From an optimization exercise on the open Yosys and OpenROAD flow, aimed at small area, a short achievable clock period and few clock cycles per item; shortcuts taken in it are not production practice. RTL that was checked went through simulation tests only; none was proved equivalent to the original. Some runs may be left out. An edit can pass the tests and still lose a function that they never use. No functional check of the RTL was part of runs 8 to 12 and 20 to 23.

Figure 1. The metal 1 layer (run 1).
Drawn at 2 px/micron. Supply wires on this layer in grey.
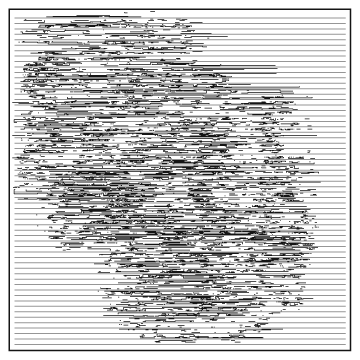
Figure 2. M2 wires (run 1).
Drawn at 2 px/micron.
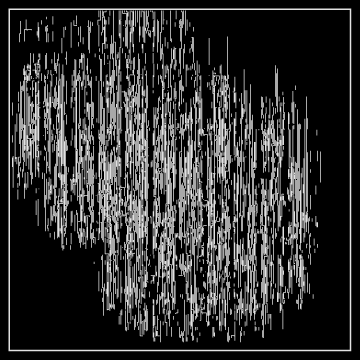
Figure 3. The routed nets (run 1).
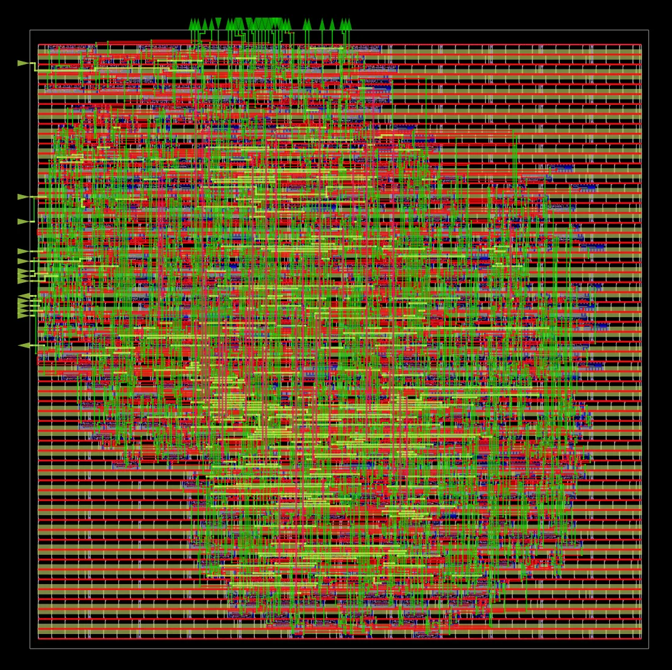
**config.mk**
```make
export PLATFORM = sky130hd
export DESIGN_NAME = logarithm
export DESIGN_NICKNAME = logarithm
export VERILOG_FILES = /design/flow/design.v
export SDC_FILE = /design/flow/constraint.sdc
export NUM_CORES = 4
export LEC_CHECK = 0
export CAP_MARGIN = 20
export CORE_MARGIN = 2
export CORE_UTILIZATION = 40
export SETUP_SLACK_MARGIN = 4.2
export SLEW_MARGIN = 60
export SYNTH_HIERARCHICAL = 1
export SYNTH_MINIMUM_KEEP_SIZE = 0
```
**constraint.sdc**
```tcl
create_clock -name core_clock -period 9.0 [get_ports {clk}]
set_input_delay 1.8000 -clock core_clock [delete_from_list [all_inputs] [get_ports {clk}]]
set_output_delay 1.8000 -clock core_clock [all_outputs]
set_load 0.01 [all_outputs]
```
**design.v**
```verilog
module logarithm #(
	parameter n = 16,
	parameter m = 24,
	parameter k = 5 ,
	parameter p = 24
) (
	input        clk  ,  
	input        reset,  
	input        start,
	input  [0:n] x    ,
	output [1:p] y    ,
	output       done
);
	reg  [23:0] f;
	wire s1;
	wire c2;
	wire s3;
	wire c4;
	wire s5;
	wire c6;
	wire s7;
	wire c8;
	wire s9;
	wire c10;
	wire s11;
	wire c12;
	wire s13;
	wire c14;
	wire s15;
	wire c16;
	wire s17;
	wire c18;
	wire s19;
	wire c20;
	wire s21;
	wire c22;
	wire s23;
	wire c24;
	wire s25;
	wire c26;
	wire s27;
	wire c28;
	wire s29;
	wire c30;
	wire s31;
	wire c32;
	wire s33;
	wire c34;
	wire s35;
	wire c36;
	wire s37;
	wire c38;
	wire s39;
	wire c40;
	wire s41;
	wire c42;
	wire s43;
	wire c44;
	wire s45;
	wire c46;
	wire s47;
	wire c48;
	wire s49;
	wire c50;
	wire s51;
	wire c52;
	wire s53;
	wire c54;
	wire s55;
	wire c56;
	wire s57;
	wire c58;
	wire s59;
	wire c60;
	wire s61;
	wire c62;
	wire s63;
	wire c64;
	wire s65;
	wire c66;
	wire s67;
	wire c68;
	wire s69;
	wire c70;
	wire s71;
	wire c72;
	wire s73;
	wire c74;
	wire s75;
	wire c76;
	wire s77;
	wire c78;
	wire s79;
	wire c80;
	wire s81;
	wire c82;
	wire s83;
	wire c84;
	wire s85;
	wire c86;
	wire s87;
	wire c88;
	wire s89;
	wire c90;
	wire s91;
	wire c92;
	wire s93;
	wire c94;
	wire s95;
	wire c96;
	wire s97;
	wire c98;
	wire s99;
	wire c100;
	wire s101;
	wire c102;
	wire s103;
	wire c104;
	wire s105;
	wire c106;
	wire s107;
	wire c108;
	wire s109;
	wire c110;
	wire s111;
	wire c112;
	wire s113;
	wire c114;
	wire s115;
	wire c116;
	wire s117;
	wire c118;
	wire s119;
	wire c120;
	wire s121;
	wire c122;
	wire s123;
	wire c124;
	wire s125;
	wire c126;
	wire s127;
	wire c128;
	wire s129;
	wire c130;
	wire s131;
	wire c132;
	wire s133;
	wire c134;
	wire s135;
	wire c136;
	wire s137;
	wire c138;
	wire s139;
	wire c140;
	wire s141;
	wire c142;
	wire s143;
	wire c144;
	wire s145;
	wire c146;
	wire s147;
	wire c148;
	wire s149;
	wire c150;
	wire s151;
	wire c152;
	wire s153;
	wire c154;
	wire s155;
	wire c156;
	wire s157;
	wire c158;
	wire s159;
	wire c160;
	wire s161;
	wire c162;
	wire s163;
	wire c164;
	wire s165;
	wire c166;
	wire s167;
	wire c168;
	wire s169;
	wire c170;
	wire s171;
	wire c172;
	wire s173;
	wire c174;
	wire s175;
	wire c176;
	wire s177;
	wire c178;
	wire s179;
	wire c180;
	wire s181;
	wire c182;
	wire s183;
	wire c184;
	wire s185;
	wire c186;
	wire s187;
	wire c188;
	wire s189;
	wire c190;
	wire s191;
	wire c192;
	wire s193;
	wire c194;
	wire s195;
	wire c196;
	wire s197;
	wire c198;
	wire s199;
	wire c200;
	wire s201;
	wire c202;
	wire s203;
	wire c204;
	wire s205;
	wire c206;
	wire s207;
	wire c208;
	wire s209;
	wire c210;
	wire s211;
	wire c212;
	wire s213;
	wire c214;
	wire s215;
	wire c216;
	wire s217;
	wire c218;
	wire s219;
	wire c220;
	wire s221;
	wire c222;
	wire s223;
	wire c224;
	wire s225;
	wire c226;
	wire s227;
	wire c228;
	wire s229;
	wire c230;
	wire s231;
	wire c232;
	wire s233;
	wire c234;
	wire s235;
	wire c236;
	wire s237;
	wire c238;
	wire s239;
	wire c240;
	wire s241;
	wire c242;
	wire s243;
	wire c244;
	wire s245;
	wire c246;
	wire s247;
	wire c248;
	wire s249;
	wire c250;
	wire s251;
	wire c252;
	wire s253;
	wire c254;
	wire s255;
	wire c256;
	wire s257;
	wire c258;
	wire s259;
	wire c260;
	wire s261;
	wire c262;
	wire s263;
	wire c264;
	wire s265;
	wire c266;
	wire s267;
	wire c268;
	wire s269;
	wire c270;
	wire s271;
	wire c272;
	wire s273;
	wire c274;
	wire s275;
	wire c276;
	wire s277;
	wire c278;
	wire s279;
	wire c280;
	wire s281;
	wire c282;
	wire ps281;
	wire s283;
	wire c284;
	wire s285;
	wire c286;
	wire s287;
	wire c288;
	wire s289;
	wire c290;
	wire s291;
	wire c292;
	wire s293;
	wire c294;
	wire s295;
	wire c296;
	wire s297;
	wire c298;
	wire s299;
	wire c300;
	wire s301;
	wire c302;
	wire s303;
	wire c304;
	wire s305;
	wire c306;
	wire s307;
	wire c308;
	wire s309;
	wire c310;
	wire s311;
	wire c312;
	wire s313;
	wire c314;
	wire s315;
	wire c316;
	wire s317;
	wire c318;
	wire s319;
	wire c320;
	wire s321;
	wire c322;
	wire s323;
	wire c324;
	wire s325;
	wire c326;
	wire s327;
	wire c328;
	wire s329;
	wire c330;
	wire s331;
	wire c332;
	wire s333;
	wire c334;
	wire s335;
	wire c336;
	wire s337;
	wire c338;
	wire s339;
	wire c340;
	wire s341;
	wire c342;
	wire s343;
	wire c344;
	wire s345;
	wire c346;
	wire s347;
	wire c348;
	wire s349;
	wire c350;
	wire s351;
	wire c352;
	wire s353;
	wire c354;
	wire s355;
	wire c356;
	wire s357;
	wire c358;
	wire s359;
	wire c360;
	wire s361;
	wire c362;
	wire s363;
	wire c364;
	wire s365;
	wire c366;
	wire s367;
	wire c368;
	wire s369;
	wire c370;
	wire s371;
	wire c372;
	wire s373;
	wire c374;
	wire ps373;
	wire s375;
	wire c376;
	wire s377;
	wire c378;
	wire ps377;
	wire s379;
	wire c380;
	wire ps379;
	wire s381;
	wire c382;
	wire ps381;
	wire s383;
	wire c384;
	wire ps383;
	wire s385;
	wire c386;
	wire ps385;
	wire s387;
	wire c388;
	wire ps387;
	wire s389;
	wire c390;
	wire ps389;
	wire s391;
	wire c392;
	wire ps391;
	wire s393;
	wire c394;
	wire ps393;
	wire s395;
	wire c396;
	wire ps395;
	wire s397;
	wire c398;
	wire ps397;
	wire s399;
	wire c400;
	wire s401;
	wire c402;
	wire s403;
	wire c404;
	wire s405;
	wire c406;
	wire s407;
	wire c408;
	wire s409;
	wire c410;
	wire s411;
	wire c412;
	wire s413;
	wire c414;
	wire s415;
	wire c416;
	wire s417;
	wire c418;
	wire s419;
	wire c420;
	wire s421;
	wire c422;
	wire s423;
	wire c424;
	wire s425;
	wire c426;
	wire s427;
	wire c428;
	wire s429;
	wire c430;
	wire s431;
	wire c432;
	wire s433;
	wire c434;
	wire s435;
	wire c436;
	wire s437;
	wire c438;
	wire s439;
	wire c440;
	wire s441;
	wire c442;
	wire s443;
	wire c444;
	wire s445;
	wire c446;
	wire s447;
	wire c448;
	wire s449;
	wire c450;
	wire s451;
	wire c452;
	wire s453;
	wire c454;
	wire s455;
	wire c456;
	wire s457;
	wire c458;
	wire ps457;
	wire s459;
	wire c460;
	wire ps459;
	wire s461;
	wire c462;
	wire s463;
	wire c464;
	wire s465;
	wire c466;
	wire ps465;
	wire s467;
	wire c468;
	wire ps467;
	wire s469;
	wire c470;
	wire ps469;
	wire s471;
	wire c472;
	wire ps471;
	wire s473;
	wire c474;
	wire ps473;
	wire s475;
	wire c476;
	wire s477;
	wire c478;
	wire ps477;
	wire s479;
	wire c480;
	wire s481;
	wire c482;
	wire ps481;
	wire s483;
	wire c484;
	wire s485;
	wire c486;
	wire s487;
	wire c488;
	wire s489;
	wire c490;
	wire s491;
	wire c492;
	wire s493;
	wire c494;
	wire s495;
	wire c496;
	wire s497;
	wire c498;
	wire s499;
	wire c500;
	wire s501;
	wire c502;
	wire s503;
	wire c504;
	wire s505;
	wire c506;
	wire pg2;
	wire pt2;
	wire pg4;
	wire pt4;
	wire pg5;
	wire pt5;
	wire pg6;
	wire pt6;
	wire pg7;
	wire pt7;
	wire pg8;
	wire pt8;
	wire pg9;
	wire pt9;
	wire pg10;
	wire pt10;
	wire pg11;
	wire pt11;
	wire pg12;
	wire pt12;
	wire pg13;
	wire pt13;
	wire pg14;
	wire pt14;
	wire pg15;
	wire pt15;
	wire pg16;
	wire pt16;
	wire pg17;
	wire pt17;
	wire pg18;
	wire pt18;
	wire pg19;
	wire pt19;
	wire pg20;
	wire pt20;
	wire pg21;
	wire pt21;
	wire pg22;
	wire pt22;
	wire pg23;
	wire pt23;
	wire pg24;
	wire pt24;
	wire pg25;
	wire pt25;
	wire pg26;
	wire pt26;
	wire pg27;
	wire pt27;
	wire pg28;
	wire pt28;
	wire pg29;
	wire pt29;
	wire pg30;
	wire pt30;
	wire pg31;
	wire pt31;
	wire pg32;
	wire pt32;
	wire pg33;
	wire pt33;
	wire pg34;
	wire pt34;
	wire pg35;
	wire pt35;
	wire pg36;
	wire pt36;
	wire pg37;
	wire pt37;
	wire pg38;
	wire pt38;
	wire pg39;
	wire pt39;
	wire pg40;
	wire pt40;
	wire pg41;
	wire pt41;
	wire pg42;
	wire pt42;
	wire pg43;
	wire pt43;
	wire pg44;
	wire pt44;
	wire pg45;
	wire pt45;
	wire pg46;
	wire pt46;
	wire pg47;
	wire pt47;
	wire cg1;
	wire ct1;
	wire cg2;
	wire ct2;
	wire cg3;
	wire ct3;
	wire cg4;
	wire ct4;
	wire cg5;
	wire ct5;
	wire cg6;
	wire ct6;
	wire cg7;
	wire ct7;
	wire cg8;
	wire ct8;
	wire cg9;
	wire ct9;
	wire cg10;
	wire ct10;
	wire cg11;
	wire ct11;
	wire cg12;
	wire ct12;
	wire cg13;
	wire ct13;
	wire cg14;
	wire ct14;
	wire cg15;
	wire ct15;
	wire cg16;
	wire ct16;
	wire cg17;
	wire ct17;
	wire ci0;
	wire cg18;
	wire ct18;
	wire cg19;
	wire cg20;
	wire cg21;
	wire cg22;
	wire ci1;
	wire cg23;
	wire ci2;
	wire ci3;
	wire cg24;
	wire ct24;
	wire cg25;
	wire cg26;
	wire ct26;
	wire cg27;
	wire ct27;
	wire cg28;
	wire ci4;
	wire ci5;
	wire cg29;
	wire ct29;
	wire ci6;
	wire ci7;
	wire cg30;
	wire ct30;
	wire cg31;
	wire cg32;
	wire ct32;
	wire cg33;
	wire ct33;
	wire ci8;
	wire ci9;
	wire cg34;
	wire ct34;
	wire cg35;
	wire cg36;
	wire ct36;
	wire cg37;
	wire ct37;
	wire cg38;
	wire cg39;
	wire ct39;
	wire ci10;
	wire ci11;
	wire cg40;
	wire ct40;
	wire cg41;
	wire ct41;
	wire cg42;
	wire ci12;
	wire ci13;
	wire cg43;
	wire ct43;
	wire cg44;
	wire ct44;
	wire cg45;
	wire ct45;
	wire cg46;
	wire cg47;
	wire ct47;
	wire cg48;
	wire ct48;
	wire cg49;
	wire ct49;
	wire cg50;
	wire ct50;
	wire cg51;
	wire ci14;
	wire ci15;
	wire cg52;
	wire cg53;
	wire ct53;
	wire cg54;
	wire ci16;
	wire ci17;
	wire cg55;
	wire ct55;
	wire ci18;
	wire ci19;
	wire cg56;
	wire cg57;
	wire ct57;
	wire cg58;
	wire ct58;
	wire ci20;
	wire ci21;
	wire cg59;
	wire cg60;
	wire ct60;
	wire cg61;
	wire cg62;
	wire ct62;
	wire ci22;
	wire ci23;
	wire cg63;
	wire ct63;
	wire cg64;
	wire ci24;
	wire ci25;
	wire cg65;
	wire ct65;
	wire cg66;
	wire ct66;
	wire cg67;
	wire cg68;
	wire ct68;
	wire cg69;
	wire ct69;
	wire cg70;
	wire ct70;
	wire cg71;
	wire ci26;
	wire ci27;
	wire cg72;
	wire ct72;
	wire ci28;
	wire ci29;
	wire cg73;
	wire cg74;
	wire ct74;
	wire cg75;
	wire ct75;
	wire ci30;
	wire ci31;
	wire cg76;
	wire ci32;
	wire ci33;
	wire cg77;
	wire ct77;
	wire ci34;
	wire ci35;
	wire cg78;
	wire ct78;
	wire ci36;
	wire ci37;
	wire cg79;
	wire cg80;
	wire ct80;
	wire cg81;
	wire ct81;
	wire ci38;
	wire ci39;
	wire cg82;
	wire ct82;
	wire ci40;
	wire ci41;
	wire cg83;
	wire cg84;
	wire ct84;
	wire cg85;
	wire ct85;
	wire ci42;
	wire ci43;
	wire cg86;
	wire cg87;
	wire ct87;
	wire ci44;
	wire ci45;
	wire cg88;
	wire ct88;
	wire cg89;
	wire ct89;
	wire ci46;
	wire ci47;
	wire cg90;
	wire ci48;
	wire ci49;
	wire cg91;
	wire ct91;
	wire cg92;
	wire ct92;
	wire cg93;
	wire ct93;
	wire ci50;
	wire ci51;
	wire cg94;
	wire cg95;
	wire ct95;
	wire cg96;
	wire ct96;
	wire cg97;
	wire ct97;
	wire cg98;
	wire ct98;
	wire ci52;
	wire ci53;
	wire cg99;
	wire ci54;
	wire cg100;
	wire ct100;
	wire cg101;
	log_xnor us1 (~(f[0] & f[17]), ~(f[1] & f[16]), s1);
	log_or uc2 (~(f[0] & f[17]), ~(f[1] & f[16]), c2);
	log_xnor us3 (~(f[0] & f[18]), ~(f[1] & f[17]), s3);
	log_or uc4 (~(f[0] & f[18]), ~(f[1] & f[17]), c4);
	log_fa us5 (~(f[0] & f[19]), ~(f[1] & f[18]), ~(f[2] & f[17]), s5, c6);
	log_xnor us7 (~(f[3] & f[16]), ~(f[4] & f[15]), s7);
	log_or uc8 (~(f[3] & f[16]), ~(f[4] & f[15]), c8);
	log_fa us9 (~(f[0] & f[20]), ~(f[1] & f[19]), ~(f[2] & f[18]), s9, c10);
	log_xnor us11 (~(f[3] & f[17]), ~(f[4] & f[16]), s11);
	log_or uc12 (~(f[3] & f[17]), ~(f[4] & f[16]), c12);
	log_fa us13 (~(f[0] & f[21]), ~(f[1] & f[20]), ~(f[2] & f[19]), s13, c14);
	log_fa us15 (~(f[3] & f[18]), ~(f[4] & f[17]), ~(f[5] & f[16]), s15, c16);
	log_xnor us17 (~(f[6] & f[15]), ~(f[7] & f[14]), s17);
	log_or uc18 (~(f[6] & f[15]), ~(f[7] & f[14]), c18);
	log_fa us19 (~(f[0] & f[22]), ~(f[1] & f[21]), ~(f[2] & f[20]), s19, c20);
	log_fa us21 (~(f[3] & f[19]), ~(f[4] & f[18]), ~(f[5] & f[17]), s21, c22);
	log_xnor us23 (~(f[6] & f[16]), ~(f[7] & f[15]), s23);
	log_or uc24 (~(f[6] & f[16]), ~(f[7] & f[15]), c24);
	log_fa us25 (~(f[0] & f[23]), ~(f[1] & f[22]), ~(f[2] & f[21]), s25, c26);
	log_fa us27 (~(f[3] & f[20]), ~(f[4] & f[19]), ~(f[5] & f[18]), s27, c28);
	log_fa us29 (~(f[6] & f[17]), ~(f[7] & f[16]), ~(f[8] & f[15]), s29, c30);
	log_xnor us31 (~(f[9] & f[14]), ~(f[10] & f[13]), s31);
	log_or uc32 (~(f[9] & f[14]), ~(f[10] & f[13]), c32);
	log_fa us33 (~(f[1] & f[23]), ~(f[2] & f[22]), ~(f[3] & f[21]), s33, c34);
	log_fa us35 (~(f[4] & f[20]), ~(f[5] & f[19]), ~(f[6] & f[18]), s35, c36);
	log_fa us37 (~(f[7] & f[17]), ~(f[8] & f[16]), ~(f[9] & f[15]), s37, c38);
	log_xnor us39 (~(f[10] & f[14]), ~(f[11] & f[13]), s39);
	log_or uc40 (~(f[10] & f[14]), ~(f[11] & f[13]), c40);
	log_fa us41 (~(f[2] & f[23]), ~(f[3] & f[22]), ~(f[4] & f[21]), s41, c42);
	log_fa us43 (~(f[5] & f[20]), ~(f[6] & f[19]), ~(f[7] & f[18]), s43, c44);
	log_fa us45 (~(f[8] & f[17]), ~(f[9] & f[16]), ~(f[10] & f[15]), s45, c46);
	log_fa us47 (~(f[11] & f[14]), ~(f[12] & f[13]), ~f[13], s47, c48);
	log_fa us49 (~(f[3] & f[23]), ~(f[4] & f[22]), ~(f[5] & f[21]), s49, c50);
	log_fa us51 (~(f[6] & f[20]), ~(f[7] & f[19]), ~(f[8] & f[18]), s51, c52);
	log_fa us53 (~(f[9] & f[17]), ~(f[10] & f[16]), ~(f[11] & f[15]), s53, c54);
	log_fa us55 (~(f[4] & f[23]), ~(f[5] & f[22]), ~(f[6] & f[21]), s55, c56);
	log_fa us57 (~(f[7] & f[20]), ~(f[8] & f[19]), ~(f[9] & f[18]), s57, c58);
	log_fa us59 (~(f[10] & f[17]), ~(f[11] & f[16]), ~(f[12] & f[15]), s59, c60);
	log_fa us61 (~(f[5] & f[23]), ~(f[6] & f[22]), ~(f[7] & f[21]), s61, c62);
	log_fa us63 (~(f[8] & f[20]), ~(f[9] & f[19]), ~(f[10] & f[18]), s63, c64);
	log_fa us65 (~(f[6] & f[23]), ~(f[7] & f[22]), ~(f[8] & f[21]), s65, c66);
	log_fa us67 (~(f[9] & f[20]), ~(f[10] & f[19]), ~(f[11] & f[18]), s67, c68);
	log_fa us69 (~(f[7] & f[23]), ~(f[8] & f[22]), ~(f[9] & f[21]), s69, c70);
	log_fa us71 (~(f[8] & f[23]), ~(f[9] & f[22]), ~(f[10] & f[21]), s71, c72);
	log_xnor us73 (~(f[0] & f[11]), ~(f[1] & f[10]), s73);
	log_or uc74 (~(f[0] & f[11]), ~(f[1] & f[10]), c74);
	log_xnor us75 (~(f[0] & f[12]), ~(f[1] & f[11]), s75);
	log_or uc76 (~(f[0] & f[12]), ~(f[1] & f[11]), c76);
	log_fa us77 (~(f[0] & f[13]), ~(f[1] & f[12]), ~(f[2] & f[11]), s77, c78);
	log_xnor us79 (~(f[3] & f[10]), ~(f[4] & f[9]), s79);
	log_or uc80 (~(f[3] & f[10]), ~(f[4] & f[9]), c80);
	log_fa us81 (~(f[0] & f[14]), ~(f[1] & f[13]), ~(f[2] & f[12]), s81, c82);
	log_xnor us83 (~(f[3] & f[11]), ~(f[4] & f[10]), s83);
	log_or uc84 (~(f[3] & f[11]), ~(f[4] & f[10]), c84);
	log_fa us85 (~(f[0] & f[15]), ~(f[1] & f[14]), ~(f[2] & f[13]), s85, c86);
	log_fa us87 (~(f[3] & f[12]), ~(f[4] & f[11]), ~(f[5] & f[10]), s87, c88);
	log_xnor us89 (~(f[6] & f[9]), ~(f[7] & f[8]), s89);
	log_or uc90 (~(f[6] & f[9]), ~(f[7] & f[8]), c90);
	log_fa us91 (~(f[0] & f[16]), ~(f[1] & f[15]), ~(f[2] & f[14]), s91, c92);
	log_fa us93 (~(f[3] & f[13]), ~(f[4] & f[12]), ~(f[5] & f[11]), s93, c94);
	log_xnor us95 (~(f[6] & f[10]), ~(f[7] & f[9]), s95);
	log_or uc96 (~(f[6] & f[10]), ~(f[7] & f[9]), c96);
	log_fa us97 (~(f[2] & f[15]), ~(f[3] & f[14]), ~(f[4] & f[13]), s97, c98);
	log_fa us99 (~(f[5] & f[12]), ~(f[6] & f[11]), ~(f[7] & f[10]), s99, c100);
	log_fa us101 (~(f[8] & f[9]), ~f[9], s1, s101, c102);
	log_fa us103 (~(f[2] & f[16]), ~(f[3] & f[15]), ~(f[4] & f[14]), s103, c104);
	log_fa us105 (~(f[5] & f[13]), ~(f[6] & f[12]), ~(f[7] & f[11]), s105, c106);
	log_fa us107 (~(f[8] & f[10]), c2, s3, s107, c108);
	log_fa us109 (~(f[5] & f[14]), ~(f[6] & f[13]), ~(f[7] & f[12]), s109, c110);
	log_fa us111 (~(f[8] & f[11]), ~(f[9] & f[10]), ~f[10], s111, c112);
	log_fa us113 (c4, s7, s5, s113, c114);
	log_fa us115 (~(f[5] & f[15]), ~(f[6] & f[14]), ~(f[7] & f[13]), s115, c116);
	log_fa us117 (~(f[8] & f[12]), ~(f[9] & f[11]), c8, s117, c118);
	log_fa us119 (s11, c6, s9, s119, c120);
	log_fa us121 (~(f[8] & f[13]), ~(f[9] & f[12]), ~(f[10] & f[11]), s121, c122);
	log_fa us123 (~f[11], c12, s17, s123, c124);
	log_fa us125 (c10, s13, s15, s125, c126);
	log_fa us127 (~(f[8] & f[14]), ~(f[9] & f[13]), ~(f[10] & f[12]), s127, c128);
	log_fa us129 (c18, s23, c14, s129, c130);
	log_fa us131 (c16, s19, s21, s131, c132);
	log_fa us133 (~(f[11] & f[12]), ~f[12], c24, s133, c134);
	log_fa us135 (s31, c20, c22, s135, c136);
	log_fa us137 (s25, s27, s29, s137, c138);
	log_fa us139 (~f[0], c32, s39, s139, c140);
	log_fa us141 (c26, c28, c30, s141, c142);
	log_fa us143 (s33, s35, s37, s143, c144);
	log_fa us145 (~f[1], c40, c34, s145, c146);
	log_fa us147 (c36, c38, s41, s147, c148);
	log_fa us149 (s43, s45, s47, s149, c150);
	log_fa us151 (~(f[12] & f[14]), ~f[2], c42, s151, c152);
	log_fa us153 (c44, c46, s49, s153, c154);
	log_fa us155 (s51, s53, c48, s155, c156);
	log_fa us157 (~(f[13] & f[14]), ~f[14], ~f[3], s157, c158);
	log_fa us159 (c50, c52, c54, s159, c160);
	log_fa us161 (s55, s57, s59, s161, c162);
	log_fa us163 (~(f[11] & f[17]), ~(f[12] & f[16]), ~(f[13] & f[15]), s163, c164);
	log_fa us165 (~f[4], c56, c58, s165, c166);
	log_fa us167 (c60, s61, s63, s167, c168);
	log_fa us169 (~(f[12] & f[17]), ~(f[13] & f[16]), ~(f[14] & f[15]), s169, c170);
	log_fa us171 (~f[15], ~f[5], c62, s171, c172);
	log_fa us173 (c64, s65, s67, s173, c174);
	log_fa us175 (~(f[10] & f[20]), ~(f[11] & f[19]), ~(f[12] & f[18]), s175, c176);
	log_fa us177 (~(f[13] & f[17]), ~(f[14] & f[16]), ~f[6], s177, c178);
	log_fa us179 (c66, c68, s69, s179, c180);
	log_fa us181 (~(f[11] & f[20]), ~(f[12] & f[19]), ~(f[13] & f[18]), s181, c182);
	log_fa us183 (~(f[14] & f[17]), ~(f[15] & f[16]), ~f[16], s183, c184);
	log_fa us185 (~f[7], c70, s71, s185, c186);
	log_fa us187 (~(f[9] & f[23]), ~(f[10] & f[22]), ~(f[11] & f[21]), s187, c188);
	log_fa us189 (~(f[12] & f[20]), ~(f[13] & f[19]), ~(f[14] & f[18]), s189, c190);
	log_fa us191 (~(f[15] & f[17]), ~f[8], c72, s191, c192);
	log_fa us193 (~(f[10] & f[23]), ~(f[11] & f[22]), ~(f[12] & f[21]), s193, c194);
	log_fa us195 (~(f[13] & f[20]), ~(f[14] & f[19]), ~(f[15] & f[18]), s195, c196);
	log_fa us197 (~(f[16] & f[17]), ~f[17], ~f[9], s197, c198);
	log_fa us199 (~(f[11] & f[23]), ~(f[12] & f[22]), ~(f[13] & f[21]), s199, c200);
	log_fa us201 (~(f[14] & f[20]), ~(f[15] & f[19]), ~(f[16] & f[18]), s201, c202);
	log_fa us203 (~(f[12] & f[23]), ~(f[13] & f[22]), ~(f[14] & f[21]), s203, c204);
	log_fa us205 (~(f[15] & f[20]), ~(f[16] & f[19]), ~(f[17] & f[18]), s205, c206);
	log_fa us207 (~(f[13] & f[23]), ~(f[14] & f[22]), ~(f[15] & f[21]), s207, c208);
	log_fa us209 (~(f[14] & f[23]), ~(f[15] & f[22]), ~(f[16] & f[21]), s209, c210);
	log_xnor us211 (~(f[0] & f[7]), ~(f[1] & f[6]), s211);
	log_or uc212 (~(f[0] & f[7]), ~(f[1] & f[6]), c212);
	log_xnor us213 (~(f[0] & f[8]), ~(f[1] & f[7]), s213);
	log_or uc214 (~(f[0] & f[8]), ~(f[1] & f[7]), c214);
	log_fa us215 (~(f[0] & f[9]), ~(f[1] & f[8]), ~(f[2] & f[7]), s215, c216);
	log_xnor us217 (~(f[3] & f[6]), ~(f[4] & f[5]), s217);
	log_or uc218 (~(f[3] & f[6]), ~(f[4] & f[5]), c218);
	log_fa us219 (~(f[0] & f[10]), ~(f[1] & f[9]), ~(f[2] & f[8]), s219, c220);
	log_xnor us221 (~(f[3] & f[7]), ~(f[4] & f[6]), s221);
	log_or uc222 (~(f[3] & f[7]), ~(f[4] & f[6]), c222);
	log_fa us223 (~(f[2] & f[9]), ~(f[3] & f[8]), ~(f[4] & f[7]), s223, c224);
	log_fa us225 (~(f[5] & f[6]), ~f[6], s73, s225, c226);
	log_fa us227 (~(f[2] & f[10]), ~(f[3] & f[9]), ~(f[4] & f[8]), s227, c228);
	log_fa us229 (~(f[5] & f[7]), c74, s75, s229, c230);
	log_fa us231 (~(f[5] & f[8]), ~(f[6] & f[7]), ~f[7], s231, c232);
	log_fa us233 (c76, s79, s77, s233, c234);
	log_fa us235 (~(f[5] & f[9]), ~(f[6] & f[8]), c80, s235, c236);
	log_fa us237 (s83, c78, s81, s237, c238);
	log_fa us239 (~f[8], c84, s89, s239, c240);
	log_fa us241 (c82, s85, s87, s241, c242);
	log_fa us243 (c90, s95, c86, s243, c244);
	log_fa us245 (c88, s91, s93, s245, c246);
	log_fa us247 (c96, c92, c94, s247, c248);
	log_fa us249 (s97, s99, s101, s249, c250);
	log_fa us251 (c98, c100, s103, s251, c252);
	log_fa us253 (s105, c102, s107, s253, c254);
	log_fa us255 (c104, c106, s109, s255, c256);
	log_fa us257 (s111, c108, s113, s257, c258);
	log_fa us259 (c110, s115, s117, s259, c260);
	log_fa us261 (c112, s119, c114, s261, c262);
	log_fa us263 (c116, s121, c118, s263, c264);
	log_fa us265 (s123, c120, s125, s265, c266);
	log_fa us267 (c122, s127, c124, s267, c268);
	log_fa us269 (s129, c126, s131, s269, c270);
	log_fa us271 (c128, s133, c130, s271, c272);
	log_fa us273 (s135, c132, s137, s273, c274);
	log_fa us275 (c134, s139, c136, s275, c276);
	log_fa us277 (s141, c138, s143, s277, c278);
	log_fa us279 (c140, s145, c142, s279, c280);
	log_xor ups281 (s147, c144, ps281);
	log_xor us281 (ps281, s149, s281);
	log_maj uc282 (s147, c144, s149, c282);
	log_fa us283 (s151, c146, s153, s283, c284);
	log_fa us285 (c148, c150, s155, s285, c286);
	log_fa us287 (s157, c152, s159, s287, c288);
	log_fa us289 (c154, s161, c156, s289, c290);
	log_fa us291 (s163, c158, c160, s291, c292);
	log_fa us293 (s165, c162, s167, s293, c294);
	log_fa us295 (c164, s169, s171, s295, c296);
	log_fa us297 (c166, c168, s173, s297, c298);
	log_fa us299 (c170, s175, s177, s299, c300);
	log_fa us301 (c172, s179, c174, s301, c302);
	log_fa us303 (c176, s181, s183, s303, c304);
	log_fa us305 (c178, s185, c180, s305, c306);
	log_fa us307 (c182, s187, s189, s307, c308);
	log_fa us309 (c184, s191, c186, s309, c310);
	log_fa us311 (c188, c190, s193, s311, c312);
	log_fa us313 (s195, s197, c192, s313, c314);
	log_fa us315 (~f[10], c194, c196, s315, c316);
	log_fa us317 (s199, s201, c198, s317, c318);
	log_fa us319 (~f[18], ~f[11], c200, s319, c320);
	log_fa us321 (c202, s203, s205, s321, c322);
	log_fa us323 (~(f[16] & f[20]), ~(f[17] & f[19]), ~f[12], s323, c324);
	log_fa us325 (c204, c206, s207, s325, c326);
	log_fa us327 (~(f[17] & f[20]), ~(f[18] & f[19]), ~f[19], s327, c328);
	log_fa us329 (~f[13], c208, s209, s329, c330);
	log_fa us331 (~(f[15] & f[23]), ~(f[16] & f[22]), ~(f[17] & f[21]), s331, c332);
	log_fa us333 (~(f[18] & f[20]), ~f[14], c210, s333, c334);
	log_fa us335 (~(f[16] & f[23]), ~(f[17] & f[22]), ~(f[18] & f[21]), s335, c336);
	log_fa us337 (~(f[19] & f[20]), ~f[20], ~f[15], s337, c338);
	log_fa us339 (~(f[17] & f[23]), ~(f[18] & f[22]), ~(f[19] & f[21]), s339, c340);
	log_fa us341 (~(f[18] & f[23]), ~(f[19] & f[22]), ~(f[20] & f[21]), s341, c342);
	log_xnor us343 (~(f[0] & f[5]), ~(f[1] & f[4]), s343);
	log_or uc344 (~(f[0] & f[5]), ~(f[1] & f[4]), c344);
	log_xnor us345 (~(f[0] & f[6]), ~(f[1] & f[5]), s345);
	log_or uc346 (~(f[0] & f[6]), ~(f[1] & f[5]), c346);
	log_fa us347 (~(f[2] & f[5]), ~(f[3] & f[4]), ~f[4], s347, c348);
	log_fa us349 (~(f[2] & f[6]), ~(f[3] & f[5]), c212, s349, c350);
	log_fa us351 (~f[5], c214, s217, s351, c352);
	log_fa us353 (c218, s221, c216, s353, c354);
	log_fa us355 (c222, c220, s223, s355, c356);
	log_fa us357 (c224, s227, c226, s357, c358);
	log_fa us359 (c228, s231, c230, s359, c360);
	log_fa us361 (s235, c232, s237, s361, c362);
	log_fa us363 (c236, s239, c238, s363, c364);
	log_fa us365 (c240, s243, c242, s365, c366);
	log_fa us367 (c244, s247, c246, s367, c368);
	log_fa us369 (c248, s251, c250, s369, c370);
	log_fa us371 (s255, c252, c254, s371, c372);
	log_xor ups373 (c256, s259, ps373);
	log_xor us373 (ps373, c258, s373);
	log_maj uc374 (c256, s259, c258, c374);
	log_fa us375 (c260, s263, c262, s375, c376);
	log_xor ups377 (s267, c264, ps377);
	log_xor us377 (ps377, c266, s377);
	log_maj uc378 (s267, c264, c266, c378);
	log_xor ups379 (c268, s271, ps379);
	log_xor us379 (ps379, c270, s379);
	log_maj uc380 (c268, s271, c270, c380);
	log_xor ups381 (s275, c272, ps381);
	log_xor us381 (ps381, c274, s381);
	log_maj uc382 (s275, c272, c274, c382);
	log_xor ups383 (s279, c276, ps383);
	log_xor us383 (ps383, c278, s383);
	log_maj uc384 (s279, c276, c278, c384);
	log_xor ups385 (c280, s283, ps385);
	log_xor us385 (ps385, c282, s385);
	log_maj uc386 (c280, s283, c282, c386);
	log_xor ups387 (c284, s287, ps387);
	log_xor us387 (ps387, c286, s387);
	log_maj uc388 (c284, s287, c286, c388);
	log_xor ups389 (s291, c288, ps389);
	log_xor us389 (ps389, s293, s389);
	log_maj uc390 (s291, c288, s293, c390);
	log_xor ups391 (s295, c292, ps391);
	log_xor us391 (ps391, c294, s391);
	log_maj uc392 (s295, c292, c294, c392);
	log_xor ups393 (s299, c296, ps393);
	log_xor us393 (ps393, s301, s393);
	log_maj uc394 (s299, c296, s301, c394);
	log_xor ups395 (c300, s303, ps395);
	log_xor us395 (ps395, c302, s395);
	log_maj uc396 (c300, s303, c302, c396);
	log_xor ups397 (c304, s307, ps397);
	log_xor us397 (ps397, s309, s397);
	log_maj uc398 (c304, s307, s309, c398);
	log_fa us399 (s311, c308, s313, s399, c400);
	log_fa us401 (s315, c312, s317, s401, c402);
	log_fa us403 (s319, c316, s321, s403, c404);
	log_fa us405 (s323, c320, s325, s405, c406);
	log_fa us407 (s327, c324, s329, s407, c408);
	log_fa us409 (s331, c328, s333, s409, c410);
	log_fa us411 (c332, s335, s337, s411, c412);
	log_fa us413 (~f[16], c336, s339, s413, c414);
	log_fa us415 (~f[21], ~f[17], c340, s415, c416);
	log_fa us417 (~(f[19] & f[23]), ~(f[20] & f[22]), ~f[18], s417, c418);
	log_fa us419 (~(f[20] & f[23]), ~(f[21] & f[22]), ~f[22], s419, c420);
	log_xnor us421 (~(f[0] & f[3]), ~(f[1] & f[2]), s421);
	log_or uc422 (~(f[0] & f[3]), ~(f[1] & f[2]), c422);
	log_xnor us423 (~(f[0] & f[4]), ~(f[1] & f[3]), s423);
	log_or uc424 (~(f[0] & f[4]), ~(f[1] & f[3]), c424);
	log_fa us425 (~(f[2] & f[3]), ~f[3], s343, s425, c426);
	log_fa us427 (~(f[2] & f[4]), c344, s345, s427, c428);
	log_fa us429 (c346, s211, s347, s429, c430);
	log_fa us431 (s213, s349, c348, s431, c432);
	log_fa us433 (s215, c350, s351, s433, c434);
	log_fa us435 (s219, c352, s353, s435, c436);
	log_fa us437 (s225, c354, s355, s437, c438);
	log_fa us439 (s229, c356, s357, s439, c440);
	log_fa us441 (s233, s359, c358, s441, c442);
	log_fa us443 (c234, c360, s361, s443, c444);
	log_fa us445 (s241, s363, c362, s445, c446);
	log_fa us447 (s245, s365, c364, s447, c448);
	log_fa us449 (s249, c366, s367, s449, c450);
	log_fa us451 (s253, c368, s369, s451, c452);
	log_fa us453 (s257, s371, c370, s453, c454);
	log_fa us455 (s261, s373, c372, s455, c456);
	log_xor ups457 (s265, c374, ps457);
	log_xor us457 (ps457, s375, s457);
	log_maj uc458 (s265, c374, s375, c458);
	log_xor ups459 (s269, s377, ps459);
	log_xor us459 (ps459, c376, s459);
	log_maj uc460 (s269, s377, c376, c460);
	log_fa us461 (s273, s379, c378, s461, c462);
	log_fa us463 (s277, s381, c380, s463, c464);
	log_xor ups465 (s281, s383, ps465);
	log_xor us465 (ps465, c382, s465);
	log_maj uc466 (s281, s383, c382, c466);
	log_xor ups467 (s285, c384, ps467);
	log_xor us467 (ps467, s385, s467);
	log_maj uc468 (s285, c384, s385, c468);
	log_xor ups469 (s289, c386, ps469);
	log_xor us469 (ps469, s387, s469);
	log_maj uc470 (s289, c386, s387, c470);
	log_xor ups471 (c290, c388, ps471);
	log_xor us471 (ps471, s389, s471);
	log_maj uc472 (c290, c388, s389, c472);
	log_xor ups473 (s297, s391, ps473);
	log_xor us473 (ps473, c390, s473);
	log_maj uc474 (s297, s391, c390, c474);
	log_fa us475 (c298, s393, c392, s475, c476);
	log_xor ups477 (s305, s395, ps477);
	log_xor us477 (ps477, c394, s477);
	log_maj uc478 (s305, s395, c394, c478);
	log_fa us479 (c306, s397, c396, s479, c480);
	log_xor ups481 (c310, s399, ps481);
	log_xor us481 (ps481, c398, s481);
	log_maj uc482 (c310, s399, c398, c482);
	log_fa us483 (c314, s401, c400, s483, c484);
	log_fa us485 (c318, s403, c402, s485, c486);
	log_fa us487 (c322, s405, c404, s487, c488);
	log_fa us489 (c326, s407, c406, s489, c490);
	log_fa us491 (c330, s409, c408, s491, c492);
	log_fa us493 (c334, s411, c410, s493, c494);
	log_fa us495 (c338, s413, c412, s495, c496);
	log_fa us497 (s341, s415, c414, s497, c498);
	log_fa us499 (c342, s417, c416, s499, c500);
	log_fa us501 (~f[19], s419, c418, s501, c502);
	log_fa us503 (~(f[21] & f[23]), ~f[20], c420, s503, c504);
	log_fa us505 (~(f[22] & f[23]), ~f[23], ~f[21], s505, c506);
	wire [49:0] ta = {1'b1, ~f[23], c506, c504, c502, c500, c498, c496, c494, c492, c490, c488, c486, c484, c482, c480, c478, c476, c474, c472, c470, c468, c466, c464, c462, c460, c458, c456, c454, c452, c450, c448, c446, c444, c442, c440, c438, c436, c434, c432, c430, c428, c426, c424, c422, s421, ~(f[0] & f[2]), ~(f[0] & f[1]), 1'b1, ~f[0]};
	wire [49:0] tb = {1'b1, 1'b1, ~f[22], s505, s503, s501, s499, s497, s495, s493, s491, s489, s487, s485, s483, s481, s479, s477, s475, s473, s471, s469, s467, s465, s463, s461, s459, s457, s455, s453, s451, s449, s447, s445, s443, s441, s439, s437, s435, s433, s431, s429, s427, s425, s423, ~f[2], 1'b1, ~f[1], 1'b1, 1'b1};
	wire [49:0] t, cy, pp_;
	log_nor u_pg2 (~(f[0] & f[1]), ~f[1], pg2);
	log_nand u_pt2 (~(f[0] & f[1]), ~f[1], pt2);
	log_nor u_pg4 (s421, ~f[2], pg4);
	log_nand u_pt4 (s421, ~f[2], pt4);
	log_nor u_pg5 (c422, s423, pg5);
	log_nand u_pt5 (c422, s423, pt5);
	log_nor u_pg6 (c424, s425, pg6);
	log_nand u_pt6 (c424, s425, pt6);
	log_nor u_pg7 (c426, s427, pg7);
	log_nand u_pt7 (c426, s427, pt7);
	log_nor u_pg8 (c428, s429, pg8);
	log_nand u_pt8 (c428, s429, pt8);
	log_nor u_pg9 (c430, s431, pg9);
	log_nand u_pt9 (c430, s431, pt9);
	log_nor u_pg10 (c432, s433, pg10);
	log_nand u_pt10 (c432, s433, pt10);
	log_nor u_pg11 (c434, s435, pg11);
	log_nand u_pt11 (c434, s435, pt11);
	log_nor u_pg12 (c436, s437, pg12);
	log_nand u_pt12 (c436, s437, pt12);
	log_nor u_pg13 (c438, s439, pg13);
	log_nand u_pt13 (c438, s439, pt13);
	log_nor u_pg14 (c440, s441, pg14);
	log_nand u_pt14 (c440, s441, pt14);
	log_nor u_pg15 (c442, s443, pg15);
	log_nand u_pt15 (c442, s443, pt15);
	log_nor u_pg16 (c444, s445, pg16);
	log_nand u_pt16 (c444, s445, pt16);
	log_nor u_pg17 (c446, s447, pg17);
	log_nand u_pt17 (c446, s447, pt17);
	log_nor u_pg18 (c448, s449, pg18);
	log_nand u_pt18 (c448, s449, pt18);
	log_nor u_pg19 (c450, s451, pg19);
	log_nand u_pt19 (c450, s451, pt19);
	log_nor u_pg20 (c452, s453, pg20);
	log_nand u_pt20 (c452, s453, pt20);
	log_nor u_pg21 (c454, s455, pg21);
	log_nand u_pt21 (c454, s455, pt21);
	log_nor u_pg22 (c456, s457, pg22);
	log_nand u_pt22 (c456, s457, pt22);
	log_nor u_pg23 (c458, s459, pg23);
	log_nand u_pt23 (c458, s459, pt23);
	log_nor u_pg24 (c460, s461, pg24);
	log_nand u_pt24 (c460, s461, pt24);
	log_nor u_pg25 (c462, s463, pg25);
	log_nand u_pt25 (c462, s463, pt25);
	log_nor u_pg26 (c464, s465, pg26);
	log_nand u_pt26 (c464, s465, pt26);
	log_nor u_pg27 (c466, s467, pg27);
	log_nand u_pt27 (c466, s467, pt27);
	log_nor u_pg28 (c468, s469, pg28);
	log_nand u_pt28 (c468, s469, pt28);
	log_nor u_pg29 (c470, s471, pg29);
	log_nand u_pt29 (c470, s471, pt29);
	log_nor u_pg30 (c472, s473, pg30);
	log_nand u_pt30 (c472, s473, pt30);
	log_nor u_pg31 (c474, s475, pg31);
	log_nand u_pt31 (c474, s475, pt31);
	log_nor u_pg32 (c476, s477, pg32);
	log_nand u_pt32 (c476, s477, pt32);
	log_nor u_pg33 (c478, s479, pg33);
	log_nand u_pt33 (c478, s479, pt33);
	log_nor u_pg34 (c480, s481, pg34);
	log_nand u_pt34 (c480, s481, pt34);
	log_nor u_pg35 (c482, s483, pg35);
	log_nand u_pt35 (c482, s483, pt35);
	log_nor u_pg36 (c484, s485, pg36);
	log_nand u_pt36 (c484, s485, pt36);
	log_nor u_pg37 (c486, s487, pg37);
	log_nand u_pt37 (c486, s487, pt37);
	log_nor u_pg38 (c488, s489, pg38);
	log_nand u_pt38 (c488, s489, pt38);
	log_nor u_pg39 (c490, s491, pg39);
	log_nand u_pt39 (c490, s491, pt39);
	log_nor u_pg40 (c492, s493, pg40);
	log_nand u_pt40 (c492, s493, pt40);
	log_nor u_pg41 (c494, s495, pg41);
	log_nand u_pt41 (c494, s495, pt41);
	log_nor u_pg42 (c496, s497, pg42);
	log_nand u_pt42 (c496, s497, pt42);
	log_nor u_pg43 (c498, s499, pg43);
	log_nand u_pt43 (c498, s499, pt43);
	log_nor u_pg44 (c500, s501, pg44);
	log_nand u_pt44 (c500, s501, pt44);
	log_nor u_pg45 (c502, s503, pg45);
	log_nand u_pt45 (c502, s503, pt45);
	log_nor u_pg46 (c504, s505, pg46);
	log_nand u_pt46 (c504, s505, pt46);
	log_nor u_pg47 (c506, ~f[22], pg47);
	log_nand u_pt47 (c506, ~f[22], pt47);
	log_aoi21 u_cg1 (pt23, pg22, pg23, cg1);
	log_nand u_ct1 (pt23, pt22, ct1);
	log_aoi21 u_cg2 (pt21, pg20, pg21, cg2);
	log_nand u_ct2 (pt21, pt20, ct2);
	log_oai21 u_cg3 (ct1, cg2, cg1, cg3);
	log_nor u_ct3 (ct1, ct2, ct3);
	log_aoi21 u_cg4 (pt19, pg18, pg19, cg4);
	log_nand u_ct4 (pt19, pt18, ct4);
	log_aoi21 u_cg5 (pt17, pg16, pg17, cg5);
	log_nand u_ct5 (pt17, pt16, ct5);
	log_oai21 u_cg6 (ct4, cg5, cg4, cg6);
	log_nor u_ct6 (ct4, ct5, ct6);
	log_aoi21 u_cg7 (ct3, cg6, cg3, cg7);
	log_nand u_ct7 (ct3, ct6, ct7);
	log_aoi21 u_cg8 (pt15, pg14, pg15, cg8);
	log_nand u_ct8 (pt15, pt14, ct8);
	log_aoi21 u_cg9 (pt13, pg12, pg13, cg9);
	log_nand u_ct9 (pt13, pt12, ct9);
	log_oai21 u_cg10 (ct8, cg9, cg8, cg10);
	log_nor u_ct10 (ct8, ct9, ct10);
	log_aoi21 u_cg11 (pt11, pg10, pg11, cg11);
	log_nand u_ct11 (pt11, pt10, ct11);
	log_aoi21 u_cg12 (pt9, pg8, pg9, cg12);
	log_nand u_ct12 (pt9, pt8, ct12);
	log_oai21 u_cg13 (ct11, cg12, cg11, cg13);
	log_nor u_ct13 (ct11, ct12, ct13);
	log_aoi21 u_cg14 (ct10, cg13, cg10, cg14);
	log_nand u_ct14 (ct10, ct13, ct14);
	log_aoi21 u_cg15 (pt7, pg6, pg7, cg15);
	log_nand u_ct15 (pt7, pt6, ct15);
	log_aoi21 u_cg16 (pt5, pg4, pg5, cg16);
	log_nand u_ct16 (pt5, pt4, ct16);
	log_oai21 u_cg17 (ct15, cg16, cg15, cg17);
	log_nor u_ct17 (ct15, ct16, ct17);
	log_inv u_ci0 (~(f[0] & f[2]), ci0);
	log_aoi21 u_cg18 (ci0, pg2, 1'b0, cg18);
	log_nand u_ct18 (ci0, pt2, ct18);
	log_aoi21 u_cg19 (1'b0, 1'b0, 1'b0, cg19);
	log_oai21 u_cg20 (ct18, cg19, cg18, cg20);
	log_aoi21 u_cg21 (ct17, cg20, cg17, cg21);
	log_oai21 u_cg22 (ct14, cg21, cg14, cg22);
	log_inv u_ci1 (cg22, ci1);
	log_oai21 u_cg23 (ct7, ci1, cg7, cg23);
	log_inv u_ci2 (pg24, ci2);
	log_inv u_ci3 (pt24, ci3);
	log_oai21 u_cg24 (ci3, cg7, ci2, cg24);
	log_nor u_ct24 (ci3, ct7, ct24);
	log_aoi21 u_cg25 (ct24, cg22, cg24, cg25);
	log_aoi21 u_cg26 (pt25, pg24, pg25, cg26);
	log_nand u_ct26 (pt25, pt24, ct26);
	log_oai21 u_cg27 (ct26, cg7, cg26, cg27);
	log_nor u_ct27 (ct26, ct7, ct27);
	log_aoi21 u_cg28 (ct27, cg22, cg27, cg28);
	log_inv u_ci4 (pg26, ci4);
	log_inv u_ci5 (pt26, ci5);
	log_oai21 u_cg29 (ci5, cg26, ci4, cg29);
	log_nor u_ct29 (ci5, ct26, ct29);
	log_inv u_ci6 (cg29, ci6);
	log_inv u_ci7 (ct29, ci7);
	log_oai21 u_cg30 (ci7, cg7, ci6, cg30);
	log_nor u_ct30 (ci7, ct7, ct30);
	log_aoi21 u_cg31 (ct30, cg22, cg30, cg31);
	log_aoi21 u_cg32 (pt27, pg26, pg27, cg32);
	log_nand u_ct32 (pt27, pt26, ct32);
	log_oai21 u_cg33 (ct32, cg26, cg32, cg33);
	log_nor u_ct33 (ct32, ct26, ct33);
	log_inv u_ci8 (cg33, ci8);
	log_inv u_ci9 (ct33, ci9);
	log_oai21 u_cg34 (ci9, cg7, ci8, cg34);
	log_nor u_ct34 (ci9, ct7, ct34);
	log_aoi21 u_cg35 (ct34, cg22, cg34, cg35);
	log_aoi21 u_cg36 (pt28, cg33, pg28, cg36);
	log_nand u_ct36 (pt28, ct33, ct36);
	log_oai21 u_cg37 (ct36, cg7, cg36, cg37);
	log_nor u_ct37 (ct36, ct7, ct37);
	log_aoi21 u_cg38 (ct37, cg22, cg37, cg38);
	log_aoi21 u_cg39 (pt29, pg28, pg29, cg39);
	log_nand u_ct39 (pt29, pt28, ct39);
	log_inv u_ci10 (cg39, ci10);
	log_inv u_ci11 (ct39, ci11);
	log_aoi21 u_cg40 (ci11, cg33, ci10, cg40);
	log_nand u_ct40 (ci11, ct33, ct40);
	log_oai21 u_cg41 (ct40, cg7, cg40, cg41);
	log_nor u_ct41 (ct40, ct7, ct41);
	log_aoi21 u_cg42 (ct41, cg22, cg41, cg42);
	log_inv u_ci12 (pg30, ci12);
	log_inv u_ci13 (pt30, ci13);
	log_oai21 u_cg43 (ci13, cg39, ci12, cg43);
	log_nor u_ct43 (ci13, ct39, ct43);
	log_aoi21 u_cg44 (ct43, cg33, cg43, cg44);
	log_nand u_ct44 (ct43, ct33, ct44);
	log_oai21 u_cg45 (ct44, cg7, cg44, cg45);
	log_nor u_ct45 (ct44, ct7, ct45);
	log_aoi21 u_cg46 (ct45, cg22, cg45, cg46);
	log_aoi21 u_cg47 (pt31, pg30, pg31, cg47);
	log_nand u_ct47 (pt31, pt30, ct47);
	log_oai21 u_cg48 (ct47, cg39, cg47, cg48);
	log_nor u_ct48 (ct47, ct39, ct48);
	log_aoi21 u_cg49 (ct48, cg33, cg48, cg49);
	log_nand u_ct49 (ct48, ct33, ct49);
	log_oai21 u_cg50 (ct49, cg7, cg49, cg50);
	log_nor u_ct50 (ct49, ct7, ct50);
	log_aoi21 u_cg51 (ct50, cg22, cg50, cg51);
	log_inv u_ci14 (pg32, ci14);
	log_inv u_ci15 (pt32, ci15);
	log_oai21 u_cg52 (ci15, cg51, ci14, cg52);
	log_aoi21 u_cg53 (pt33, pg32, pg33, cg53);
	log_nand u_ct53 (pt33, pt32, ct53);
	log_oai21 u_cg54 (ct53, cg51, cg53, cg54);
	log_inv u_ci16 (pg34, ci16);
	log_inv u_ci17 (pt34, ci17);
	log_oai21 u_cg55 (ci17, cg53, ci16, cg55);
	log_nor u_ct55 (ci17, ct53, ct55);
	log_inv u_ci18 (cg55, ci18);
	log_inv u_ci19 (ct55, ci19);
	log_oai21 u_cg56 (ci19, cg51, ci18, cg56);
	log_aoi21 u_cg57 (pt35, pg34, pg35, cg57);
	log_nand u_ct57 (pt35, pt34, ct57);
	log_oai21 u_cg58 (ct57, cg53, cg57, cg58);
	log_nor u_ct58 (ct57, ct53, ct58);
	log_inv u_ci20 (cg58, ci20);
	log_inv u_ci21 (ct58, ci21);
	log_oai21 u_cg59 (ci21, cg51, ci20, cg59);
	log_aoi21 u_cg60 (pt36, cg58, pg36, cg60);
	log_nand u_ct60 (pt36, ct58, ct60);
	log_oai21 u_cg61 (ct60, cg51, cg60, cg61);
	log_aoi21 u_cg62 (pt37, pg36, pg37, cg62);
	log_nand u_ct62 (pt37, pt36, ct62);
	log_inv u_ci22 (cg62, ci22);
	log_inv u_ci23 (ct62, ci23);
	log_aoi21 u_cg63 (ci23, cg58, ci22, cg63);
	log_nand u_ct63 (ci23, ct58, ct63);
	log_oai21 u_cg64 (ct63, cg51, cg63, cg64);
	log_inv u_ci24 (pg38, ci24);
	log_inv u_ci25 (pt38, ci25);
	log_oai21 u_cg65 (ci25, cg62, ci24, cg65);
	log_nor u_ct65 (ci25, ct62, ct65);
	log_aoi21 u_cg66 (ct65, cg58, cg65, cg66);
	log_nand u_ct66 (ct65, ct58, ct66);
	log_oai21 u_cg67 (ct66, cg51, cg66, cg67);
	log_aoi21 u_cg68 (pt39, pg38, pg39, cg68);
	log_nand u_ct68 (pt39, pt38, ct68);
	log_oai21 u_cg69 (ct68, cg62, cg68, cg69);
	log_nor u_ct69 (ct68, ct62, ct69);
	log_aoi21 u_cg70 (ct69, cg58, cg69, cg70);
	log_nand u_ct70 (ct69, ct58, ct70);
	log_oai21 u_cg71 (ct70, cg51, cg70, cg71);
	log_inv u_ci26 (pg40, ci26);
	log_inv u_ci27 (pt40, ci27);
	log_oai21 u_cg72 (ci27, cg70, ci26, cg72);
	log_nor u_ct72 (ci27, ct70, ct72);
	log_inv u_ci28 (cg72, ci28);
	log_inv u_ci29 (ct72, ci29);
	log_oai21 u_cg73 (ci29, cg51, ci28, cg73);
	log_aoi21 u_cg74 (pt41, pg40, pg41, cg74);
	log_nand u_ct74 (pt41, pt40, ct74);
	log_oai21 u_cg75 (ct74, cg70, cg74, cg75);
	log_nor u_ct75 (ct74, ct70, ct75);
	log_inv u_ci30 (cg75, ci30);
	log_inv u_ci31 (ct75, ci31);
	log_oai21 u_cg76 (ci31, cg51, ci30, cg76);
	log_inv u_ci32 (pg42, ci32);
	log_inv u_ci33 (pt42, ci33);
	log_oai21 u_cg77 (ci33, cg74, ci32, cg77);
	log_nor u_ct77 (ci33, ct74, ct77);
	log_inv u_ci34 (cg77, ci34);
	log_inv u_ci35 (ct77, ci35);
	log_oai21 u_cg78 (ci35, cg70, ci34, cg78);
	log_nor u_ct78 (ci35, ct70, ct78);
	log_inv u_ci36 (cg78, ci36);
	log_inv u_ci37 (ct78, ci37);
	log_oai21 u_cg79 (ci37, cg51, ci36, cg79);
	log_aoi21 u_cg80 (pt43, pg42, pg43, cg80);
	log_nand u_ct80 (pt43, pt42, ct80);
	log_oai21 u_cg81 (ct80, cg74, cg80, cg81);
	log_nor u_ct81 (ct80, ct74, ct81);
	log_inv u_ci38 (cg81, ci38);
	log_inv u_ci39 (ct81, ci39);
	log_oai21 u_cg82 (ci39, cg70, ci38, cg82);
	log_nor u_ct82 (ci39, ct70, ct82);
	log_inv u_ci40 (cg82, ci40);
	log_inv u_ci41 (ct82, ci41);
	log_oai21 u_cg83 (ci41, cg51, ci40, cg83);
	log_aoi21 u_cg84 (pt44, cg81, pg44, cg84);
	log_nand u_ct84 (pt44, ct81, ct84);
	log_oai21 u_cg85 (ct84, cg70, cg84, cg85);
	log_nor u_ct85 (ct84, ct70, ct85);
	log_inv u_ci42 (cg85, ci42);
	log_inv u_ci43 (ct85, ci43);
	log_oai21 u_cg86 (ci43, cg51, ci42, cg86);
	log_aoi21 u_cg87 (pt45, pg44, pg45, cg87);
	log_nand u_ct87 (pt45, pt44, ct87);
	log_inv u_ci44 (cg87, ci44);
	log_inv u_ci45 (ct87, ci45);
	log_aoi21 u_cg88 (ci45, cg81, ci44, cg88);
	log_nand u_ct88 (ci45, ct81, ct88);
	log_oai21 u_cg89 (ct88, cg70, cg88, cg89);
	log_nor u_ct89 (ct88, ct70, ct89);
	log_inv u_ci46 (cg89, ci46);
	log_inv u_ci47 (ct89, ci47);
	log_oai21 u_cg90 (ci47, cg51, ci46, cg90);
	log_inv u_ci48 (pg46, ci48);
	log_inv u_ci49 (pt46, ci49);
	log_oai21 u_cg91 (ci49, cg87, ci48, cg91);
	log_nor u_ct91 (ci49, ct87, ct91);
	log_aoi21 u_cg92 (ct91, cg81, cg91, cg92);
	log_nand u_ct92 (ct91, ct81, ct92);
	log_oai21 u_cg93 (ct92, cg70, cg92, cg93);
	log_nor u_ct93 (ct92, ct70, ct93);
	log_inv u_ci50 (cg93, ci50);
	log_inv u_ci51 (ct93, ci51);
	log_oai21 u_cg94 (ci51, cg51, ci50, cg94);
	log_aoi21 u_cg95 (pt47, pg46, pg47, cg95);
	log_nand u_ct95 (pt47, pt46, ct95);
	log_oai21 u_cg96 (ct95, cg87, cg95, cg96);
	log_nor u_ct96 (ct95, ct87, ct96);
	log_aoi21 u_cg97 (ct96, cg81, cg96, cg97);
	log_nand u_ct97 (ct96, ct81, ct97);
	log_oai21 u_cg98 (ct97, cg70, cg97, cg98);
	log_nor u_ct98 (ct97, ct70, ct98);
	log_inv u_ci52 (cg98, ci52);
	log_inv u_ci53 (ct98, ci53);
	log_oai21 u_cg99 (ci53, cg51, ci52, cg99);
	log_inv u_ci54 (~f[23], ci54);
	log_aoi21 u_cg100 (ci54, cg98, 1'b0, cg100);
	log_nand u_ct100 (ci54, ct98, ct100);
	log_oai21 u_cg101 (ct100, cg51, cg100, cg101);
	assign cy[24] = cg23;
	assign cy[25] = ~cg25;
	assign cy[26] = ~cg28;
	assign cy[27] = ~cg31;
	assign cy[28] = ~cg35;
	assign cy[29] = ~cg38;
	assign cy[30] = ~cg42;
	assign cy[31] = ~cg46;
	assign cy[32] = ~cg51;
	assign cy[33] = cg52;
	assign cy[34] = cg54;
	assign cy[35] = cg56;
	assign cy[36] = cg59;
	assign cy[37] = cg61;
	assign cy[38] = cg64;
	assign cy[39] = cg67;
	assign cy[40] = cg71;
	assign cy[41] = cg73;
	assign cy[42] = cg76;
	assign cy[43] = cg79;
	assign cy[44] = cg83;
	assign cy[45] = cg86;
	assign cy[46] = cg90;
	assign cy[47] = cg94;
	assign cy[48] = cg99;
	assign cy[49] = cg101;
	assign pp_[24] = c460 ^ s461;
	assign pp_[25] = c462 ^ s463;
	assign pp_[26] = c464 ^ s465;
	assign pp_[27] = c466 ^ s467;
	assign pp_[28] = c468 ^ s469;
	assign pp_[29] = c470 ^ s471;
	assign pp_[30] = c472 ^ s473;
	assign pp_[31] = c474 ^ s475;
	assign pp_[32] = c476 ^ s477;
	assign pp_[33] = c478 ^ s479;
	assign pp_[34] = c480 ^ s481;
	assign pp_[35] = c482 ^ s483;
	assign pp_[36] = c484 ^ s485;
	assign pp_[37] = c486 ^ s487;
	assign pp_[38] = c488 ^ s489;
	assign pp_[39] = c490 ^ s491;
	assign pp_[40] = c492 ^ s493;
	assign pp_[41] = c494 ^ s495;
	assign pp_[42] = c496 ^ s497;
	assign pp_[43] = c498 ^ s499;
	assign pp_[44] = c500 ^ s501;
	assign pp_[45] = c502 ^ s503;
	assign pp_[46] = c504 ^ s505;
	assign pp_[47] = c506 ^ ~f[22];
	assign pp_[48] = ~~f[23];
	assign pp_[49] = 1'b0;
	log_xor u_sum24 (pp_[24], cy[24], t[24]);
	log_xor u_sum25 (pp_[25], cy[25], t[25]);
	log_xor u_sum26 (pp_[26], cy[26], t[26]);
	log_xor u_sum27 (pp_[27], cy[27], t[27]);
	log_xor u_sum28 (pp_[28], cy[28], t[28]);
	log_xor u_sum29 (pp_[29], cy[29], t[29]);
	log_xor u_sum30 (pp_[30], cy[30], t[30]);
	log_xor u_sum31 (pp_[31], cy[31], t[31]);
	log_xor u_sum32 (pp_[32], cy[32], t[32]);
	log_xor u_sum33 (pp_[33], cy[33], t[33]);
	log_xor u_sum34 (pp_[34], cy[34], t[34]);
	log_xor u_sum35 (pp_[35], cy[35], t[35]);
	log_xor u_sum36 (pp_[36], cy[36], t[36]);
	log_xor u_sum37 (pp_[37], cy[37], t[37]);
	log_xor u_sum38 (pp_[38], cy[38], t[38]);
	log_xor u_sum39 (pp_[39], cy[39], t[39]);
	log_xor u_sum40 (pp_[40], cy[40], t[40]);
	log_xor u_sum41 (pp_[41], cy[41], t[41]);
	log_xor u_sum42 (pp_[42], cy[42], t[42]);
	log_xor u_sum43 (pp_[43], cy[43], t[43]);
	log_xor u_sum44 (pp_[44], cy[44], t[44]);
	log_xor u_sum45 (pp_[45], cy[45], t[45]);
	log_xor u_sum46 (pp_[46], cy[46], t[46]);
	log_xor u_sum47 (pp_[47], cy[47], t[47]);
	log_xor u_sum48 (pp_[48], cy[48], t[48]);
	log_xor u_sum49 (pp_[49], cy[49], t[49]);
	assign t[23:0] = 24'd0;
	wire [25:0] s  = t[49:24];
	wire        b  = f >= 24'd6949351;
	wire ge1 = f >= 24'd1518468;
	wire ge2 = f >= 24'd3174369;
	wire ge3 = f >= 24'd4980142;
	wire ge4 = b;
	wire ge5 = f >= 24'd9096789;
	wire ge6 = f >= 24'd11438586;
	wire ge7 = f >= 24'd13992335;
	wire tb0 = ge4;
	wire tb1 = (tb0 ? ge6 : ge2);
	wire tb2 = (tb0 ? (tb1 ? ge7 : ge5) : (tb1 ? ge3 : ge1));
	wire [2:0] tbits = {tb0, tb1, tb2};
	reg  [21:0] sr;          
	wire        dn = sr[21];
	wire        sh = ~dn & b;      
	wire        sk = ~dn & ~b;     
	wire        hd = dn & ~start;  
	wire [23:0] fh;
	log_and u_hold0 (hd, f[0], fh[0]);
	log_and u_hold1 (hd, f[1], fh[1]);
	log_and u_hold2 (hd, f[2], fh[2]);
	log_and u_hold3 (hd, f[3], fh[3]);
	log_and u_hold4 (hd, f[4], fh[4]);
	log_and u_hold5 (hd, f[5], fh[5]);
	log_and u_hold6 (hd, f[6], fh[6]);
	log_and u_hold7 (hd, f[7], fh[7]);
	log_and u_hold8 (hd, f[8], fh[8]);
	log_and u_hold9 (hd, f[9], fh[9]);
	log_and u_hold10 (hd, f[10], fh[10]);
	log_and u_hold11 (hd, f[11], fh[11]);
	log_and u_hold12 (hd, f[12], fh[12]);
	log_and u_hold13 (hd, f[13], fh[13]);
	log_and u_hold14 (hd, f[14], fh[14]);
	log_and u_hold15 (hd, f[15], fh[15]);
	log_and u_hold16 (hd, f[16], fh[16]);
	log_and u_hold17 (hd, f[17], fh[17]);
	log_and u_hold18 (hd, f[18], fh[18]);
	log_and u_hold19 (hd, f[19], fh[19]);
	log_and u_hold20 (hd, f[20], fh[20]);
	log_and u_hold21 (hd, f[21], fh[21]);
	log_and u_hold22 (hd, f[22], fh[22]);
	log_and u_hold23 (hd, f[23], fh[23]);
	wire [23:0] fs;              
	log_a22oi u_sel0 (sh, s[1], sk, s[0], fs[0]);
	log_a22oi u_sel1 (sh, s[2], sk, s[1], fs[1]);
	log_a22oi u_sel2 (sh, s[3], sk, s[2], fs[2]);
	log_a22oi u_sel3 (sh, s[4], sk, s[3], fs[3]);
	log_a22oi u_sel4 (sh, s[5], sk, s[4], fs[4]);
	log_a22oi u_sel5 (sh, s[6], sk, s[5], fs[5]);
	log_a22oi u_sel6 (sh, s[7], sk, s[6], fs[6]);
	log_a22oi u_sel7 (sh, s[8], sk, s[7], fs[7]);
	log_a22oi u_sel8 (sh, s[9], sk, s[8], fs[8]);
	log_a22oi u_sel9 (sh, s[10], sk, s[9], fs[9]);
	log_a22oi u_sel10 (sh, s[11], sk, s[10], fs[10]);
	log_a22oi u_sel11 (sh, s[12], sk, s[11], fs[11]);
	log_a22oi u_sel12 (sh, s[13], sk, s[12], fs[12]);
	log_a22oi u_sel13 (sh, s[14], sk, s[13], fs[13]);
	log_a22oi u_sel14 (sh, s[15], sk, s[14], fs[14]);
	log_a22oi u_sel15 (sh, s[16], sk, s[15], fs[15]);
	log_a22oi u_sel16 (sh, s[17], sk, s[16], fs[16]);
	log_a22oi u_sel17 (sh, s[18], sk, s[17], fs[17]);
	log_a22oi u_sel18 (sh, s[19], sk, s[18], fs[18]);
	log_a22oi u_sel19 (sh, s[20], sk, s[19], fs[19]);
	log_a22oi u_sel20 (sh, s[21], sk, s[20], fs[20]);
	log_a22oi u_sel21 (sh, s[22], sk, s[21], fs[21]);
	log_a22oi u_sel22 (sh, s[23], sk, s[22], fs[22]);
	log_a22oi u_sel23 (sh, s[25], sk, s[23], fs[23]);
	always @(posedge clk)
		f <= ~fs | fh | ({24{start & x[0]}} & {x[1:n], {(m-n){1'b0}}});
	always @(posedge clk or negedge reset) begin
		if (~reset)
			sr[21] <= 1'b1;
		else if (start | ~dn)
			sr[21] <= start ? 1'b0 : sr[20];
	end
	always @(posedge clk) begin
		if (start | ~dn)
			sr[20:0] <= start ? 21'd1 : {sr[19:0], b};
	end
	assign done = dn;
	assign y    = {sr[20:0], tbits};
endmodule
module log_fa (input a, input b, input c, output s, output co);
	assign s  = a ^ b ^ c;
	assign co = (a & b) | (a & c) | (b & c);
endmodule
module log_xor (input a, input b, output y);
	assign y = a ^ b;
endmodule
module log_maj (input a, input b, input c, output y);
	assign y = (a & b) | (a & c) | (b & c);
endmodule
module log_a22oi (input a, input b, input c, input d, output y);
	assign y = ~((a & b) | (c & d));
endmodule
module log_and (input a, input b, output y);
	assign y = a & b;
endmodule
module log_nand (input a, input b, output y);
	assign y = ~(a & b);
endmodule
module log_nor (input a, input b, output y);
	assign y = ~(a | b);
endmodule
module log_inv (input a, output y);
	assign y = ~a;
endmodule
module log_aoi21 (input a, input b, input c, output y);
	assign y = ~((a & b) | c);
endmodule
module log_oai21 (input a, input b, input c, output y);
	assign y = ~((a | b) & c);
endmodule
module log_xnor (input a, input b, output y);
	assign y = ~(a ^ b);
endmodule
module log_or (input a, input b, output y);
	assign y = a | b;
endmodule
```
**flow/run.sh**
```bash
#!/bin/bash
# Standard layout, with the smallest buffer on the ports instead of the
# delay buffer that buffer_ports picks by default.
set -e
export BUFFER_PORTS_ARGS="-buffer_cell sky130_fd_sc_hd__buf_1"
bash standard.sh finish > standard_flow.log 2>&1
```
**standard.sh**
```bash
#!/bin/bash
# synth_recipe.tcl (not shown) runs the flow's synth.tcl, then flattens the netlist and writes it again
# the make line also repeats each setting of config.mk as NAME=value (left out here)
make -C /OpenROAD-flow-scripts/flow DESIGN_CONFIG=/design/flow/config.mk WORK_HOME=/design/flow/orfs CLKGATE_MAP_FILE= SYNTH_SCRIPT=/design/flow/synth_recipe.tcl "${@:-finish}"
```
==> flow_summary.toml, run 1 <==
[synthesis]
synth_top_family_by_area = "adder cells"
yosys-mux-area-fraction_pct = 0
synth_top_area_share_pct = 38.0
syn_avg_cell_area_sq_um = 8.48
yosysSeqAreaShare_pct = 10.3
postSynthCellCount = 1298
synth_top_cell_by_area = "fa_1"
ys.flop_type = "dfxtp_1"
yosysWarnings = 7
synthArstFlopShare_pct = 2.17
synth_edf_count = 21
syn_area_sq_mm = 0.0110
synth_top_cells_by_count = "nand2_1 (373), fa_1 (209), xor2_1 (92), nor2_1 (90), inv_1 (87)"
synthSimpleGateAreaFrac_pct = 22.7
synth_compound_area_share_pct = 11.4
synth.distinct_cells = 54
yosys.area_share.adder_pct = 40.2

[cells_and_area]
nets = 1605
fin_area_sq_mm = 0.0132
signal_buffers = 144
largestRegisters = "f x24, sr x22"
dominant_cells = "multi-input combinational cells"
largest_register_ffs = 24
clkCellAreaFrac_pct = 1.12
design.seq.count = 46
multi_input_area_sq_mm = 0.00945
final_util_pct = 49.0
nonClkBufAreaFrac_pct = 12.5
area_delta_synth_final_pct = 20.2
nMultiInputCombCells = 1091
final_common_cell = "nand2_1"
clock_buffer_count = 5
num-nonclk-inverters = 88
largest_register = "f"
multi_input_area_share_pct = 71.4
drive_gt1_share_pct = 20.4
n_fill_cell = 2514

[hold_path]
hold_start = "sr[20]"
hold_path_class = "reg -> reg"
min_path_cells = 2
min_to = "sr[21]"

[critical_path]
critPathTopFamily = "adder cells"
cp_slowest_cell = "fa_1"
end_kind = "register"
path_depth = 18
r2r-end = "f[11]"
cp-start-kind = "register"
cp_num_buf_inv = 2
r2r_cells = 18
critical_path_required_ns = 9.18
crit_path_end = "f[11]"
arrival_ns = 4.93
cp_common_cell = "fa_1"
cp_max_fo = 14
crit_chain = "buf_12 -> nand2_1 -> fa_1 -> fa_1 -> fa_1 -> maj3_2 -> fa_1 -> nor2_1 -> a21oi_2 -> o21ai_4 -> a21oi_2 -> o21ai_2 -> a21oi_4 -> clkbuf_16 -> o21ai_1 -> xor2_1 -> a22oi_2 -> nand3b_1"
worstSetupPathType = "reg -> reg"

[clocking]
cts_tree = "done"
ctsLongestPathBuffers = 2
clk_latency_ns = 0.30
ctsResizeCount = 28
cts_made_buffers = 5
cts_root_buf = "clkbuf_16"
cts_sinks = 46

[place]
gp_congestion = 0.894
dpl.hpwl_mm = 22.1
place_ws_ns = 3.78
place_inst = 1636

[global_routing]
grt_usage_pct = 21.9
grt_max_degree = 32
grt_overflow = 0
grt_pass1_vias = 9273
grtUsageMet3_pct = 2.49
busiest_layer = "met2"
antenna_found_initial = 1
grt_first_pass_wirelength_mm = 49.6

[sta]
grt_setup_unrepaired = "yes"
setup_ws_ns = 4.26
finClkSkew_ns = 0.00507
fmax_mhz = 211
worst_hold_slack_ns = 0.511
maxSlewViolCount = 0
setup_viol = 0
fin_crit_sh_pct = 52.7
period_needed_ns = 4.74

[floorplanning]
die_w_microns = 170
die_area_sq_mm = 0.0289
fp-row-count = 60
die_h_microns = 170
initial_core_util_pct = 40.7
coreArea_sq_mm = 0.0270

[flow_run]
maxCapViolCount = 0

[outcome]
status = "complete, no violations"

[route]
wl_met2_mm = 17.0
drt_iter0_markers = 893
highest-signal-layer = "met4"
viasPerCell = 5.51
drc = 0
drtPass1Iterations = 5
Testbench counts for the RTL of run 1, summed over its fixed seeds: cycles 36,800, items 1,600.
About Figure 1:
longest straight run: 51.5 microns
share of all routed wire: 40%
nets with wire on the layer: 1462
main direction: horizontal
wire length on this layer: 14100 microns
GRT met1 Usage: 30.3%
detailed-route wire length: 35.3 mm
Vias: 9460

About Figure 2:
nets with wire on the layer: 1403
wire length on this layer: 17000 microns
main direction: vertical
M2 GR Usage: 37.2%

About Figure 3:
Met1 Wirelength: 14.1 mm
WL per Instance: 20.5 microns
met3 wire len: 2.83 mm

==> run 1 -> run 2 <==
--- a/config.mk
+++ b/config.mk
@@ -10,3 +10,4 @@
 export CORE_UTILIZATION = 40
-export SETUP_SLACK_MARGIN = 4.2
+export CTS_BUF_LIST = sky130_fd_sc_hd__clkbuf_4 sky130_fd_sc_hd__clkbuf_8
+export SETUP_SLACK_MARGIN = 3.6
 export SLEW_MARGIN = 60
==> flow_summary.toml, run 2 <==
[sta]
finClkSkew_ns = 0.0138
grt_setup_unrepaired = "no"
relSlewSlack_pct = 62.5
setup_viol = 0
fmax_mhz = 199
period_needed_ns = 5.03
worst_hold_slack_ns = 0.534
maxSlewViolCount = 0
fin_crit_sh_pct = 55.9

[cells_and_area]
clock_buffer_count = 5
final_common_cell = "nand2_1"
final_util_pct = 43.1
nonClkBufAreaFrac_pct = 3.47
nets = 1533
design.seq.count = 46
multi_input_area_share_pct = 79.5
multi_input_area_sq_mm = 0.00927
area_delta_synth_final_pct = 5.87
largestRegisters = "f x24, sr x22"
n_fill_cell = 2702
fin_area_sq_mm = 0.0117
largest_register = "f"
nMultiInputCombCells = 1090
num-nonclk-inverters = 88
largest_register_ffs = 24
dominant_cells = "multi-input combinational cells"
signal_buffers = 73
clkCellAreaFrac_pct = 0.794

[critical_path]
r2r_cells = 19
worstSetupPathType = "reg -> reg"
cp_num_buf_inv = 2
critical_path_required_ns = 9.20
end_kind = "register"
critPathTopFamily = "adder cells"
r2r-end = "f[15]"
crit_path_end = "f[15]"
cp_slowest_cell = "fa_1"
critPathLaunch = "f[6]"
path_depth = 19
arrival_ns = 5.24
crit_chain = "buf_4 -> nand2_1 -> fa_1 -> fa_1 -> fa_1 -> maj3_2 -> xor2_1 -> xor2_1 -> nand2_1 -> a21oi_2 -> o21ai_1 -> a21oi_2 -> o21ai_1 -> a21oi_4 -> buf_12 -> o21ai_1 -> xor2_1 -> a22oi_2 -> nand3b_1"
cp-start-kind = "register"
cp_max_fo = 21
r2r_slack_ns = 3.97

[clocking]
clk_latency_ns = 0.31
cts_made_buffers = 5
ctsResizeCount = 0
cts_tree = "done"
ctsLongestPathBuffers = 2
cts_sinks = 46
cts_root_buf = "clkbuf_8"

[synthesis]
synth_top_cell_by_area = "fa_1"
yosys.area_share.adder_pct = 40.2
ys.flop_type = "dfxtp_1"
synth_compound_area_share_pct = 11.4
synthArstFlopShare_pct = 2.17
synth_edf_count = 21
synth_top_family_by_area = "adder cells"
yosysWarnings = 7
syn_area_sq_mm = 0.0110
synth_top_cells_by_count = "nand2_1 (373), fa_1 (209), xor2_1 (92), nor2_1 (90), inv_1 (87)"
synth.distinct_cells = 54
syn_avg_cell_area_sq_um = 8.48

[route]
drc = 0
drtPass1Iterations = 5
wl_per_cell_microns = 18.4
drt_iter0_markers = 688
viasPerCell = 5.37
wl_met3_mm = 1.76
wl_met1_mm = 13.1
highest-signal-layer = "met4"

[floorplanning]
coreArea_sq_mm = 0.0270
die_w_microns = 170
fp-row-count = 60
die_area_sq_mm = 0.0289
initial_core_util_pct = 40.7
die_h_microns = 170

[global_routing]
grt_pass1_vias = 9169
grt_usage_pct = 21.7
busiest_layer = "met2"
met2_usage_pct = 37.4
antenna_found_initial = 0
met1_usage_pct = 29.1
grtUsageMet3_pct = 3.09
grt_overflow = 0
grt_first_pass_wirelength_mm = 49.3
grt_max_degree = 31

[place]
dpl.hpwl_mm = 22.6
gp_congestion = 0.892
place_ws_ns = 3.61
place_inst = 1637

[hold_path]
hold_start = "f[23]"
min_path_cells = 1
hold_path_class = "reg -> reg"

[outcome]
status = "complete, no violations"

[flow_run]
maxCapViolCount = 0
Figure 4. The metal 3 layer (run 2).
Drawn at 4 px/micron.
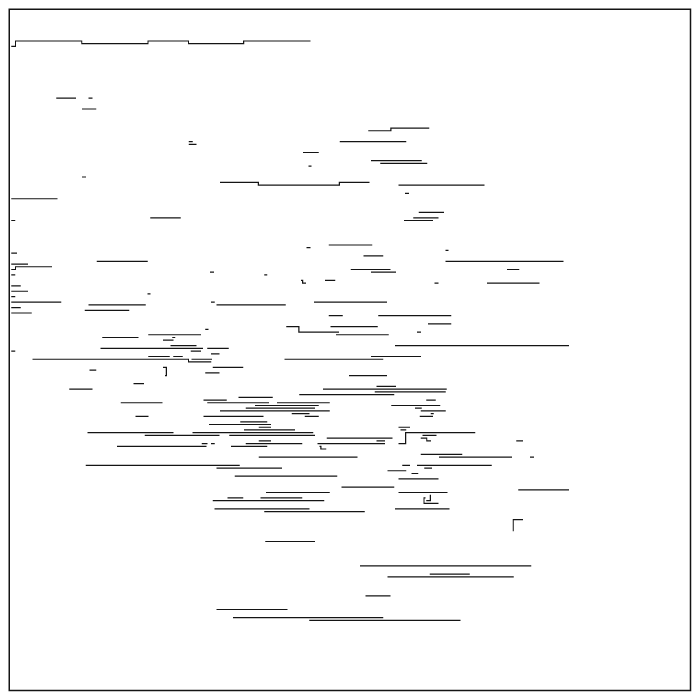
wire length on this layer: 1760 microns
main direction: horizontal
longest straight run: 43.2 microns
nets with wire on the layer: 105
share of all routed wire: 5.8%

Figure 5. Metal 4 (run 2).
Drawn at 3 px/micron. Supply wires on this layer in grey. Cells faint in the background.
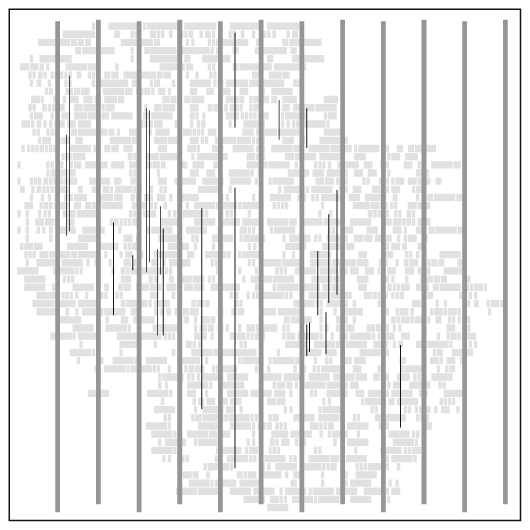
main direction: vertical
share of all routed wire: 2.2%
longest straight run: 93.2 microns
nets with wire on the layer: 21
wire length on this layer: 674 microns
Vias: 8836
detailed-route wire length: 30.3 mm

==> run 2 -> run 3 <==
--- a/config.mk
+++ b/config.mk
@@ -11,3 +11,3 @@
 export CTS_BUF_LIST = sky130_fd_sc_hd__clkbuf_4 sky130_fd_sc_hd__clkbuf_8
-export SETUP_SLACK_MARGIN = 3.6
+export SETUP_SLACK_MARGIN = 3.8
 export SLEW_MARGIN = 60
==> flow_summary.toml, run 3 <==
[route]
drc = 0
wl_per_cell_microns = 18.3
viasPerCell = 5.38
drt_iter0_markers = 607
wl_met1_mm = 12.9
routed_wl_mm = 30.2
ant_nets = 0
wl_met2_mm = 14.7
drtPass1Iterations = 5
highest-signal-layer = "met4"
wl_met3_mm = 1.80
vias = 8851

[cells_and_area]
largest_register = "f"
nonClkBufAreaFrac_pct = 3.68
multi_input_area_sq_mm = 0.00927
n_fill_cell = 2706
final_util_pct = 43.3
largestRegisters = "f x24, sr x22"
multi_input_area_share_pct = 79.3
drive_gt1_share_pct = 12.3
clock_buffer_count = 5
nets = 1533
design.seq.count = 46
fin_area_sq_mm = 0.0117
num-nonclk-inverters = 88
nMultiInputCombCells = 1090
dominant_cells = "multi-input combinational cells"
signal_buffers = 73
mostFrequentLayoutCells = "nand2_1 (371), fa_1 (209), xor2_1 (92)"
final_cells = 1646
clkCellAreaFrac_pct = 0.792
area_delta_synth_final_pct = 6.17
final_common_cell = "nand2_1"
largest_register_ffs = 24
final-seq-area_sq_mm = 0.00114

[synthesis]
ys.flop_type = "dfxtp_1"
synth_top_area_share_pct = 38.0
synthSimpleGateAreaFrac_pct = 22.7
synth_top_family_by_area = "adder cells"
yosys-mux-area-fraction_pct = 0
postSynthCellCount = 1298
synth_compound_area_share_pct = 11.4
syn_avg_cell_area_sq_um = 8.48
synth_most_common_cell = "nand2_1"
synth_top_cells_by_count = "nand2_1 (373), fa_1 (209), xor2_1 (92), nor2_1 (90), inv_1 (87)"
yosysSeqAreaShare_pct = 10.3
synthArstFlopShare_pct = 2.17
syn_area_sq_mm = 0.0110
yosysWarnings = 7
synth_top_cell_by_area = "fa_1"
synth_edf_count = 21
synth.distinct_cells = 54
yosys.area_share.adder_pct = 40.2
synth-seq-cells = 46

[hold_path]
hold_start = "sr[20]"
min_path_cells = 2
hold_path_class = "reg -> reg"
min_to = "sr[21]"

[critical_path]
critPathLaunch = "f[21]"
crit_path_end = "f[9]"
path_depth = 19
cp_common_cell = "fa_1"
r2r-end = "f[9]"
cp_max_fo = 26
cp_slowest_cell = "fa_1"
crit_chain = "buf_6 -> nand2_1 -> fa_1 -> fa_1 -> fa_1 -> xor2_1 -> xor2_1 -> fa_1 -> nor2_1 -> a21oi_2 -> o21ai_2 -> a21oi_2 -> o21ai_1 -> a21oi_4 -> buf_12 -> o21ai_1 -> xor2_1 -> a22oi_2 -> nand3b_1"
arrival_ns = 5.17
cp-start-kind = "register"
cp_num_buf_inv = 2
r2r_slack_ns = 4.08
critPathTopFamily = "adder cells"
worstSetupPathType = "reg -> reg"
critical_path_required_ns = 9.25
r2r_cells = 19
end_kind = "register"

[place]
gp_congestion = 0.892
dpl.hpwl_mm = 22.6
place_inst = 1637
port_buffers = 44
place_ws_ns = 3.61

[floorplanning]
die_h_microns = 170
fp-row-count = 60
die_area_sq_mm = 0.0289
coreArea_sq_mm = 0.0270
initial_core_util_pct = 40.7
die_w_microns = 170
taps = 341

[clocking]
cts_sinks = 46
cts_root_buf = "clkbuf_8"
ctsResizeCount = 1
ctsLongestPathBuffers = 2
cts_setup_buffers = 1
clk_latency_ns = 0.31
clkTransAtPathRegs_ns = 0.11
cts_made_buffers = 5
cts_tree = "done"

[global_routing]
grt_first_pass_wirelength_mm = 49.3
grt_usage_pct = 21.7
met1_usage_pct = 29.0
antenna_found_initial = 0
grt_pass1_vias = 9172
grt_max_degree = 31
grt_overflow = 0
grtUsageMet3_pct = 3.09
met2_usage_pct = 37.4
busiest_layer = "met2"

[sta]
worst_hold_slack_ns = 0.545
maxSlewViolCount = 0
fmax_mhz = 203
finClkSkew_ns = 0.0139
period_needed_ns = 4.92
finalSetupTns_ns = 0
hold_viol = 0
grt_setup_unrepaired = "no"
fin_crit_sh_pct = 54.7
setup_viol = 0
relSlewSlack_pct = 62.9
setup_ws_ns = 4.08
worstMarginPinSlew_ns = 0.552

[flow_run]
maxCapViolCount = 0

[outcome]
status = "complete, no violations"
Figure 6. M2 wires (run 3).
Drawn at 2 px/micron.
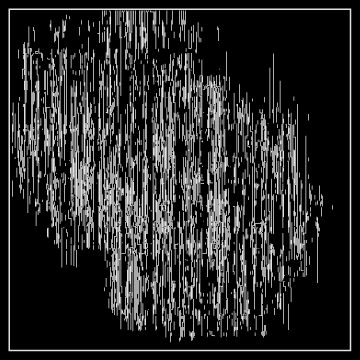
longest straight run: 74.5 microns
share of all routed wire: 49%
main direction: vertical
nets with wire on the layer: 1283

Figure 7. The metal 1 layer (run 3).
Drawn at 2 px/micron. Supply wires on this layer in grey.
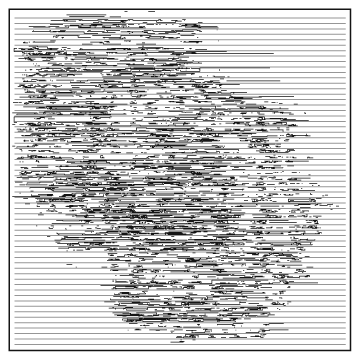
wire length on this layer: 12900 microns
longest straight run: 45.1 microns

==> run 3 -> run 4 <==
--- a/config.mk
+++ b/config.mk
@@ -11,3 +11,3 @@
 export CTS_BUF_LIST = sky130_fd_sc_hd__clkbuf_4 sky130_fd_sc_hd__clkbuf_8
-export SETUP_SLACK_MARGIN = 3.8
+export SETUP_SLACK_MARGIN = 4.0
 export SLEW_MARGIN = 60
==> flow_summary.toml, run 4 <==
[outcome]
status = "complete, no violations"

[synthesis]
synthSimpleGateAreaFrac_pct = 22.7
synth_top_cells_by_count = "nand2_1 (373), fa_1 (209), xor2_1 (92), nor2_1 (90), inv_1 (87)"
yosysWarnings = 7
synth_top_family_by_area = "adder cells"
synth_top_area_share_pct = 38.0
yosysSeqAreaShare_pct = 10.3
postSynthCellCount = 1298
synth_compound_area_share_pct = 11.4
synthArstFlopShare_pct = 2.17
synth_top_cell_by_area = "fa_1"

[critical_path]
crit_path_end = "f[15]"
r2r_cells = 18
critPathTopFamily = "adder cells"
path_depth = 18
critPathLaunch = "f[20]"
cp_slowest_cell = "fa_1"
cp_num_buf_inv = 2
critical_path_required_ns = 9.25

[hold_path]
hold_start = "sr[20]"

[sta]
period_needed_ns = 4.76
hold_viol = 0
fmax_mhz = 210
maxSlewViolCount = 0
finClkSkew_ns = 0.0161
worst_hold_slack_ns = 0.546
setup_ws_ns = 4.24
worstMarginPinSlew_ns = 0.561
setup_viol = 0
grt_setup_unrepaired = "no"
fin_crit_sh_pct = 52.9
relSlewSlack_pct = 62.2

[global_routing]
met2_usage_pct = 37.6
met1_usage_pct = 29.2
grt_overflow = 0
grt_pass1_vias = 9198

[floorplanning]
die_area_sq_mm = 0.0289
coreArea_sq_mm = 0.0270

[cells_and_area]
clock_buffer_count = 5
multi_input_area_share_pct = 78.1
final_common_cell = "nand2_1"
area_delta_synth_final_pct = 8.15
dominant_cells = "multi-input combinational cells"
signal_buffers = 77
design.seq.count = 46
n_fill_cell = 2685
multi_input_area_sq_mm = 0.00931
final-seq-area_sq_mm = 0.00116
fin_area_sq_mm = 0.0119
largestRegisters = "f x24, sr x22"
largest_register_ffs = 24
nMultiInputCombCells = 1091

[clocking]
clk_latency_ns = 0.32
clkTransAtPathRegs_ns = 0.11
cts_made_buffers = 5
ctsLongestPathBuffers = 2
cts_root_buf = "clkbuf_8"
ctsResizeCount = 12

[route]
routed_wl_mm = 30.6
ant_nets = 0
drt_iter0_markers = 632

[place]
dpl.hpwl_mm = 22.6
port_buffers = 44
Figure 8. The routed nets (run 4).
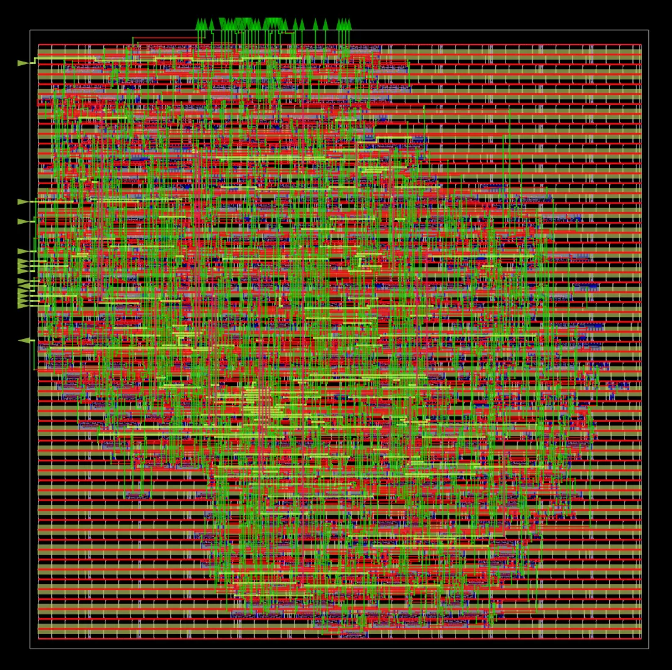
highest routed layer: met4
Vias: 8918
met3 wire len: 1.80 mm
Tot GR Track Use: 21.8%
WL per Instance: 18.5 microns

Figure 9. M2 wires (run 4).
Drawn at 2 px/micron.
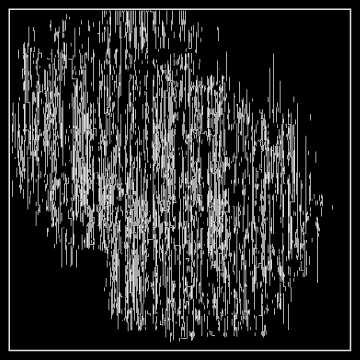
longest straight run: 74.8 microns
main direction: vertical
wire length on this layer: 14900 microns
nets with wire on the layer: 1291
share of all routed wire: 49%

==> run 4 -> run 5 <==
--- a/config.mk
+++ b/config.mk
@@ -7,3 +7,3 @@
 export LEC_CHECK = 0
-export CAP_MARGIN = 20
+export CAP_MARGIN = 50
 export CORE_MARGIN = 2
==> flow_summary.toml, run 5 <==
[synthesis]
synth_top_cell_by_area = "fa_1"
yosysWarnings = 7
synth-seq-cells = 46
synthSimpleGateAreaFrac_pct = 22.7
postSynthCellCount = 1298
syn_avg_cell_area_sq_um = 8.48
synth_top_cells_by_count = "nand2_1 (373), fa_1 (209), xor2_1 (92), nor2_1 (90), inv_1 (87)"
synth.distinct_cells = 54
synth_most_common_cell = "nand2_1"

[floorplanning]
die_area_sq_mm = 0.0289
fp-row-count = 60
coreArea_sq_mm = 0.0270
die_h_microns = 170

[cells_and_area]
multi_input_area_share_pct = 78.1
nonClkBufAreaFrac_pct = 4.99
final-seq-area_sq_mm = 0.00116
drive_gt1_share_pct = 13.1
clkCellAreaFrac_pct = 0.777
nMultiInputCombCells = 1091
nets = 1538
num-nonclk-inverters = 88
clock_buffer_count = 5
final_util_pct = 44.1
dominant_cells = "multi-input combinational cells"
largest_register_ffs = 24
largest_register = "f"

[global_routing]
grt_overflow = 0
grtUsageMet3_pct = 3.07
grt_pass1_vias = 9198
grt_max_degree = 31
grt_first_pass_wirelength_mm = 49.6

[critical_path]
worstSetupPathType = "reg -> reg"
critPathTopFamily = "adder cells"
cp_num_buf_inv = 2
cp_common_cell = "fa_1"
r2r_cells = 18
path_depth = 18
critPathLaunch = "f[20]"
r2r_slack_ns = 4.24

[place]
place_ws_ns = 3.61
port_buffers = 44

[hold_path]
min_path_cells = 2
hold_start = "sr[20]"
min_to = "sr[21]"

[sta]
setup_viol = 0
relSlewSlack_pct = 62.2
maxSlewViolCount = 0
grt_setup_unrepaired = "no"
period_needed_ns = 4.76
fin_crit_sh_pct = 52.9
fmax_mhz = 210

[route]
wl_met3_mm = 1.80
drtPass1Iterations = 5
drt_iter0_markers = 632
drc = 0
wl_per_cell_microns = 18.5
vias = 8918
wl_met2_mm = 14.9
ant_nets = 0

[clocking]
clkTransAtPathRegs_ns = 0.11
cts_root_buf = "clkbuf_8"
ctsResizeCount = 12
cts_sinks = 46

[outcome]
status = "complete, no violations"
Figure 10. The metal 1 layer (run 5).
Drawn at 2 px/micron. Supply wires on this layer in grey.
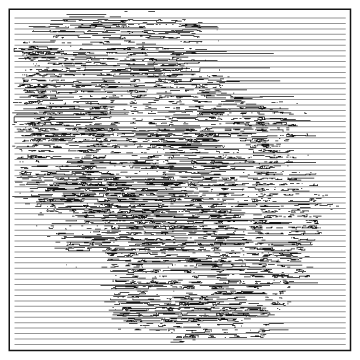
wire length on this layer: 13200 microns
longest straight run: 50.6 microns

Figure 11. Metal 4 (run 5).
Drawn at 3 px/micron. Supply wires on this layer in grey. Cells faint in the background.
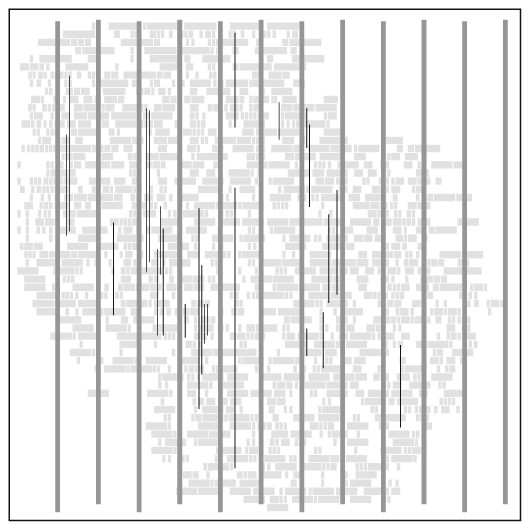
nets with wire on the layer: 22
wire length on this layer: 739 microns
longest straight run: 93.2 microns
main direction: vertical

==> run 5 -> run 6 <==
--- a/config.mk
+++ b/config.mk
@@ -7,3 +7,3 @@
 export LEC_CHECK = 0
-export CAP_MARGIN = 50
+export CAP_MARGIN = 20
 export CORE_MARGIN = 2
@@ -12,3 +12,3 @@
 export SETUP_SLACK_MARGIN = 4.0
-export SLEW_MARGIN = 60
+export SLEW_MARGIN = 80
 export SYNTH_HIERARCHICAL = 1
==> flow_summary.toml, run 6 <==
[global_routing]
grt_usage_pct = 22.0
grt_pass1_vias = 9279
grt_max_degree = 31
grt_overflow = 0
antenna_found_initial = 0
busiest_layer = "met2"
grt_first_pass_wirelength_mm = 49.6
met1_usage_pct = 29.2

[clocking]
cts_hold_buf = 0
cts_root_buf = "clkbuf_8"
clkTransAtPathRegs_ns = 0.10
cts_made_buffers = 5
cts_setup_buffers = 3
ctsLongestPathBuffers = 2
cts_sinks = 46
cts_tree = "done"
ctsResizeCount = 34

[cells_and_area]
antennaDiodeCount = 0
dominant_cells = "multi-input combinational cells"
final_util_pct = 47.2
multi_input_area_sq_mm = 0.00956
sh_seq_area_pct = 9.30
mostFrequentLayoutCells = "nand2_1 (367), fa_1 (204), nor2_1 (80)"
largest_register_ffs = 24
nets = 1570
clkCellAreaFrac_pct = 0.726
final_cells = 1683
n_fill_cell = 2600
signal_buffers = 110
num-nonclk-inverters = 88
final_common_cell = "nand2_1"
largest_register = "f"
nMultiInputCombCells = 1090
drive_gt1_share_pct = 18.9
area_delta_synth_final_pct = 15.8
design.seq.count = 46
fin_area_sq_mm = 0.0128
clock_buffer_count = 5
final-seq-area_sq_mm = 0.00119
multi_input_area_share_pct = 74.9

[synthesis]
synth.distinct_cells = 54
yosysWarnings = 7
synth-seq-cells = 46
yosysSeqAreaShare_pct = 10.3
yosys.area_share.adder_pct = 40.2
yosys-mux-area-fraction_pct = 0
synth_top_cells_by_count = "nand2_1 (373), fa_1 (209), xor2_1 (92), nor2_1 (90), inv_1 (87)"
synth_most_common_cell = "nand2_1"
synth_top_cell_by_area = "fa_1"
synth_top_area_share_pct = 38.0
ys.flop_type = "dfxtp_1"
syn_avg_cell_area_sq_um = 8.48
synth_top_family_by_area = "adder cells"
synth_edf_count = 21
synthSimpleGateAreaFrac_pct = 22.7
postSynthCellCount = 1298
synth_compound_area_share_pct = 11.4
synthArstFlopShare_pct = 2.17

[sta]
hold_viol = 0
grt_setup_unrepaired = "no"
setup_ws_ns = 4.15
setup_viol = 0
maxSlewViolCount = 0
worst_hold_slack_ns = 0.521
fmax_mhz = 206
period_needed_ns = 4.85
finalSetupTns_ns = 0

[route]
wl_met1_mm = 13.4
viasPerCell = 5.45
ant_nets = 0
drt_iter0_markers = 619
wl_per_cell_microns = 19.3
wl_met3_mm = 2.34
drc = 0
highest-signal-layer = "met4"
wl_met2_mm = 15.9
drtPass1Iterations = 5

[floorplanning]
die_h_microns = 170
die_w_microns = 170
taps = 341
initial_core_util_pct = 40.7
fp-row-count = 60

[outcome]
status = "complete, no violations"

[place]
gp_congestion = 0.892
placed_cell_area_sq_mm = 0.0118
port_buffers = 44
dpl.hpwl_mm = 22.8
place_inst = 1645
place_ws_ns = 3.69

[critical_path]
crit_chain = "buf_6 -> inv_1 -> fa_1 -> fa_1 -> fa_1 -> maj3_2 -> xor2_1 -> xor2_1 -> nand2_1 -> a21oi_2 -> o21ai_1 -> a21oi_2 -> o21ai_2 -> a21oi_4 -> buf_6 -> buf_4 -> o21ai_1 -> xor2_1 -> a22oi_2 -> nand3b_1"
r2r_slack_ns = 4.15
reg2reg_from = "f[13]"
r2r-end = "f[18]"
critPathLaunch = "f[13]"
critical_path_required_ns = 9.21
end_kind = "register"
r2r_cells = 20
critPathTopFamily = "adder cells"
cp_slowest_cell = "fa_1"
cp_num_buf_inv = 4
cp_max_fo = 28
worstSetupPathType = "reg -> reg"
path_depth = 20
cp-start-kind = "register"
arrival_ns = 5.06
crit_path_end = "f[18]"

[hold_path]
min_to = "sr[21]"
hold_start = "sr[20]"
hold_path_class = "reg -> reg"
min_path_cells = 2

[flow_run]
maxCapViolCount = 0
Figure 12. M2 wires (run 6).
Drawn at 2 px/micron.
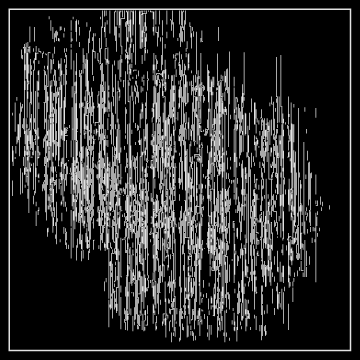
wire length on this layer: 15900 microns
nets with wire on the layer: 1345
longest straight run: 64.6 microns
share of all routed wire: 49%
M2 GR Usage: 37.7%
detailed-route wire length: 32.5 mm
Vias: 9173

Figure 13. The metal 3 layer (run 6).
Drawn at 4 px/micron.
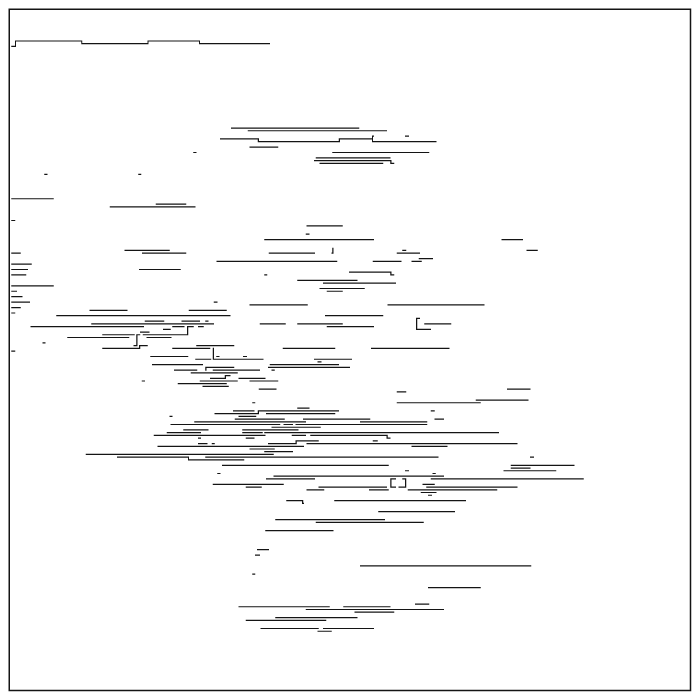
main direction: horizontal
share of all routed wire: 7.2%
longest straight run: 58.4 microns
nets with wire on the layer: 127

==> run 6 -> run 7 <==
--- a/config.mk
+++ b/config.mk
@@ -10,5 +10,5 @@
 export CORE_UTILIZATION = 40
-export CTS_BUF_LIST = sky130_fd_sc_hd__clkbuf_4 sky130_fd_sc_hd__clkbuf_8
+export CTS_BUF_LIST = sky130_fd_sc_hd__clkbuf_8 sky130_fd_sc_hd__clkbuf_16
 export SETUP_SLACK_MARGIN = 4.0
-export SLEW_MARGIN = 80
+export SLEW_MARGIN = 60
 export SYNTH_HIERARCHICAL = 1
==> flow_summary.toml, run 7 <==
[clocking]
clkTransAtPathRegs_ns = 0.07
cts_max_level = 2
cts_root_buf = "clkbuf_16"
cts_hold_buf = 0
cts_made_buffers = 5
cts_tree = "done"
ctsResizeCount = 10
ctsLongestPathBuffers = 2
cts_sinks = 46
cts_setup_buffers = 1
clk_latency_ns = 0.30

[cells_and_area]
final_cells = 1653
mostFrequentLayoutCells = "nand2_1 (371), fa_1 (209), xor2_1 (92)"
final-seq-area_sq_mm = 0.00116
area_delta_synth_final_pct = 9.13
signal_buffers = 79
final_util_pct = 44.5
antennaDiodeCount = 0
largest_register_ffs = 24
sh_seq_area_pct = 9.66
drive_gt1_share_pct = 13.3
clock_buffer_count = 5
nets = 1540
fin_area_sq_mm = 0.0120
num-nonclk-inverters = 88
clkCellAreaFrac_pct = 1.24
final_common_cell = "nand2_1"
nonClkBufAreaFrac_pct = 5.36
largest_register = "f"
nMultiInputCombCells = 1091
largestRegisters = "f x24, sr x22"
design.seq.count = 46
n_fill_cell = 2668
dominant_cells = "multi-input combinational cells"
multi_input_area_share_pct = 77.4
multi_input_area_sq_mm = 0.00931

[floorplanning]
die_area_sq_mm = 0.0289
coreArea_sq_mm = 0.0270
initial_core_util_pct = 40.7
die_h_microns = 170
io_pins = 45
taps = 341
die_w_microns = 170
fp-row-count = 60

[synthesis]
synth_compound_area_share_pct = 11.4
postSynthCellCount = 1298
yosys-mux-area-fraction_pct = 0
synth_top_area_share_pct = 38.0
synth_top_family_by_area = "adder cells"
synthXorXnorAreaFrac_pct = 9.15
synth-seq-cells = 46
synth_most_common_cell = "nand2_1"
syn_avg_cell_area_sq_um = 8.48
synthArstFlopShare_pct = 2.17
synth.distinct_cells = 54
ys.flop_type = "dfxtp_1"
syn_area_sq_mm = 0.0110
synth_top_cell_by_area = "fa_1"
synth_edf_count = 21
yosys-top-cells-area = "fa_1 (38%), nand2_1 (13%), xor2_1 (7.3%)"
yosysWarnings = 7
yosysSeqAreaShare_pct = 10.3
synthSimpleGateAreaFrac_pct = 22.7
synth_top_cells_by_count = "nand2_1 (373), fa_1 (209), xor2_1 (92), nor2_1 (90), inv_1 (87)"
yosys.area_share.adder_pct = 40.2

[global_routing]
met1_usage_pct = 29.3
grt_max_degree = 31
grtUsageMet3_pct = 3.07
grt_first_pass_wirelength_mm = 49.7
grt_overflow = 0
busiest_layer = "met2"
antenna_found_initial = 0
grt_pass1_vias = 9211
grt_usage_pct = 22.0

[critical_path]
reg2reg_from = "f[20]"
end_kind = "register"
critPathMaxStageDelay_ns = 0.57
critPathLaunch = "f[20]"
cp-start-kind = "register"
critPathTopFamily = "adder cells"
r2r-end = "f[9]"
worstSetupPathType = "reg -> reg"
critical_path_required_ns = 9.24
arrival_ns = 5.00
cp_num_buf_inv = 2
crit_path_end = "f[9]"
cp_slowest_cell = "fa_1"
r2r_slack_ns = 4.24
crit_chain = "buf_6 -> nand2_1 -> fa_1 -> fa_1 -> fa_1 -> fa_1 -> maj3_2 -> nand2_1 -> nand2_1 -> nor2_2 -> nand2_2 -> nor2_2 -> a21oi_4 -> buf_12 -> o21ai_1 -> xor2_1 -> a22oi_2 -> nand3b_1"
cp_common_cell = "fa_1"
cp_max_fo = 26
path_depth = 18
r2r_cells = 18

[route]
wl_met2_mm = 15.0
drtPass1Iterations = 5
viasPerCell = 5.42
ant_nets = 0
routed_wl_mm = 30.9
drt_iter0_markers = 685
highest-signal-layer = "met4"
drc = 0
wl_met1_mm = 13.0

[hold_path]
min_path_cells = 2
hold_start = "sr[20]"
min_to = "sr[21]"
hold_path_class = "reg -> reg"

[sta]
setup_viol = 0
grt_setup_unrepaired = "no"
maxSlewViolCount = 0
fmax_mhz = 210
worst_hold_slack_ns = 0.528
period_needed_ns = 4.76
finalSetupTns_ns = 0
relSlewSlack_pct = 62.8
setup_ws_ns = 4.24
worstMarginPinSlew_ns = 0.553
hold_viol = 0
fin_crit_sh_pct = 52.9
finClkSkew_ns = 0.00744

[place]
place_ws_ns = 3.61
gp_congestion = 0.892
dpl.hpwl_mm = 22.6
place_inst = 1637
placed_cell_area_sq_mm = 0.0115
port_buffers = 44

[outcome]
status = "complete, no violations"

[flow_run]
maxCapViolCount = 0
Figure 14. The routed nets (run 7).
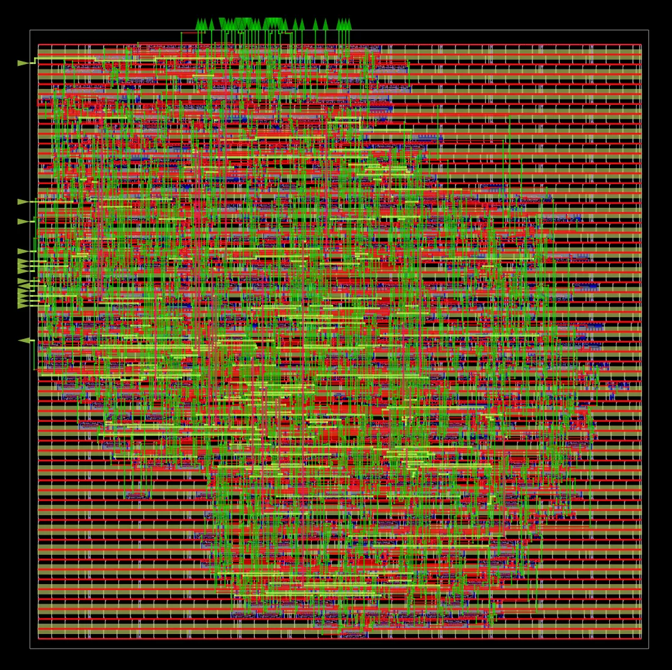
met3 wire len: 2.07 mm
WL per Instance: 18.7 microns

Figure 15. M2 wires (run 7).
Drawn at 2 px/micron.
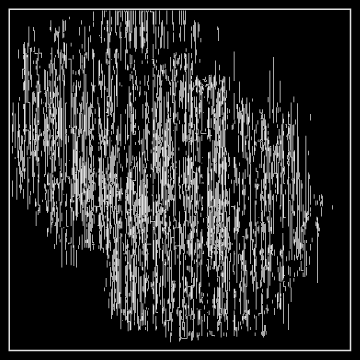
wire length on this layer: 15000 microns
nets with wire on the layer: 1289
main direction: vertical
share of all routed wire: 49%
longest straight run: 72.8 microns
M2 GR Usage: 37.7%
Vias: 8957

==> run 7 -> run 8 <==
--- a/design.v
+++ b/design.v
@@ -1579,15 +1579,10 @@
 	wire        b  = f >= 24'd6949351;
-	wire ge1 = f >= 24'd1518468;
-	wire ge2 = f >= 24'd3174369;
-	wire ge3 = f >= 24'd4980142;
-	wire ge4 = b;
-	wire ge5 = f >= 24'd9096789;
-	wire ge6 = f >= 24'd11438586;
-	wire ge7 = f >= 24'd13992335;
-	wire tb0 = ge4;
-	wire tb1 = (tb0 ? ge6 : ge2);
-	wire tb2 = (tb0 ? (tb1 ? ge7 : ge5) : (tb1 ? ge3 : ge1));
-	wire [2:0] tbits = {tb0, tb1, tb2};
-	reg  [21:0] sr;          
-	wire        dn = sr[21];
+	wire ge1 = f >= 24'd3174369;
+	wire ge2 = b;
+	wire ge3 = f >= 24'd11438586;
+	wire tb0 = ge2;
+	wire tb1 = (tb0 ? ge3 : ge1);
+	wire [1:0] tbits = {tb0, tb1};
+	reg  [22:0] sr;          
+	wire        dn = sr[22];
 	wire        sh = ~dn & b;      
@@ -1649,5 +1644,5 @@
 		if (~reset)
-			sr[21] <= 1'b1;
+			sr[22] <= 1'b1;
 		else if (start | ~dn)
-			sr[21] <= start ? 1'b0 : sr[20];
+			sr[22] <= start ? 1'b0 : sr[21];
 	end
@@ -1655,6 +1650,6 @@
 		if (start | ~dn)
-			sr[20:0] <= start ? 21'd1 : {sr[19:0], b};
+			sr[21:0] <= start ? 22'd1 : {sr[20:0], b};
 	end
 	assign done = dn;
-	assign y    = {sr[20:0], tbits};
+	assign y    = {sr[21:0], tbits};
 endmodule
--- a/config.mk
+++ b/config.mk
@@ -10,4 +10,4 @@
 export CORE_UTILIZATION = 40
-export CTS_BUF_LIST = sky130_fd_sc_hd__clkbuf_8 sky130_fd_sc_hd__clkbuf_16
-export SETUP_SLACK_MARGIN = 4.0
+export CTS_BUF_LIST = sky130_fd_sc_hd__clkbuf_4 sky130_fd_sc_hd__clkbuf_8
+export SETUP_SLACK_MARGIN = 3.8
 export SLEW_MARGIN = 60
==> flow_summary.toml, run 8 <==
[synthesis]
synth-seq-cells = 47
yosys-top-cells-area = "fa_1 (39%), nand2_1 (13%), xor2_1 (7.5%)"
synth.distinct_cells = 40
yosys-mux-area-fraction_pct = 0
postSynthCellCount = 1260
synth_compound_area_share_pct = 10.2
syn_area_sq_mm = 0.0107
ys.flop_type = "dfxtp_1"
synthXorXnorAreaFrac_pct = 9.38
yosys.area_share.adder_pct = 41.3
synthArstFlopShare_pct = 2.13
yosysWarnings = 7
yosysSeqAreaShare_pct = 10.9
synth_top_area_share_pct = 39.0
synth_edf_count = 22
synth_top_family_by_area = "adder cells"
synth_top_cell_by_area = "fa_1"
syn_avg_cell_area_sq_um = 8.52

[critical_path]
crit_chain = "buf_6 -> nand2_1 -> fa_1 -> fa_1 -> fa_1 -> maj3_2 -> fa_1 -> nor2_1 -> a21oi_2 -> o21ai_2 -> a21oi_2 -> o21ai_1 -> a21oi_4 -> buf_12 -> o21ai_1 -> xor2_1 -> a22oi_2 -> nand3b_1"
critPathMaxStageDelay_ns = 0.57
r2r-end = "f[10]"
end_kind = "register"
cp_slowest_cell = "fa_1"
reg2reg_from = "f[18]"
cp_num_buf_inv = 2
worstSetupPathType = "reg -> reg"
cp_max_fo = 21
path_depth = 18
cp-start-kind = "register"
critical_path_required_ns = 9.25

[sta]
fin_crit_sh_pct = 55.1
relSlewSlack_pct = 62.6
fmax_mhz = 202
worstMarginPinSlew_ns = 0.561
maxSlewViolCount = 0
setup_viol = 0
finClkSkew_ns = 0.0141
hold_viol = 0
period_needed_ns = 4.96
setup_ws_ns = 4.04

[outcome]
status = "complete, no violations"

[floorplanning]
fp-row-count = 59
die_area_sq_mm = 0.0282
die_h_microns = 168
taps = 335
io_pins = 45

[global_routing]
grt_pass1_vias = 8832
busiest_layer = "met2"
grt_first_pass_wirelength_mm = 46.0
grt_max_degree = 29
met2_usage_pct = 35.3
grt_usage_pct = 20.5

[cells_and_area]
area_delta_synth_final_pct = 6.69
nets = 1499
final_cells = 1606
largest_register_ffs = 24
nonClkBufAreaFrac_pct = 3.69
final-seq-area_sq_mm = 0.00118
n_fill_cell = 2593
drive_gt1_share_pct = 11.8
design.seq.count = 47
sh_seq_area_pct = 10.3
num-nonclk-inverters = 87
dominant_cells = "multi-input combinational cells"
final_util_pct = 43.7
largest_register = "f"
clock_buffer_count = 5

[hold_path]
min_path_cells = 2
hold_path_class = "reg -> reg"
min_to = "sr[22]"

[route]
wl_met2_mm = 13.9
wl_met3_mm = 1.22
drc = 0
drt_iter0_markers = 432
wl_per_cell_microns = 17.4
viasPerCell = 5.17
ant_nets = 0

[clocking]
cts_sinks = 47
cts_max_level = 2
clk_latency_ns = 0.31
cts_made_buffers = 5
cts_tree = "done"
ctsLongestPathBuffers = 2
cts_hold_buf = 0
cts_root_buf = "clkbuf_8"

[place]
port_buffers = 44
placed_cell_area_sq_mm = 0.0113
dpl.hpwl_mm = 21.0
place_ws_ns = 3.41
place_inst = 1594

[flow_run]
maxCapViolCount = 0
Figure 16. Metal 4 (run 8).
Drawn at 3 px/micron. Supply wires on this layer in grey. Cells faint in the background.
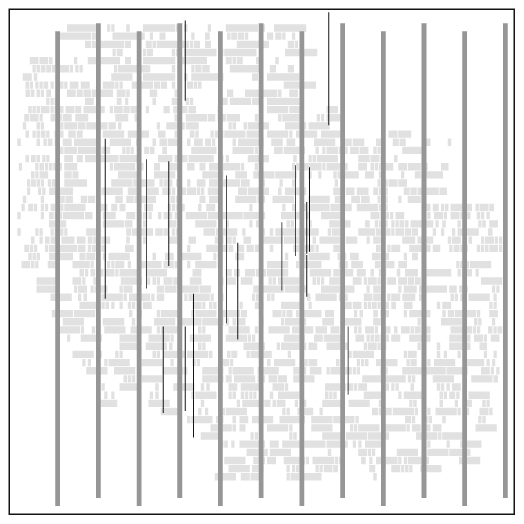
longest straight run: 53.0 microns
share of all routed wire: 1.8%
wire length on this layer: 513 microns
nets with wire on the layer: 15
main direction: vertical
detailed-route wire length: 27.9 mm
Vias: 8309

Figure 17. The metal 3 layer (run 8).
Drawn at 4 px/micron.
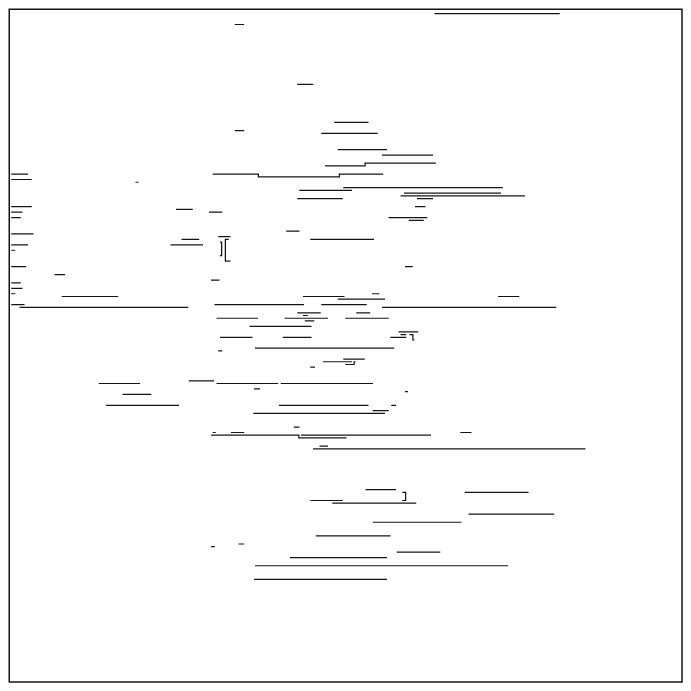
main direction: horizontal
share of all routed wire: 4.4%
wire length on this layer: 1220 microns
nets with wire on the layer: 77
GRT met3 Usage: 2.37%

==> run 8 -> run 9 <==
--- a/design.v
+++ b/design.v
@@ -14,2 +14,3 @@
 	reg  [23:0] f;
+	reg  [23:0] r;           
 	wire s1;
@@ -1579,10 +1580,3 @@
 	wire        b  = f >= 24'd6949351;
-	wire ge1 = f >= 24'd3174369;
-	wire ge2 = b;
-	wire ge3 = f >= 24'd11438586;
-	wire tb0 = ge2;
-	wire tb1 = (tb0 ? ge3 : ge1);
-	wire [1:0] tbits = {tb0, tb1};
-	reg  [22:0] sr;          
-	wire        dn = sr[22];
+	wire        dn = r[23];        
 	wire        sh = ~dn & b;      
@@ -1615,3 +1609,3 @@
 	log_and u_hold23 (hd, f[23], fh[23]);
-	wire [23:0] fs;              
+	wire [23:0] fs;                
 	log_a22oi u_sel0 (sh, s[1], sk, s[0], fs[0]);
@@ -1644,12 +1638,12 @@
 		if (~reset)
-			sr[22] <= 1'b1;
-		else if (start | ~dn)
-			sr[22] <= start ? 1'b0 : sr[21];
+			r[23] <= 1'b1;
+		else if (start | ~r[23])
+			r[23] <= start ? 1'b0 : r[22];
 	end
 	always @(posedge clk) begin
-		if (start | ~dn)
-			sr[21:0] <= start ? 22'd1 : {sr[20:0], b};
+		if (start | ~r[23])
+			r[22:0] <= start ? 23'd1 : {r[21:0], b};
 	end
-	assign done = dn;
-	assign y    = {sr[21:0], tbits};
+	assign done = r[23];
+	assign y    = {r[22:0], b};
 endmodule
==> flow_summary.toml, run 9 <==
[place]
gp_congestion = 0.850
dpl.hpwl_mm = 20.4
placed_cell_area_sq_mm = 0.0112
place_inst = 1583
port_buffers = 44
place_ws_ns = 3.60

[synthesis]
synth_top_cell_by_area = "fa_1"
synth-seq-cells = 48
synth_edf_count = 23
synth_compound_area_share_pct = 9.57
ys.flop_type = "dfxtp_1"
syn_avg_cell_area_sq_um = 8.58
synthXorXnorAreaFrac_pct = 9.45
yosys.area_share.adder_pct = 41.6
syn_area_sq_mm = 0.0107
synthArstFlopShare_pct = 2.08
yosys-top-cells-area = "fa_1 (39%), nand2_1 (13%), xor2_1 (7.6%)"
yosysSeqAreaShare_pct = 11.2
synth_top_area_share_pct = 39.3
synth_top_cells_by_count = "nand2_1 (376), fa_1 (209), xor2_1 (92), inv_1 (87), nor2_1 (81)"
synth_top_family_by_area = "adder cells"
yosys-mux-area-fraction_pct = 0
synth.distinct_cells = 35
synth_most_common_cell = "nand2_1"
yosysWarnings = 7
synthSimpleGateAreaFrac_pct = 22.4
postSynthCellCount = 1243

[critical_path]
critical_path_required_ns = 9.20
worstSetupPathType = "reg -> reg"
critPathLaunch = "f[16]"
crit_path_end = "f[8]"
end_kind = "register"
cp_max_fo = 17
reg2reg_from = "f[16]"
cp_common_cell = "xor2_1"
path_depth = 20
crit_chain = "buf_4 -> nand2_1 -> or2_1 -> fa_1 -> fa_1 -> xor2_1 -> xor2_1 -> xor2_1 -> xor2_1 -> nand2_1 -> a21oi_2 -> o21ai_1 -> a21oi_2 -> o21ai_1 -> a21oi_4 -> buf_12 -> o21ai_1 -> xor2_1 -> a22oi_2 -> nand3b_1"
r2r_slack_ns = 4.03
r2r-end = "f[8]"
cp-start-kind = "register"
critPathMaxStageDelay_ns = 0.59
cp_slowest_cell = "fa_1"
arrival_ns = 5.17
r2r_cells = 20
cp_num_buf_inv = 2
critPathTopFamily = "compound AO/OA/AOI/OAI gates"

[clocking]
clk_latency_ns = 0.32
ctsResizeCount = 1
cts_hold_buf = 0
cts_root_buf = "clkbuf_8"
cts_setup_buffers = 1
clkTransAtPathRegs_ns = 0.11
cts_max_level = 2
cts_tree = "done"
cts_made_buffers = 5
cts_sinks = 48
ctsLongestPathBuffers = 2

[cells_and_area]
multi_input_area_sq_mm = 0.00892
final-seq-area_sq_mm = 0.00121
sh_seq_area_pct = 10.6
drive_gt1_share_pct = 11.8
largestRegisters = "f x24, r x24"
nMultiInputCombCells = 1041
area_delta_synth_final_pct = 7.36
dominant_cells = "multi-input combinational cells"
final_util_pct = 43.8
n_fill_cell = 2625
nonClkBufAreaFrac_pct = 3.78
clkCellAreaFrac_pct = 1.20
design.seq.count = 48
clock_buffer_count = 5
antennaDiodeCount = 0
nets = 1486
signal_buffers = 74
num-nonclk-inverters = 87
final_common_cell = "nand2_1"
fin_area_sq_mm = 0.0114
mostFrequentLayoutCells = "nand2_1 (374), fa_1 (209), xor2_1 (92)"
final_cells = 1593
multi_input_area_share_pct = 77.9

[sta]
maxSlewViolCount = 0
finClkSkew_ns = 0.0124
hold_viol = 0
worst_hold_slack_ns = 0.556
grt_setup_unrepaired = "yes"
fin_crit_sh_pct = 55.2
fmax_mhz = 201
period_needed_ns = 4.97
finalSetupTns_ns = 0
setup_viol = 0
setup_ws_ns = 4.03

[floorplanning]
initial_core_util_pct = 40.8
taps = 335
die_w_microns = 167
coreArea_sq_mm = 0.0261
die_h_microns = 167
die_area_sq_mm = 0.0280
fp-row-count = 59
io_pins = 45

[route]
wl_met1_mm = 11.7
drt_iter0_markers = 535
drc = 0
viasPerCell = 5.24
ant_nets = 0
highest-signal-layer = "met4"
vias = 8354
drtPass1Iterations = 6

[global_routing]
met2_usage_pct = 35.2
grt_overflow = 0
busiest_layer = "met2"
grt_pass1_vias = 8836
antenna_found_initial = 0
grtUsageMet3_pct = 3.43
grt_usage_pct = 20.2
grt_first_pass_wirelength_mm = 45.3
grt_max_degree = 28
met1_usage_pct = 26.5

[hold_path]
hold_start = "r[22]"
hold_path_class = "reg -> reg"
min_to = "r[23]"
min_path_cells = 2

[flow_run]
maxCapViolCount = 0

[outcome]
status = "complete, no violations"
Figure 18. The metal 1 layer (run 9).
Drawn at 2 px/micron. Supply wires on this layer in grey.
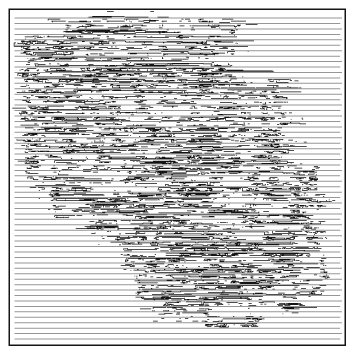
nets with wire on the layer: 1360
main direction: horizontal
longest straight run: 52.0 microns
wire length on this layer: 11700 microns
share of all routed wire: 42%

Figure 19. The routed nets (run 9).
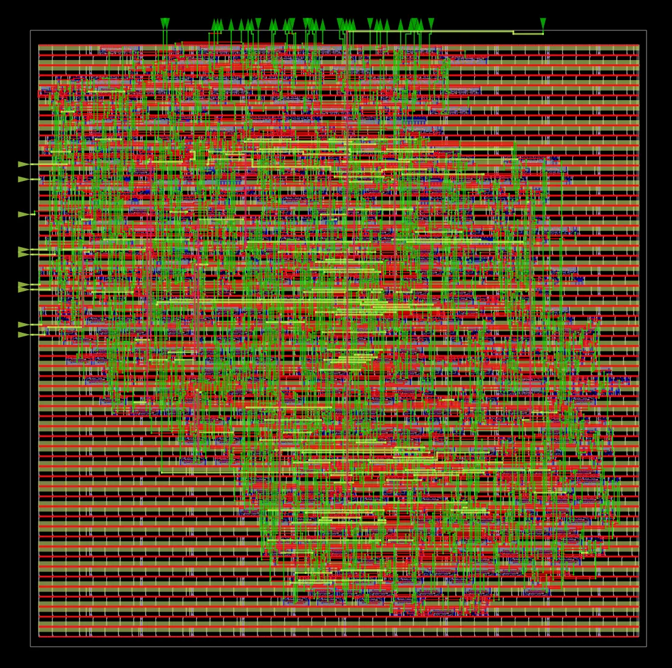
detailed-route wire length: 27.7 mm
WL per Instance: 17.4 microns
met3 wire len: 1.88 mm
met2 routed WL: 13.5 mm

==> run 9 -> run 10 <==
--- a/design.v
+++ b/design.v
@@ -14,3 +14,2 @@
 	reg  [23:0] f;
-	reg  [23:0] r;           
 	wire s1;
@@ -1580,3 +1579,24 @@
 	wire        b  = f >= 24'd6949351;
-	wire        dn = r[23];        
+	wire ge1 = f >= 24'd742791;
+	wire ge2 = f >= 24'd1518468;
+	wire ge3 = f >= 24'd2328488;
+	wire ge4 = f >= 24'd3174369;
+	wire ge5 = f >= 24'd4057702;
+	wire ge6 = f >= 24'd4980142;
+	wire ge7 = f >= 24'd5943423;
+	wire ge8 = b;
+	wire ge9 = f >= 24'd7999816;
+	wire ge10 = f >= 24'd9096789;
+	wire ge11 = f >= 24'd10242329;
+	wire ge12 = f >= 24'd11438586;
+	wire ge13 = f >= 24'd12687807;
+	wire ge14 = f >= 24'd13992335;
+	wire ge15 = f >= 24'd15354619;
+	wire tb0 = ge8;
+	wire tb1 = (tb0 ? ge12 : ge4);
+	wire tb2 = (tb0 ? (tb1 ? ge14 : ge10) : (tb1 ? ge6 : ge2));
+	wire tb3 = (tb0 ? (tb1 ? (tb2 ? ge15 : ge13) : (tb2 ? ge11 : ge9)) : (tb1 ? (tb2 ? ge7 : ge5) : (tb2 ? ge3 : ge1)));
+	wire [3:0] tbits = {tb0, tb1, tb2, tb3};
+	reg  [20:0] sr;          
+	wire        dn = sr[20];
 	wire        sh = ~dn & b;      
@@ -1609,3 +1629,3 @@
 	log_and u_hold23 (hd, f[23], fh[23]);
-	wire [23:0] fs;                
+	wire [23:0] fs;              
 	log_a22oi u_sel0 (sh, s[1], sk, s[0], fs[0]);
@@ -1638,12 +1658,12 @@
 		if (~reset)
-			r[23] <= 1'b1;
-		else if (start | ~r[23])
-			r[23] <= start ? 1'b0 : r[22];
+			sr[20] <= 1'b1;
+		else if (start | ~dn)
+			sr[20] <= start ? 1'b0 : sr[19];
 	end
 	always @(posedge clk) begin
-		if (start | ~r[23])
-			r[22:0] <= start ? 23'd1 : {r[21:0], b};
+		if (start | ~dn)
+			sr[19:0] <= start ? 20'd1 : {sr[18:0], b};
 	end
-	assign done = r[23];
-	assign y    = {r[22:0], b};
+	assign done = dn;
+	assign y    = {sr[19:0], tbits};
 endmodule
--- a/config.mk
+++ b/config.mk
@@ -10,4 +10,3 @@
 export CORE_UTILIZATION = 40
-export CTS_BUF_LIST = sky130_fd_sc_hd__clkbuf_4 sky130_fd_sc_hd__clkbuf_8
-export SETUP_SLACK_MARGIN = 3.8
+export SETUP_SLACK_MARGIN = 4.0
 export SLEW_MARGIN = 60
==> flow_summary.toml, run 10 <==
[place]
place_ws_ns = 3.45
dpl.hpwl_mm = 26.0
placed_cell_area_sq_mm = 0.0121
gp_congestion = 0.937
port_buffers = 44
place_inst = 1764

[cells_and_area]
antennaDiodeCount = 0
final-seq-area_sq_mm = 0.00117
mostFrequentLayoutCells = "nand2_1 (383), fa_1 (202), nor2_1 (87)"
clkCellAreaFrac_pct = 1.12
num-nonclk-inverters = 88
nonClkBufAreaFrac_pct = 10.3
final_util_pct = 47.1
largestRegisters = "f x24, sr x21"
area_delta_synth_final_pct = 16.9
dominant_cells = "multi-input combinational cells"
signal_buffers = 130
design.seq.count = 45
n_fill_cell = 2797
largest_register_ffs = 24
drive_gt1_share_pct = 17.4
largest_register = "f"
fin_area_sq_mm = 0.0134
sh_seq_area_pct = 8.68
nets = 1674
nMultiInputCombCells = 1175
final_common_cell = "nand2_1"
multi_input_area_share_pct = 73.8
multi_input_area_sq_mm = 0.00993

[synthesis]
yosysSeqAreaShare_pct = 9.62
synthSimpleGateAreaFrac_pct = 24.1
synth_edf_count = 20
synth_top_family_by_area = "adder cells"
postSynthCellCount = 1384
yosys-top-cells-area = "fa_1 (36%), nand2_1 (13%), xor2_1 (7.0%)"
syn_area_sq_mm = 0.0115
synthXorXnorAreaFrac_pct = 8.75
yosys.area_share.adder_pct = 38.5
synth_top_area_share_pct = 36.4
ys.flop_type = "dfxtp_1"
synth-seq-cells = 45
synth_top_cells_by_count = "nand2_1 (388), fa_1 (209), nor2_1 (94), xor2_1 (92), inv_1 (87)"
yosysWarnings = 7
synth_top_cell_by_area = "fa_1"
synth_most_common_cell = "nand2_1"
synth.distinct_cells = 66
synth_compound_area_share_pct = 13.1
synthArstFlopShare_pct = 2.22
yosys-mux-area-fraction_pct = 0
syn_avg_cell_area_sq_um = 8.31

[critical_path]
cp-start-kind = "register"
cp_num_buf_inv = 2
critPathTopFamily = "compound AO/OA/AOI/OAI gates"
critPathLaunch = "f[10]"
worstSetupPathType = "reg -> out"
critical_path_required_ns = 7.20
arrival_ns = 3.23
critPathMaxStageDelay_ns = 0.55
reg2reg_from = "f[14]"
end_kind = "output pin"
cp_max_fo = 31
path_depth = 9
r2r-end = "f[14]"
cp_slowest_cell = "a2111oi_0"
crit_path_end = "y[24]"
r2r_slack_ns = 4.08
r2r_cells = 20

[hold_path]
hold_start = "sr[19]"
min_to = "sr[20]"
min_path_cells = 2
hold_path_class = "reg -> reg"

[sta]
worst_hold_slack_ns = 0.516
worstMarginPinSlew_ns = 0.554
relSlewSlack_pct = 63.0
setup_ws_ns = 3.97
period_needed_ns = 5.03
grt_setup_unrepaired = "yes"
hold_viol = 0
finClkSkew_ns = 0.0107
setup_viol = 0
fin_crit_sh_pct = 55.9

[global_routing]
antenna_found_initial = 0
grt_pass1_vias = 10400
grtUsageMet3_pct = 3.84
grt_max_degree = 36
grt_first_pass_wirelength_mm = 57.6
grt_overflow = 0
met1_usage_pct = 33.3
met2_usage_pct = 39.9
busiest_layer = "met2"

[floorplanning]
taps = 384
die_h_microns = 174
coreArea_sq_mm = 0.0285
fp-row-count = 62
initial_core_util_pct = 40.3
io_pins = 45
die_area_sq_mm = 0.0301
die_w_microns = 174

[clocking]
clk_latency_ns = 0.31
cts_made_buffers = 5
ctsLongestPathBuffers = 2
cts_root_buf = "clkbuf_16"
clkTransAtPathRegs_ns = 0.08
ctsResizeCount = 45
cts_tree = "done"
cts_sinks = 45
cts_setup_buffers = 6
cts_max_level = 2
cts_hold_buf = 0

[route]
vias = 10400
viasPerCell = 5.69
routed_wl_mm = 39.7
ant_nets = 0
wl_per_cell_microns = 21.7
drc = 0
highest-signal-layer = "met4"
drt_iter0_markers = 1103

[flow_run]
maxCapViolCount = 0

[outcome]
status = "complete, no violations"
Figure 20. The routed nets (run 10).
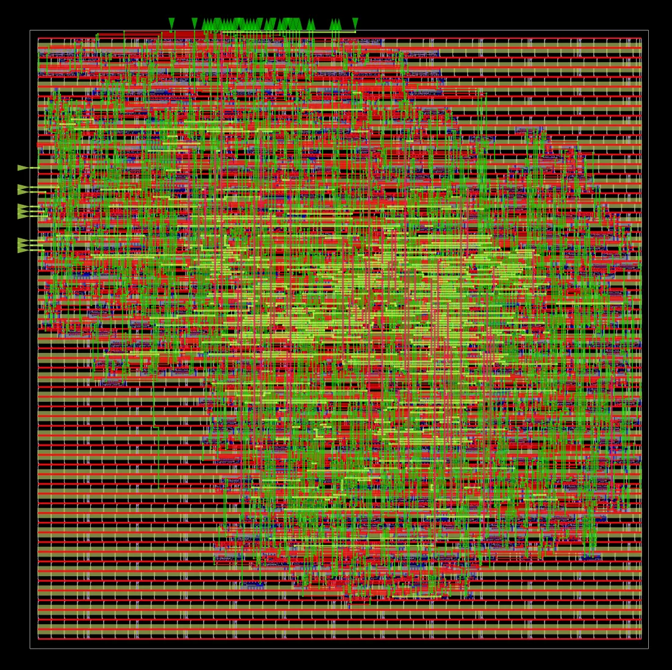
met3 wire len: 3.68 mm
Tot GR Track Use: 24.4%
met2 routed WL: 18.2 mm
Met1 Wirelength: 16.3 mm

Figure 21. Metal 4 (run 10).
Drawn at 3 px/micron. Supply wires on this layer in grey. Cells faint in the background.
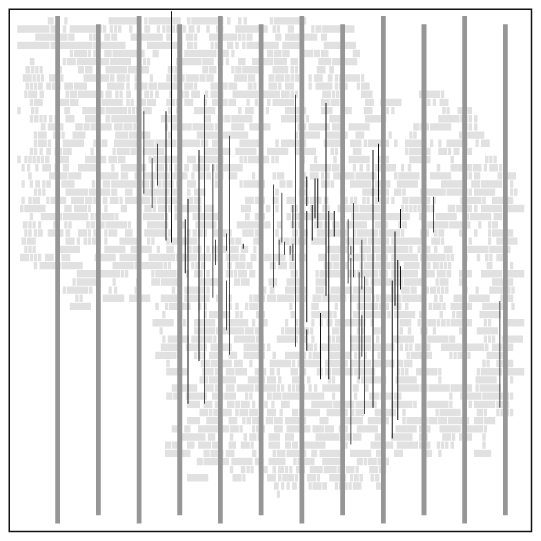
wire length on this layer: 1500 microns
nets with wire on the layer: 45
main direction: vertical

==> run 10 -> run 11 <==
--- a/design.v
+++ b/design.v
@@ -1600,31 +1600,8 @@
 	reg  [20:0] sr;          
-	wire        dn = sr[20];
-	wire        sh = ~dn & b;      
-	wire        sk = ~dn & ~b;     
-	wire        hd = dn & ~start;  
-	wire [23:0] fh;
-	log_and u_hold0 (hd, f[0], fh[0]);
-	log_and u_hold1 (hd, f[1], fh[1]);
-	log_and u_hold2 (hd, f[2], fh[2]);
-	log_and u_hold3 (hd, f[3], fh[3]);
-	log_and u_hold4 (hd, f[4], fh[4]);
-	log_and u_hold5 (hd, f[5], fh[5]);
-	log_and u_hold6 (hd, f[6], fh[6]);
-	log_and u_hold7 (hd, f[7], fh[7]);
-	log_and u_hold8 (hd, f[8], fh[8]);
-	log_and u_hold9 (hd, f[9], fh[9]);
-	log_and u_hold10 (hd, f[10], fh[10]);
-	log_and u_hold11 (hd, f[11], fh[11]);
-	log_and u_hold12 (hd, f[12], fh[12]);
-	log_and u_hold13 (hd, f[13], fh[13]);
-	log_and u_hold14 (hd, f[14], fh[14]);
-	log_and u_hold15 (hd, f[15], fh[15]);
-	log_and u_hold16 (hd, f[16], fh[16]);
-	log_and u_hold17 (hd, f[17], fh[17]);
-	log_and u_hold18 (hd, f[18], fh[18]);
-	log_and u_hold19 (hd, f[19], fh[19]);
-	log_and u_hold20 (hd, f[20], fh[20]);
-	log_and u_hold21 (hd, f[21], fh[21]);
-	log_and u_hold22 (hd, f[22], fh[22]);
-	log_and u_hold23 (hd, f[23], fh[23]);
+	reg  [3:0] q;           
+	reg         dn;          
+	wire        last = sr[20] & ~dn;
+	wire        ld = dn;
+	wire        sh = ~ld & b;    
+	wire        sk = ~ld & ~b;   
 	wire [23:0] fs;              
@@ -1655,15 +1632,17 @@
 	always @(posedge clk)
-		f <= ~fs | fh | ({24{start & x[0]}} & {x[1:n], {(m-n){1'b0}}});
+		f <= ~fs | ({24{ld & x[0]}} & {x[1:n], {(m-n){1'b0}}});
 	always @(posedge clk or negedge reset) begin
 		if (~reset)
-			sr[20] <= 1'b1;
-		else if (start | ~dn)
-			sr[20] <= start ? 1'b0 : sr[19];
+			dn <= 1'b1;
+		else if (start | last)
+			dn <= ~start;
 	end
 	always @(posedge clk) begin
-		if (start | ~dn)
-			sr[19:0] <= start ? 20'd1 : {sr[18:0], b};
+		if (start | (~dn & ~last))
+			sr <= start ? 21'd1 : {sr[19:0], b};
+		if (last)
+			q <= tbits;
 	end
 	assign done = dn;
-	assign y    = {sr[19:0], tbits};
+	assign y    = {sr[19:0], q};
 endmodule
--- a/config.mk
+++ b/config.mk
@@ -10,3 +10,4 @@
 export CORE_UTILIZATION = 40
-export SETUP_SLACK_MARGIN = 4.0
+export CTS_BUF_LIST = sky130_fd_sc_hd__clkbuf_4 sky130_fd_sc_hd__clkbuf_8
+export SETUP_SLACK_MARGIN = 3.8
 export SLEW_MARGIN = 60
==> flow_summary.toml, run 11 <==
[outcome]
status = "complete, no violations"

[sta]
maxSlewViolCount = 0
setup_viol = 0
worstMarginPinSlew_ns = 0.525
fin_crit_sh_pct = 55.0
setup_ws_ns = 4.05
period_needed_ns = 4.95
hold_viol = 0
fmax_mhz = 202
worst_hold_slack_ns = 0.569
grt_setup_unrepaired = "yes"
finClkSkew_ns = 0.00841
relSlewSlack_pct = 64.1
finalSetupTns_ns = 0

[critical_path]
r2r-end = "f[10]"
cp_max_fo = 30
worstSetupPathType = "reg -> reg"
cp-start-kind = "register"
cp_slowest_cell = "fa_1"
arrival_ns = 5.23
r2r_slack_ns = 4.05
r2r_cells = 17
critPathTopFamily = "adder cells"
reg2reg_from = "f[16]"
path_depth = 17
end_kind = "register"
critical_path_required_ns = 9.28
cp_num_buf_inv = 2
critPathLaunch = "f[16]"

[synthesis]
synth_edf_count = 25
synth_top_family_by_area = "adder cells"
syn_area_sq_mm = 0.0115
yosysSeqAreaShare_pct = 11.0
synthXorXnorAreaFrac_pct = 8.77
yosys-mux-area-fraction_pct = 0
synth_most_common_cell = "nand2_1"
synthArstFlopShare_pct = 2.00
synth_top_cells_by_count = "nand2_1 (397), fa_1 (209), nor2_1 (98), inv_1 (96), xor2_1 (92)"
synth_top_cell_by_area = "fa_1"
yosys.area_share.adder_pct = 38.6
synth_compound_area_share_pct = 13.7
postSynthCellCount = 1380
synth-seq-cells = 50
ys.flop_type = "edfxtp_1"
synth_top_area_share_pct = 36.4
synthSimpleGateAreaFrac_pct = 20.9
syn_avg_cell_area_sq_um = 8.32

[cells_and_area]
n_fill_cell = 2862
final_util_pct = 42.8
drive_gt1_share_pct = 11.3
dominant_cells = "multi-input combinational cells"
sh_seq_area_pct = 10.4
num-nonclk-inverters = 97
largestRegisters = "f x24, sr x21, q x4"
signal_buffers = 73
clock_buffer_count = 5
antennaDiodeCount = 0
final_common_cell = "nand2_1"
largest_register_ffs = 24
multi_input_area_share_pct = 78.1
area_delta_synth_final_pct = 6.15
final_cells = 1752
fin_area_sq_mm = 0.0122
mostFrequentLayoutCells = "nand2_1 (396), fa_1 (209), inv_1 (95)"
design.seq.count = 50
final-seq-area_sq_mm = 0.00126
multi_input_area_sq_mm = 0.00952
clkCellAreaFrac_pct = 0.934

[global_routing]
grt_first_pass_wirelength_mm = 52.9
met2_usage_pct = 36.5
grt_usage_pct = 22.2
grt_pass1_vias = 9765
met1_usage_pct = 30.1
antenna_found_initial = 0
grt_overflow = 0
grtUsageMet3_pct = 3.55
busiest_layer = "met2"
grt_max_degree = 38

[place]
dpl.hpwl_mm = 23.7
place_ws_ns = 3.54
placed_cell_area_sq_mm = 0.0120

[floorplanning]
die_area_sq_mm = 0.0301
coreArea_sq_mm = 0.0285
initial_core_util_pct = 40.3
fp-row-count = 62

[clocking]
ctsLongestPathBuffers = 2
ctsResizeCount = 2
cts_root_buf = "clkbuf_8"
cts_setup_buffers = 0
cts_tree = "done"
clkTransAtPathRegs_ns = 0.10
cts_hold_buf = 0
cts_max_level = 2
cts_sinks = 50

[route]
ant_nets = 0
highest-signal-layer = "met4"
drt_iter0_markers = 826
drc = 0
wl_met1_mm = 14.0
drtPass1Iterations = 5
wl_per_cell_microns = 18.5
viasPerCell = 5.42

[hold_path]
min_to = "sr[16]"
hold_start = "sr[15]"
hold_path_class = "reg -> reg"

[flow_run]
maxCapViolCount = 0
Figure 22. M2 wires (run 11).
Drawn at 2 px/micron.
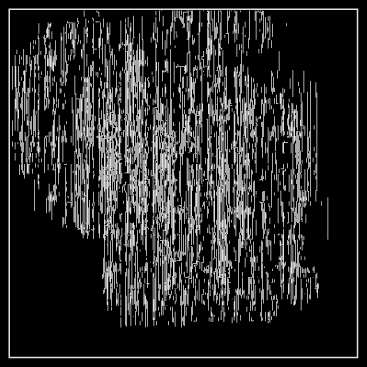
nets with wire on the layer: 1343
wire length on this layer: 15200 microns
longest straight run: 57.8 microns

Figure 23. Metal 4 (run 11).
Drawn at 3 px/micron. Supply wires on this layer in grey. Cells faint in the background.
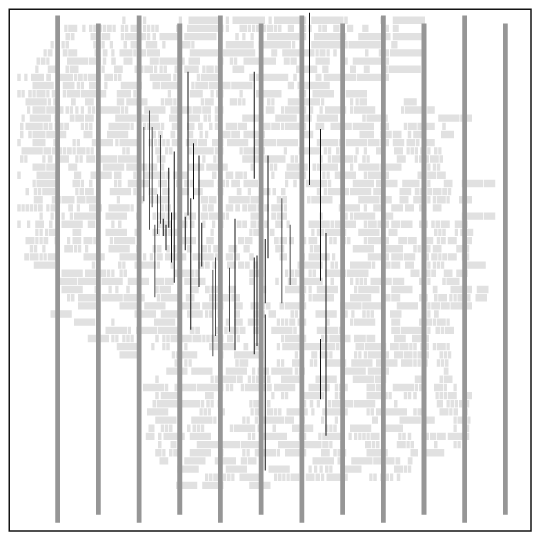
main direction: vertical
nets with wire on the layer: 29
wire length on this layer: 1000 microns
longest straight run: 67.3 microns
share of all routed wire: 3.1%
detailed-route wire length: 32.5 mm
Vias: 9501

==> run 11 -> run 12 <==
--- a/design.v
+++ b/design.v
@@ -1579,26 +1579,12 @@
 	wire        b  = f >= 24'd6949351;
-	wire ge1 = f >= 24'd742791;
-	wire ge2 = f >= 24'd1518468;
-	wire ge3 = f >= 24'd2328488;
-	wire ge4 = f >= 24'd3174369;
-	wire ge5 = f >= 24'd4057702;
-	wire ge6 = f >= 24'd4980142;
-	wire ge7 = f >= 24'd5943423;
-	wire ge8 = b;
-	wire ge9 = f >= 24'd7999816;
-	wire ge10 = f >= 24'd9096789;
-	wire ge11 = f >= 24'd10242329;
-	wire ge12 = f >= 24'd11438586;
-	wire ge13 = f >= 24'd12687807;
-	wire ge14 = f >= 24'd13992335;
-	wire ge15 = f >= 24'd15354619;
-	wire tb0 = ge8;
-	wire tb1 = (tb0 ? ge12 : ge4);
-	wire tb2 = (tb0 ? (tb1 ? ge14 : ge10) : (tb1 ? ge6 : ge2));
-	wire tb3 = (tb0 ? (tb1 ? (tb2 ? ge15 : ge13) : (tb2 ? ge11 : ge9)) : (tb1 ? (tb2 ? ge7 : ge5) : (tb2 ? ge3 : ge1)));
-	wire [3:0] tbits = {tb0, tb1, tb2, tb3};
-	reg  [20:0] sr;          
-	reg  [3:0] q;           
+	wire ge1 = f >= 24'd3174369;
+	wire ge2 = b;
+	wire ge3 = f >= 24'd11438586;
+	wire tb0 = ge2;
+	wire tb1 = (tb0 ? ge3 : ge1);
+	wire [1:0] tbits = {tb0, tb1};
+	reg  [22:0] sr;          
+	reg  [1:0] q;           
 	reg         dn;          
-	wire        last = sr[20] & ~dn;
+	wire        last = sr[22] & ~dn;
 	wire        ld = dn;
@@ -1641,3 +1627,3 @@
 		if (start | (~dn & ~last))
-			sr <= start ? 21'd1 : {sr[19:0], b};
+			sr <= start ? 23'd1 : {sr[21:0], b};
 		if (last)
@@ -1646,3 +1632,3 @@
 	assign done = dn;
-	assign y    = {sr[19:0], q};
+	assign y    = {sr[21:0], q};
 endmodule
==> flow_summary.toml, run 12 <==
[synthesis]
syn_avg_cell_area_sq_um = 8.56
synth_most_common_cell = "nand2_1"
synth-seq-cells = 50
yosysSeqAreaShare_pct = 11.7
syn_area_sq_mm = 0.0108
synthXorXnorAreaFrac_pct = 9.35
synth_top_cell_by_area = "fa_1"
synth_top_cells_by_count = "nand2_1 (391), fa_1 (209), inv_1 (94), xor2_1 (92), nor2_1 (85)"
yosysWarnings = 7
synth_edf_count = 25
synth_top_area_share_pct = 38.8
ys.flop_type = "edfxtp_1"
yosys-mux-area-fraction_pct = 0
synth_top_family_by_area = "adder cells"
synthArstFlopShare_pct = 2.00
yosys-top-cells-area = "fa_1 (39%), nand2_1 (14%), xor2_1 (7.5%)"
yosys.area_share.adder_pct = 41.1
synthSimpleGateAreaFrac_pct = 20.0
synth.distinct_cells = 39
postSynthCellCount = 1259
synth_compound_area_share_pct = 10.2

[global_routing]
grt_overflow = 0
grtUsageMet3_pct = 2.44
met1_usage_pct = 27.0
antenna_found_initial = 0
grt_usage_pct = 20.0
busiest_layer = "met2"
grt_pass1_vias = 8769
met2_usage_pct = 34.4
grt_first_pass_wirelength_mm = 45.1
grt_max_degree = 29

[cells_and_area]
final_util_pct = 42.4
drive_gt1_share_pct = 12.0
num-nonclk-inverters = 95
multi_input_area_sq_mm = 0.00877
signal_buffers = 69
clkCellAreaFrac_pct = 1.03
dominant_cells = "multi-input combinational cells"
nonClkBufAreaFrac_pct = 3.33
nets = 1473
final_cells = 1586
sh_seq_area_pct = 11.3
multi_input_area_share_pct = 77.4
clock_buffer_count = 5
largest_register_ffs = 24
n_fill_cell = 2674
largest_register = "f"
mostFrequentLayoutCells = "nand2_1 (390), fa_1 (209), inv_1 (93)"
fin_area_sq_mm = 0.0113
area_delta_synth_final_pct = 5.08
nMultiInputCombCells = 1023
largestRegisters = "f x24, sr x23, q x2"
final-seq-area_sq_mm = 0.00128
antennaDiodeCount = 0
design.seq.count = 50
final_common_cell = "nand2_1"

[critical_path]
arrival_ns = 5.20
cp-start-kind = "register"
end_kind = "register"
worstSetupPathType = "reg -> reg"
critPathTopFamily = "adder cells"
r2r-end = "f[13]"
path_depth = 18
r2r_slack_ns = 4.09
critical_path_required_ns = 9.29
cp_max_fo = 27
crit_chain = "buf_4 -> nand2_1 -> fa_1 -> fa_1 -> fa_1 -> fa_1 -> maj3_2 -> nand2_1 -> nand2_1 -> nor2_1 -> nand2_1 -> nor2_1 -> a21oi_4 -> buf_12 -> o21ai_1 -> xor2_1 -> a22oi_2 -> nand2_1"
cp_common_cell = "nand2_1"
r2r_cells = 18
cp_num_buf_inv = 2
critPathMaxStageDelay_ns = 0.57
crit_path_end = "f[13]"
reg2reg_from = "f[20]"
cp_slowest_cell = "fa_1"
critPathLaunch = "f[20]"

[sta]
finalSetupTns_ns = 0
fin_crit_sh_pct = 54.5
period_needed_ns = 4.91
setup_viol = 0
relSlewSlack_pct = 66.6
fmax_mhz = 204
hold_viol = 0
maxSlewViolCount = 0
finClkSkew_ns = 0.0162
worstMarginPinSlew_ns = 0.501
grt_setup_unrepaired = "no"
worst_hold_slack_ns = 0.566
setup_ws_ns = 4.09

[route]
ant_nets = 0
highest-signal-layer = "met4"
drt_iter0_markers = 600
viasPerCell = 5.19
routed_wl_mm = 26.8
drc = 0
wl_met1_mm = 11.9
wl_per_cell_microns = 16.9
drtPass1Iterations = 5
wl_met2_mm = 13.3

[hold_path]
hold_start = "sr[0]"
min_to = "sr[1]"
min_path_cells = 1
hold_path_class = "reg -> reg"

[clocking]
clk_latency_ns = 0.34
clkTransAtPathRegs_ns = 0.12
cts_sinks = 50
cts_root_buf = "clkbuf_8"
cts_made_buffers = 5
cts_setup_buffers = 1
ctsLongestPathBuffers = 2
cts_tree = "done"
cts_max_level = 2
cts_hold_buf = 0
ctsResizeCount = 1

[floorplanning]
die_area_sq_mm = 0.0283
coreArea_sq_mm = 0.0267
initial_core_util_pct = 40.3
die_w_microns = 168
io_pins = 45
die_h_microns = 168
taps = 341
fp-row-count = 60

[place]
place_inst = 1577
place_ws_ns = 3.72
dpl.hpwl_mm = 20.0
placed_cell_area_sq_mm = 0.0111
gp_congestion = 0.832
port_buffers = 44

[outcome]
status = "complete, no violations"

[flow_run]
maxCapViolCount = 0
Figure 24. The routed nets (run 12).
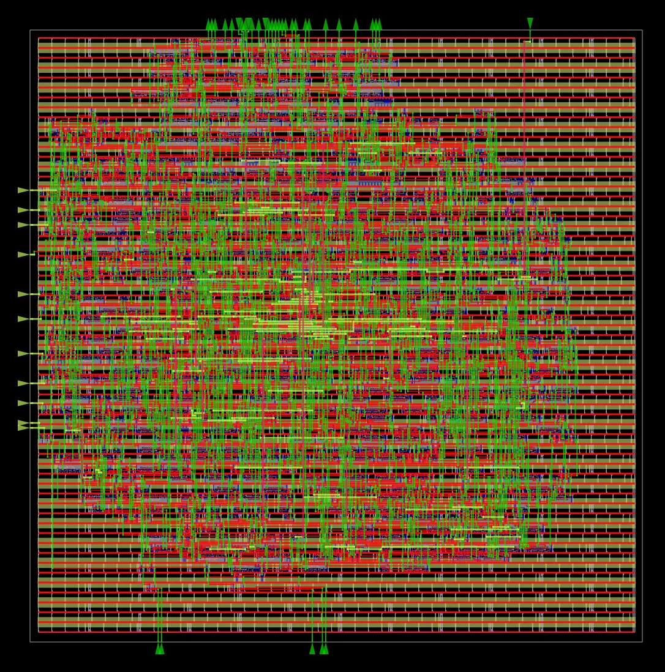
Vias: 8225
met3 wire len: 1.09 mm

Figure 25. The metal 3 layer (run 12).
Drawn at 4 px/micron.
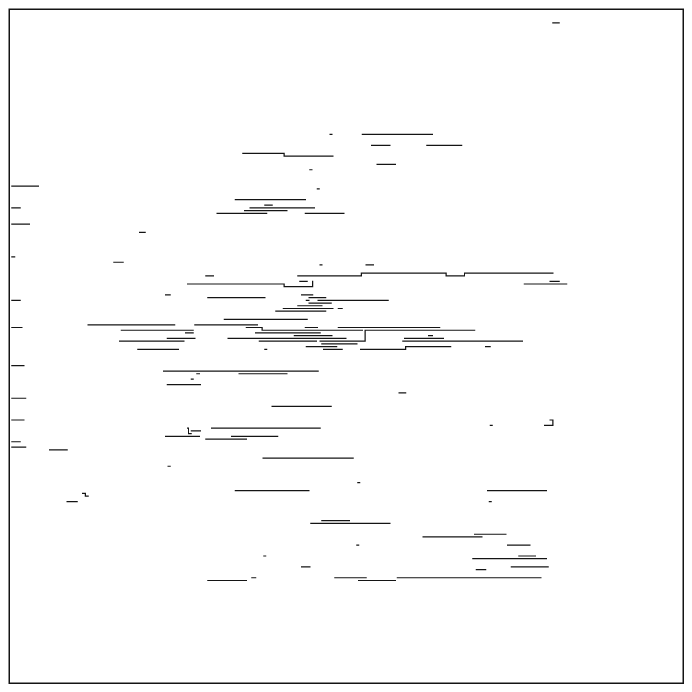
nets with wire on the layer: 72
longest straight run: 38.6 microns
main direction: horizontal

==> run 12 -> run 13 <==
--- a/design.v
+++ b/design.v
@@ -1579,12 +1579,17 @@
 	wire        b  = f >= 24'd6949351;
-	wire ge1 = f >= 24'd3174369;
-	wire ge2 = b;
-	wire ge3 = f >= 24'd11438586;
-	wire tb0 = ge2;
-	wire tb1 = (tb0 ? ge3 : ge1);
-	wire [1:0] tbits = {tb0, tb1};
-	reg  [22:0] sr;          
-	reg  [1:0] q;           
+	wire ge1 = f >= 24'd1518468;
+	wire ge2 = f >= 24'd3174369;
+	wire ge3 = f >= 24'd4980142;
+	wire ge4 = b;
+	wire ge5 = f >= 24'd9096789;
+	wire ge6 = f >= 24'd11438586;
+	wire ge7 = f >= 24'd13992335;
+	wire tb0 = ge4;
+	wire tb1 = (tb0 ? ge6 : ge2);
+	wire tb2 = (tb0 ? (tb1 ? ge7 : ge5) : (tb1 ? ge3 : ge1));
+	wire [2:0] tbits = {tb0, tb1, tb2};
+	reg  [21:0] sr;          
+	reg  [2:0] q;           
 	reg         dn;          
-	wire        last = sr[22] & ~dn;
+	wire        last = sr[21] & ~dn;
 	wire        ld = dn;
@@ -1627,3 +1632,3 @@
 		if (start | (~dn & ~last))
-			sr <= start ? 23'd1 : {sr[21:0], b};
+			sr <= start ? 22'd1 : {sr[20:0], b};
 		if (last)
@@ -1632,3 +1637,3 @@
 	assign done = dn;
-	assign y    = {sr[21:0], q};
+	assign y    = {sr[20:0], q};
 endmodule
==> flow_summary.toml, run 13 <==
[outcome]
status = "complete, no violations"

[route]
wl_met2_mm = 14.0
drc = 0
wl_per_cell_microns = 17.6
drt_iter0_markers = 605
wl_met1_mm = 12.3
ant_nets = 0

[synthesis]
synth_top_family_by_area = "adder cells"
yosys-top-cells-area = "fa_1 (38%), nand2_1 (13%), xor2_1 (7.3%)"
synth-seq-cells = 50
syn_area_sq_mm = 0.0110
synth_top_cell_by_area = "fa_1"
syn_avg_cell_area_sq_um = 8.50
synth.distinct_cells = 49
yosys-mux-area-fraction_pct = 0
synth_edf_count = 25
ys.flop_type = "edfxtp_1"
synth_top_area_share_pct = 38.0
yosysSeqAreaShare_pct = 11.4
yosysWarnings = 7
yosys.area_share.adder_pct = 40.3

[sta]
hold_viol = 0
setup_ws_ns = 4.08
maxSlewViolCount = 0
period_needed_ns = 4.92
finClkSkew_ns = 0.0152
relSlewSlack_pct = 60.1
worst_hold_slack_ns = 0.574
setup_viol = 0

[cells_and_area]
antennaDiodeCount = 0
area_delta_synth_final_pct = 4.80
fin_area_sq_mm = 0.0115
final-seq-area_sq_mm = 0.00127
clock_buffer_count = 5
drive_gt1_share_pct = 11.5
num-nonclk-inverters = 94
largestRegisters = "f x24, sr x22, q x3"
n_fill_cell = 2699
largest_register = "f"
design.seq.count = 50
dominant_cells = "multi-input combinational cells"
multi_input_area_share_pct = 78.0
mostFrequentLayoutCells = "nand2_1 (389), fa_1 (209), inv_1 (93)"
sh_seq_area_pct = 11.0
multi_input_area_sq_mm = 0.00899
final_common_cell = "nand2_1"
nets = 1511
clkCellAreaFrac_pct = 0.847

[place]
port_buffers = 44
placed_cell_area_sq_mm = 0.0114
dpl.hpwl_mm = 21.5
place_ws_ns = 3.55
gp_congestion = 0.862

[hold_path]
min_path_cells = 2
hold_path_class = "reg -> reg"

[global_routing]
met1_usage_pct = 28.7
grt_overflow = 0
grt_first_pass_wirelength_mm = 47.3
met2_usage_pct = 35.6
antenna_found_initial = 0
grt_max_degree = 31

[flow_run]
maxCapViolCount = 0

[critical_path]
r2r-end = "f[11]"
critPathMaxStageDelay_ns = 0.59
path_depth = 18
critPathLaunch = "f[19]"
reg2reg_from = "f[19]"
critical_path_required_ns = 9.27
worstSetupPathType = "reg -> reg"
crit_path_end = "f[11]"
cp_max_fo = 27
end_kind = "register"
cp_num_buf_inv = 2

[floorplanning]
die_w_microns = 170
initial_core_util_pct = 40.8
coreArea_sq_mm = 0.0270

[clocking]
cts_setup_buffers = 1
ctsLongestPathBuffers = 2
cts_sinks = 50
clkTransAtPathRegs_ns = 0.11
cts_hold_buf = 0
cts_max_level = 2
ctsResizeCount = 1
clk_latency_ns = 0.32
Testbench counts for the RTL of run 13, summed over its fixed seeds: cycles 38,400, items 1,600.
Figure 26. Metal 4 (run 13).
Drawn at 3 px/micron. Supply wires on this layer in grey. Cells faint in the background.
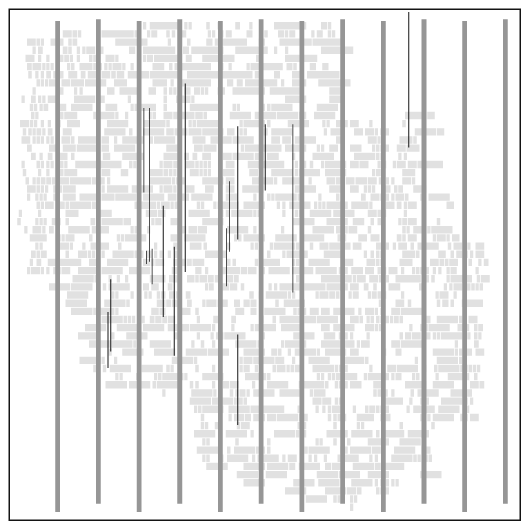
main direction: vertical
share of all routed wire: 1.8%
longest straight run: 62.6 microns
nets with wire on the layer: 16
wire length on this layer: 504 microns

Figure 27. The metal 3 layer (run 13).
Drawn at 4 px/micron.
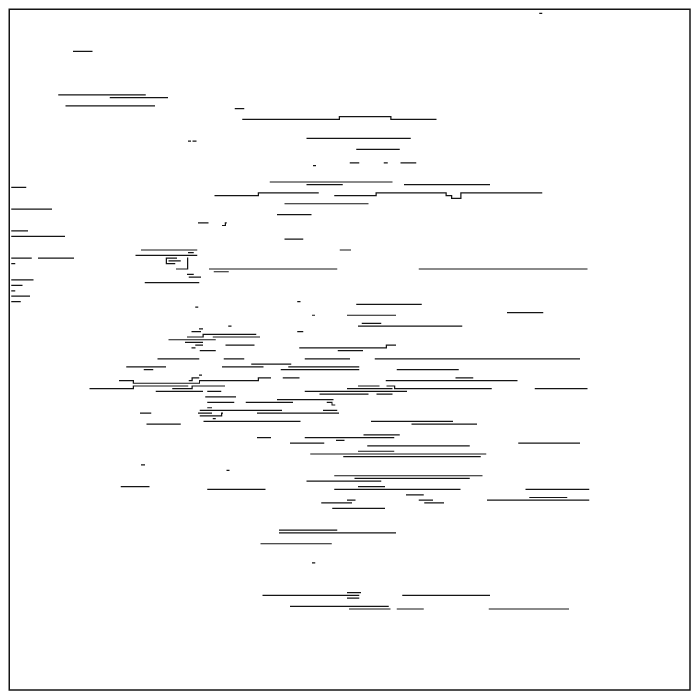
main direction: horizontal
nets with wire on the layer: 101
longest straight run: 51.1 microns
Vias: 8625
GRT met3 Usage: 2.98%
detailed-route wire length: 28.6 mm

==> run 13 -> run 14 <==
--- a/design.v
+++ b/design.v
@@ -14,2 +14,3 @@
 	reg  [23:0] f;
+	reg  [24:0] r;           
 	wire s1;
@@ -1579,61 +1580,20 @@
 	wire        b  = f >= 24'd6949351;
-	wire ge1 = f >= 24'd1518468;
-	wire ge2 = f >= 24'd3174369;
-	wire ge3 = f >= 24'd4980142;
-	wire ge4 = b;
-	wire ge5 = f >= 24'd9096789;
-	wire ge6 = f >= 24'd11438586;
-	wire ge7 = f >= 24'd13992335;
-	wire tb0 = ge4;
-	wire tb1 = (tb0 ? ge6 : ge2);
-	wire tb2 = (tb0 ? (tb1 ? ge7 : ge5) : (tb1 ? ge3 : ge1));
-	wire [2:0] tbits = {tb0, tb1, tb2};
-	reg  [21:0] sr;          
-	reg  [2:0] q;           
-	reg         dn;          
-	wire        last = sr[21] & ~dn;
-	wire        ld = dn;
+	wire        ld = r[24];
 	wire        sh = ~ld & b;    
 	wire        sk = ~ld & ~b;   
-	wire [23:0] fs;              
-	log_a22oi u_sel0 (sh, s[1], sk, s[0], fs[0]);
-	log_a22oi u_sel1 (sh, s[2], sk, s[1], fs[1]);
-	log_a22oi u_sel2 (sh, s[3], sk, s[2], fs[2]);
-	log_a22oi u_sel3 (sh, s[4], sk, s[3], fs[3]);
-	log_a22oi u_sel4 (sh, s[5], sk, s[4], fs[4]);
-	log_a22oi u_sel5 (sh, s[6], sk, s[5], fs[5]);
-	log_a22oi u_sel6 (sh, s[7], sk, s[6], fs[6]);
-	log_a22oi u_sel7 (sh, s[8], sk, s[7], fs[7]);
-	log_a22oi u_sel8 (sh, s[9], sk, s[8], fs[8]);
-	log_a22oi u_sel9 (sh, s[10], sk, s[9], fs[9]);
-	log_a22oi u_sel10 (sh, s[11], sk, s[10], fs[10]);
-	log_a22oi u_sel11 (sh, s[12], sk, s[11], fs[11]);
-	log_a22oi u_sel12 (sh, s[13], sk, s[12], fs[12]);
-	log_a22oi u_sel13 (sh, s[14], sk, s[13], fs[13]);
-	log_a22oi u_sel14 (sh, s[15], sk, s[14], fs[14]);
-	log_a22oi u_sel15 (sh, s[16], sk, s[15], fs[15]);
-	log_a22oi u_sel16 (sh, s[17], sk, s[16], fs[16]);
-	log_a22oi u_sel17 (sh, s[18], sk, s[17], fs[17]);
-	log_a22oi u_sel18 (sh, s[19], sk, s[18], fs[18]);
-	log_a22oi u_sel19 (sh, s[20], sk, s[19], fs[19]);
-	log_a22oi u_sel20 (sh, s[21], sk, s[20], fs[20]);
-	log_a22oi u_sel21 (sh, s[22], sk, s[21], fs[21]);
-	log_a22oi u_sel22 (sh, s[23], sk, s[22], fs[22]);
-	log_a22oi u_sel23 (sh, s[25], sk, s[23], fs[23]);
 	always @(posedge clk)
-		f <= ~fs | ({24{ld & x[0]}} & {x[1:n], {(m-n){1'b0}}});
+		f <= ({24{sh}} & {s[25], s[23:1]}) | ({24{sk}} & s[23:0]) |
+		     ({24{ld}} & {x[1:n], {(m-n){1'b0}}});
 	always @(posedge clk or negedge reset) begin
 		if (~reset)
-			dn <= 1'b1;
-		else if (start | last)
-			dn <= ~start;
+			r[24] <= 1'b1;
+		else if (start | ~r[24])
+			r[24] <= start ? 1'b0 : r[23];
 	end
 	always @(posedge clk) begin
-		if (start | (~dn & ~last))
-			sr <= start ? 22'd1 : {sr[20:0], b};
-		if (last)
-			q <= tbits;
+		if (start | ~r[24])
+			r[23:0] <= start ? 24'd1 : {r[22:0], b & x[0]};
 	end
-	assign done = dn;
-	assign y    = {sr[20:0], q};
+	assign done = r[24];
+	assign y    = r[23:0];
 endmodule
@@ -1649,8 +1609,2 @@
 endmodule
-module log_a22oi (input a, input b, input c, input d, output y);
-	assign y = ~((a & b) | (c & d));
-endmodule
-module log_and (input a, input b, output y);
-	assign y = a & b;
-endmodule
 module log_nand (input a, input b, output y);
--- a/config.mk
+++ b/config.mk
@@ -11,2 +11,3 @@
 export CTS_BUF_LIST = sky130_fd_sc_hd__clkbuf_4 sky130_fd_sc_hd__clkbuf_8
+export PLACE_DENSITY = 0.75
 export SETUP_SLACK_MARGIN = 3.8
==> flow_summary.toml, run 14 <==
[outcome]
status = "complete, no violations"

[synthesis]
yosys-mux-area-fraction_pct = 0
yosysSeqAreaShare_pct = 11.6
synth_top_family_by_area = "adder cells"
synth_most_common_cell = "nand2_1"
synthXorXnorAreaFrac_pct = 9.56
synth-seq-cells = 49
synth.distinct_cells = 33
synth_compound_area_share_pct = 10.0
yosys.area_share.adder_pct = 42.1
ys.flop_type = "edfxtp_1"
synth_top_area_share_pct = 39.7
synthSimpleGateAreaFrac_pct = 20.4

[critical_path]
path_depth = 18
r2r-end = "f[22]"
r2r_slack_ns = 4.07
critPathTopFamily = "adder cells"
worstSetupPathType = "reg -> reg"
cp-start-kind = "register"
r2r_cells = 18
end_kind = "register"
cp_num_buf_inv = 2
arrival_ns = 5.18
crit_chain = "buf_4 -> nand2_1 -> fa_1 -> fa_1 -> fa_1 -> fa_1 -> maj3_2 -> nand2_1 -> nand2_1 -> nor2_1 -> nand2_2 -> nor2_1 -> a21oi_4 -> buf_12 -> o21ai_1 -> xor2_1 -> o21ai_0 -> a21oi_1"
cp_common_cell = "fa_1"
crit_path_end = "f[22]"
cp_max_fo = 26
critPathLaunch = "f[18]"
reg2reg_from = "f[18]"
critPathMaxStageDelay_ns = 0.52

[global_routing]
grt_usage_pct = 19.4
antenna_found_initial = 0
grt_first_pass_wirelength_mm = 44.1
grt_overflow = 0
grt_pass1_vias = 9128
met2_usage_pct = 33.8
grt_max_degree = 44
met1_usage_pct = 24.8
busiest_layer = "met2"

[flow_run]
maxCapViolCount = 0

[clocking]
cts_tree = "done"
clkTransAtPathRegs_ns = 0.11
cts_root_buf = "clkbuf_8"
clk_latency_ns = 0.32
ctsResizeCount = 0
cts_made_buffers = 5

[floorplanning]
taps = 335
coreArea_sq_mm = 0.0260
initial_core_util_pct = 40.6
io_pins = 45
fp-row-count = 59
die_h_microns = 166

[place]
dpl.hpwl_mm = 19.5
place_inst = 1571

[cells_and_area]
fin_area_sq_mm = 0.0112
multi_input_area_share_pct = 78.0
antennaDiodeCount = 0
mostFrequentLayoutCells = "nand2_1 (357), fa_1 (209), xor2_1 (92)"
final_common_cell = "nand2_1"
num-nonclk-inverters = 85
final_cells = 1580
clock_buffer_count = 5
design.seq.count = 49
final-seq-area_sq_mm = 0.00128
largest_register = "r"
signal_buffers = 62
final_util_pct = 43.1

[sta]
worst_hold_slack_ns = 0.540
period_needed_ns = 4.93
grt_setup_unrepaired = "no"
hold_viol = 0
worstMarginPinSlew_ns = 0.565
fin_crit_sh_pct = 54.8
relSlewSlack_pct = 62.3

[route]
drtPass1Iterations = 5
drt_iter0_markers = 709
highest-signal-layer = "met4"
drc = 0
routed_wl_mm = 26.5

[hold_path]
hold_path_class = "reg -> reg"
min_path_cells = 2
min_to = "r[24]"
Testbench counts for the RTL of run 14, summed over its fixed seeds: cycles 41,600, items 1,600.
Figure 28. M2 wires (run 14).
Drawn at 2 px/micron.
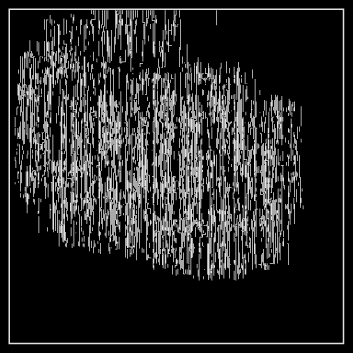
share of all routed wire: 50%
main direction: vertical
nets with wire on the layer: 1297
longest straight run: 54.4 microns
wire length on this layer: 13200 microns

Figure 29. The routed nets (run 14).
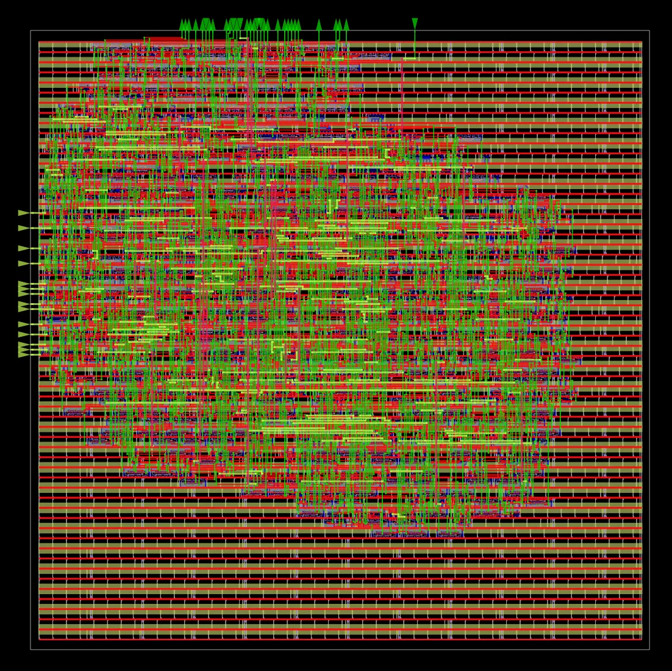
met3 wire len: 1.98 mm
Met1 Wirelength: 10.7 mm
WL per Instance: 16.8 microns
Vias: 8564
met2 routed WL: 13.2 mm

==> run 14 -> run 15 <==
--- a/config.mk
+++ b/config.mk
@@ -11,3 +11,2 @@
 export CTS_BUF_LIST = sky130_fd_sc_hd__clkbuf_4 sky130_fd_sc_hd__clkbuf_8
-export PLACE_DENSITY = 0.75
 export SETUP_SLACK_MARGIN = 3.8
==> flow_summary.toml, run 15 <==
[floorplanning]
taps = 335
coreArea_sq_mm = 0.0260
initial_core_util_pct = 40.6
die_area_sq_mm = 0.0277
die_h_microns = 166
io_pins = 45
die_w_microns = 166
fp-row-count = 59

[clocking]
cts_made_buffers = 5
clk_latency_ns = 0.31
cts_setup_buffers = 1
ctsLongestPathBuffers = 2
cts_sinks = 49
cts_hold_buf = 0
ctsResizeCount = 4
cts_max_level = 2
cts_tree = "done"
clkTransAtPathRegs_ns = 0.11
cts_root_buf = "clkbuf_8"

[critical_path]
r2r_cells = 18
critPathTopFamily = "adder cells"
cp_num_buf_inv = 2
critPathLaunch = "f[18]"
worstSetupPathType = "reg -> reg"
cp_slowest_cell = "fa_1"
crit_chain = "buf_6 -> nand2_1 -> fa_1 -> fa_1 -> fa_1 -> maj3_2 -> fa_1 -> nor2_1 -> a21oi_2 -> o21ai_2 -> a21oi_2 -> o21ai_1 -> a21oi_4 -> buf_6 -> o21ai_1 -> xor2_1 -> a31oi_1 -> a21oi_1"
cp_common_cell = "fa_1"
cp-start-kind = "register"
path_depth = 18
reg2reg_from = "f[18]"
critPathMaxStageDelay_ns = 0.58
critical_path_required_ns = 9.25
crit_path_end = "f[10]"
r2r-end = "f[10]"
end_kind = "register"
arrival_ns = 5.11
r2r_slack_ns = 4.14
cp_max_fo = 26

[sta]
worstMarginPinSlew_ns = 0.517
finClkSkew_ns = 0.0128
setup_viol = 0
maxSlewViolCount = 0
hold_viol = 0
fmax_mhz = 206
fin_crit_sh_pct = 54.0
period_needed_ns = 4.86
setup_ws_ns = 4.14
finalSetupTns_ns = 0
grt_setup_unrepaired = "no"
worst_hold_slack_ns = 0.561
relSlewSlack_pct = 65.5

[route]
vias = 8297
highest-signal-layer = "met4"
drt_iter0_markers = 434
drc = 0
ant_nets = 0
routed_wl_mm = 27.5
wl_met1_mm = 11.9
viasPerCell = 5.22
drtPass1Iterations = 5
wl_met2_mm = 13.8
wl_met3_mm = 1.32
wl_per_cell_microns = 17.3

[synthesis]
postSynthCellCount = 1253
synth_edf_count = 24
syn_avg_cell_area_sq_um = 8.41
synth_top_cell_by_area = "fa_1"
synthArstFlopShare_pct = 2.04
synth_most_common_cell = "nand2_1"
synth.distinct_cells = 33
synthXorXnorAreaFrac_pct = 9.56
synth-seq-cells = 49
synth_top_family_by_area = "adder cells"
yosys-mux-area-fraction_pct = 0
yosys-top-cells-area = "fa_1 (40%), nand2_1 (13%), xor2_1 (7.6%)"
ys.flop_type = "edfxtp_1"
synth_compound_area_share_pct = 10.0
synth_top_cells_by_count = "nand2_1 (359), fa_1 (209), xor2_1 (92), inv_1 (85), nor2_1 (81)"
yosysSeqAreaShare_pct = 11.6
syn_area_sq_mm = 0.0105
yosysWarnings = 7
synth_top_area_share_pct = 39.7
yosys.area_share.adder_pct = 42.1
synthSimpleGateAreaFrac_pct = 20.4

[place]
dpl.hpwl_mm = 20.6
place_ws_ns = 3.64
place_inst = 1577
placed_cell_area_sq_mm = 0.0110
port_buffers = 44
gp_congestion = 0.806

[cells_and_area]
area_delta_synth_final_pct = 6.93
antennaDiodeCount = 0
final_common_cell = "nand2_1"
largest_register = "r"
largest_register_ffs = 25
n_fill_cell = 2594
num-nonclk-inverters = 85
final_cells = 1589
nMultiInputCombCells = 1041
clkCellAreaFrac_pct = 0.766
multi_input_area_share_pct = 77.7
signal_buffers = 71
nonClkBufAreaFrac_pct = 3.81
largestRegisters = "r x25, f x24"
fin_area_sq_mm = 0.0113
dominant_cells = "multi-input combinational cells"
final-seq-area_sq_mm = 0.00126
multi_input_area_sq_mm = 0.00875
clock_buffer_count = 5
design.seq.count = 49
final_util_pct = 43.4
mostFrequentLayoutCells = "nand2_1 (357), fa_1 (209), xor2_1 (92)"
drive_gt1_share_pct = 10.3
sh_seq_area_pct = 11.2
nets = 1482

[global_routing]
grt_max_degree = 44
met2_usage_pct = 36.7
grt_usage_pct = 20.8
busiest_layer = "met2"
grt_pass1_vias = 8859
grt_first_pass_wirelength_mm = 46.4
grt_overflow = 0
antenna_found_initial = 0
met1_usage_pct = 27.6
grtUsageMet3_pct = 2.55

[hold_path]
hold_start = "r[23]"
hold_path_class = "reg -> reg"
min_path_cells = 2
min_to = "r[24]"

[outcome]
status = "complete, no violations"

[flow_run]
maxCapViolCount = 0
Figure 30. The metal 1 layer (run 15).
Drawn at 2 px/micron. Supply wires on this layer in grey.
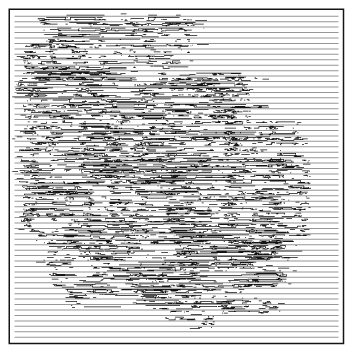
main direction: horizontal
nets with wire on the layer: 1350

Figure 31. The metal 3 layer (run 15).
Drawn at 4 px/micron.
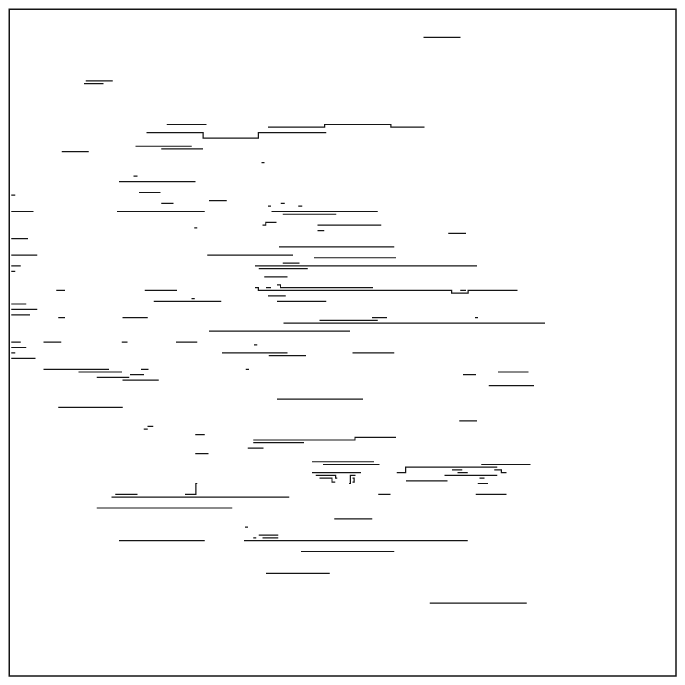
nets with wire on the layer: 80
longest straight run: 65.1 microns
wire length on this layer: 1320 microns
main direction: horizontal

==> run 15 -> run 16 <==
--- a/design.v
+++ b/design.v
@@ -14,3 +14,2 @@
 	reg  [23:0] f;
-	reg  [24:0] r;           
 	wire s1;
@@ -1580,20 +1579,82 @@
 	wire        b  = f >= 24'd6949351;
-	wire        ld = r[24];
-	wire        sh = ~ld & b;    
-	wire        sk = ~ld & ~b;   
+	wire ge1 = f >= 24'd1518468;
+	wire ge2 = f >= 24'd3174369;
+	wire ge3 = f >= 24'd4980142;
+	wire ge4 = b;
+	wire ge5 = f >= 24'd9096789;
+	wire ge6 = f >= 24'd11438586;
+	wire ge7 = f >= 24'd13992335;
+	wire tb0 = ge4;
+	wire tb1 = (tb0 ? ge6 : ge2);
+	wire tb2 = (tb0 ? (tb1 ? ge7 : ge5) : (tb1 ? ge3 : ge1));
+	wire [2:0] tbits = {tb0, tb1, tb2};
+	reg  [21:0] sr;          
+	wire        dn = sr[21];
+	wire        sh = ~dn & b;      
+	wire        sk = ~dn & ~b;     
+	wire        hd = dn & ~start;  
+	wire [23:0] fh;              
+	log_nand u_hold0 (hd, f[0], fh[0]);
+	log_nand u_hold1 (hd, f[1], fh[1]);
+	log_nand u_hold2 (hd, f[2], fh[2]);
+	log_nand u_hold3 (hd, f[3], fh[3]);
+	log_nand u_hold4 (hd, f[4], fh[4]);
+	log_nand u_hold5 (hd, f[5], fh[5]);
+	log_nand u_hold6 (hd, f[6], fh[6]);
+	log_nand u_hold7 (hd, f[7], fh[7]);
+	log_nand u_hold8 (hd, f[8], fh[8]);
+	log_nand u_hold9 (hd, f[9], fh[9]);
+	log_nand u_hold10 (hd, f[10], fh[10]);
+	log_nand u_hold11 (hd, f[11], fh[11]);
+	log_nand u_hold12 (hd, f[12], fh[12]);
+	log_nand u_hold13 (hd, f[13], fh[13]);
+	log_nand u_hold14 (hd, f[14], fh[14]);
+	log_nand u_hold15 (hd, f[15], fh[15]);
+	log_nand u_hold16 (hd, f[16], fh[16]);
+	log_nand u_hold17 (hd, f[17], fh[17]);
+	log_nand u_hold18 (hd, f[18], fh[18]);
+	log_nand u_hold19 (hd, f[19], fh[19]);
+	log_nand u_hold20 (hd, f[20], fh[20]);
+	log_nand u_hold21 (hd, f[21], fh[21]);
+	log_nand u_hold22 (hd, f[22], fh[22]);
+	log_nand u_hold23 (hd, f[23], fh[23]);
+	wire [23:0] fs;              
+	log_a22oi u_sel0 (sh, s[1], sk, s[0], fs[0]);
+	log_a22oi u_sel1 (sh, s[2], sk, s[1], fs[1]);
+	log_a22oi u_sel2 (sh, s[3], sk, s[2], fs[2]);
+	log_a22oi u_sel3 (sh, s[4], sk, s[3], fs[3]);
+	log_a22oi u_sel4 (sh, s[5], sk, s[4], fs[4]);
+	log_a22oi u_sel5 (sh, s[6], sk, s[5], fs[5]);
+	log_a22oi u_sel6 (sh, s[7], sk, s[6], fs[6]);
+	log_a22oi u_sel7 (sh, s[8], sk, s[7], fs[7]);
+	log_a22oi u_sel8 (sh, s[9], sk, s[8], fs[8]);
+	log_a22oi u_sel9 (sh, s[10], sk, s[9], fs[9]);
+	log_a22oi u_sel10 (sh, s[11], sk, s[10], fs[10]);
+	log_a22oi u_sel11 (sh, s[12], sk, s[11], fs[11]);
+	log_a22oi u_sel12 (sh, s[13], sk, s[12], fs[12]);
+	log_a22oi u_sel13 (sh, s[14], sk, s[13], fs[13]);
+	log_a22oi u_sel14 (sh, s[15], sk, s[14], fs[14]);
+	log_a22oi u_sel15 (sh, s[16], sk, s[15], fs[15]);
+	log_a22oi u_sel16 (sh, s[17], sk, s[16], fs[16]);
+	log_a22oi u_sel17 (sh, s[18], sk, s[17], fs[17]);
+	log_a22oi u_sel18 (sh, s[19], sk, s[18], fs[18]);
+	log_a22oi u_sel19 (sh, s[20], sk, s[19], fs[19]);
+	log_a22oi u_sel20 (sh, s[21], sk, s[20], fs[20]);
+	log_a22oi u_sel21 (sh, s[22], sk, s[21], fs[21]);
+	log_a22oi u_sel22 (sh, s[23], sk, s[22], fs[22]);
+	log_a22oi u_sel23 (sh, s[25], sk, s[23], fs[23]);
 	always @(posedge clk)
-		f <= ({24{sh}} & {s[25], s[23:1]}) | ({24{sk}} & s[23:0]) |
-		     ({24{ld}} & {x[1:n], {(m-n){1'b0}}});
+		f <= ~fs | ~fh | ({24{start & x[0]}} & {x[1:n], {(m-n){1'b0}}});
 	always @(posedge clk or negedge reset) begin
 		if (~reset)
-			r[24] <= 1'b1;
-		else if (start | ~r[24])
-			r[24] <= start ? 1'b0 : r[23];
+			sr[21] <= 1'b1;
+		else if (start | ~dn)
+			sr[21] <= start ? 1'b0 : sr[20];
 	end
 	always @(posedge clk) begin
-		if (start | ~r[24])
-			r[23:0] <= start ? 24'd1 : {r[22:0], b & x[0]};
+		if (start | ~dn)
+			sr[20:0] <= start ? 21'd1 : {sr[19:0], b};
 	end
-	assign done = r[24];
-	assign y    = r[23:0];
+	assign done = dn;
+	assign y    = {sr[20:0], tbits};
 endmodule
@@ -1609,2 +1670,8 @@
 endmodule
+module log_a22oi (input a, input b, input c, input d, output y);
+	assign y = ~((a & b) | (c & d));
+endmodule
+module log_and (input a, input b, output y);
+	assign y = a & b;
+endmodule
 module log_nand (input a, input b, output y);
--- a/config.mk
+++ b/config.mk
@@ -10,4 +10,3 @@
 export CORE_UTILIZATION = 40
-export CTS_BUF_LIST = sky130_fd_sc_hd__clkbuf_4 sky130_fd_sc_hd__clkbuf_8
-export SETUP_SLACK_MARGIN = 3.8
+export SETUP_SLACK_MARGIN = 4.1
 export SLEW_MARGIN = 60
==> flow_summary.toml, run 16 <==
[critical_path]
critPathLaunch = "f[22]"
r2r-end = "f[14]"
reg2reg_from = "f[22]"
cp-start-kind = "register"
crit_path_end = "f[14]"
critPathMaxStageDelay_ns = 0.56
cp_num_buf_inv = 2
critical_path_required_ns = 9.24
arrival_ns = 4.94

[cells_and_area]
num-nonclk-inverters = 88
multi_input_area_share_pct = 76.6
final-seq-area_sq_mm = 0.00115
area_delta_synth_final_pct = 10.3
antennaDiodeCount = 0
sh_seq_area_pct = 9.53
multi_input_area_sq_mm = 0.00920
nMultiInputCombCells = 1091
nonClkBufAreaFrac_pct = 6.32
mostFrequentLayoutCells = "nand2_1 (403), fa_1 (209), xor2_1 (91)"

[global_routing]
antenna_found_initial = 0
grt_first_pass_wirelength_mm = 48.5
grt_usage_pct = 21.6
grt_max_degree = 31

[synthesis]
synthSimpleGateAreaFrac_pct = 21.8
yosys-top-cells-area = "fa_1 (38%), nand2_1 (14%), xor2_1 (7.4%)"
synth_top_area_share_pct = 38.4
syn_avg_cell_area_sq_um = 8.39
syn_area_sq_mm = 0.0109
synth_most_common_cell = "nand2_1"
yosysWarnings = 7
yosys-mux-area-fraction_pct = 0

[clocking]
cts_setup_buffers = 1
cts_sinks = 46
cts_max_level = 2
cts_made_buffers = 5

[floorplanning]
coreArea_sq_mm = 0.0269
io_pins = 45
initial_core_util_pct = 40.5
fp-row-count = 60
die_area_sq_mm = 0.0286

[outcome]
status = "complete, no violations"

[sta]
grt_setup_unrepaired = "no"
worstMarginPinSlew_ns = 0.546
maxSlewViolCount = 0
relSlewSlack_pct = 63.4
period_needed_ns = 4.70
worst_hold_slack_ns = 0.503

[route]
drc = 0
highest-signal-layer = "met4"
drtPass1Iterations = 5
wl_met1_mm = 13.5

[place]
place_ws_ns = 3.75
port_buffers = 44
dpl.hpwl_mm = 21.7
place_inst = 1637

[hold_path]
min_path_cells = 2
Testbench counts for the RTL of run 16, summed over its fixed seeds: cycles 36,800, items 1,600.
Figure 32. M2 wires (run 16).
Drawn at 2 px/micron.
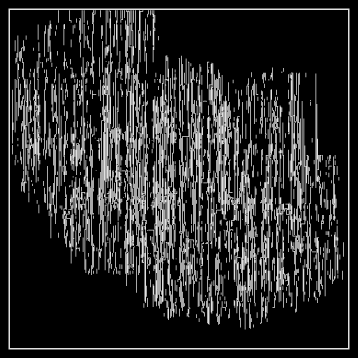
share of all routed wire: 48%
longest straight run: 86.9 microns
nets with wire on the layer: 1290
main direction: vertical
M2 GR Usage: 36.1%
Vias: 8836

Figure 33. Metal 4 (run 16).
Drawn at 3 px/micron. Supply wires on this layer in grey. Cells faint in the background.
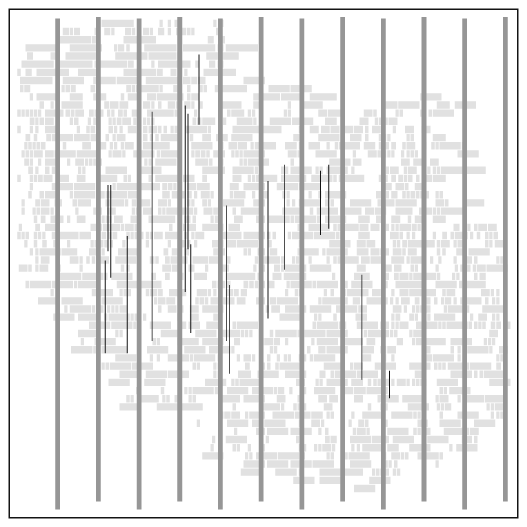
nets with wire on the layer: 17
share of all routed wire: 1.9%
wire length on this layer: 597 microns
longest straight run: 76.2 microns
main direction: vertical
detailed-route wire length: 30.8 mm

==> run 16 -> run 17 <==
--- a/config.mk
+++ b/config.mk
@@ -10,3 +10,3 @@
 export CORE_UTILIZATION = 40
-export SETUP_SLACK_MARGIN = 4.1
+export SETUP_SLACK_MARGIN = 3.9
 export SLEW_MARGIN = 60
==> flow_summary.toml, run 17 <==
[outcome]
status = "complete, no violations"

[critical_path]
end_kind = "register"
cp_max_fo = 29
worstSetupPathType = "reg -> reg"
cp_common_cell = "fa_1"
critPathMaxStageDelay_ns = 0.62
critPathLaunch = "f[23]"
arrival_ns = 5.05
r2r_slack_ns = 4.14
crit_chain = "buf_6 -> nand2_1 -> fa_1 -> fa_1 -> fa_1 -> maj3_2 -> fa_1 -> nand2_1 -> a21oi_2 -> o21ai_4 -> a21oi_4 -> o21ai_1 -> a21oi_2 -> o21ai_1 -> xor2_1 -> a22oi_2 -> nand3_1"
cp_slowest_cell = "fa_1"
cp-start-kind = "register"
cp_num_buf_inv = 1
r2r_cells = 17
reg2reg_from = "f[23]"
critPathTopFamily = "adder cells"
path_depth = 17
critical_path_required_ns = 9.18
r2r-end = "f[23]"
crit_path_end = "f[23]"

[place]
place_inst = 1638
place_ws_ns = 3.61
port_buffers = 44
gp_congestion = 0.869
placed_cell_area_sq_mm = 0.0114
dpl.hpwl_mm = 22.0

[clocking]
ctsResizeCount = 3
clkTransAtPathRegs_ns = 0.07
cts_tree = "done"
cts_setup_buffers = 1
clk_latency_ns = 0.29
ctsLongestPathBuffers = 2
cts_hold_buf = 0
cts_sinks = 46
cts_made_buffers = 5
cts_max_level = 2
cts_root_buf = "clkbuf_16"

[floorplanning]
initial_core_util_pct = 40.5
coreArea_sq_mm = 0.0269
die_h_microns = 169
fp-row-count = 60
die_area_sq_mm = 0.0286
io_pins = 45
taps = 341
die_w_microns = 169

[route]
ant_nets = 0
drtPass1Iterations = 5
drt_iter0_markers = 523
viasPerCell = 5.37
highest-signal-layer = "met4"
drc = 0
wl_met1_mm = 13.0
wl_met3_mm = 1.82
routed_wl_mm = 30.3
wl_per_cell_microns = 18.3
wl_met2_mm = 14.8
vias = 8878

[global_routing]
grt_overflow = 0
met2_usage_pct = 36.7
grt_pass1_vias = 9125
grt_first_pass_wirelength_mm = 48.8
grt_max_degree = 31
grt_usage_pct = 21.7
grtUsageMet3_pct = 3.11
busiest_layer = "met2"
antenna_found_initial = 0
met1_usage_pct = 29.5

[sta]
fin_crit_sh_pct = 54.0
relSlewSlack_pct = 58.9
worst_hold_slack_ns = 0.472
period_needed_ns = 4.86
finClkSkew_ns = 0.00465
fmax_mhz = 206
maxSlewViolCount = 0
finalSetupTns_ns = 0
hold_viol = 0
worstMarginPinSlew_ns = 0.616
grt_setup_unrepaired = "no"
setup_viol = 0
setup_ws_ns = 4.14

[cells_and_area]
clock_buffer_count = 5
mostFrequentLayoutCells = "nand2_1 (403), fa_1 (209), xor2_1 (92)"
final_common_cell = "nand2_1"
final_cells = 1652
n_fill_cell = 2693
largest_register_ffs = 24
largestRegisters = "f x24, sr x22"
clkCellAreaFrac_pct = 1.27
nMultiInputCombCells = 1091
design.seq.count = 46
final-seq-area_sq_mm = 0.00114
signal_buffers = 78
multi_input_area_sq_mm = 0.00918
nonClkBufAreaFrac_pct = 4.15
fin_area_sq_mm = 0.0117
largest_register = "f"
nets = 1539
final_util_pct = 43.6
num-nonclk-inverters = 88
area_delta_synth_final_pct = 7.56
multi_input_area_share_pct = 78.3
sh_seq_area_pct = 9.77
drive_gt1_share_pct = 12.4
dominant_cells = "multi-input combinational cells"
antennaDiodeCount = 0

[synthesis]
synthArstFlopShare_pct = 2.17
yosysSeqAreaShare_pct = 10.4
synth-seq-cells = 46
syn_avg_cell_area_sq_um = 8.39
yosys-top-cells-area = "fa_1 (38%), nand2_1 (14%), xor2_1 (7.4%)"
syn_area_sq_mm = 0.0109
synth_top_area_share_pct = 38.4
synthXorXnorAreaFrac_pct = 9.25
yosys-mux-area-fraction_pct = 0
ys.flop_type = "dfxtp_1"
synth_top_cell_by_area = "fa_1"
synth_top_cells_by_count = "nand2_1 (405), fa_1 (209), xor2_1 (92), nor2_1 (90), inv_1 (87)"
synth_edf_count = 21
synth_most_common_cell = "nand2_1"
yosysWarnings = 7
synth_top_family_by_area = "adder cells"
synthSimpleGateAreaFrac_pct = 21.8
yosys.area_share.adder_pct = 40.7
synth.distinct_cells = 53
postSynthCellCount = 1298
synth_compound_area_share_pct = 11.6

[hold_path]
min_path_cells = 2
hold_start = "f[23]"
min_to = "f[23]"
hold_path_class = "reg -> reg"

[flow_run]
maxCapViolCount = 0
Figure 34. The metal 1 layer (run 17).
Drawn at 2 px/micron. Supply wires on this layer in grey.
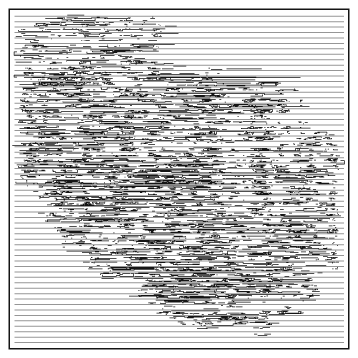
longest straight run: 53.8 microns
main direction: horizontal
share of all routed wire: 43%
wire length on this layer: 13000 microns
nets with wire on the layer: 1403

Figure 35. The metal 3 layer (run 17).
Drawn at 4 px/micron.
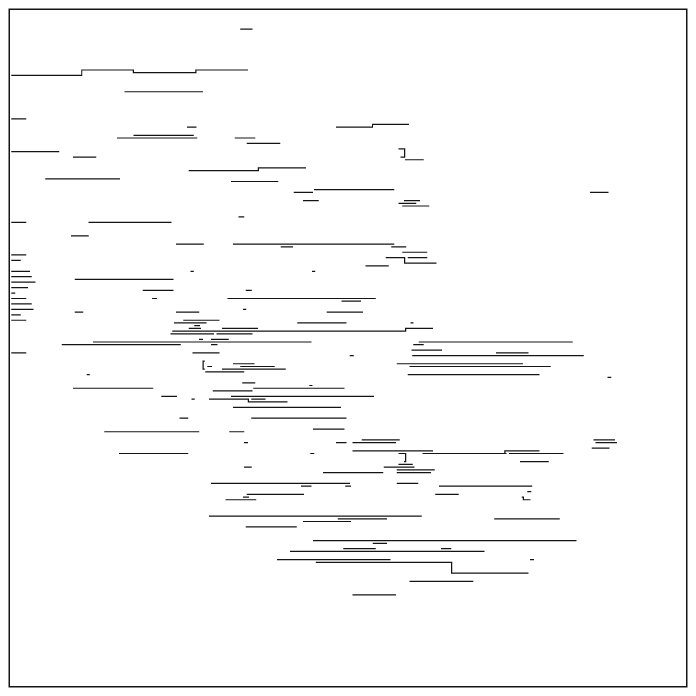
share of all routed wire: 6.0%
nets with wire on the layer: 98
longest straight run: 65.5 microns
wire length on this layer: 1820 microns

==> run 17 -> run 18 <==
--- a/config.mk
+++ b/config.mk
@@ -10,3 +10,3 @@
 export CORE_UTILIZATION = 40
-export SETUP_SLACK_MARGIN = 3.9
+export SETUP_SLACK_MARGIN = 4.0
 export SLEW_MARGIN = 60
==> flow_summary.toml, run 18 <==
[outcome]
status = "complete, no violations"

[sta]
relSlewSlack_pct = 59.2
fmax_mhz = 208
setup_viol = 0
period_needed_ns = 4.80
setup_ws_ns = 4.20
hold_viol = 0
finClkSkew_ns = 0.00416
worstMarginPinSlew_ns = 0.611
maxSlewViolCount = 0
fin_crit_sh_pct = 53.3
grt_setup_unrepaired = "yes"
finalSetupTns_ns = 0

[clocking]
ctsResizeCount = 10
cts_tree = "done"
cts_root_buf = "clkbuf_16"
cts_sinks = 46
ctsLongestPathBuffers = 2
cts_made_buffers = 5
cts_setup_buffers = 2
clk_latency_ns = 0.29
cts_hold_buf = 0
clkTransAtPathRegs_ns = 0.07
cts_max_level = 2

[critical_path]
cp_common_cell = "fa_1"
cp_num_buf_inv = 2
end_kind = "register"
critPathTopFamily = "adder cells"
crit_path_end = "f[23]"
critPathMaxStageDelay_ns = 0.59
path_depth = 18
critPathLaunch = "f[22]"
worstSetupPathType = "reg -> reg"
cp_slowest_cell = "fa_1"
crit_chain = "buf_4 -> nand2_1 -> fa_1 -> fa_1 -> fa_1 -> maj3_2 -> fa_1 -> nand2_1 -> a21oi_2 -> o21ai_4 -> a21oi_4 -> buf_12 -> o21ai_1 -> a21oi_2 -> o21ai_1 -> xor2_1 -> a22oi_2 -> nand3_1"
arrival_ns = 4.98
critical_path_required_ns = 9.18
reg2reg_from = "f[22]"
r2r_slack_ns = 4.20
cp-start-kind = "register"
r2r_cells = 18
r2r-end = "f[23]"

[synthesis]
synth_compound_area_share_pct = 11.6
syn_avg_cell_area_sq_um = 8.39
synthXorXnorAreaFrac_pct = 9.25
yosysWarnings = 7
yosys-mux-area-fraction_pct = 0
synth_top_family_by_area = "adder cells"
synthSimpleGateAreaFrac_pct = 21.8
synth_edf_count = 21
synth_top_cells_by_count = "nand2_1 (405), fa_1 (209), xor2_1 (92), nor2_1 (90), inv_1 (87)"
ys.flop_type = "dfxtp_1"
synth_top_area_share_pct = 38.4
postSynthCellCount = 1298
yosysSeqAreaShare_pct = 10.4
yosys-top-cells-area = "fa_1 (38%), nand2_1 (14%), xor2_1 (7.4%)"
synth-seq-cells = 46
yosys.area_share.adder_pct = 40.7
synthArstFlopShare_pct = 2.17
synth_top_cell_by_area = "fa_1"
synth.distinct_cells = 53
syn_area_sq_mm = 0.0109

[floorplanning]
die_w_microns = 169
die_area_sq_mm = 0.0286
initial_core_util_pct = 40.5
taps = 341
coreArea_sq_mm = 0.0269
io_pins = 45
die_h_microns = 169
fp-row-count = 60

[global_routing]
antenna_found_initial = 0
grt_first_pass_wirelength_mm = 48.9
met1_usage_pct = 29.5
grt_max_degree = 31
grt_pass1_vias = 9130
grt_overflow = 0
busiest_layer = "met2"
grtUsageMet3_pct = 3.11
met2_usage_pct = 36.8

[cells_and_area]
largest_register = "f"
final_util_pct = 43.9
drive_gt1_share_pct = 12.9
nets = 1539
final_common_cell = "nand2_1"
clkCellAreaFrac_pct = 1.26
largest_register_ffs = 24
area_delta_synth_final_pct = 8.37
nonClkBufAreaFrac_pct = 4.68
signal_buffers = 79
multi_input_area_share_pct = 77.9
nMultiInputCombCells = 1090
clock_buffer_count = 5
final_cells = 1652
dominant_cells = "multi-input combinational cells"
num-nonclk-inverters = 88
design.seq.count = 46
final-seq-area_sq_mm = 0.00115
n_fill_cell = 2680
mostFrequentLayoutCells = "nand2_1 (402), fa_1 (209), xor2_1 (92)"
antennaDiodeCount = 0
fin_area_sq_mm = 0.0118
sh_seq_area_pct = 9.71
multi_input_area_sq_mm = 0.00920
largestRegisters = "f x24, sr x22"

[place]
dpl.hpwl_mm = 22.0
gp_congestion = 0.869
port_buffers = 44
place_ws_ns = 3.61
placed_cell_area_sq_mm = 0.0114
place_inst = 1638

[hold_path]
hold_start = "f[11]"
min_path_cells = 2
min_to = "f[11]"

[route]
viasPerCell = 5.36
highest-signal-layer = "met4"
drt_iter0_markers = 565
wl_per_cell_microns = 18.3
drtPass1Iterations = 7
wl_met3_mm = 1.96
ant_nets = 0
wl_met1_mm = 12.9
wl_met2_mm = 14.7
drc = 0

[flow_run]
maxCapViolCount = 0
Figure 36. Metal 4 (run 18).
Drawn at 3 px/micron. Supply wires on this layer in grey. Cells faint in the background.
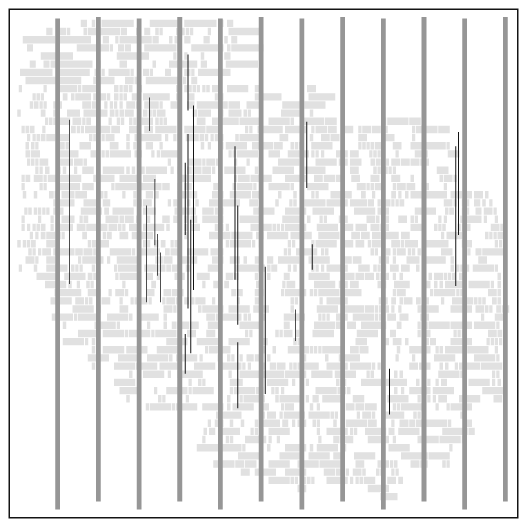
wire length on this layer: 650 microns
main direction: vertical
nets with wire on the layer: 19
longest straight run: 61.2 microns

Figure 37. The routed nets (run 18).
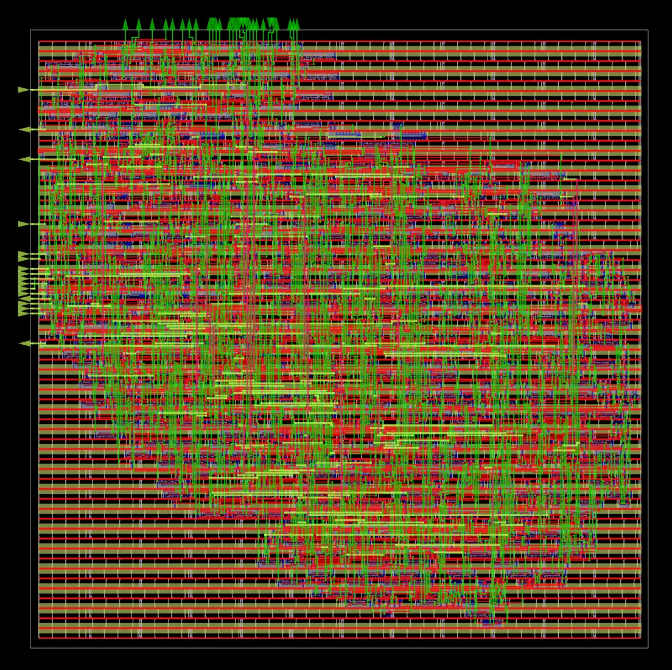
Tot GR Track Use: 21.7%
detailed-route wire length: 30.2 mm

==> run 18 -> run 19 <==
--- a/config.mk
+++ b/config.mk
@@ -10,2 +10,3 @@
 export CORE_UTILIZATION = 40
+export CTS_BUF_LIST = sky130_fd_sc_hd__clkbuf_4 sky130_fd_sc_hd__clkbuf_8
 export SETUP_SLACK_MARGIN = 4.0
==> flow_summary.toml, run 19 <==
[synthesis]
synth_top_cell_by_area = "fa_1"
yosysSeqAreaShare_pct = 10.4
ys.flop_type = "dfxtp_1"
synth.distinct_cells = 53
synth_edf_count = 21
synth-seq-cells = 46
syn_area_sq_mm = 0.0109
yosys.area_share.adder_pct = 40.7
syn_avg_cell_area_sq_um = 8.39
yosys-mux-area-fraction_pct = 0
synthXorXnorAreaFrac_pct = 9.25
postSynthCellCount = 1298

[critical_path]
cp_num_buf_inv = 2
crit_path_end = "f[22]"
critPathMaxStageDelay_ns = 0.57
r2r-end = "f[22]"
path_depth = 18
end_kind = "register"
critPathLaunch = "f[22]"
arrival_ns = 5.00
r2r_slack_ns = 4.21
reg2reg_from = "f[22]"
cp-start-kind = "register"
cp_max_fo = 17

[cells_and_area]
drive_gt1_share_pct = 12.9
antennaDiodeCount = 0
num-nonclk-inverters = 88
largest_register_ffs = 24
n_fill_cell = 2685
largestRegisters = "f x24, sr x22"
nonClkBufAreaFrac_pct = 4.73
fin_area_sq_mm = 0.0118
largest_register = "f"
sh_seq_area_pct = 9.74
final_util_pct = 43.8
multi_input_area_share_pct = 78.3
final_cells = 1652
clock_buffer_count = 5
mostFrequentLayoutCells = "nand2_1 (402), fa_1 (209), xor2_1 (92)"
clkCellAreaFrac_pct = 0.787

[hold_path]
min_to = "f[11]"
min_path_cells = 2
hold_path_class = "reg -> reg"
hold_start = "f[11]"

[global_routing]
grt_pass1_vias = 9127
grt_usage_pct = 21.7
grt_first_pass_wirelength_mm = 48.9
grt_overflow = 0
busiest_layer = "met2"
met1_usage_pct = 29.4
grt_max_degree = 31

[clocking]
clkTransAtPathRegs_ns = 0.10
ctsResizeCount = 10
cts_sinks = 46
cts_setup_buffers = 2
cts_max_level = 2
cts_root_buf = "clkbuf_8"
cts_made_buffers = 5
cts_tree = "done"
ctsLongestPathBuffers = 2
clk_latency_ns = 0.31

[floorplanning]
die_w_microns = 169
io_pins = 45
die_area_sq_mm = 0.0286
taps = 341
fp-row-count = 60

[sta]
relSlewSlack_pct = 59.1
fin_crit_sh_pct = 53.2
worst_hold_slack_ns = 0.491
finalSetupTns_ns = 0
finClkSkew_ns = 0.00320
setup_ws_ns = 4.21
maxSlewViolCount = 0
worstMarginPinSlew_ns = 0.612
hold_viol = 0

[route]
wl_met2_mm = 14.7
drc = 0
drt_iter0_markers = 567
vias = 8909
ant_nets = 0
wl_per_cell_microns = 18.3
wl_met3_mm = 1.85
viasPerCell = 5.39

[place]
dpl.hpwl_mm = 22.0
place_inst = 1638
placed_cell_area_sq_mm = 0.0114
place_ws_ns = 3.61

[outcome]
status = "complete, no violations"
Figure 38. The routed nets (run 19).
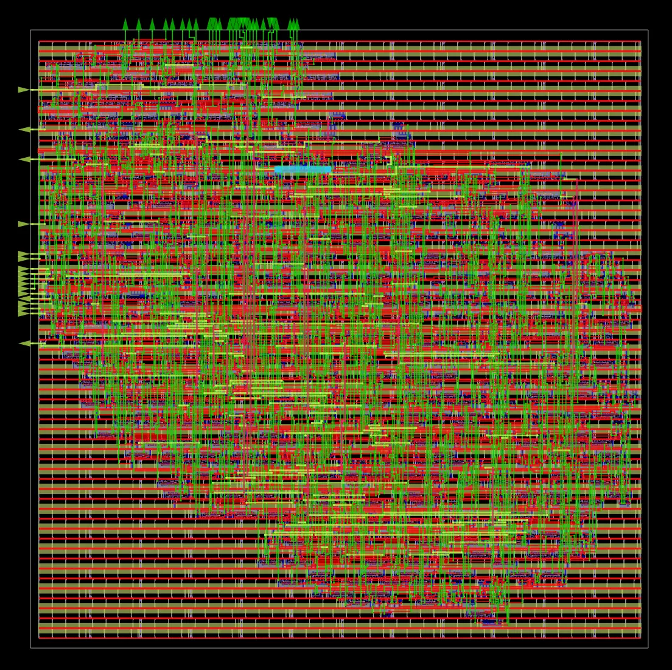
detailed-route wire length: 30.2 mm
Met1 Wirelength: 13.0 mm

Figure 39. The metal 3 layer (run 19).
Drawn at 4 px/micron.
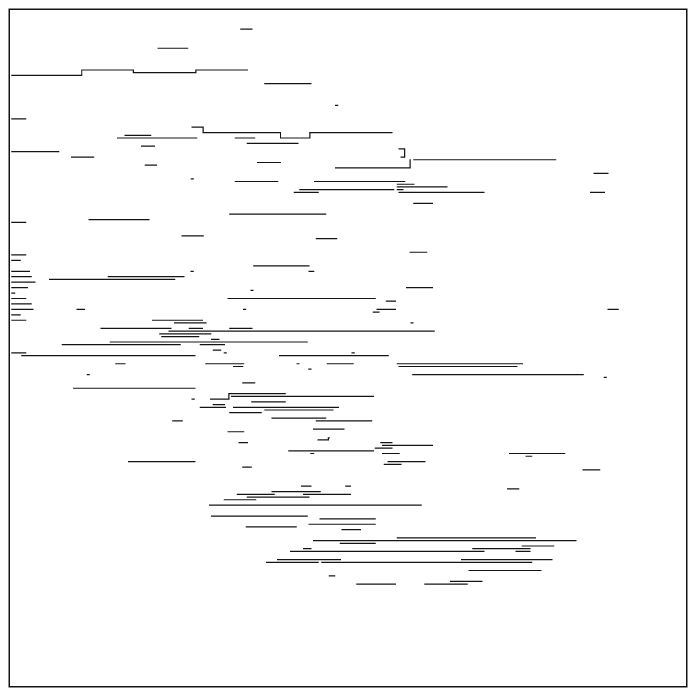
share of all routed wire: 6.1%
longest straight run: 66.2 microns

==> run 20: too many edits to list; what changed since run 19 <==
design.v: 1697 -> 1719 lines; modules unchanged: 10
  logarithm: edited, 1660 -> 1688 lines
  removed: log_a22oi, log_and
--- a/config.mk
+++ b/config.mk
@@ -10,5 +10,5 @@
 export CORE_UTILIZATION = 40
 export CTS_BUF_LIST = sky130_fd_sc_hd__clkbuf_4 sky130_fd_sc_hd__clkbuf_8
-export SETUP_SLACK_MARGIN = 4.0
+export SETUP_SLACK_MARGIN = 3.8
 export SLEW_MARGIN = 60
 export SYNTH_HIERARCHICAL = 1
==> flow_summary.toml, run 20 <==
[outcome]
status = "complete, no violations"

[sta]
finClkSkew_ns = 0.0116
worst_hold_slack_ns = 0.569
period_needed_ns = 4.81
maxSlewViolCount = 0
hold_viol = 0
fmax_mhz = 208
setup_viol = 0
grt_setup_unrepaired = "no"
fin_crit_sh_pct = 53.4
relSlewSlack_pct = 62.9
setup_ws_ns = 4.19
finalSetupTns_ns = 0

[global_routing]
grt_first_pass_wirelength_mm = 47.6
busiest_layer = "met2"
grt_usage_pct = 21.1
antenna_found_initial = 0
met2_usage_pct = 36.5
grtUsageMet3_pct = 3.08

[cells_and_area]
largestRegisters = "r x25, f x24"
largest_register = "r"
fin_area_sq_mm = 0.0114
area_delta_synth_final_pct = 5.89
mostFrequentLayoutCells = "nand2_1 (358), fa_1 (180), xor2_1 (150)"
multi_input_area_sq_mm = 0.00898
final_common_cell = "nand2_1"
multi_input_area_share_pct = 78.5
signal_buffers = 69
clock_buffer_count = 5
design.seq.count = 49
nonClkBufAreaFrac_pct = 3.26
num-nonclk-inverters = 87
largest_register_ffs = 25
final-seq-area_sq_mm = 0.00124
nets = 1511
final_cells = 1653

[critical_path]
critPathMaxStageDelay_ns = 0.66
end_kind = "register"
cp-start-kind = "register"
cp_num_buf_inv = 1
cp_slowest_cell = "dfxtp_2"
cp_max_fo = 25
critical_path_required_ns = 9.26
cp_common_cell = "fa_1"
critPathLaunch = "f[0]"
crit_path_end = "f[11]"
crit_chain = "nand2_1 -> fa_1 -> xor2_1 -> fa_1 -> fa_1 -> fa_1 -> nand2_1 -> nand2_1 -> nor2_1 -> nand2_2 -> nor2_1 -> a21oi_4 -> buf_12 -> o21ai_1 -> xor2_1 -> a31oi_1 -> a21oi_1"
r2r_cells = 17
path_depth = 17

[synthesis]
synth_top_area_share_pct = 33.4
synth_most_common_cell = "nand2_1"
yosysWarnings = 7
yosysSeqAreaShare_pct = 11.4
synth_edf_count = 24
synthSimpleGateAreaFrac_pct = 19.9
yosys-top-cells-area = "fa_1 (33%), nand2_1 (12%), xor2_1 (12%)"
postSynthCellCount = 1313
synthArstFlopShare_pct = 2.04
synth_top_cell_by_area = "fa_1"
synth_top_family_by_area = "adder cells"
synth_compound_area_share_pct = 9.82
synthXorXnorAreaFrac_pct = 14.0

[place]
gp_congestion = 0.811
port_buffers = 44
placed_cell_area_sq_mm = 0.0113
dpl.hpwl_mm = 20.5
place_ws_ns = 3.81

[clocking]
cts_sinks = 49
cts_hold_buf = 0
cts_setup_buffers = 1
clkTransAtPathRegs_ns = 0.11
clk_latency_ns = 0.32
cts_tree = "done"
cts_max_level = 2
cts_root_buf = "clkbuf_8"

[route]
wl_per_cell_microns = 17.5
wl_met2_mm = 14.2
drtPass1Iterations = 6
vias = 8761
viasPerCell = 5.30
drt_iter0_markers = 458
drc = 0
wl_met1_mm = 12.6
highest-signal-layer = "met4"
wl_met3_mm = 1.45

[floorplanning]
fp-row-count = 60
io_pins = 45
coreArea_sq_mm = 0.0267
initial_core_util_pct = 40.4

[hold_path]
hold_start = "r[23]"
hold_path_class = "reg -> reg"

[flow_run]
maxCapViolCount = 0
Figure 40. The metal 3 layer (run 20).
Drawn at 4 px/micron.
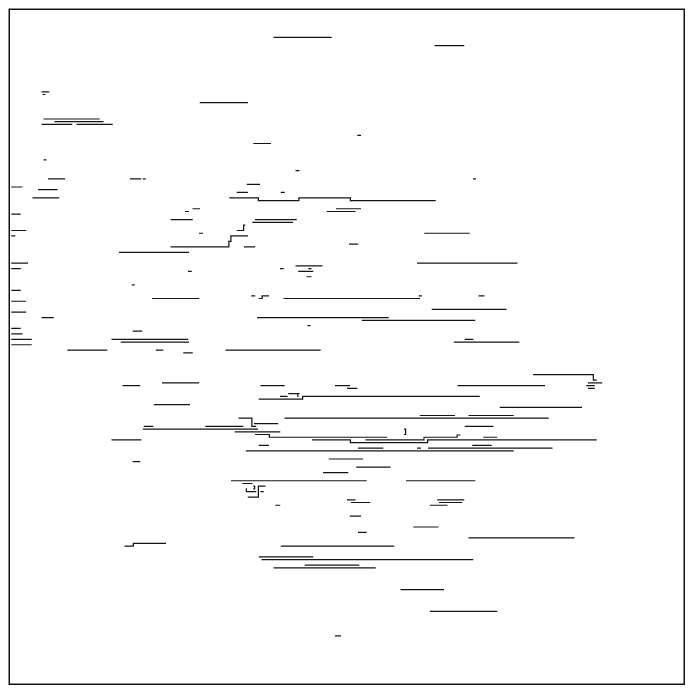
nets with wire on the layer: 84
share of all routed wire: 5.0%
main direction: horizontal
longest straight run: 66.7 microns
wire length on this layer: 1450 microns

Figure 41. M2 wires (run 20).
Drawn at 2 px/micron.
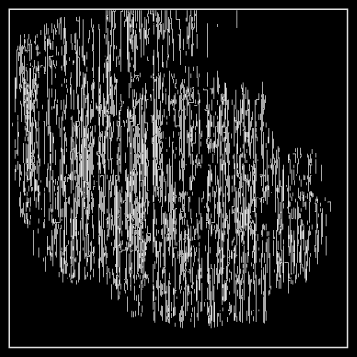
share of all routed wire: 49%
main direction: vertical
nets with wire on the layer: 1303
longest straight run: 62.2 microns
wire length on this layer: 14200 microns

==> run 20 -> run 21 <==
--- a/design.v
+++ b/design.v
@@ -14,3 +14,2 @@
 	reg  [23:0] f;
-	reg  [24:0] r;           
 	wire s1;
@@ -1669,20 +1668,82 @@
 	wire        b  = f >= 24'd6949351;
-	wire        ld = r[24];
-	wire        sh = ~ld & b;    
-	wire        sk = ~ld & ~b;   
+	wire ge1 = f >= 24'd1518468;
+	wire ge2 = f >= 24'd3174369;
+	wire ge3 = f >= 24'd4980142;
+	wire ge4 = b;
+	wire ge5 = f >= 24'd9096789;
+	wire ge6 = f >= 24'd11438586;
+	wire ge7 = f >= 24'd13992335;
+	wire tb0 = ge4;
+	wire tb1 = (tb0 ? ge6 : ge2);
+	wire tb2 = (tb0 ? (tb1 ? ge7 : ge5) : (tb1 ? ge3 : ge1));
+	wire [2:0] tbits = {tb0, tb1, tb2};
+	reg  [21:0] sr;          
+	wire        dn = sr[21];
+	wire        sh = ~dn & b;      
+	wire        sk = ~dn & ~b;     
+	wire        hd = dn & ~start;  
+	wire [23:0] fh;
+	log_and u_hold0 (hd, f[0], fh[0]);
+	log_and u_hold1 (hd, f[1], fh[1]);
+	log_and u_hold2 (hd, f[2], fh[2]);
+	log_and u_hold3 (hd, f[3], fh[3]);
+	log_and u_hold4 (hd, f[4], fh[4]);
+	log_and u_hold5 (hd, f[5], fh[5]);
+	log_and u_hold6 (hd, f[6], fh[6]);
+	log_and u_hold7 (hd, f[7], fh[7]);
+	log_and u_hold8 (hd, f[8], fh[8]);
+	log_and u_hold9 (hd, f[9], fh[9]);
+	log_and u_hold10 (hd, f[10], fh[10]);
+	log_and u_hold11 (hd, f[11], fh[11]);
+	log_and u_hold12 (hd, f[12], fh[12]);
+	log_and u_hold13 (hd, f[13], fh[13]);
+	log_and u_hold14 (hd, f[14], fh[14]);
+	log_and u_hold15 (hd, f[15], fh[15]);
+	log_and u_hold16 (hd, f[16], fh[16]);
+	log_and u_hold17 (hd, f[17], fh[17]);
+	log_and u_hold18 (hd, f[18], fh[18]);
+	log_and u_hold19 (hd, f[19], fh[19]);
+	log_and u_hold20 (hd, f[20], fh[20]);
+	log_and u_hold21 (hd, f[21], fh[21]);
+	log_and u_hold22 (hd, f[22], fh[22]);
+	log_and u_hold23 (hd, f[23], fh[23]);
+	wire [23:0] fs;              
+	log_a22oi u_sel0 (sh, s[1], sk, s[0], fs[0]);
+	log_a22oi u_sel1 (sh, s[2], sk, s[1], fs[1]);
+	log_a22oi u_sel2 (sh, s[3], sk, s[2], fs[2]);
+	log_a22oi u_sel3 (sh, s[4], sk, s[3], fs[3]);
+	log_a22oi u_sel4 (sh, s[5], sk, s[4], fs[4]);
+	log_a22oi u_sel5 (sh, s[6], sk, s[5], fs[5]);
+	log_a22oi u_sel6 (sh, s[7], sk, s[6], fs[6]);
+	log_a22oi u_sel7 (sh, s[8], sk, s[7], fs[7]);
+	log_a22oi u_sel8 (sh, s[9], sk, s[8], fs[8]);
+	log_a22oi u_sel9 (sh, s[10], sk, s[9], fs[9]);
+	log_a22oi u_sel10 (sh, s[11], sk, s[10], fs[10]);
+	log_a22oi u_sel11 (sh, s[12], sk, s[11], fs[11]);
+	log_a22oi u_sel12 (sh, s[13], sk, s[12], fs[12]);
+	log_a22oi u_sel13 (sh, s[14], sk, s[13], fs[13]);
+	log_a22oi u_sel14 (sh, s[15], sk, s[14], fs[14]);
+	log_a22oi u_sel15 (sh, s[16], sk, s[15], fs[15]);
+	log_a22oi u_sel16 (sh, s[17], sk, s[16], fs[16]);
+	log_a22oi u_sel17 (sh, s[18], sk, s[17], fs[17]);
+	log_a22oi u_sel18 (sh, s[19], sk, s[18], fs[18]);
+	log_a22oi u_sel19 (sh, s[20], sk, s[19], fs[19]);
+	log_a22oi u_sel20 (sh, s[21], sk, s[20], fs[20]);
+	log_a22oi u_sel21 (sh, s[22], sk, s[21], fs[21]);
+	log_a22oi u_sel22 (sh, s[23], sk, s[22], fs[22]);
+	log_a22oi u_sel23 (sh, s[25], sk, s[23], fs[23]);
 	always @(posedge clk)
-		f <= ({24{sh}} & {s[25], s[23:1]}) | ({24{sk}} & s[23:0]) |
-		     ({24{ld}} & {x[1:n], {(m-n){1'b0}}});
+		f <= ~fs | fh | ({24{start & x[0]}} & {x[1:n], {(m-n){1'b0}}});
 	always @(posedge clk or negedge reset) begin
 		if (~reset)
-			r[24] <= 1'b1;
-		else if (start | ~r[24])
-			r[24] <= start ? 1'b0 : r[23];
+			sr[21] <= 1'b1;
+		else if (start | ~dn)
+			sr[21] <= start ? 1'b0 : sr[20];
 	end
 	always @(posedge clk) begin
-		if (start | ~r[24])
-			r[23:0] <= start ? 24'd1 : {r[22:0], b & x[0]};
+		if (start | ~dn)
+			sr[20:0] <= start ? 21'd1 : {sr[19:0], b};
 	end
-	assign done = r[24];
-	assign y    = r[23:0];
+	assign done = dn;
+	assign y    = {sr[20:0], tbits};
 endmodule
@@ -1698,2 +1759,8 @@
 endmodule
+module log_a22oi (input a, input b, input c, input d, output y);
+	assign y = ~((a & b) | (c & d));
+endmodule
+module log_and (input a, input b, output y);
+	assign y = a & b;
+endmodule
 module log_nand (input a, input b, output y);
--- a/config.mk
+++ b/config.mk
@@ -10,4 +10,3 @@
 export CORE_UTILIZATION = 40
-export CTS_BUF_LIST = sky130_fd_sc_hd__clkbuf_4 sky130_fd_sc_hd__clkbuf_8
-export SETUP_SLACK_MARGIN = 3.8
+export SETUP_SLACK_MARGIN = 4.0
 export SLEW_MARGIN = 60
==> flow_summary.toml, run 21 <==
[synthesis]
synthSimpleGateAreaFrac_pct = 22.4
ys.flop_type = "dfxtp_1"
yosys-mux-area-fraction_pct = 0
synth_top_family_by_area = "adder cells"
synthXorXnorAreaFrac_pct = 13.5
synth.distinct_cells = 50
yosysSeqAreaShare_pct = 10.1
synth_top_area_share_pct = 32.0
yosysWarnings = 7
syn_area_sq_mm = 0.0113

[sta]
grt_setup_unrepaired = "no"
fin_crit_sh_pct = 53.4
finalSetupTns_ns = 0
setup_ws_ns = 4.20
relSlewSlack_pct = 61.7
fmax_mhz = 208
worst_hold_slack_ns = 0.538
period_needed_ns = 4.80
finClkSkew_ns = 0.00658

[cells_and_area]
design.seq.count = 46
n_fill_cell = 2795
drive_gt1_share_pct = 13.3
final_cells = 1750
multi_input_area_share_pct = 78.7
antennaDiodeCount = 0
area_delta_synth_final_pct = 7.58
clock_buffer_count = 5
fin_area_sq_mm = 0.0121
final_util_pct = 43.6
nonClkBufAreaFrac_pct = 3.99
clkCellAreaFrac_pct = 1.23
largest_register_ffs = 24
signal_buffers = 75
largestRegisters = "f x24, sr x22"
multi_input_area_sq_mm = 0.00953
final_common_cell = "nand2_1"

[clocking]
cts_tree = "done"
clkTransAtPathRegs_ns = 0.07
cts_root_buf = "clkbuf_16"
cts_setup_buffers = 1
clk_latency_ns = 0.31
ctsResizeCount = 1
cts_made_buffers = 5
cts_max_level = 2

[outcome]
status = "complete, no violations"

[critical_path]
worstSetupPathType = "reg -> out"
cp_slowest_cell = "a2111oi_2"
reg2reg_from = "f[17]"
r2r_cells = 19
crit_chain = "buf_4 -> nand2_1 -> a2111oi_2 -> a21oi_1 -> o32ai_1 -> a32oi_1 -> a31o_1 -> buf_1"
critPathMaxStageDelay_ns = 0.64
arrival_ns = 3.00
path_depth = 8
r2r_slack_ns = 4.26
end_kind = "output pin"

[global_routing]
grt_pass1_vias = 9609
met1_usage_pct = 28.1
grt_usage_pct = 21.8
busiest_layer = "met2"
grt_first_pass_wirelength_mm = 50.5
grt_overflow = 0
grtUsageMet3_pct = 2.99

[hold_path]
min_to = "sr[21]"
hold_start = "sr[20]"

[place]
placed_cell_area_sq_mm = 0.0118
dpl.hpwl_mm = 22.5
place_inst = 1740
port_buffers = 44
gp_congestion = 0.855

[route]
ant_nets = 0
wl_met2_mm = 15.0
wl_met1_mm = 13.1
routed_wl_mm = 30.6
viasPerCell = 5.31
drc = 0

[flow_run]
maxCapViolCount = 0

[floorplanning]
die_h_microns = 172
io_pins = 45
die_area_sq_mm = 0.0295
Figure 42. M2 wires (run 21).
Drawn at 2 px/micron.
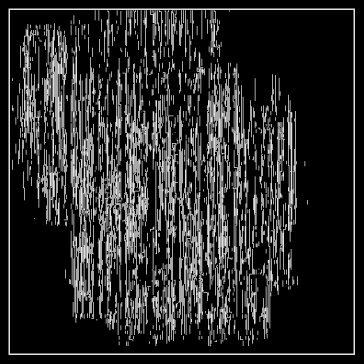
nets with wire on the layer: 1345
main direction: vertical
longest straight run: 56.4 microns
wire length on this layer: 15000 microns
share of all routed wire: 49%

Figure 43. The metal 3 layer (run 21).
Drawn at 4 px/micron.
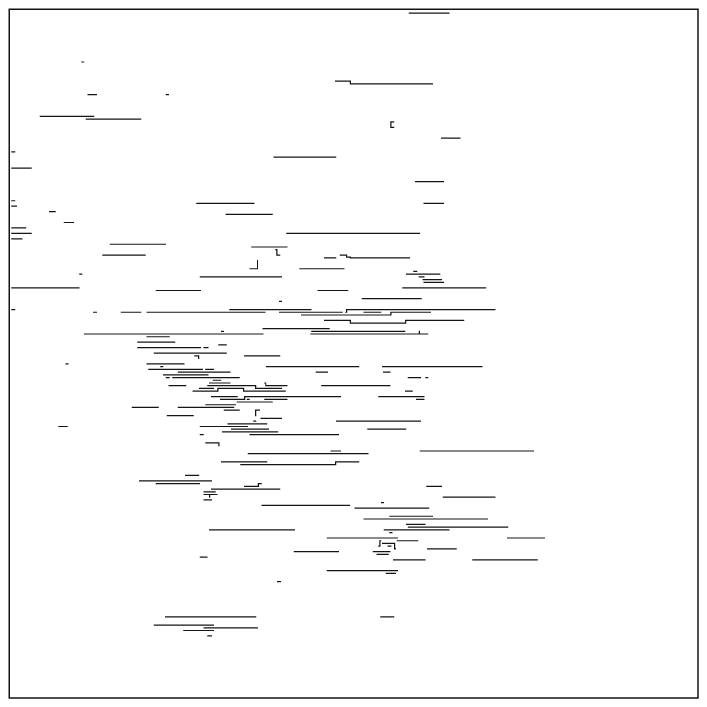
nets with wire on the layer: 88
share of all routed wire: 5.4%
longest straight run: 44.6 microns

==> run 22: too many edits to list; what changed since run 21 <==
design.v: 1786 -> 1851 lines; modules unchanged: 12
  logarithm: edited, 1749 -> 1814 lines
--- a/config.mk
+++ b/config.mk
@@ -9,5 +9,6 @@
 export CORE_MARGIN = 2
 export CORE_UTILIZATION = 40
-export SETUP_SLACK_MARGIN = 4.0
+export CTS_BUF_LIST = sky130_fd_sc_hd__clkbuf_4 sky130_fd_sc_hd__clkbuf_8
+export SETUP_SLACK_MARGIN = 3.8
 export SLEW_MARGIN = 60
 export SYNTH_HIERARCHICAL = 1
==> flow_summary.toml, run 22 <==
[outcome]
status = "complete, no violations"

[global_routing]
antenna_found_initial = 0
grtUsageMet3_pct = 1.16

[clocking]
cts_sinks = 49
cts_root_buf = "clkbuf_8"
cts_tree = "done"
cts_hold_buf = 0
cts_made_buffers = 5

[cells_and_area]
mostFrequentLayoutCells = "nand2_1 (359), xor2_1 (234), fa_1 (138)"
nMultiInputCombCells = 1183
dominant_cells = "multi-input combinational cells"
drive_gt1_share_pct = 13.5
signal_buffers = 68
final_util_pct = 42.9
largest_register = "r"
antennaDiodeCount = 0
fin_area_sq_mm = 0.0118
area_delta_synth_final_pct = 5.99
num-nonclk-inverters = 87
clkCellAreaFrac_pct = 0.761
nets = 1552

[synthesis]
synth-seq-cells = 49
syn_area_sq_mm = 0.0112
ys.flop_type = "edfxtp_1"
synth_most_common_cell = "nand2_1"
synth_top_cells_by_count = "nand2_1 (359), xor2_1 (234), fa_1 (138), maj3_2 (93), inv_1 (87)"
yosysWarnings = 7
synthXorXnorAreaFrac_pct = 20.1
synth_compound_area_share_pct = 9.50
synthSimpleGateAreaFrac_pct = 19.2
synth_top_cell_by_area = "fa_1"
postSynthCellCount = 1397
yosys-mux-area-fraction_pct = 0

[critical_path]
r2r-end = "f[23]"
critical_path_required_ns = 9.21
end_kind = "register"
cp_max_fo = 23
cp_num_buf_inv = 1
r2r_slack_ns = 4.20
cp_slowest_cell = "fa_1"
critPathLaunch = "f[22]"
reg2reg_from = "f[22]"

[sta]
fin_crit_sh_pct = 53.4
setup_ws_ns = 4.20
worst_hold_slack_ns = 0.535
finalSetupTns_ns = 0
fmax_mhz = 208
finClkSkew_ns = 0.00577
worstMarginPinSlew_ns = 0.566
hold_viol = 0
period_needed_ns = 4.80
setup_viol = 0

[place]
place_inst = 1763
placed_cell_area_sq_mm = 0.0117
place_ws_ns = 3.95

[hold_path]
hold_start = "r[23]"
hold_path_class = "reg -> reg"
min_path_cells = 2

[route]
drt_iter0_markers = 571
wl_met1_mm = 13.4
wl_met3_mm = 1.18
vias = 9272
drtPass1Iterations = 6

[flow_run]
maxCapViolCount = 0

[floorplanning]
die_h_microns = 171
taps = 378
Figure 44. The metal 1 layer (run 22).
Drawn at 2 px/micron. Supply wires on this layer in grey.
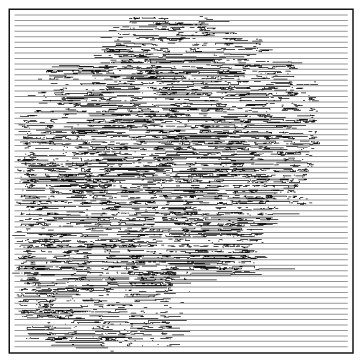
longest straight run: 55.2 microns
share of all routed wire: 45%

Figure 45. The routed nets (run 22).
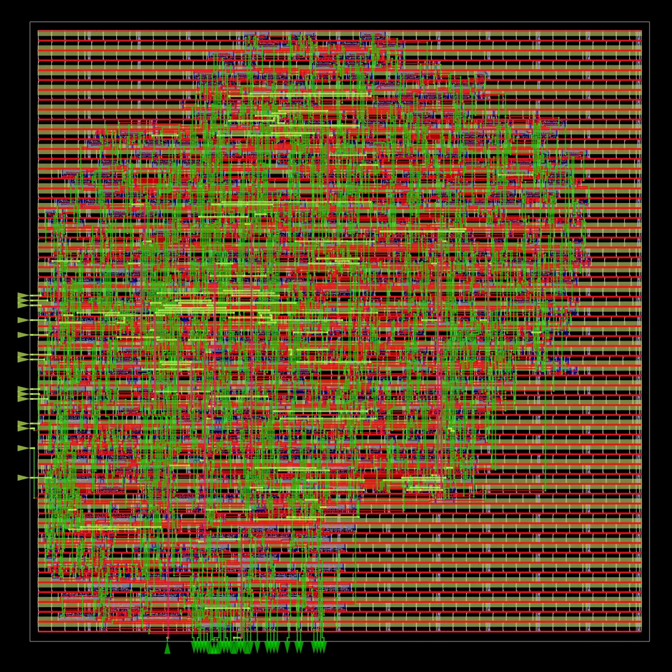
WL per Instance: 16.7 microns
detailed-route wire length: 29.6 mm
Tot GR Track Use: 21.1%

## Run 23: large edit since run 22, in outline
design.v: 1851 -> 1852 lines; modules unchanged: 12
  logarithm: edited, 1814 -> 1815 lines
==> flow_summary.toml, run 23 <==
[synthesis]
synth-seq-cells = 49
synth_top_cells_by_count = "nand2_1 (377), fa_1 (209), inv_1 (133), xor2_1 (92), nor2_1 (85)"
synthArstFlopShare_pct = 2.04
yosysSeqAreaShare_pct = 11.1
syn_avg_cell_area_sq_um = 8.19
synth_top_cell_by_area = "fa_1"
synth_top_area_share_pct = 37.8
synth_compound_area_share_pct = 12.0
ys.flop_type = "edfxtp_1"
yosys-top-cells-area = "fa_1 (38%), nand2_1 (13%), xor2_1 (7.3%)"
syn_area_sq_mm = 0.0111
synth_top_family_by_area = "adder cells"
synthSimpleGateAreaFrac_pct = 20.1
synth.distinct_cells = 33
synthXorXnorAreaFrac_pct = 9.09
yosys.area_share.adder_pct = 40.0
synth_edf_count = 24
synth_most_common_cell = "nand2_1"
yosys-mux-area-fraction_pct = 0
yosysWarnings = 7
postSynthCellCount = 1353

[outcome]
status = "complete, no violations"

[critical_path]
path_depth = 20
cp_max_fo = 25
critPathMaxStageDelay_ns = 0.53
r2r_slack_ns = 4.11
crit_path_end = "f[18]"
critPathTopFamily = "adder cells"
worstSetupPathType = "reg -> reg"
crit_chain = "buf_4 -> nand2_1 -> fa_1 -> fa_1 -> fa_1 -> xor2_1 -> xor2_1 -> xor2_1 -> xor2_1 -> nor2_1 -> a21oi_2 -> o21ai_1 -> a21oi_2 -> o21ai_4 -> buf_8 -> a21oi_2 -> inv_1 -> xor2_1 -> a31oi_1 -> a21oi_1"
arrival_ns = 5.12
critPathLaunch = "f[6]"
end_kind = "register"
cp_common_cell = "xor2_1"
critical_path_required_ns = 9.23
reg2reg_from = "f[6]"
r2r_cells = 20
cp_num_buf_inv = 3
r2r-end = "f[18]"
cp_slowest_cell = "fa_1"
cp-start-kind = "register"

[global_routing]
grt_overflow = 0
grt_pass1_vias = 9542
grt_usage_pct = 21.5
met2_usage_pct = 38.9
grtUsageMet3_pct = 2.51
grt_first_pass_wirelength_mm = 49.2
grt_max_degree = 44
antenna_found_initial = 0
busiest_layer = "met2"

[clocking]
cts_hold_buf = 0
ctsResizeCount = 0
clkTransAtPathRegs_ns = 0.10
cts_max_level = 2
ctsLongestPathBuffers = 2
cts_sinks = 49
cts_made_buffers = 5
clk_latency_ns = 0.31
cts_root_buf = "clkbuf_8"
cts_tree = "done"
cts_setup_buffers = 0

[cells_and_area]
multi_input_area_share_pct = 76.8
final_common_cell = "nand2_1"
signal_buffers = 71
largestRegisters = "r x25, f x24"
final_cells = 1726
final_util_pct = 43.7
design.seq.count = 49
fin_area_sq_mm = 0.0118
largest_register_ffs = 25
sh_seq_area_pct = 10.6
multi_input_area_sq_mm = 0.00908
nonClkBufAreaFrac_pct = 3.32
final-seq-area_sq_mm = 0.00125
dominant_cells = "multi-input combinational cells"
mostFrequentLayoutCells = "nand2_1 (377), fa_1 (209), inv_1 (133)"
antennaDiodeCount = 0
largest_register = "r"
clock_buffer_count = 5
n_fill_cell = 2745
area_delta_synth_final_pct = 6.81
drive_gt1_share_pct = 11.6
nets = 1582
num-nonclk-inverters = 133
clkCellAreaFrac_pct = 1.16
nMultiInputCombCells = 1093

[route]
highest-signal-layer = "met4"
viasPerCell = 5.19
ant_nets = 0
wl_met1_mm = 12.6
wl_met3_mm = 1.34
drc = 0
drtPass1Iterations = 5
wl_per_cell_microns = 17.2
wl_met2_mm = 15.1
drt_iter0_markers = 598

[floorplanning]
initial_core_util_pct = 40.9
die_area_sq_mm = 0.0290
coreArea_sq_mm = 0.0271
die_h_microns = 170
fp-row-count = 60
die_w_microns = 170
io_pins = 45
taps = 372

[hold_path]
min_path_cells = 1
hold_start = "r[10]"
hold_path_class = "reg -> reg"
min_to = "r[11]"

[flow_run]
maxCapViolCount = 0

[sta]
finalSetupTns_ns = 0
setup_ws_ns = 4.11
fmax_mhz = 205
grt_setup_unrepaired = "no"
period_needed_ns = 4.89
worstMarginPinSlew_ns = 0.548
setup_viol = 0
hold_viol = 0
maxSlewViolCount = 0
relSlewSlack_pct = 63.2
finClkSkew_ns = 0.00755
fin_crit_sh_pct = 54.3
worst_hold_slack_ns = 0.573

[place]
port_buffers = 44
place_ws_ns = 3.92
dpl.hpwl_mm = 22.1
place_inst = 1715
gp_congestion = 0.895
placed_cell_area_sq_mm = 0.0116
Figure 46. The metal 1 layer (run 23).
Drawn at 2 px/micron. Supply wires on this layer in grey.
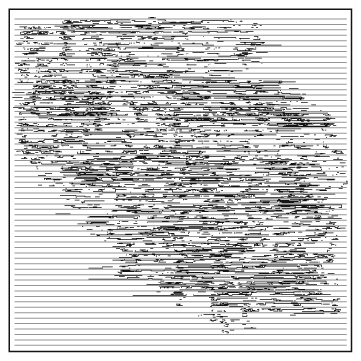
main direction: horizontal
longest straight run: 43.2 microns
wire length on this layer: 12600 microns
nets with wire on the layer: 1440
Vias: 8962
GRT met1 Usage: 27.4%
detailed-route wire length: 29.7 mm

Figure 47. The metal 3 layer (run 23).
Drawn at 4 px/micron.
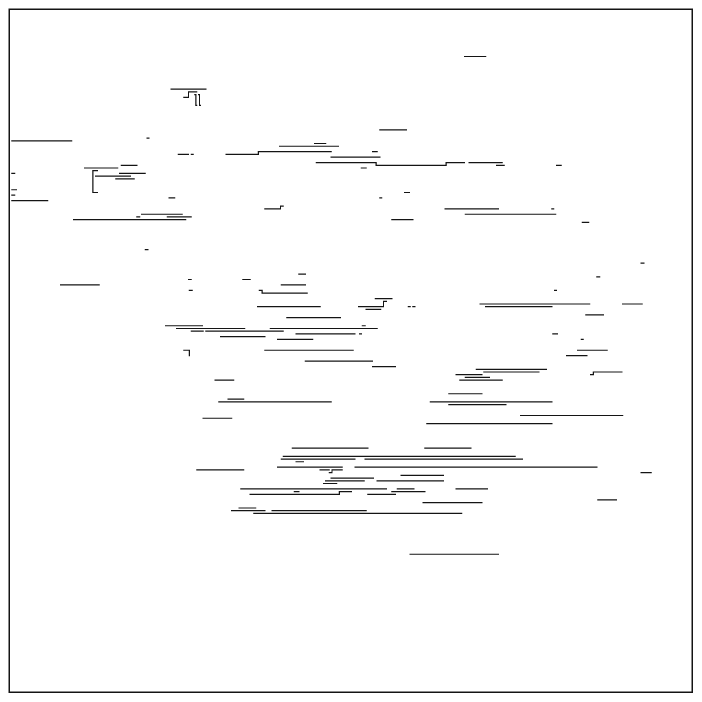
share of all routed wire: 4.5%
main direction: horizontal
longest straight run: 60.5 microns


## Gallery

The metal 3 layer.
Drawn at 4 px/micron.
Plate I
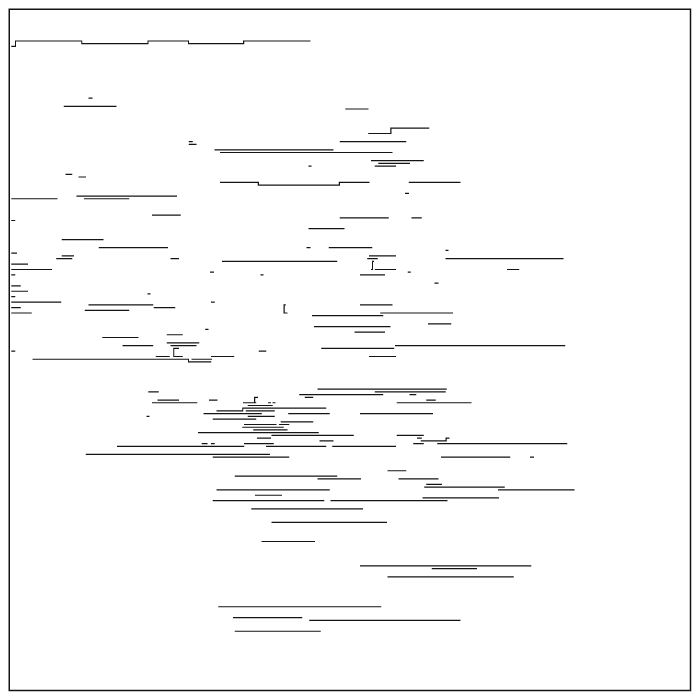
Plate II
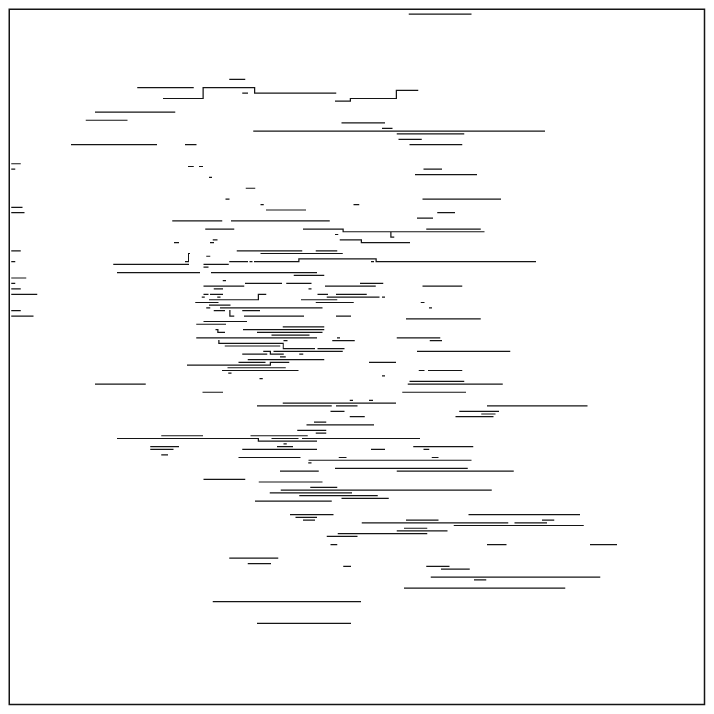
Run 11 is Plate II.
Run 5 is Plate I.

re-timing with driven ports:
In the flow no input, the clock included, has a driving cell. The finished layouts below were timed again as built, in two steps. Step 1, drivers: a clkbuf_16 drives clk and a buf_2 each remaining input, both assumed. Step 2 times the ports against the registers' clock, not the clock port: input delays grow and output delays shrink by t, the midpoint of the rising clock arrivals with the driver on. Three values: ideal, step 1, step 2; two values: the first two.
run | t (ns) | slack for setup (ns) | worst register clock-pin slew, ns
run 1 | 0.339 | 4.255 / 4.255 / 4.255 | 0.07 / 0.07
run 2 | 0.344 | 3.966 / 3.966 / 3.966 | 0.11 / 0.11
run 3 | 0.344 | 4.076 / 4.076 / 4.076 | 0.11 / 0.11
run 4 | 0.345 | 4.242 / 4.242 / 4.242 | 0.11 / 0.11
run 5 | 0.345 | 4.242 / 4.242 / 4.242 | 0.11 / 0.11
run 6 | 0.357 | 4.149 / 4.149 / 4.149 | 0.10 / 0.10
run 7 | 0.343 | 4.236 / 4.236 / 4.236 | 0.07 / 0.07
run 8 | 0.339 | 4.042 / 4.042 / 4.042 | 0.11 / 0.11
run 9 | 0.350 | 4.030 / 4.030 / 4.030 | 0.11 / 0.11
run 10 | 0.347 | 3.969 / 3.927 / 4.080 | 0.08 / 0.08
run 11 | 0.365 | 4.053 / 4.053 / 4.053 | 0.10 / 0.10
run 12 | 0.370 | 4.092 / 4.092 / 4.092 | 0.12 / 0.12
run 13 | 0.350 | 4.080 / 4.080 / 4.080 | 0.11 / 0.11
run 14 | 0.340 | 4.068 / 4.068 / 4.068 | 0.11 / 0.11
run 15 | 0.335 | 4.137 / 4.137 / 4.137 | 0.11 / 0.11
run 16 | 0.334 | 4.297 / 4.297 / 4.297 | 0.09 / 0.09
run 17 | 0.326 | 4.139 / 4.139 / 4.139 | 0.07 / 0.07
run 18 | 0.327 | 4.201 / 4.201 / 4.201 | 0.07 / 0.07
run 19 | 0.346 | 4.208 / 4.208 / 4.208 | 0.10 / 0.10
run 20 | 0.350 | 4.191 / 4.191 / 4.191 | 0.11 / 0.11
run 21 | 0.345 | 4.198 / 4.158 / 4.261 | 0.07 / 0.07
run 22 | 0.338 | 4.198 / 4.198 / 4.198 | 0.10 / 0.10
run 23 | 0.333 | 4.114 / 4.114 / 4.114 | 0.10 / 0.10
After both steps every run listed still meets setup and hold.
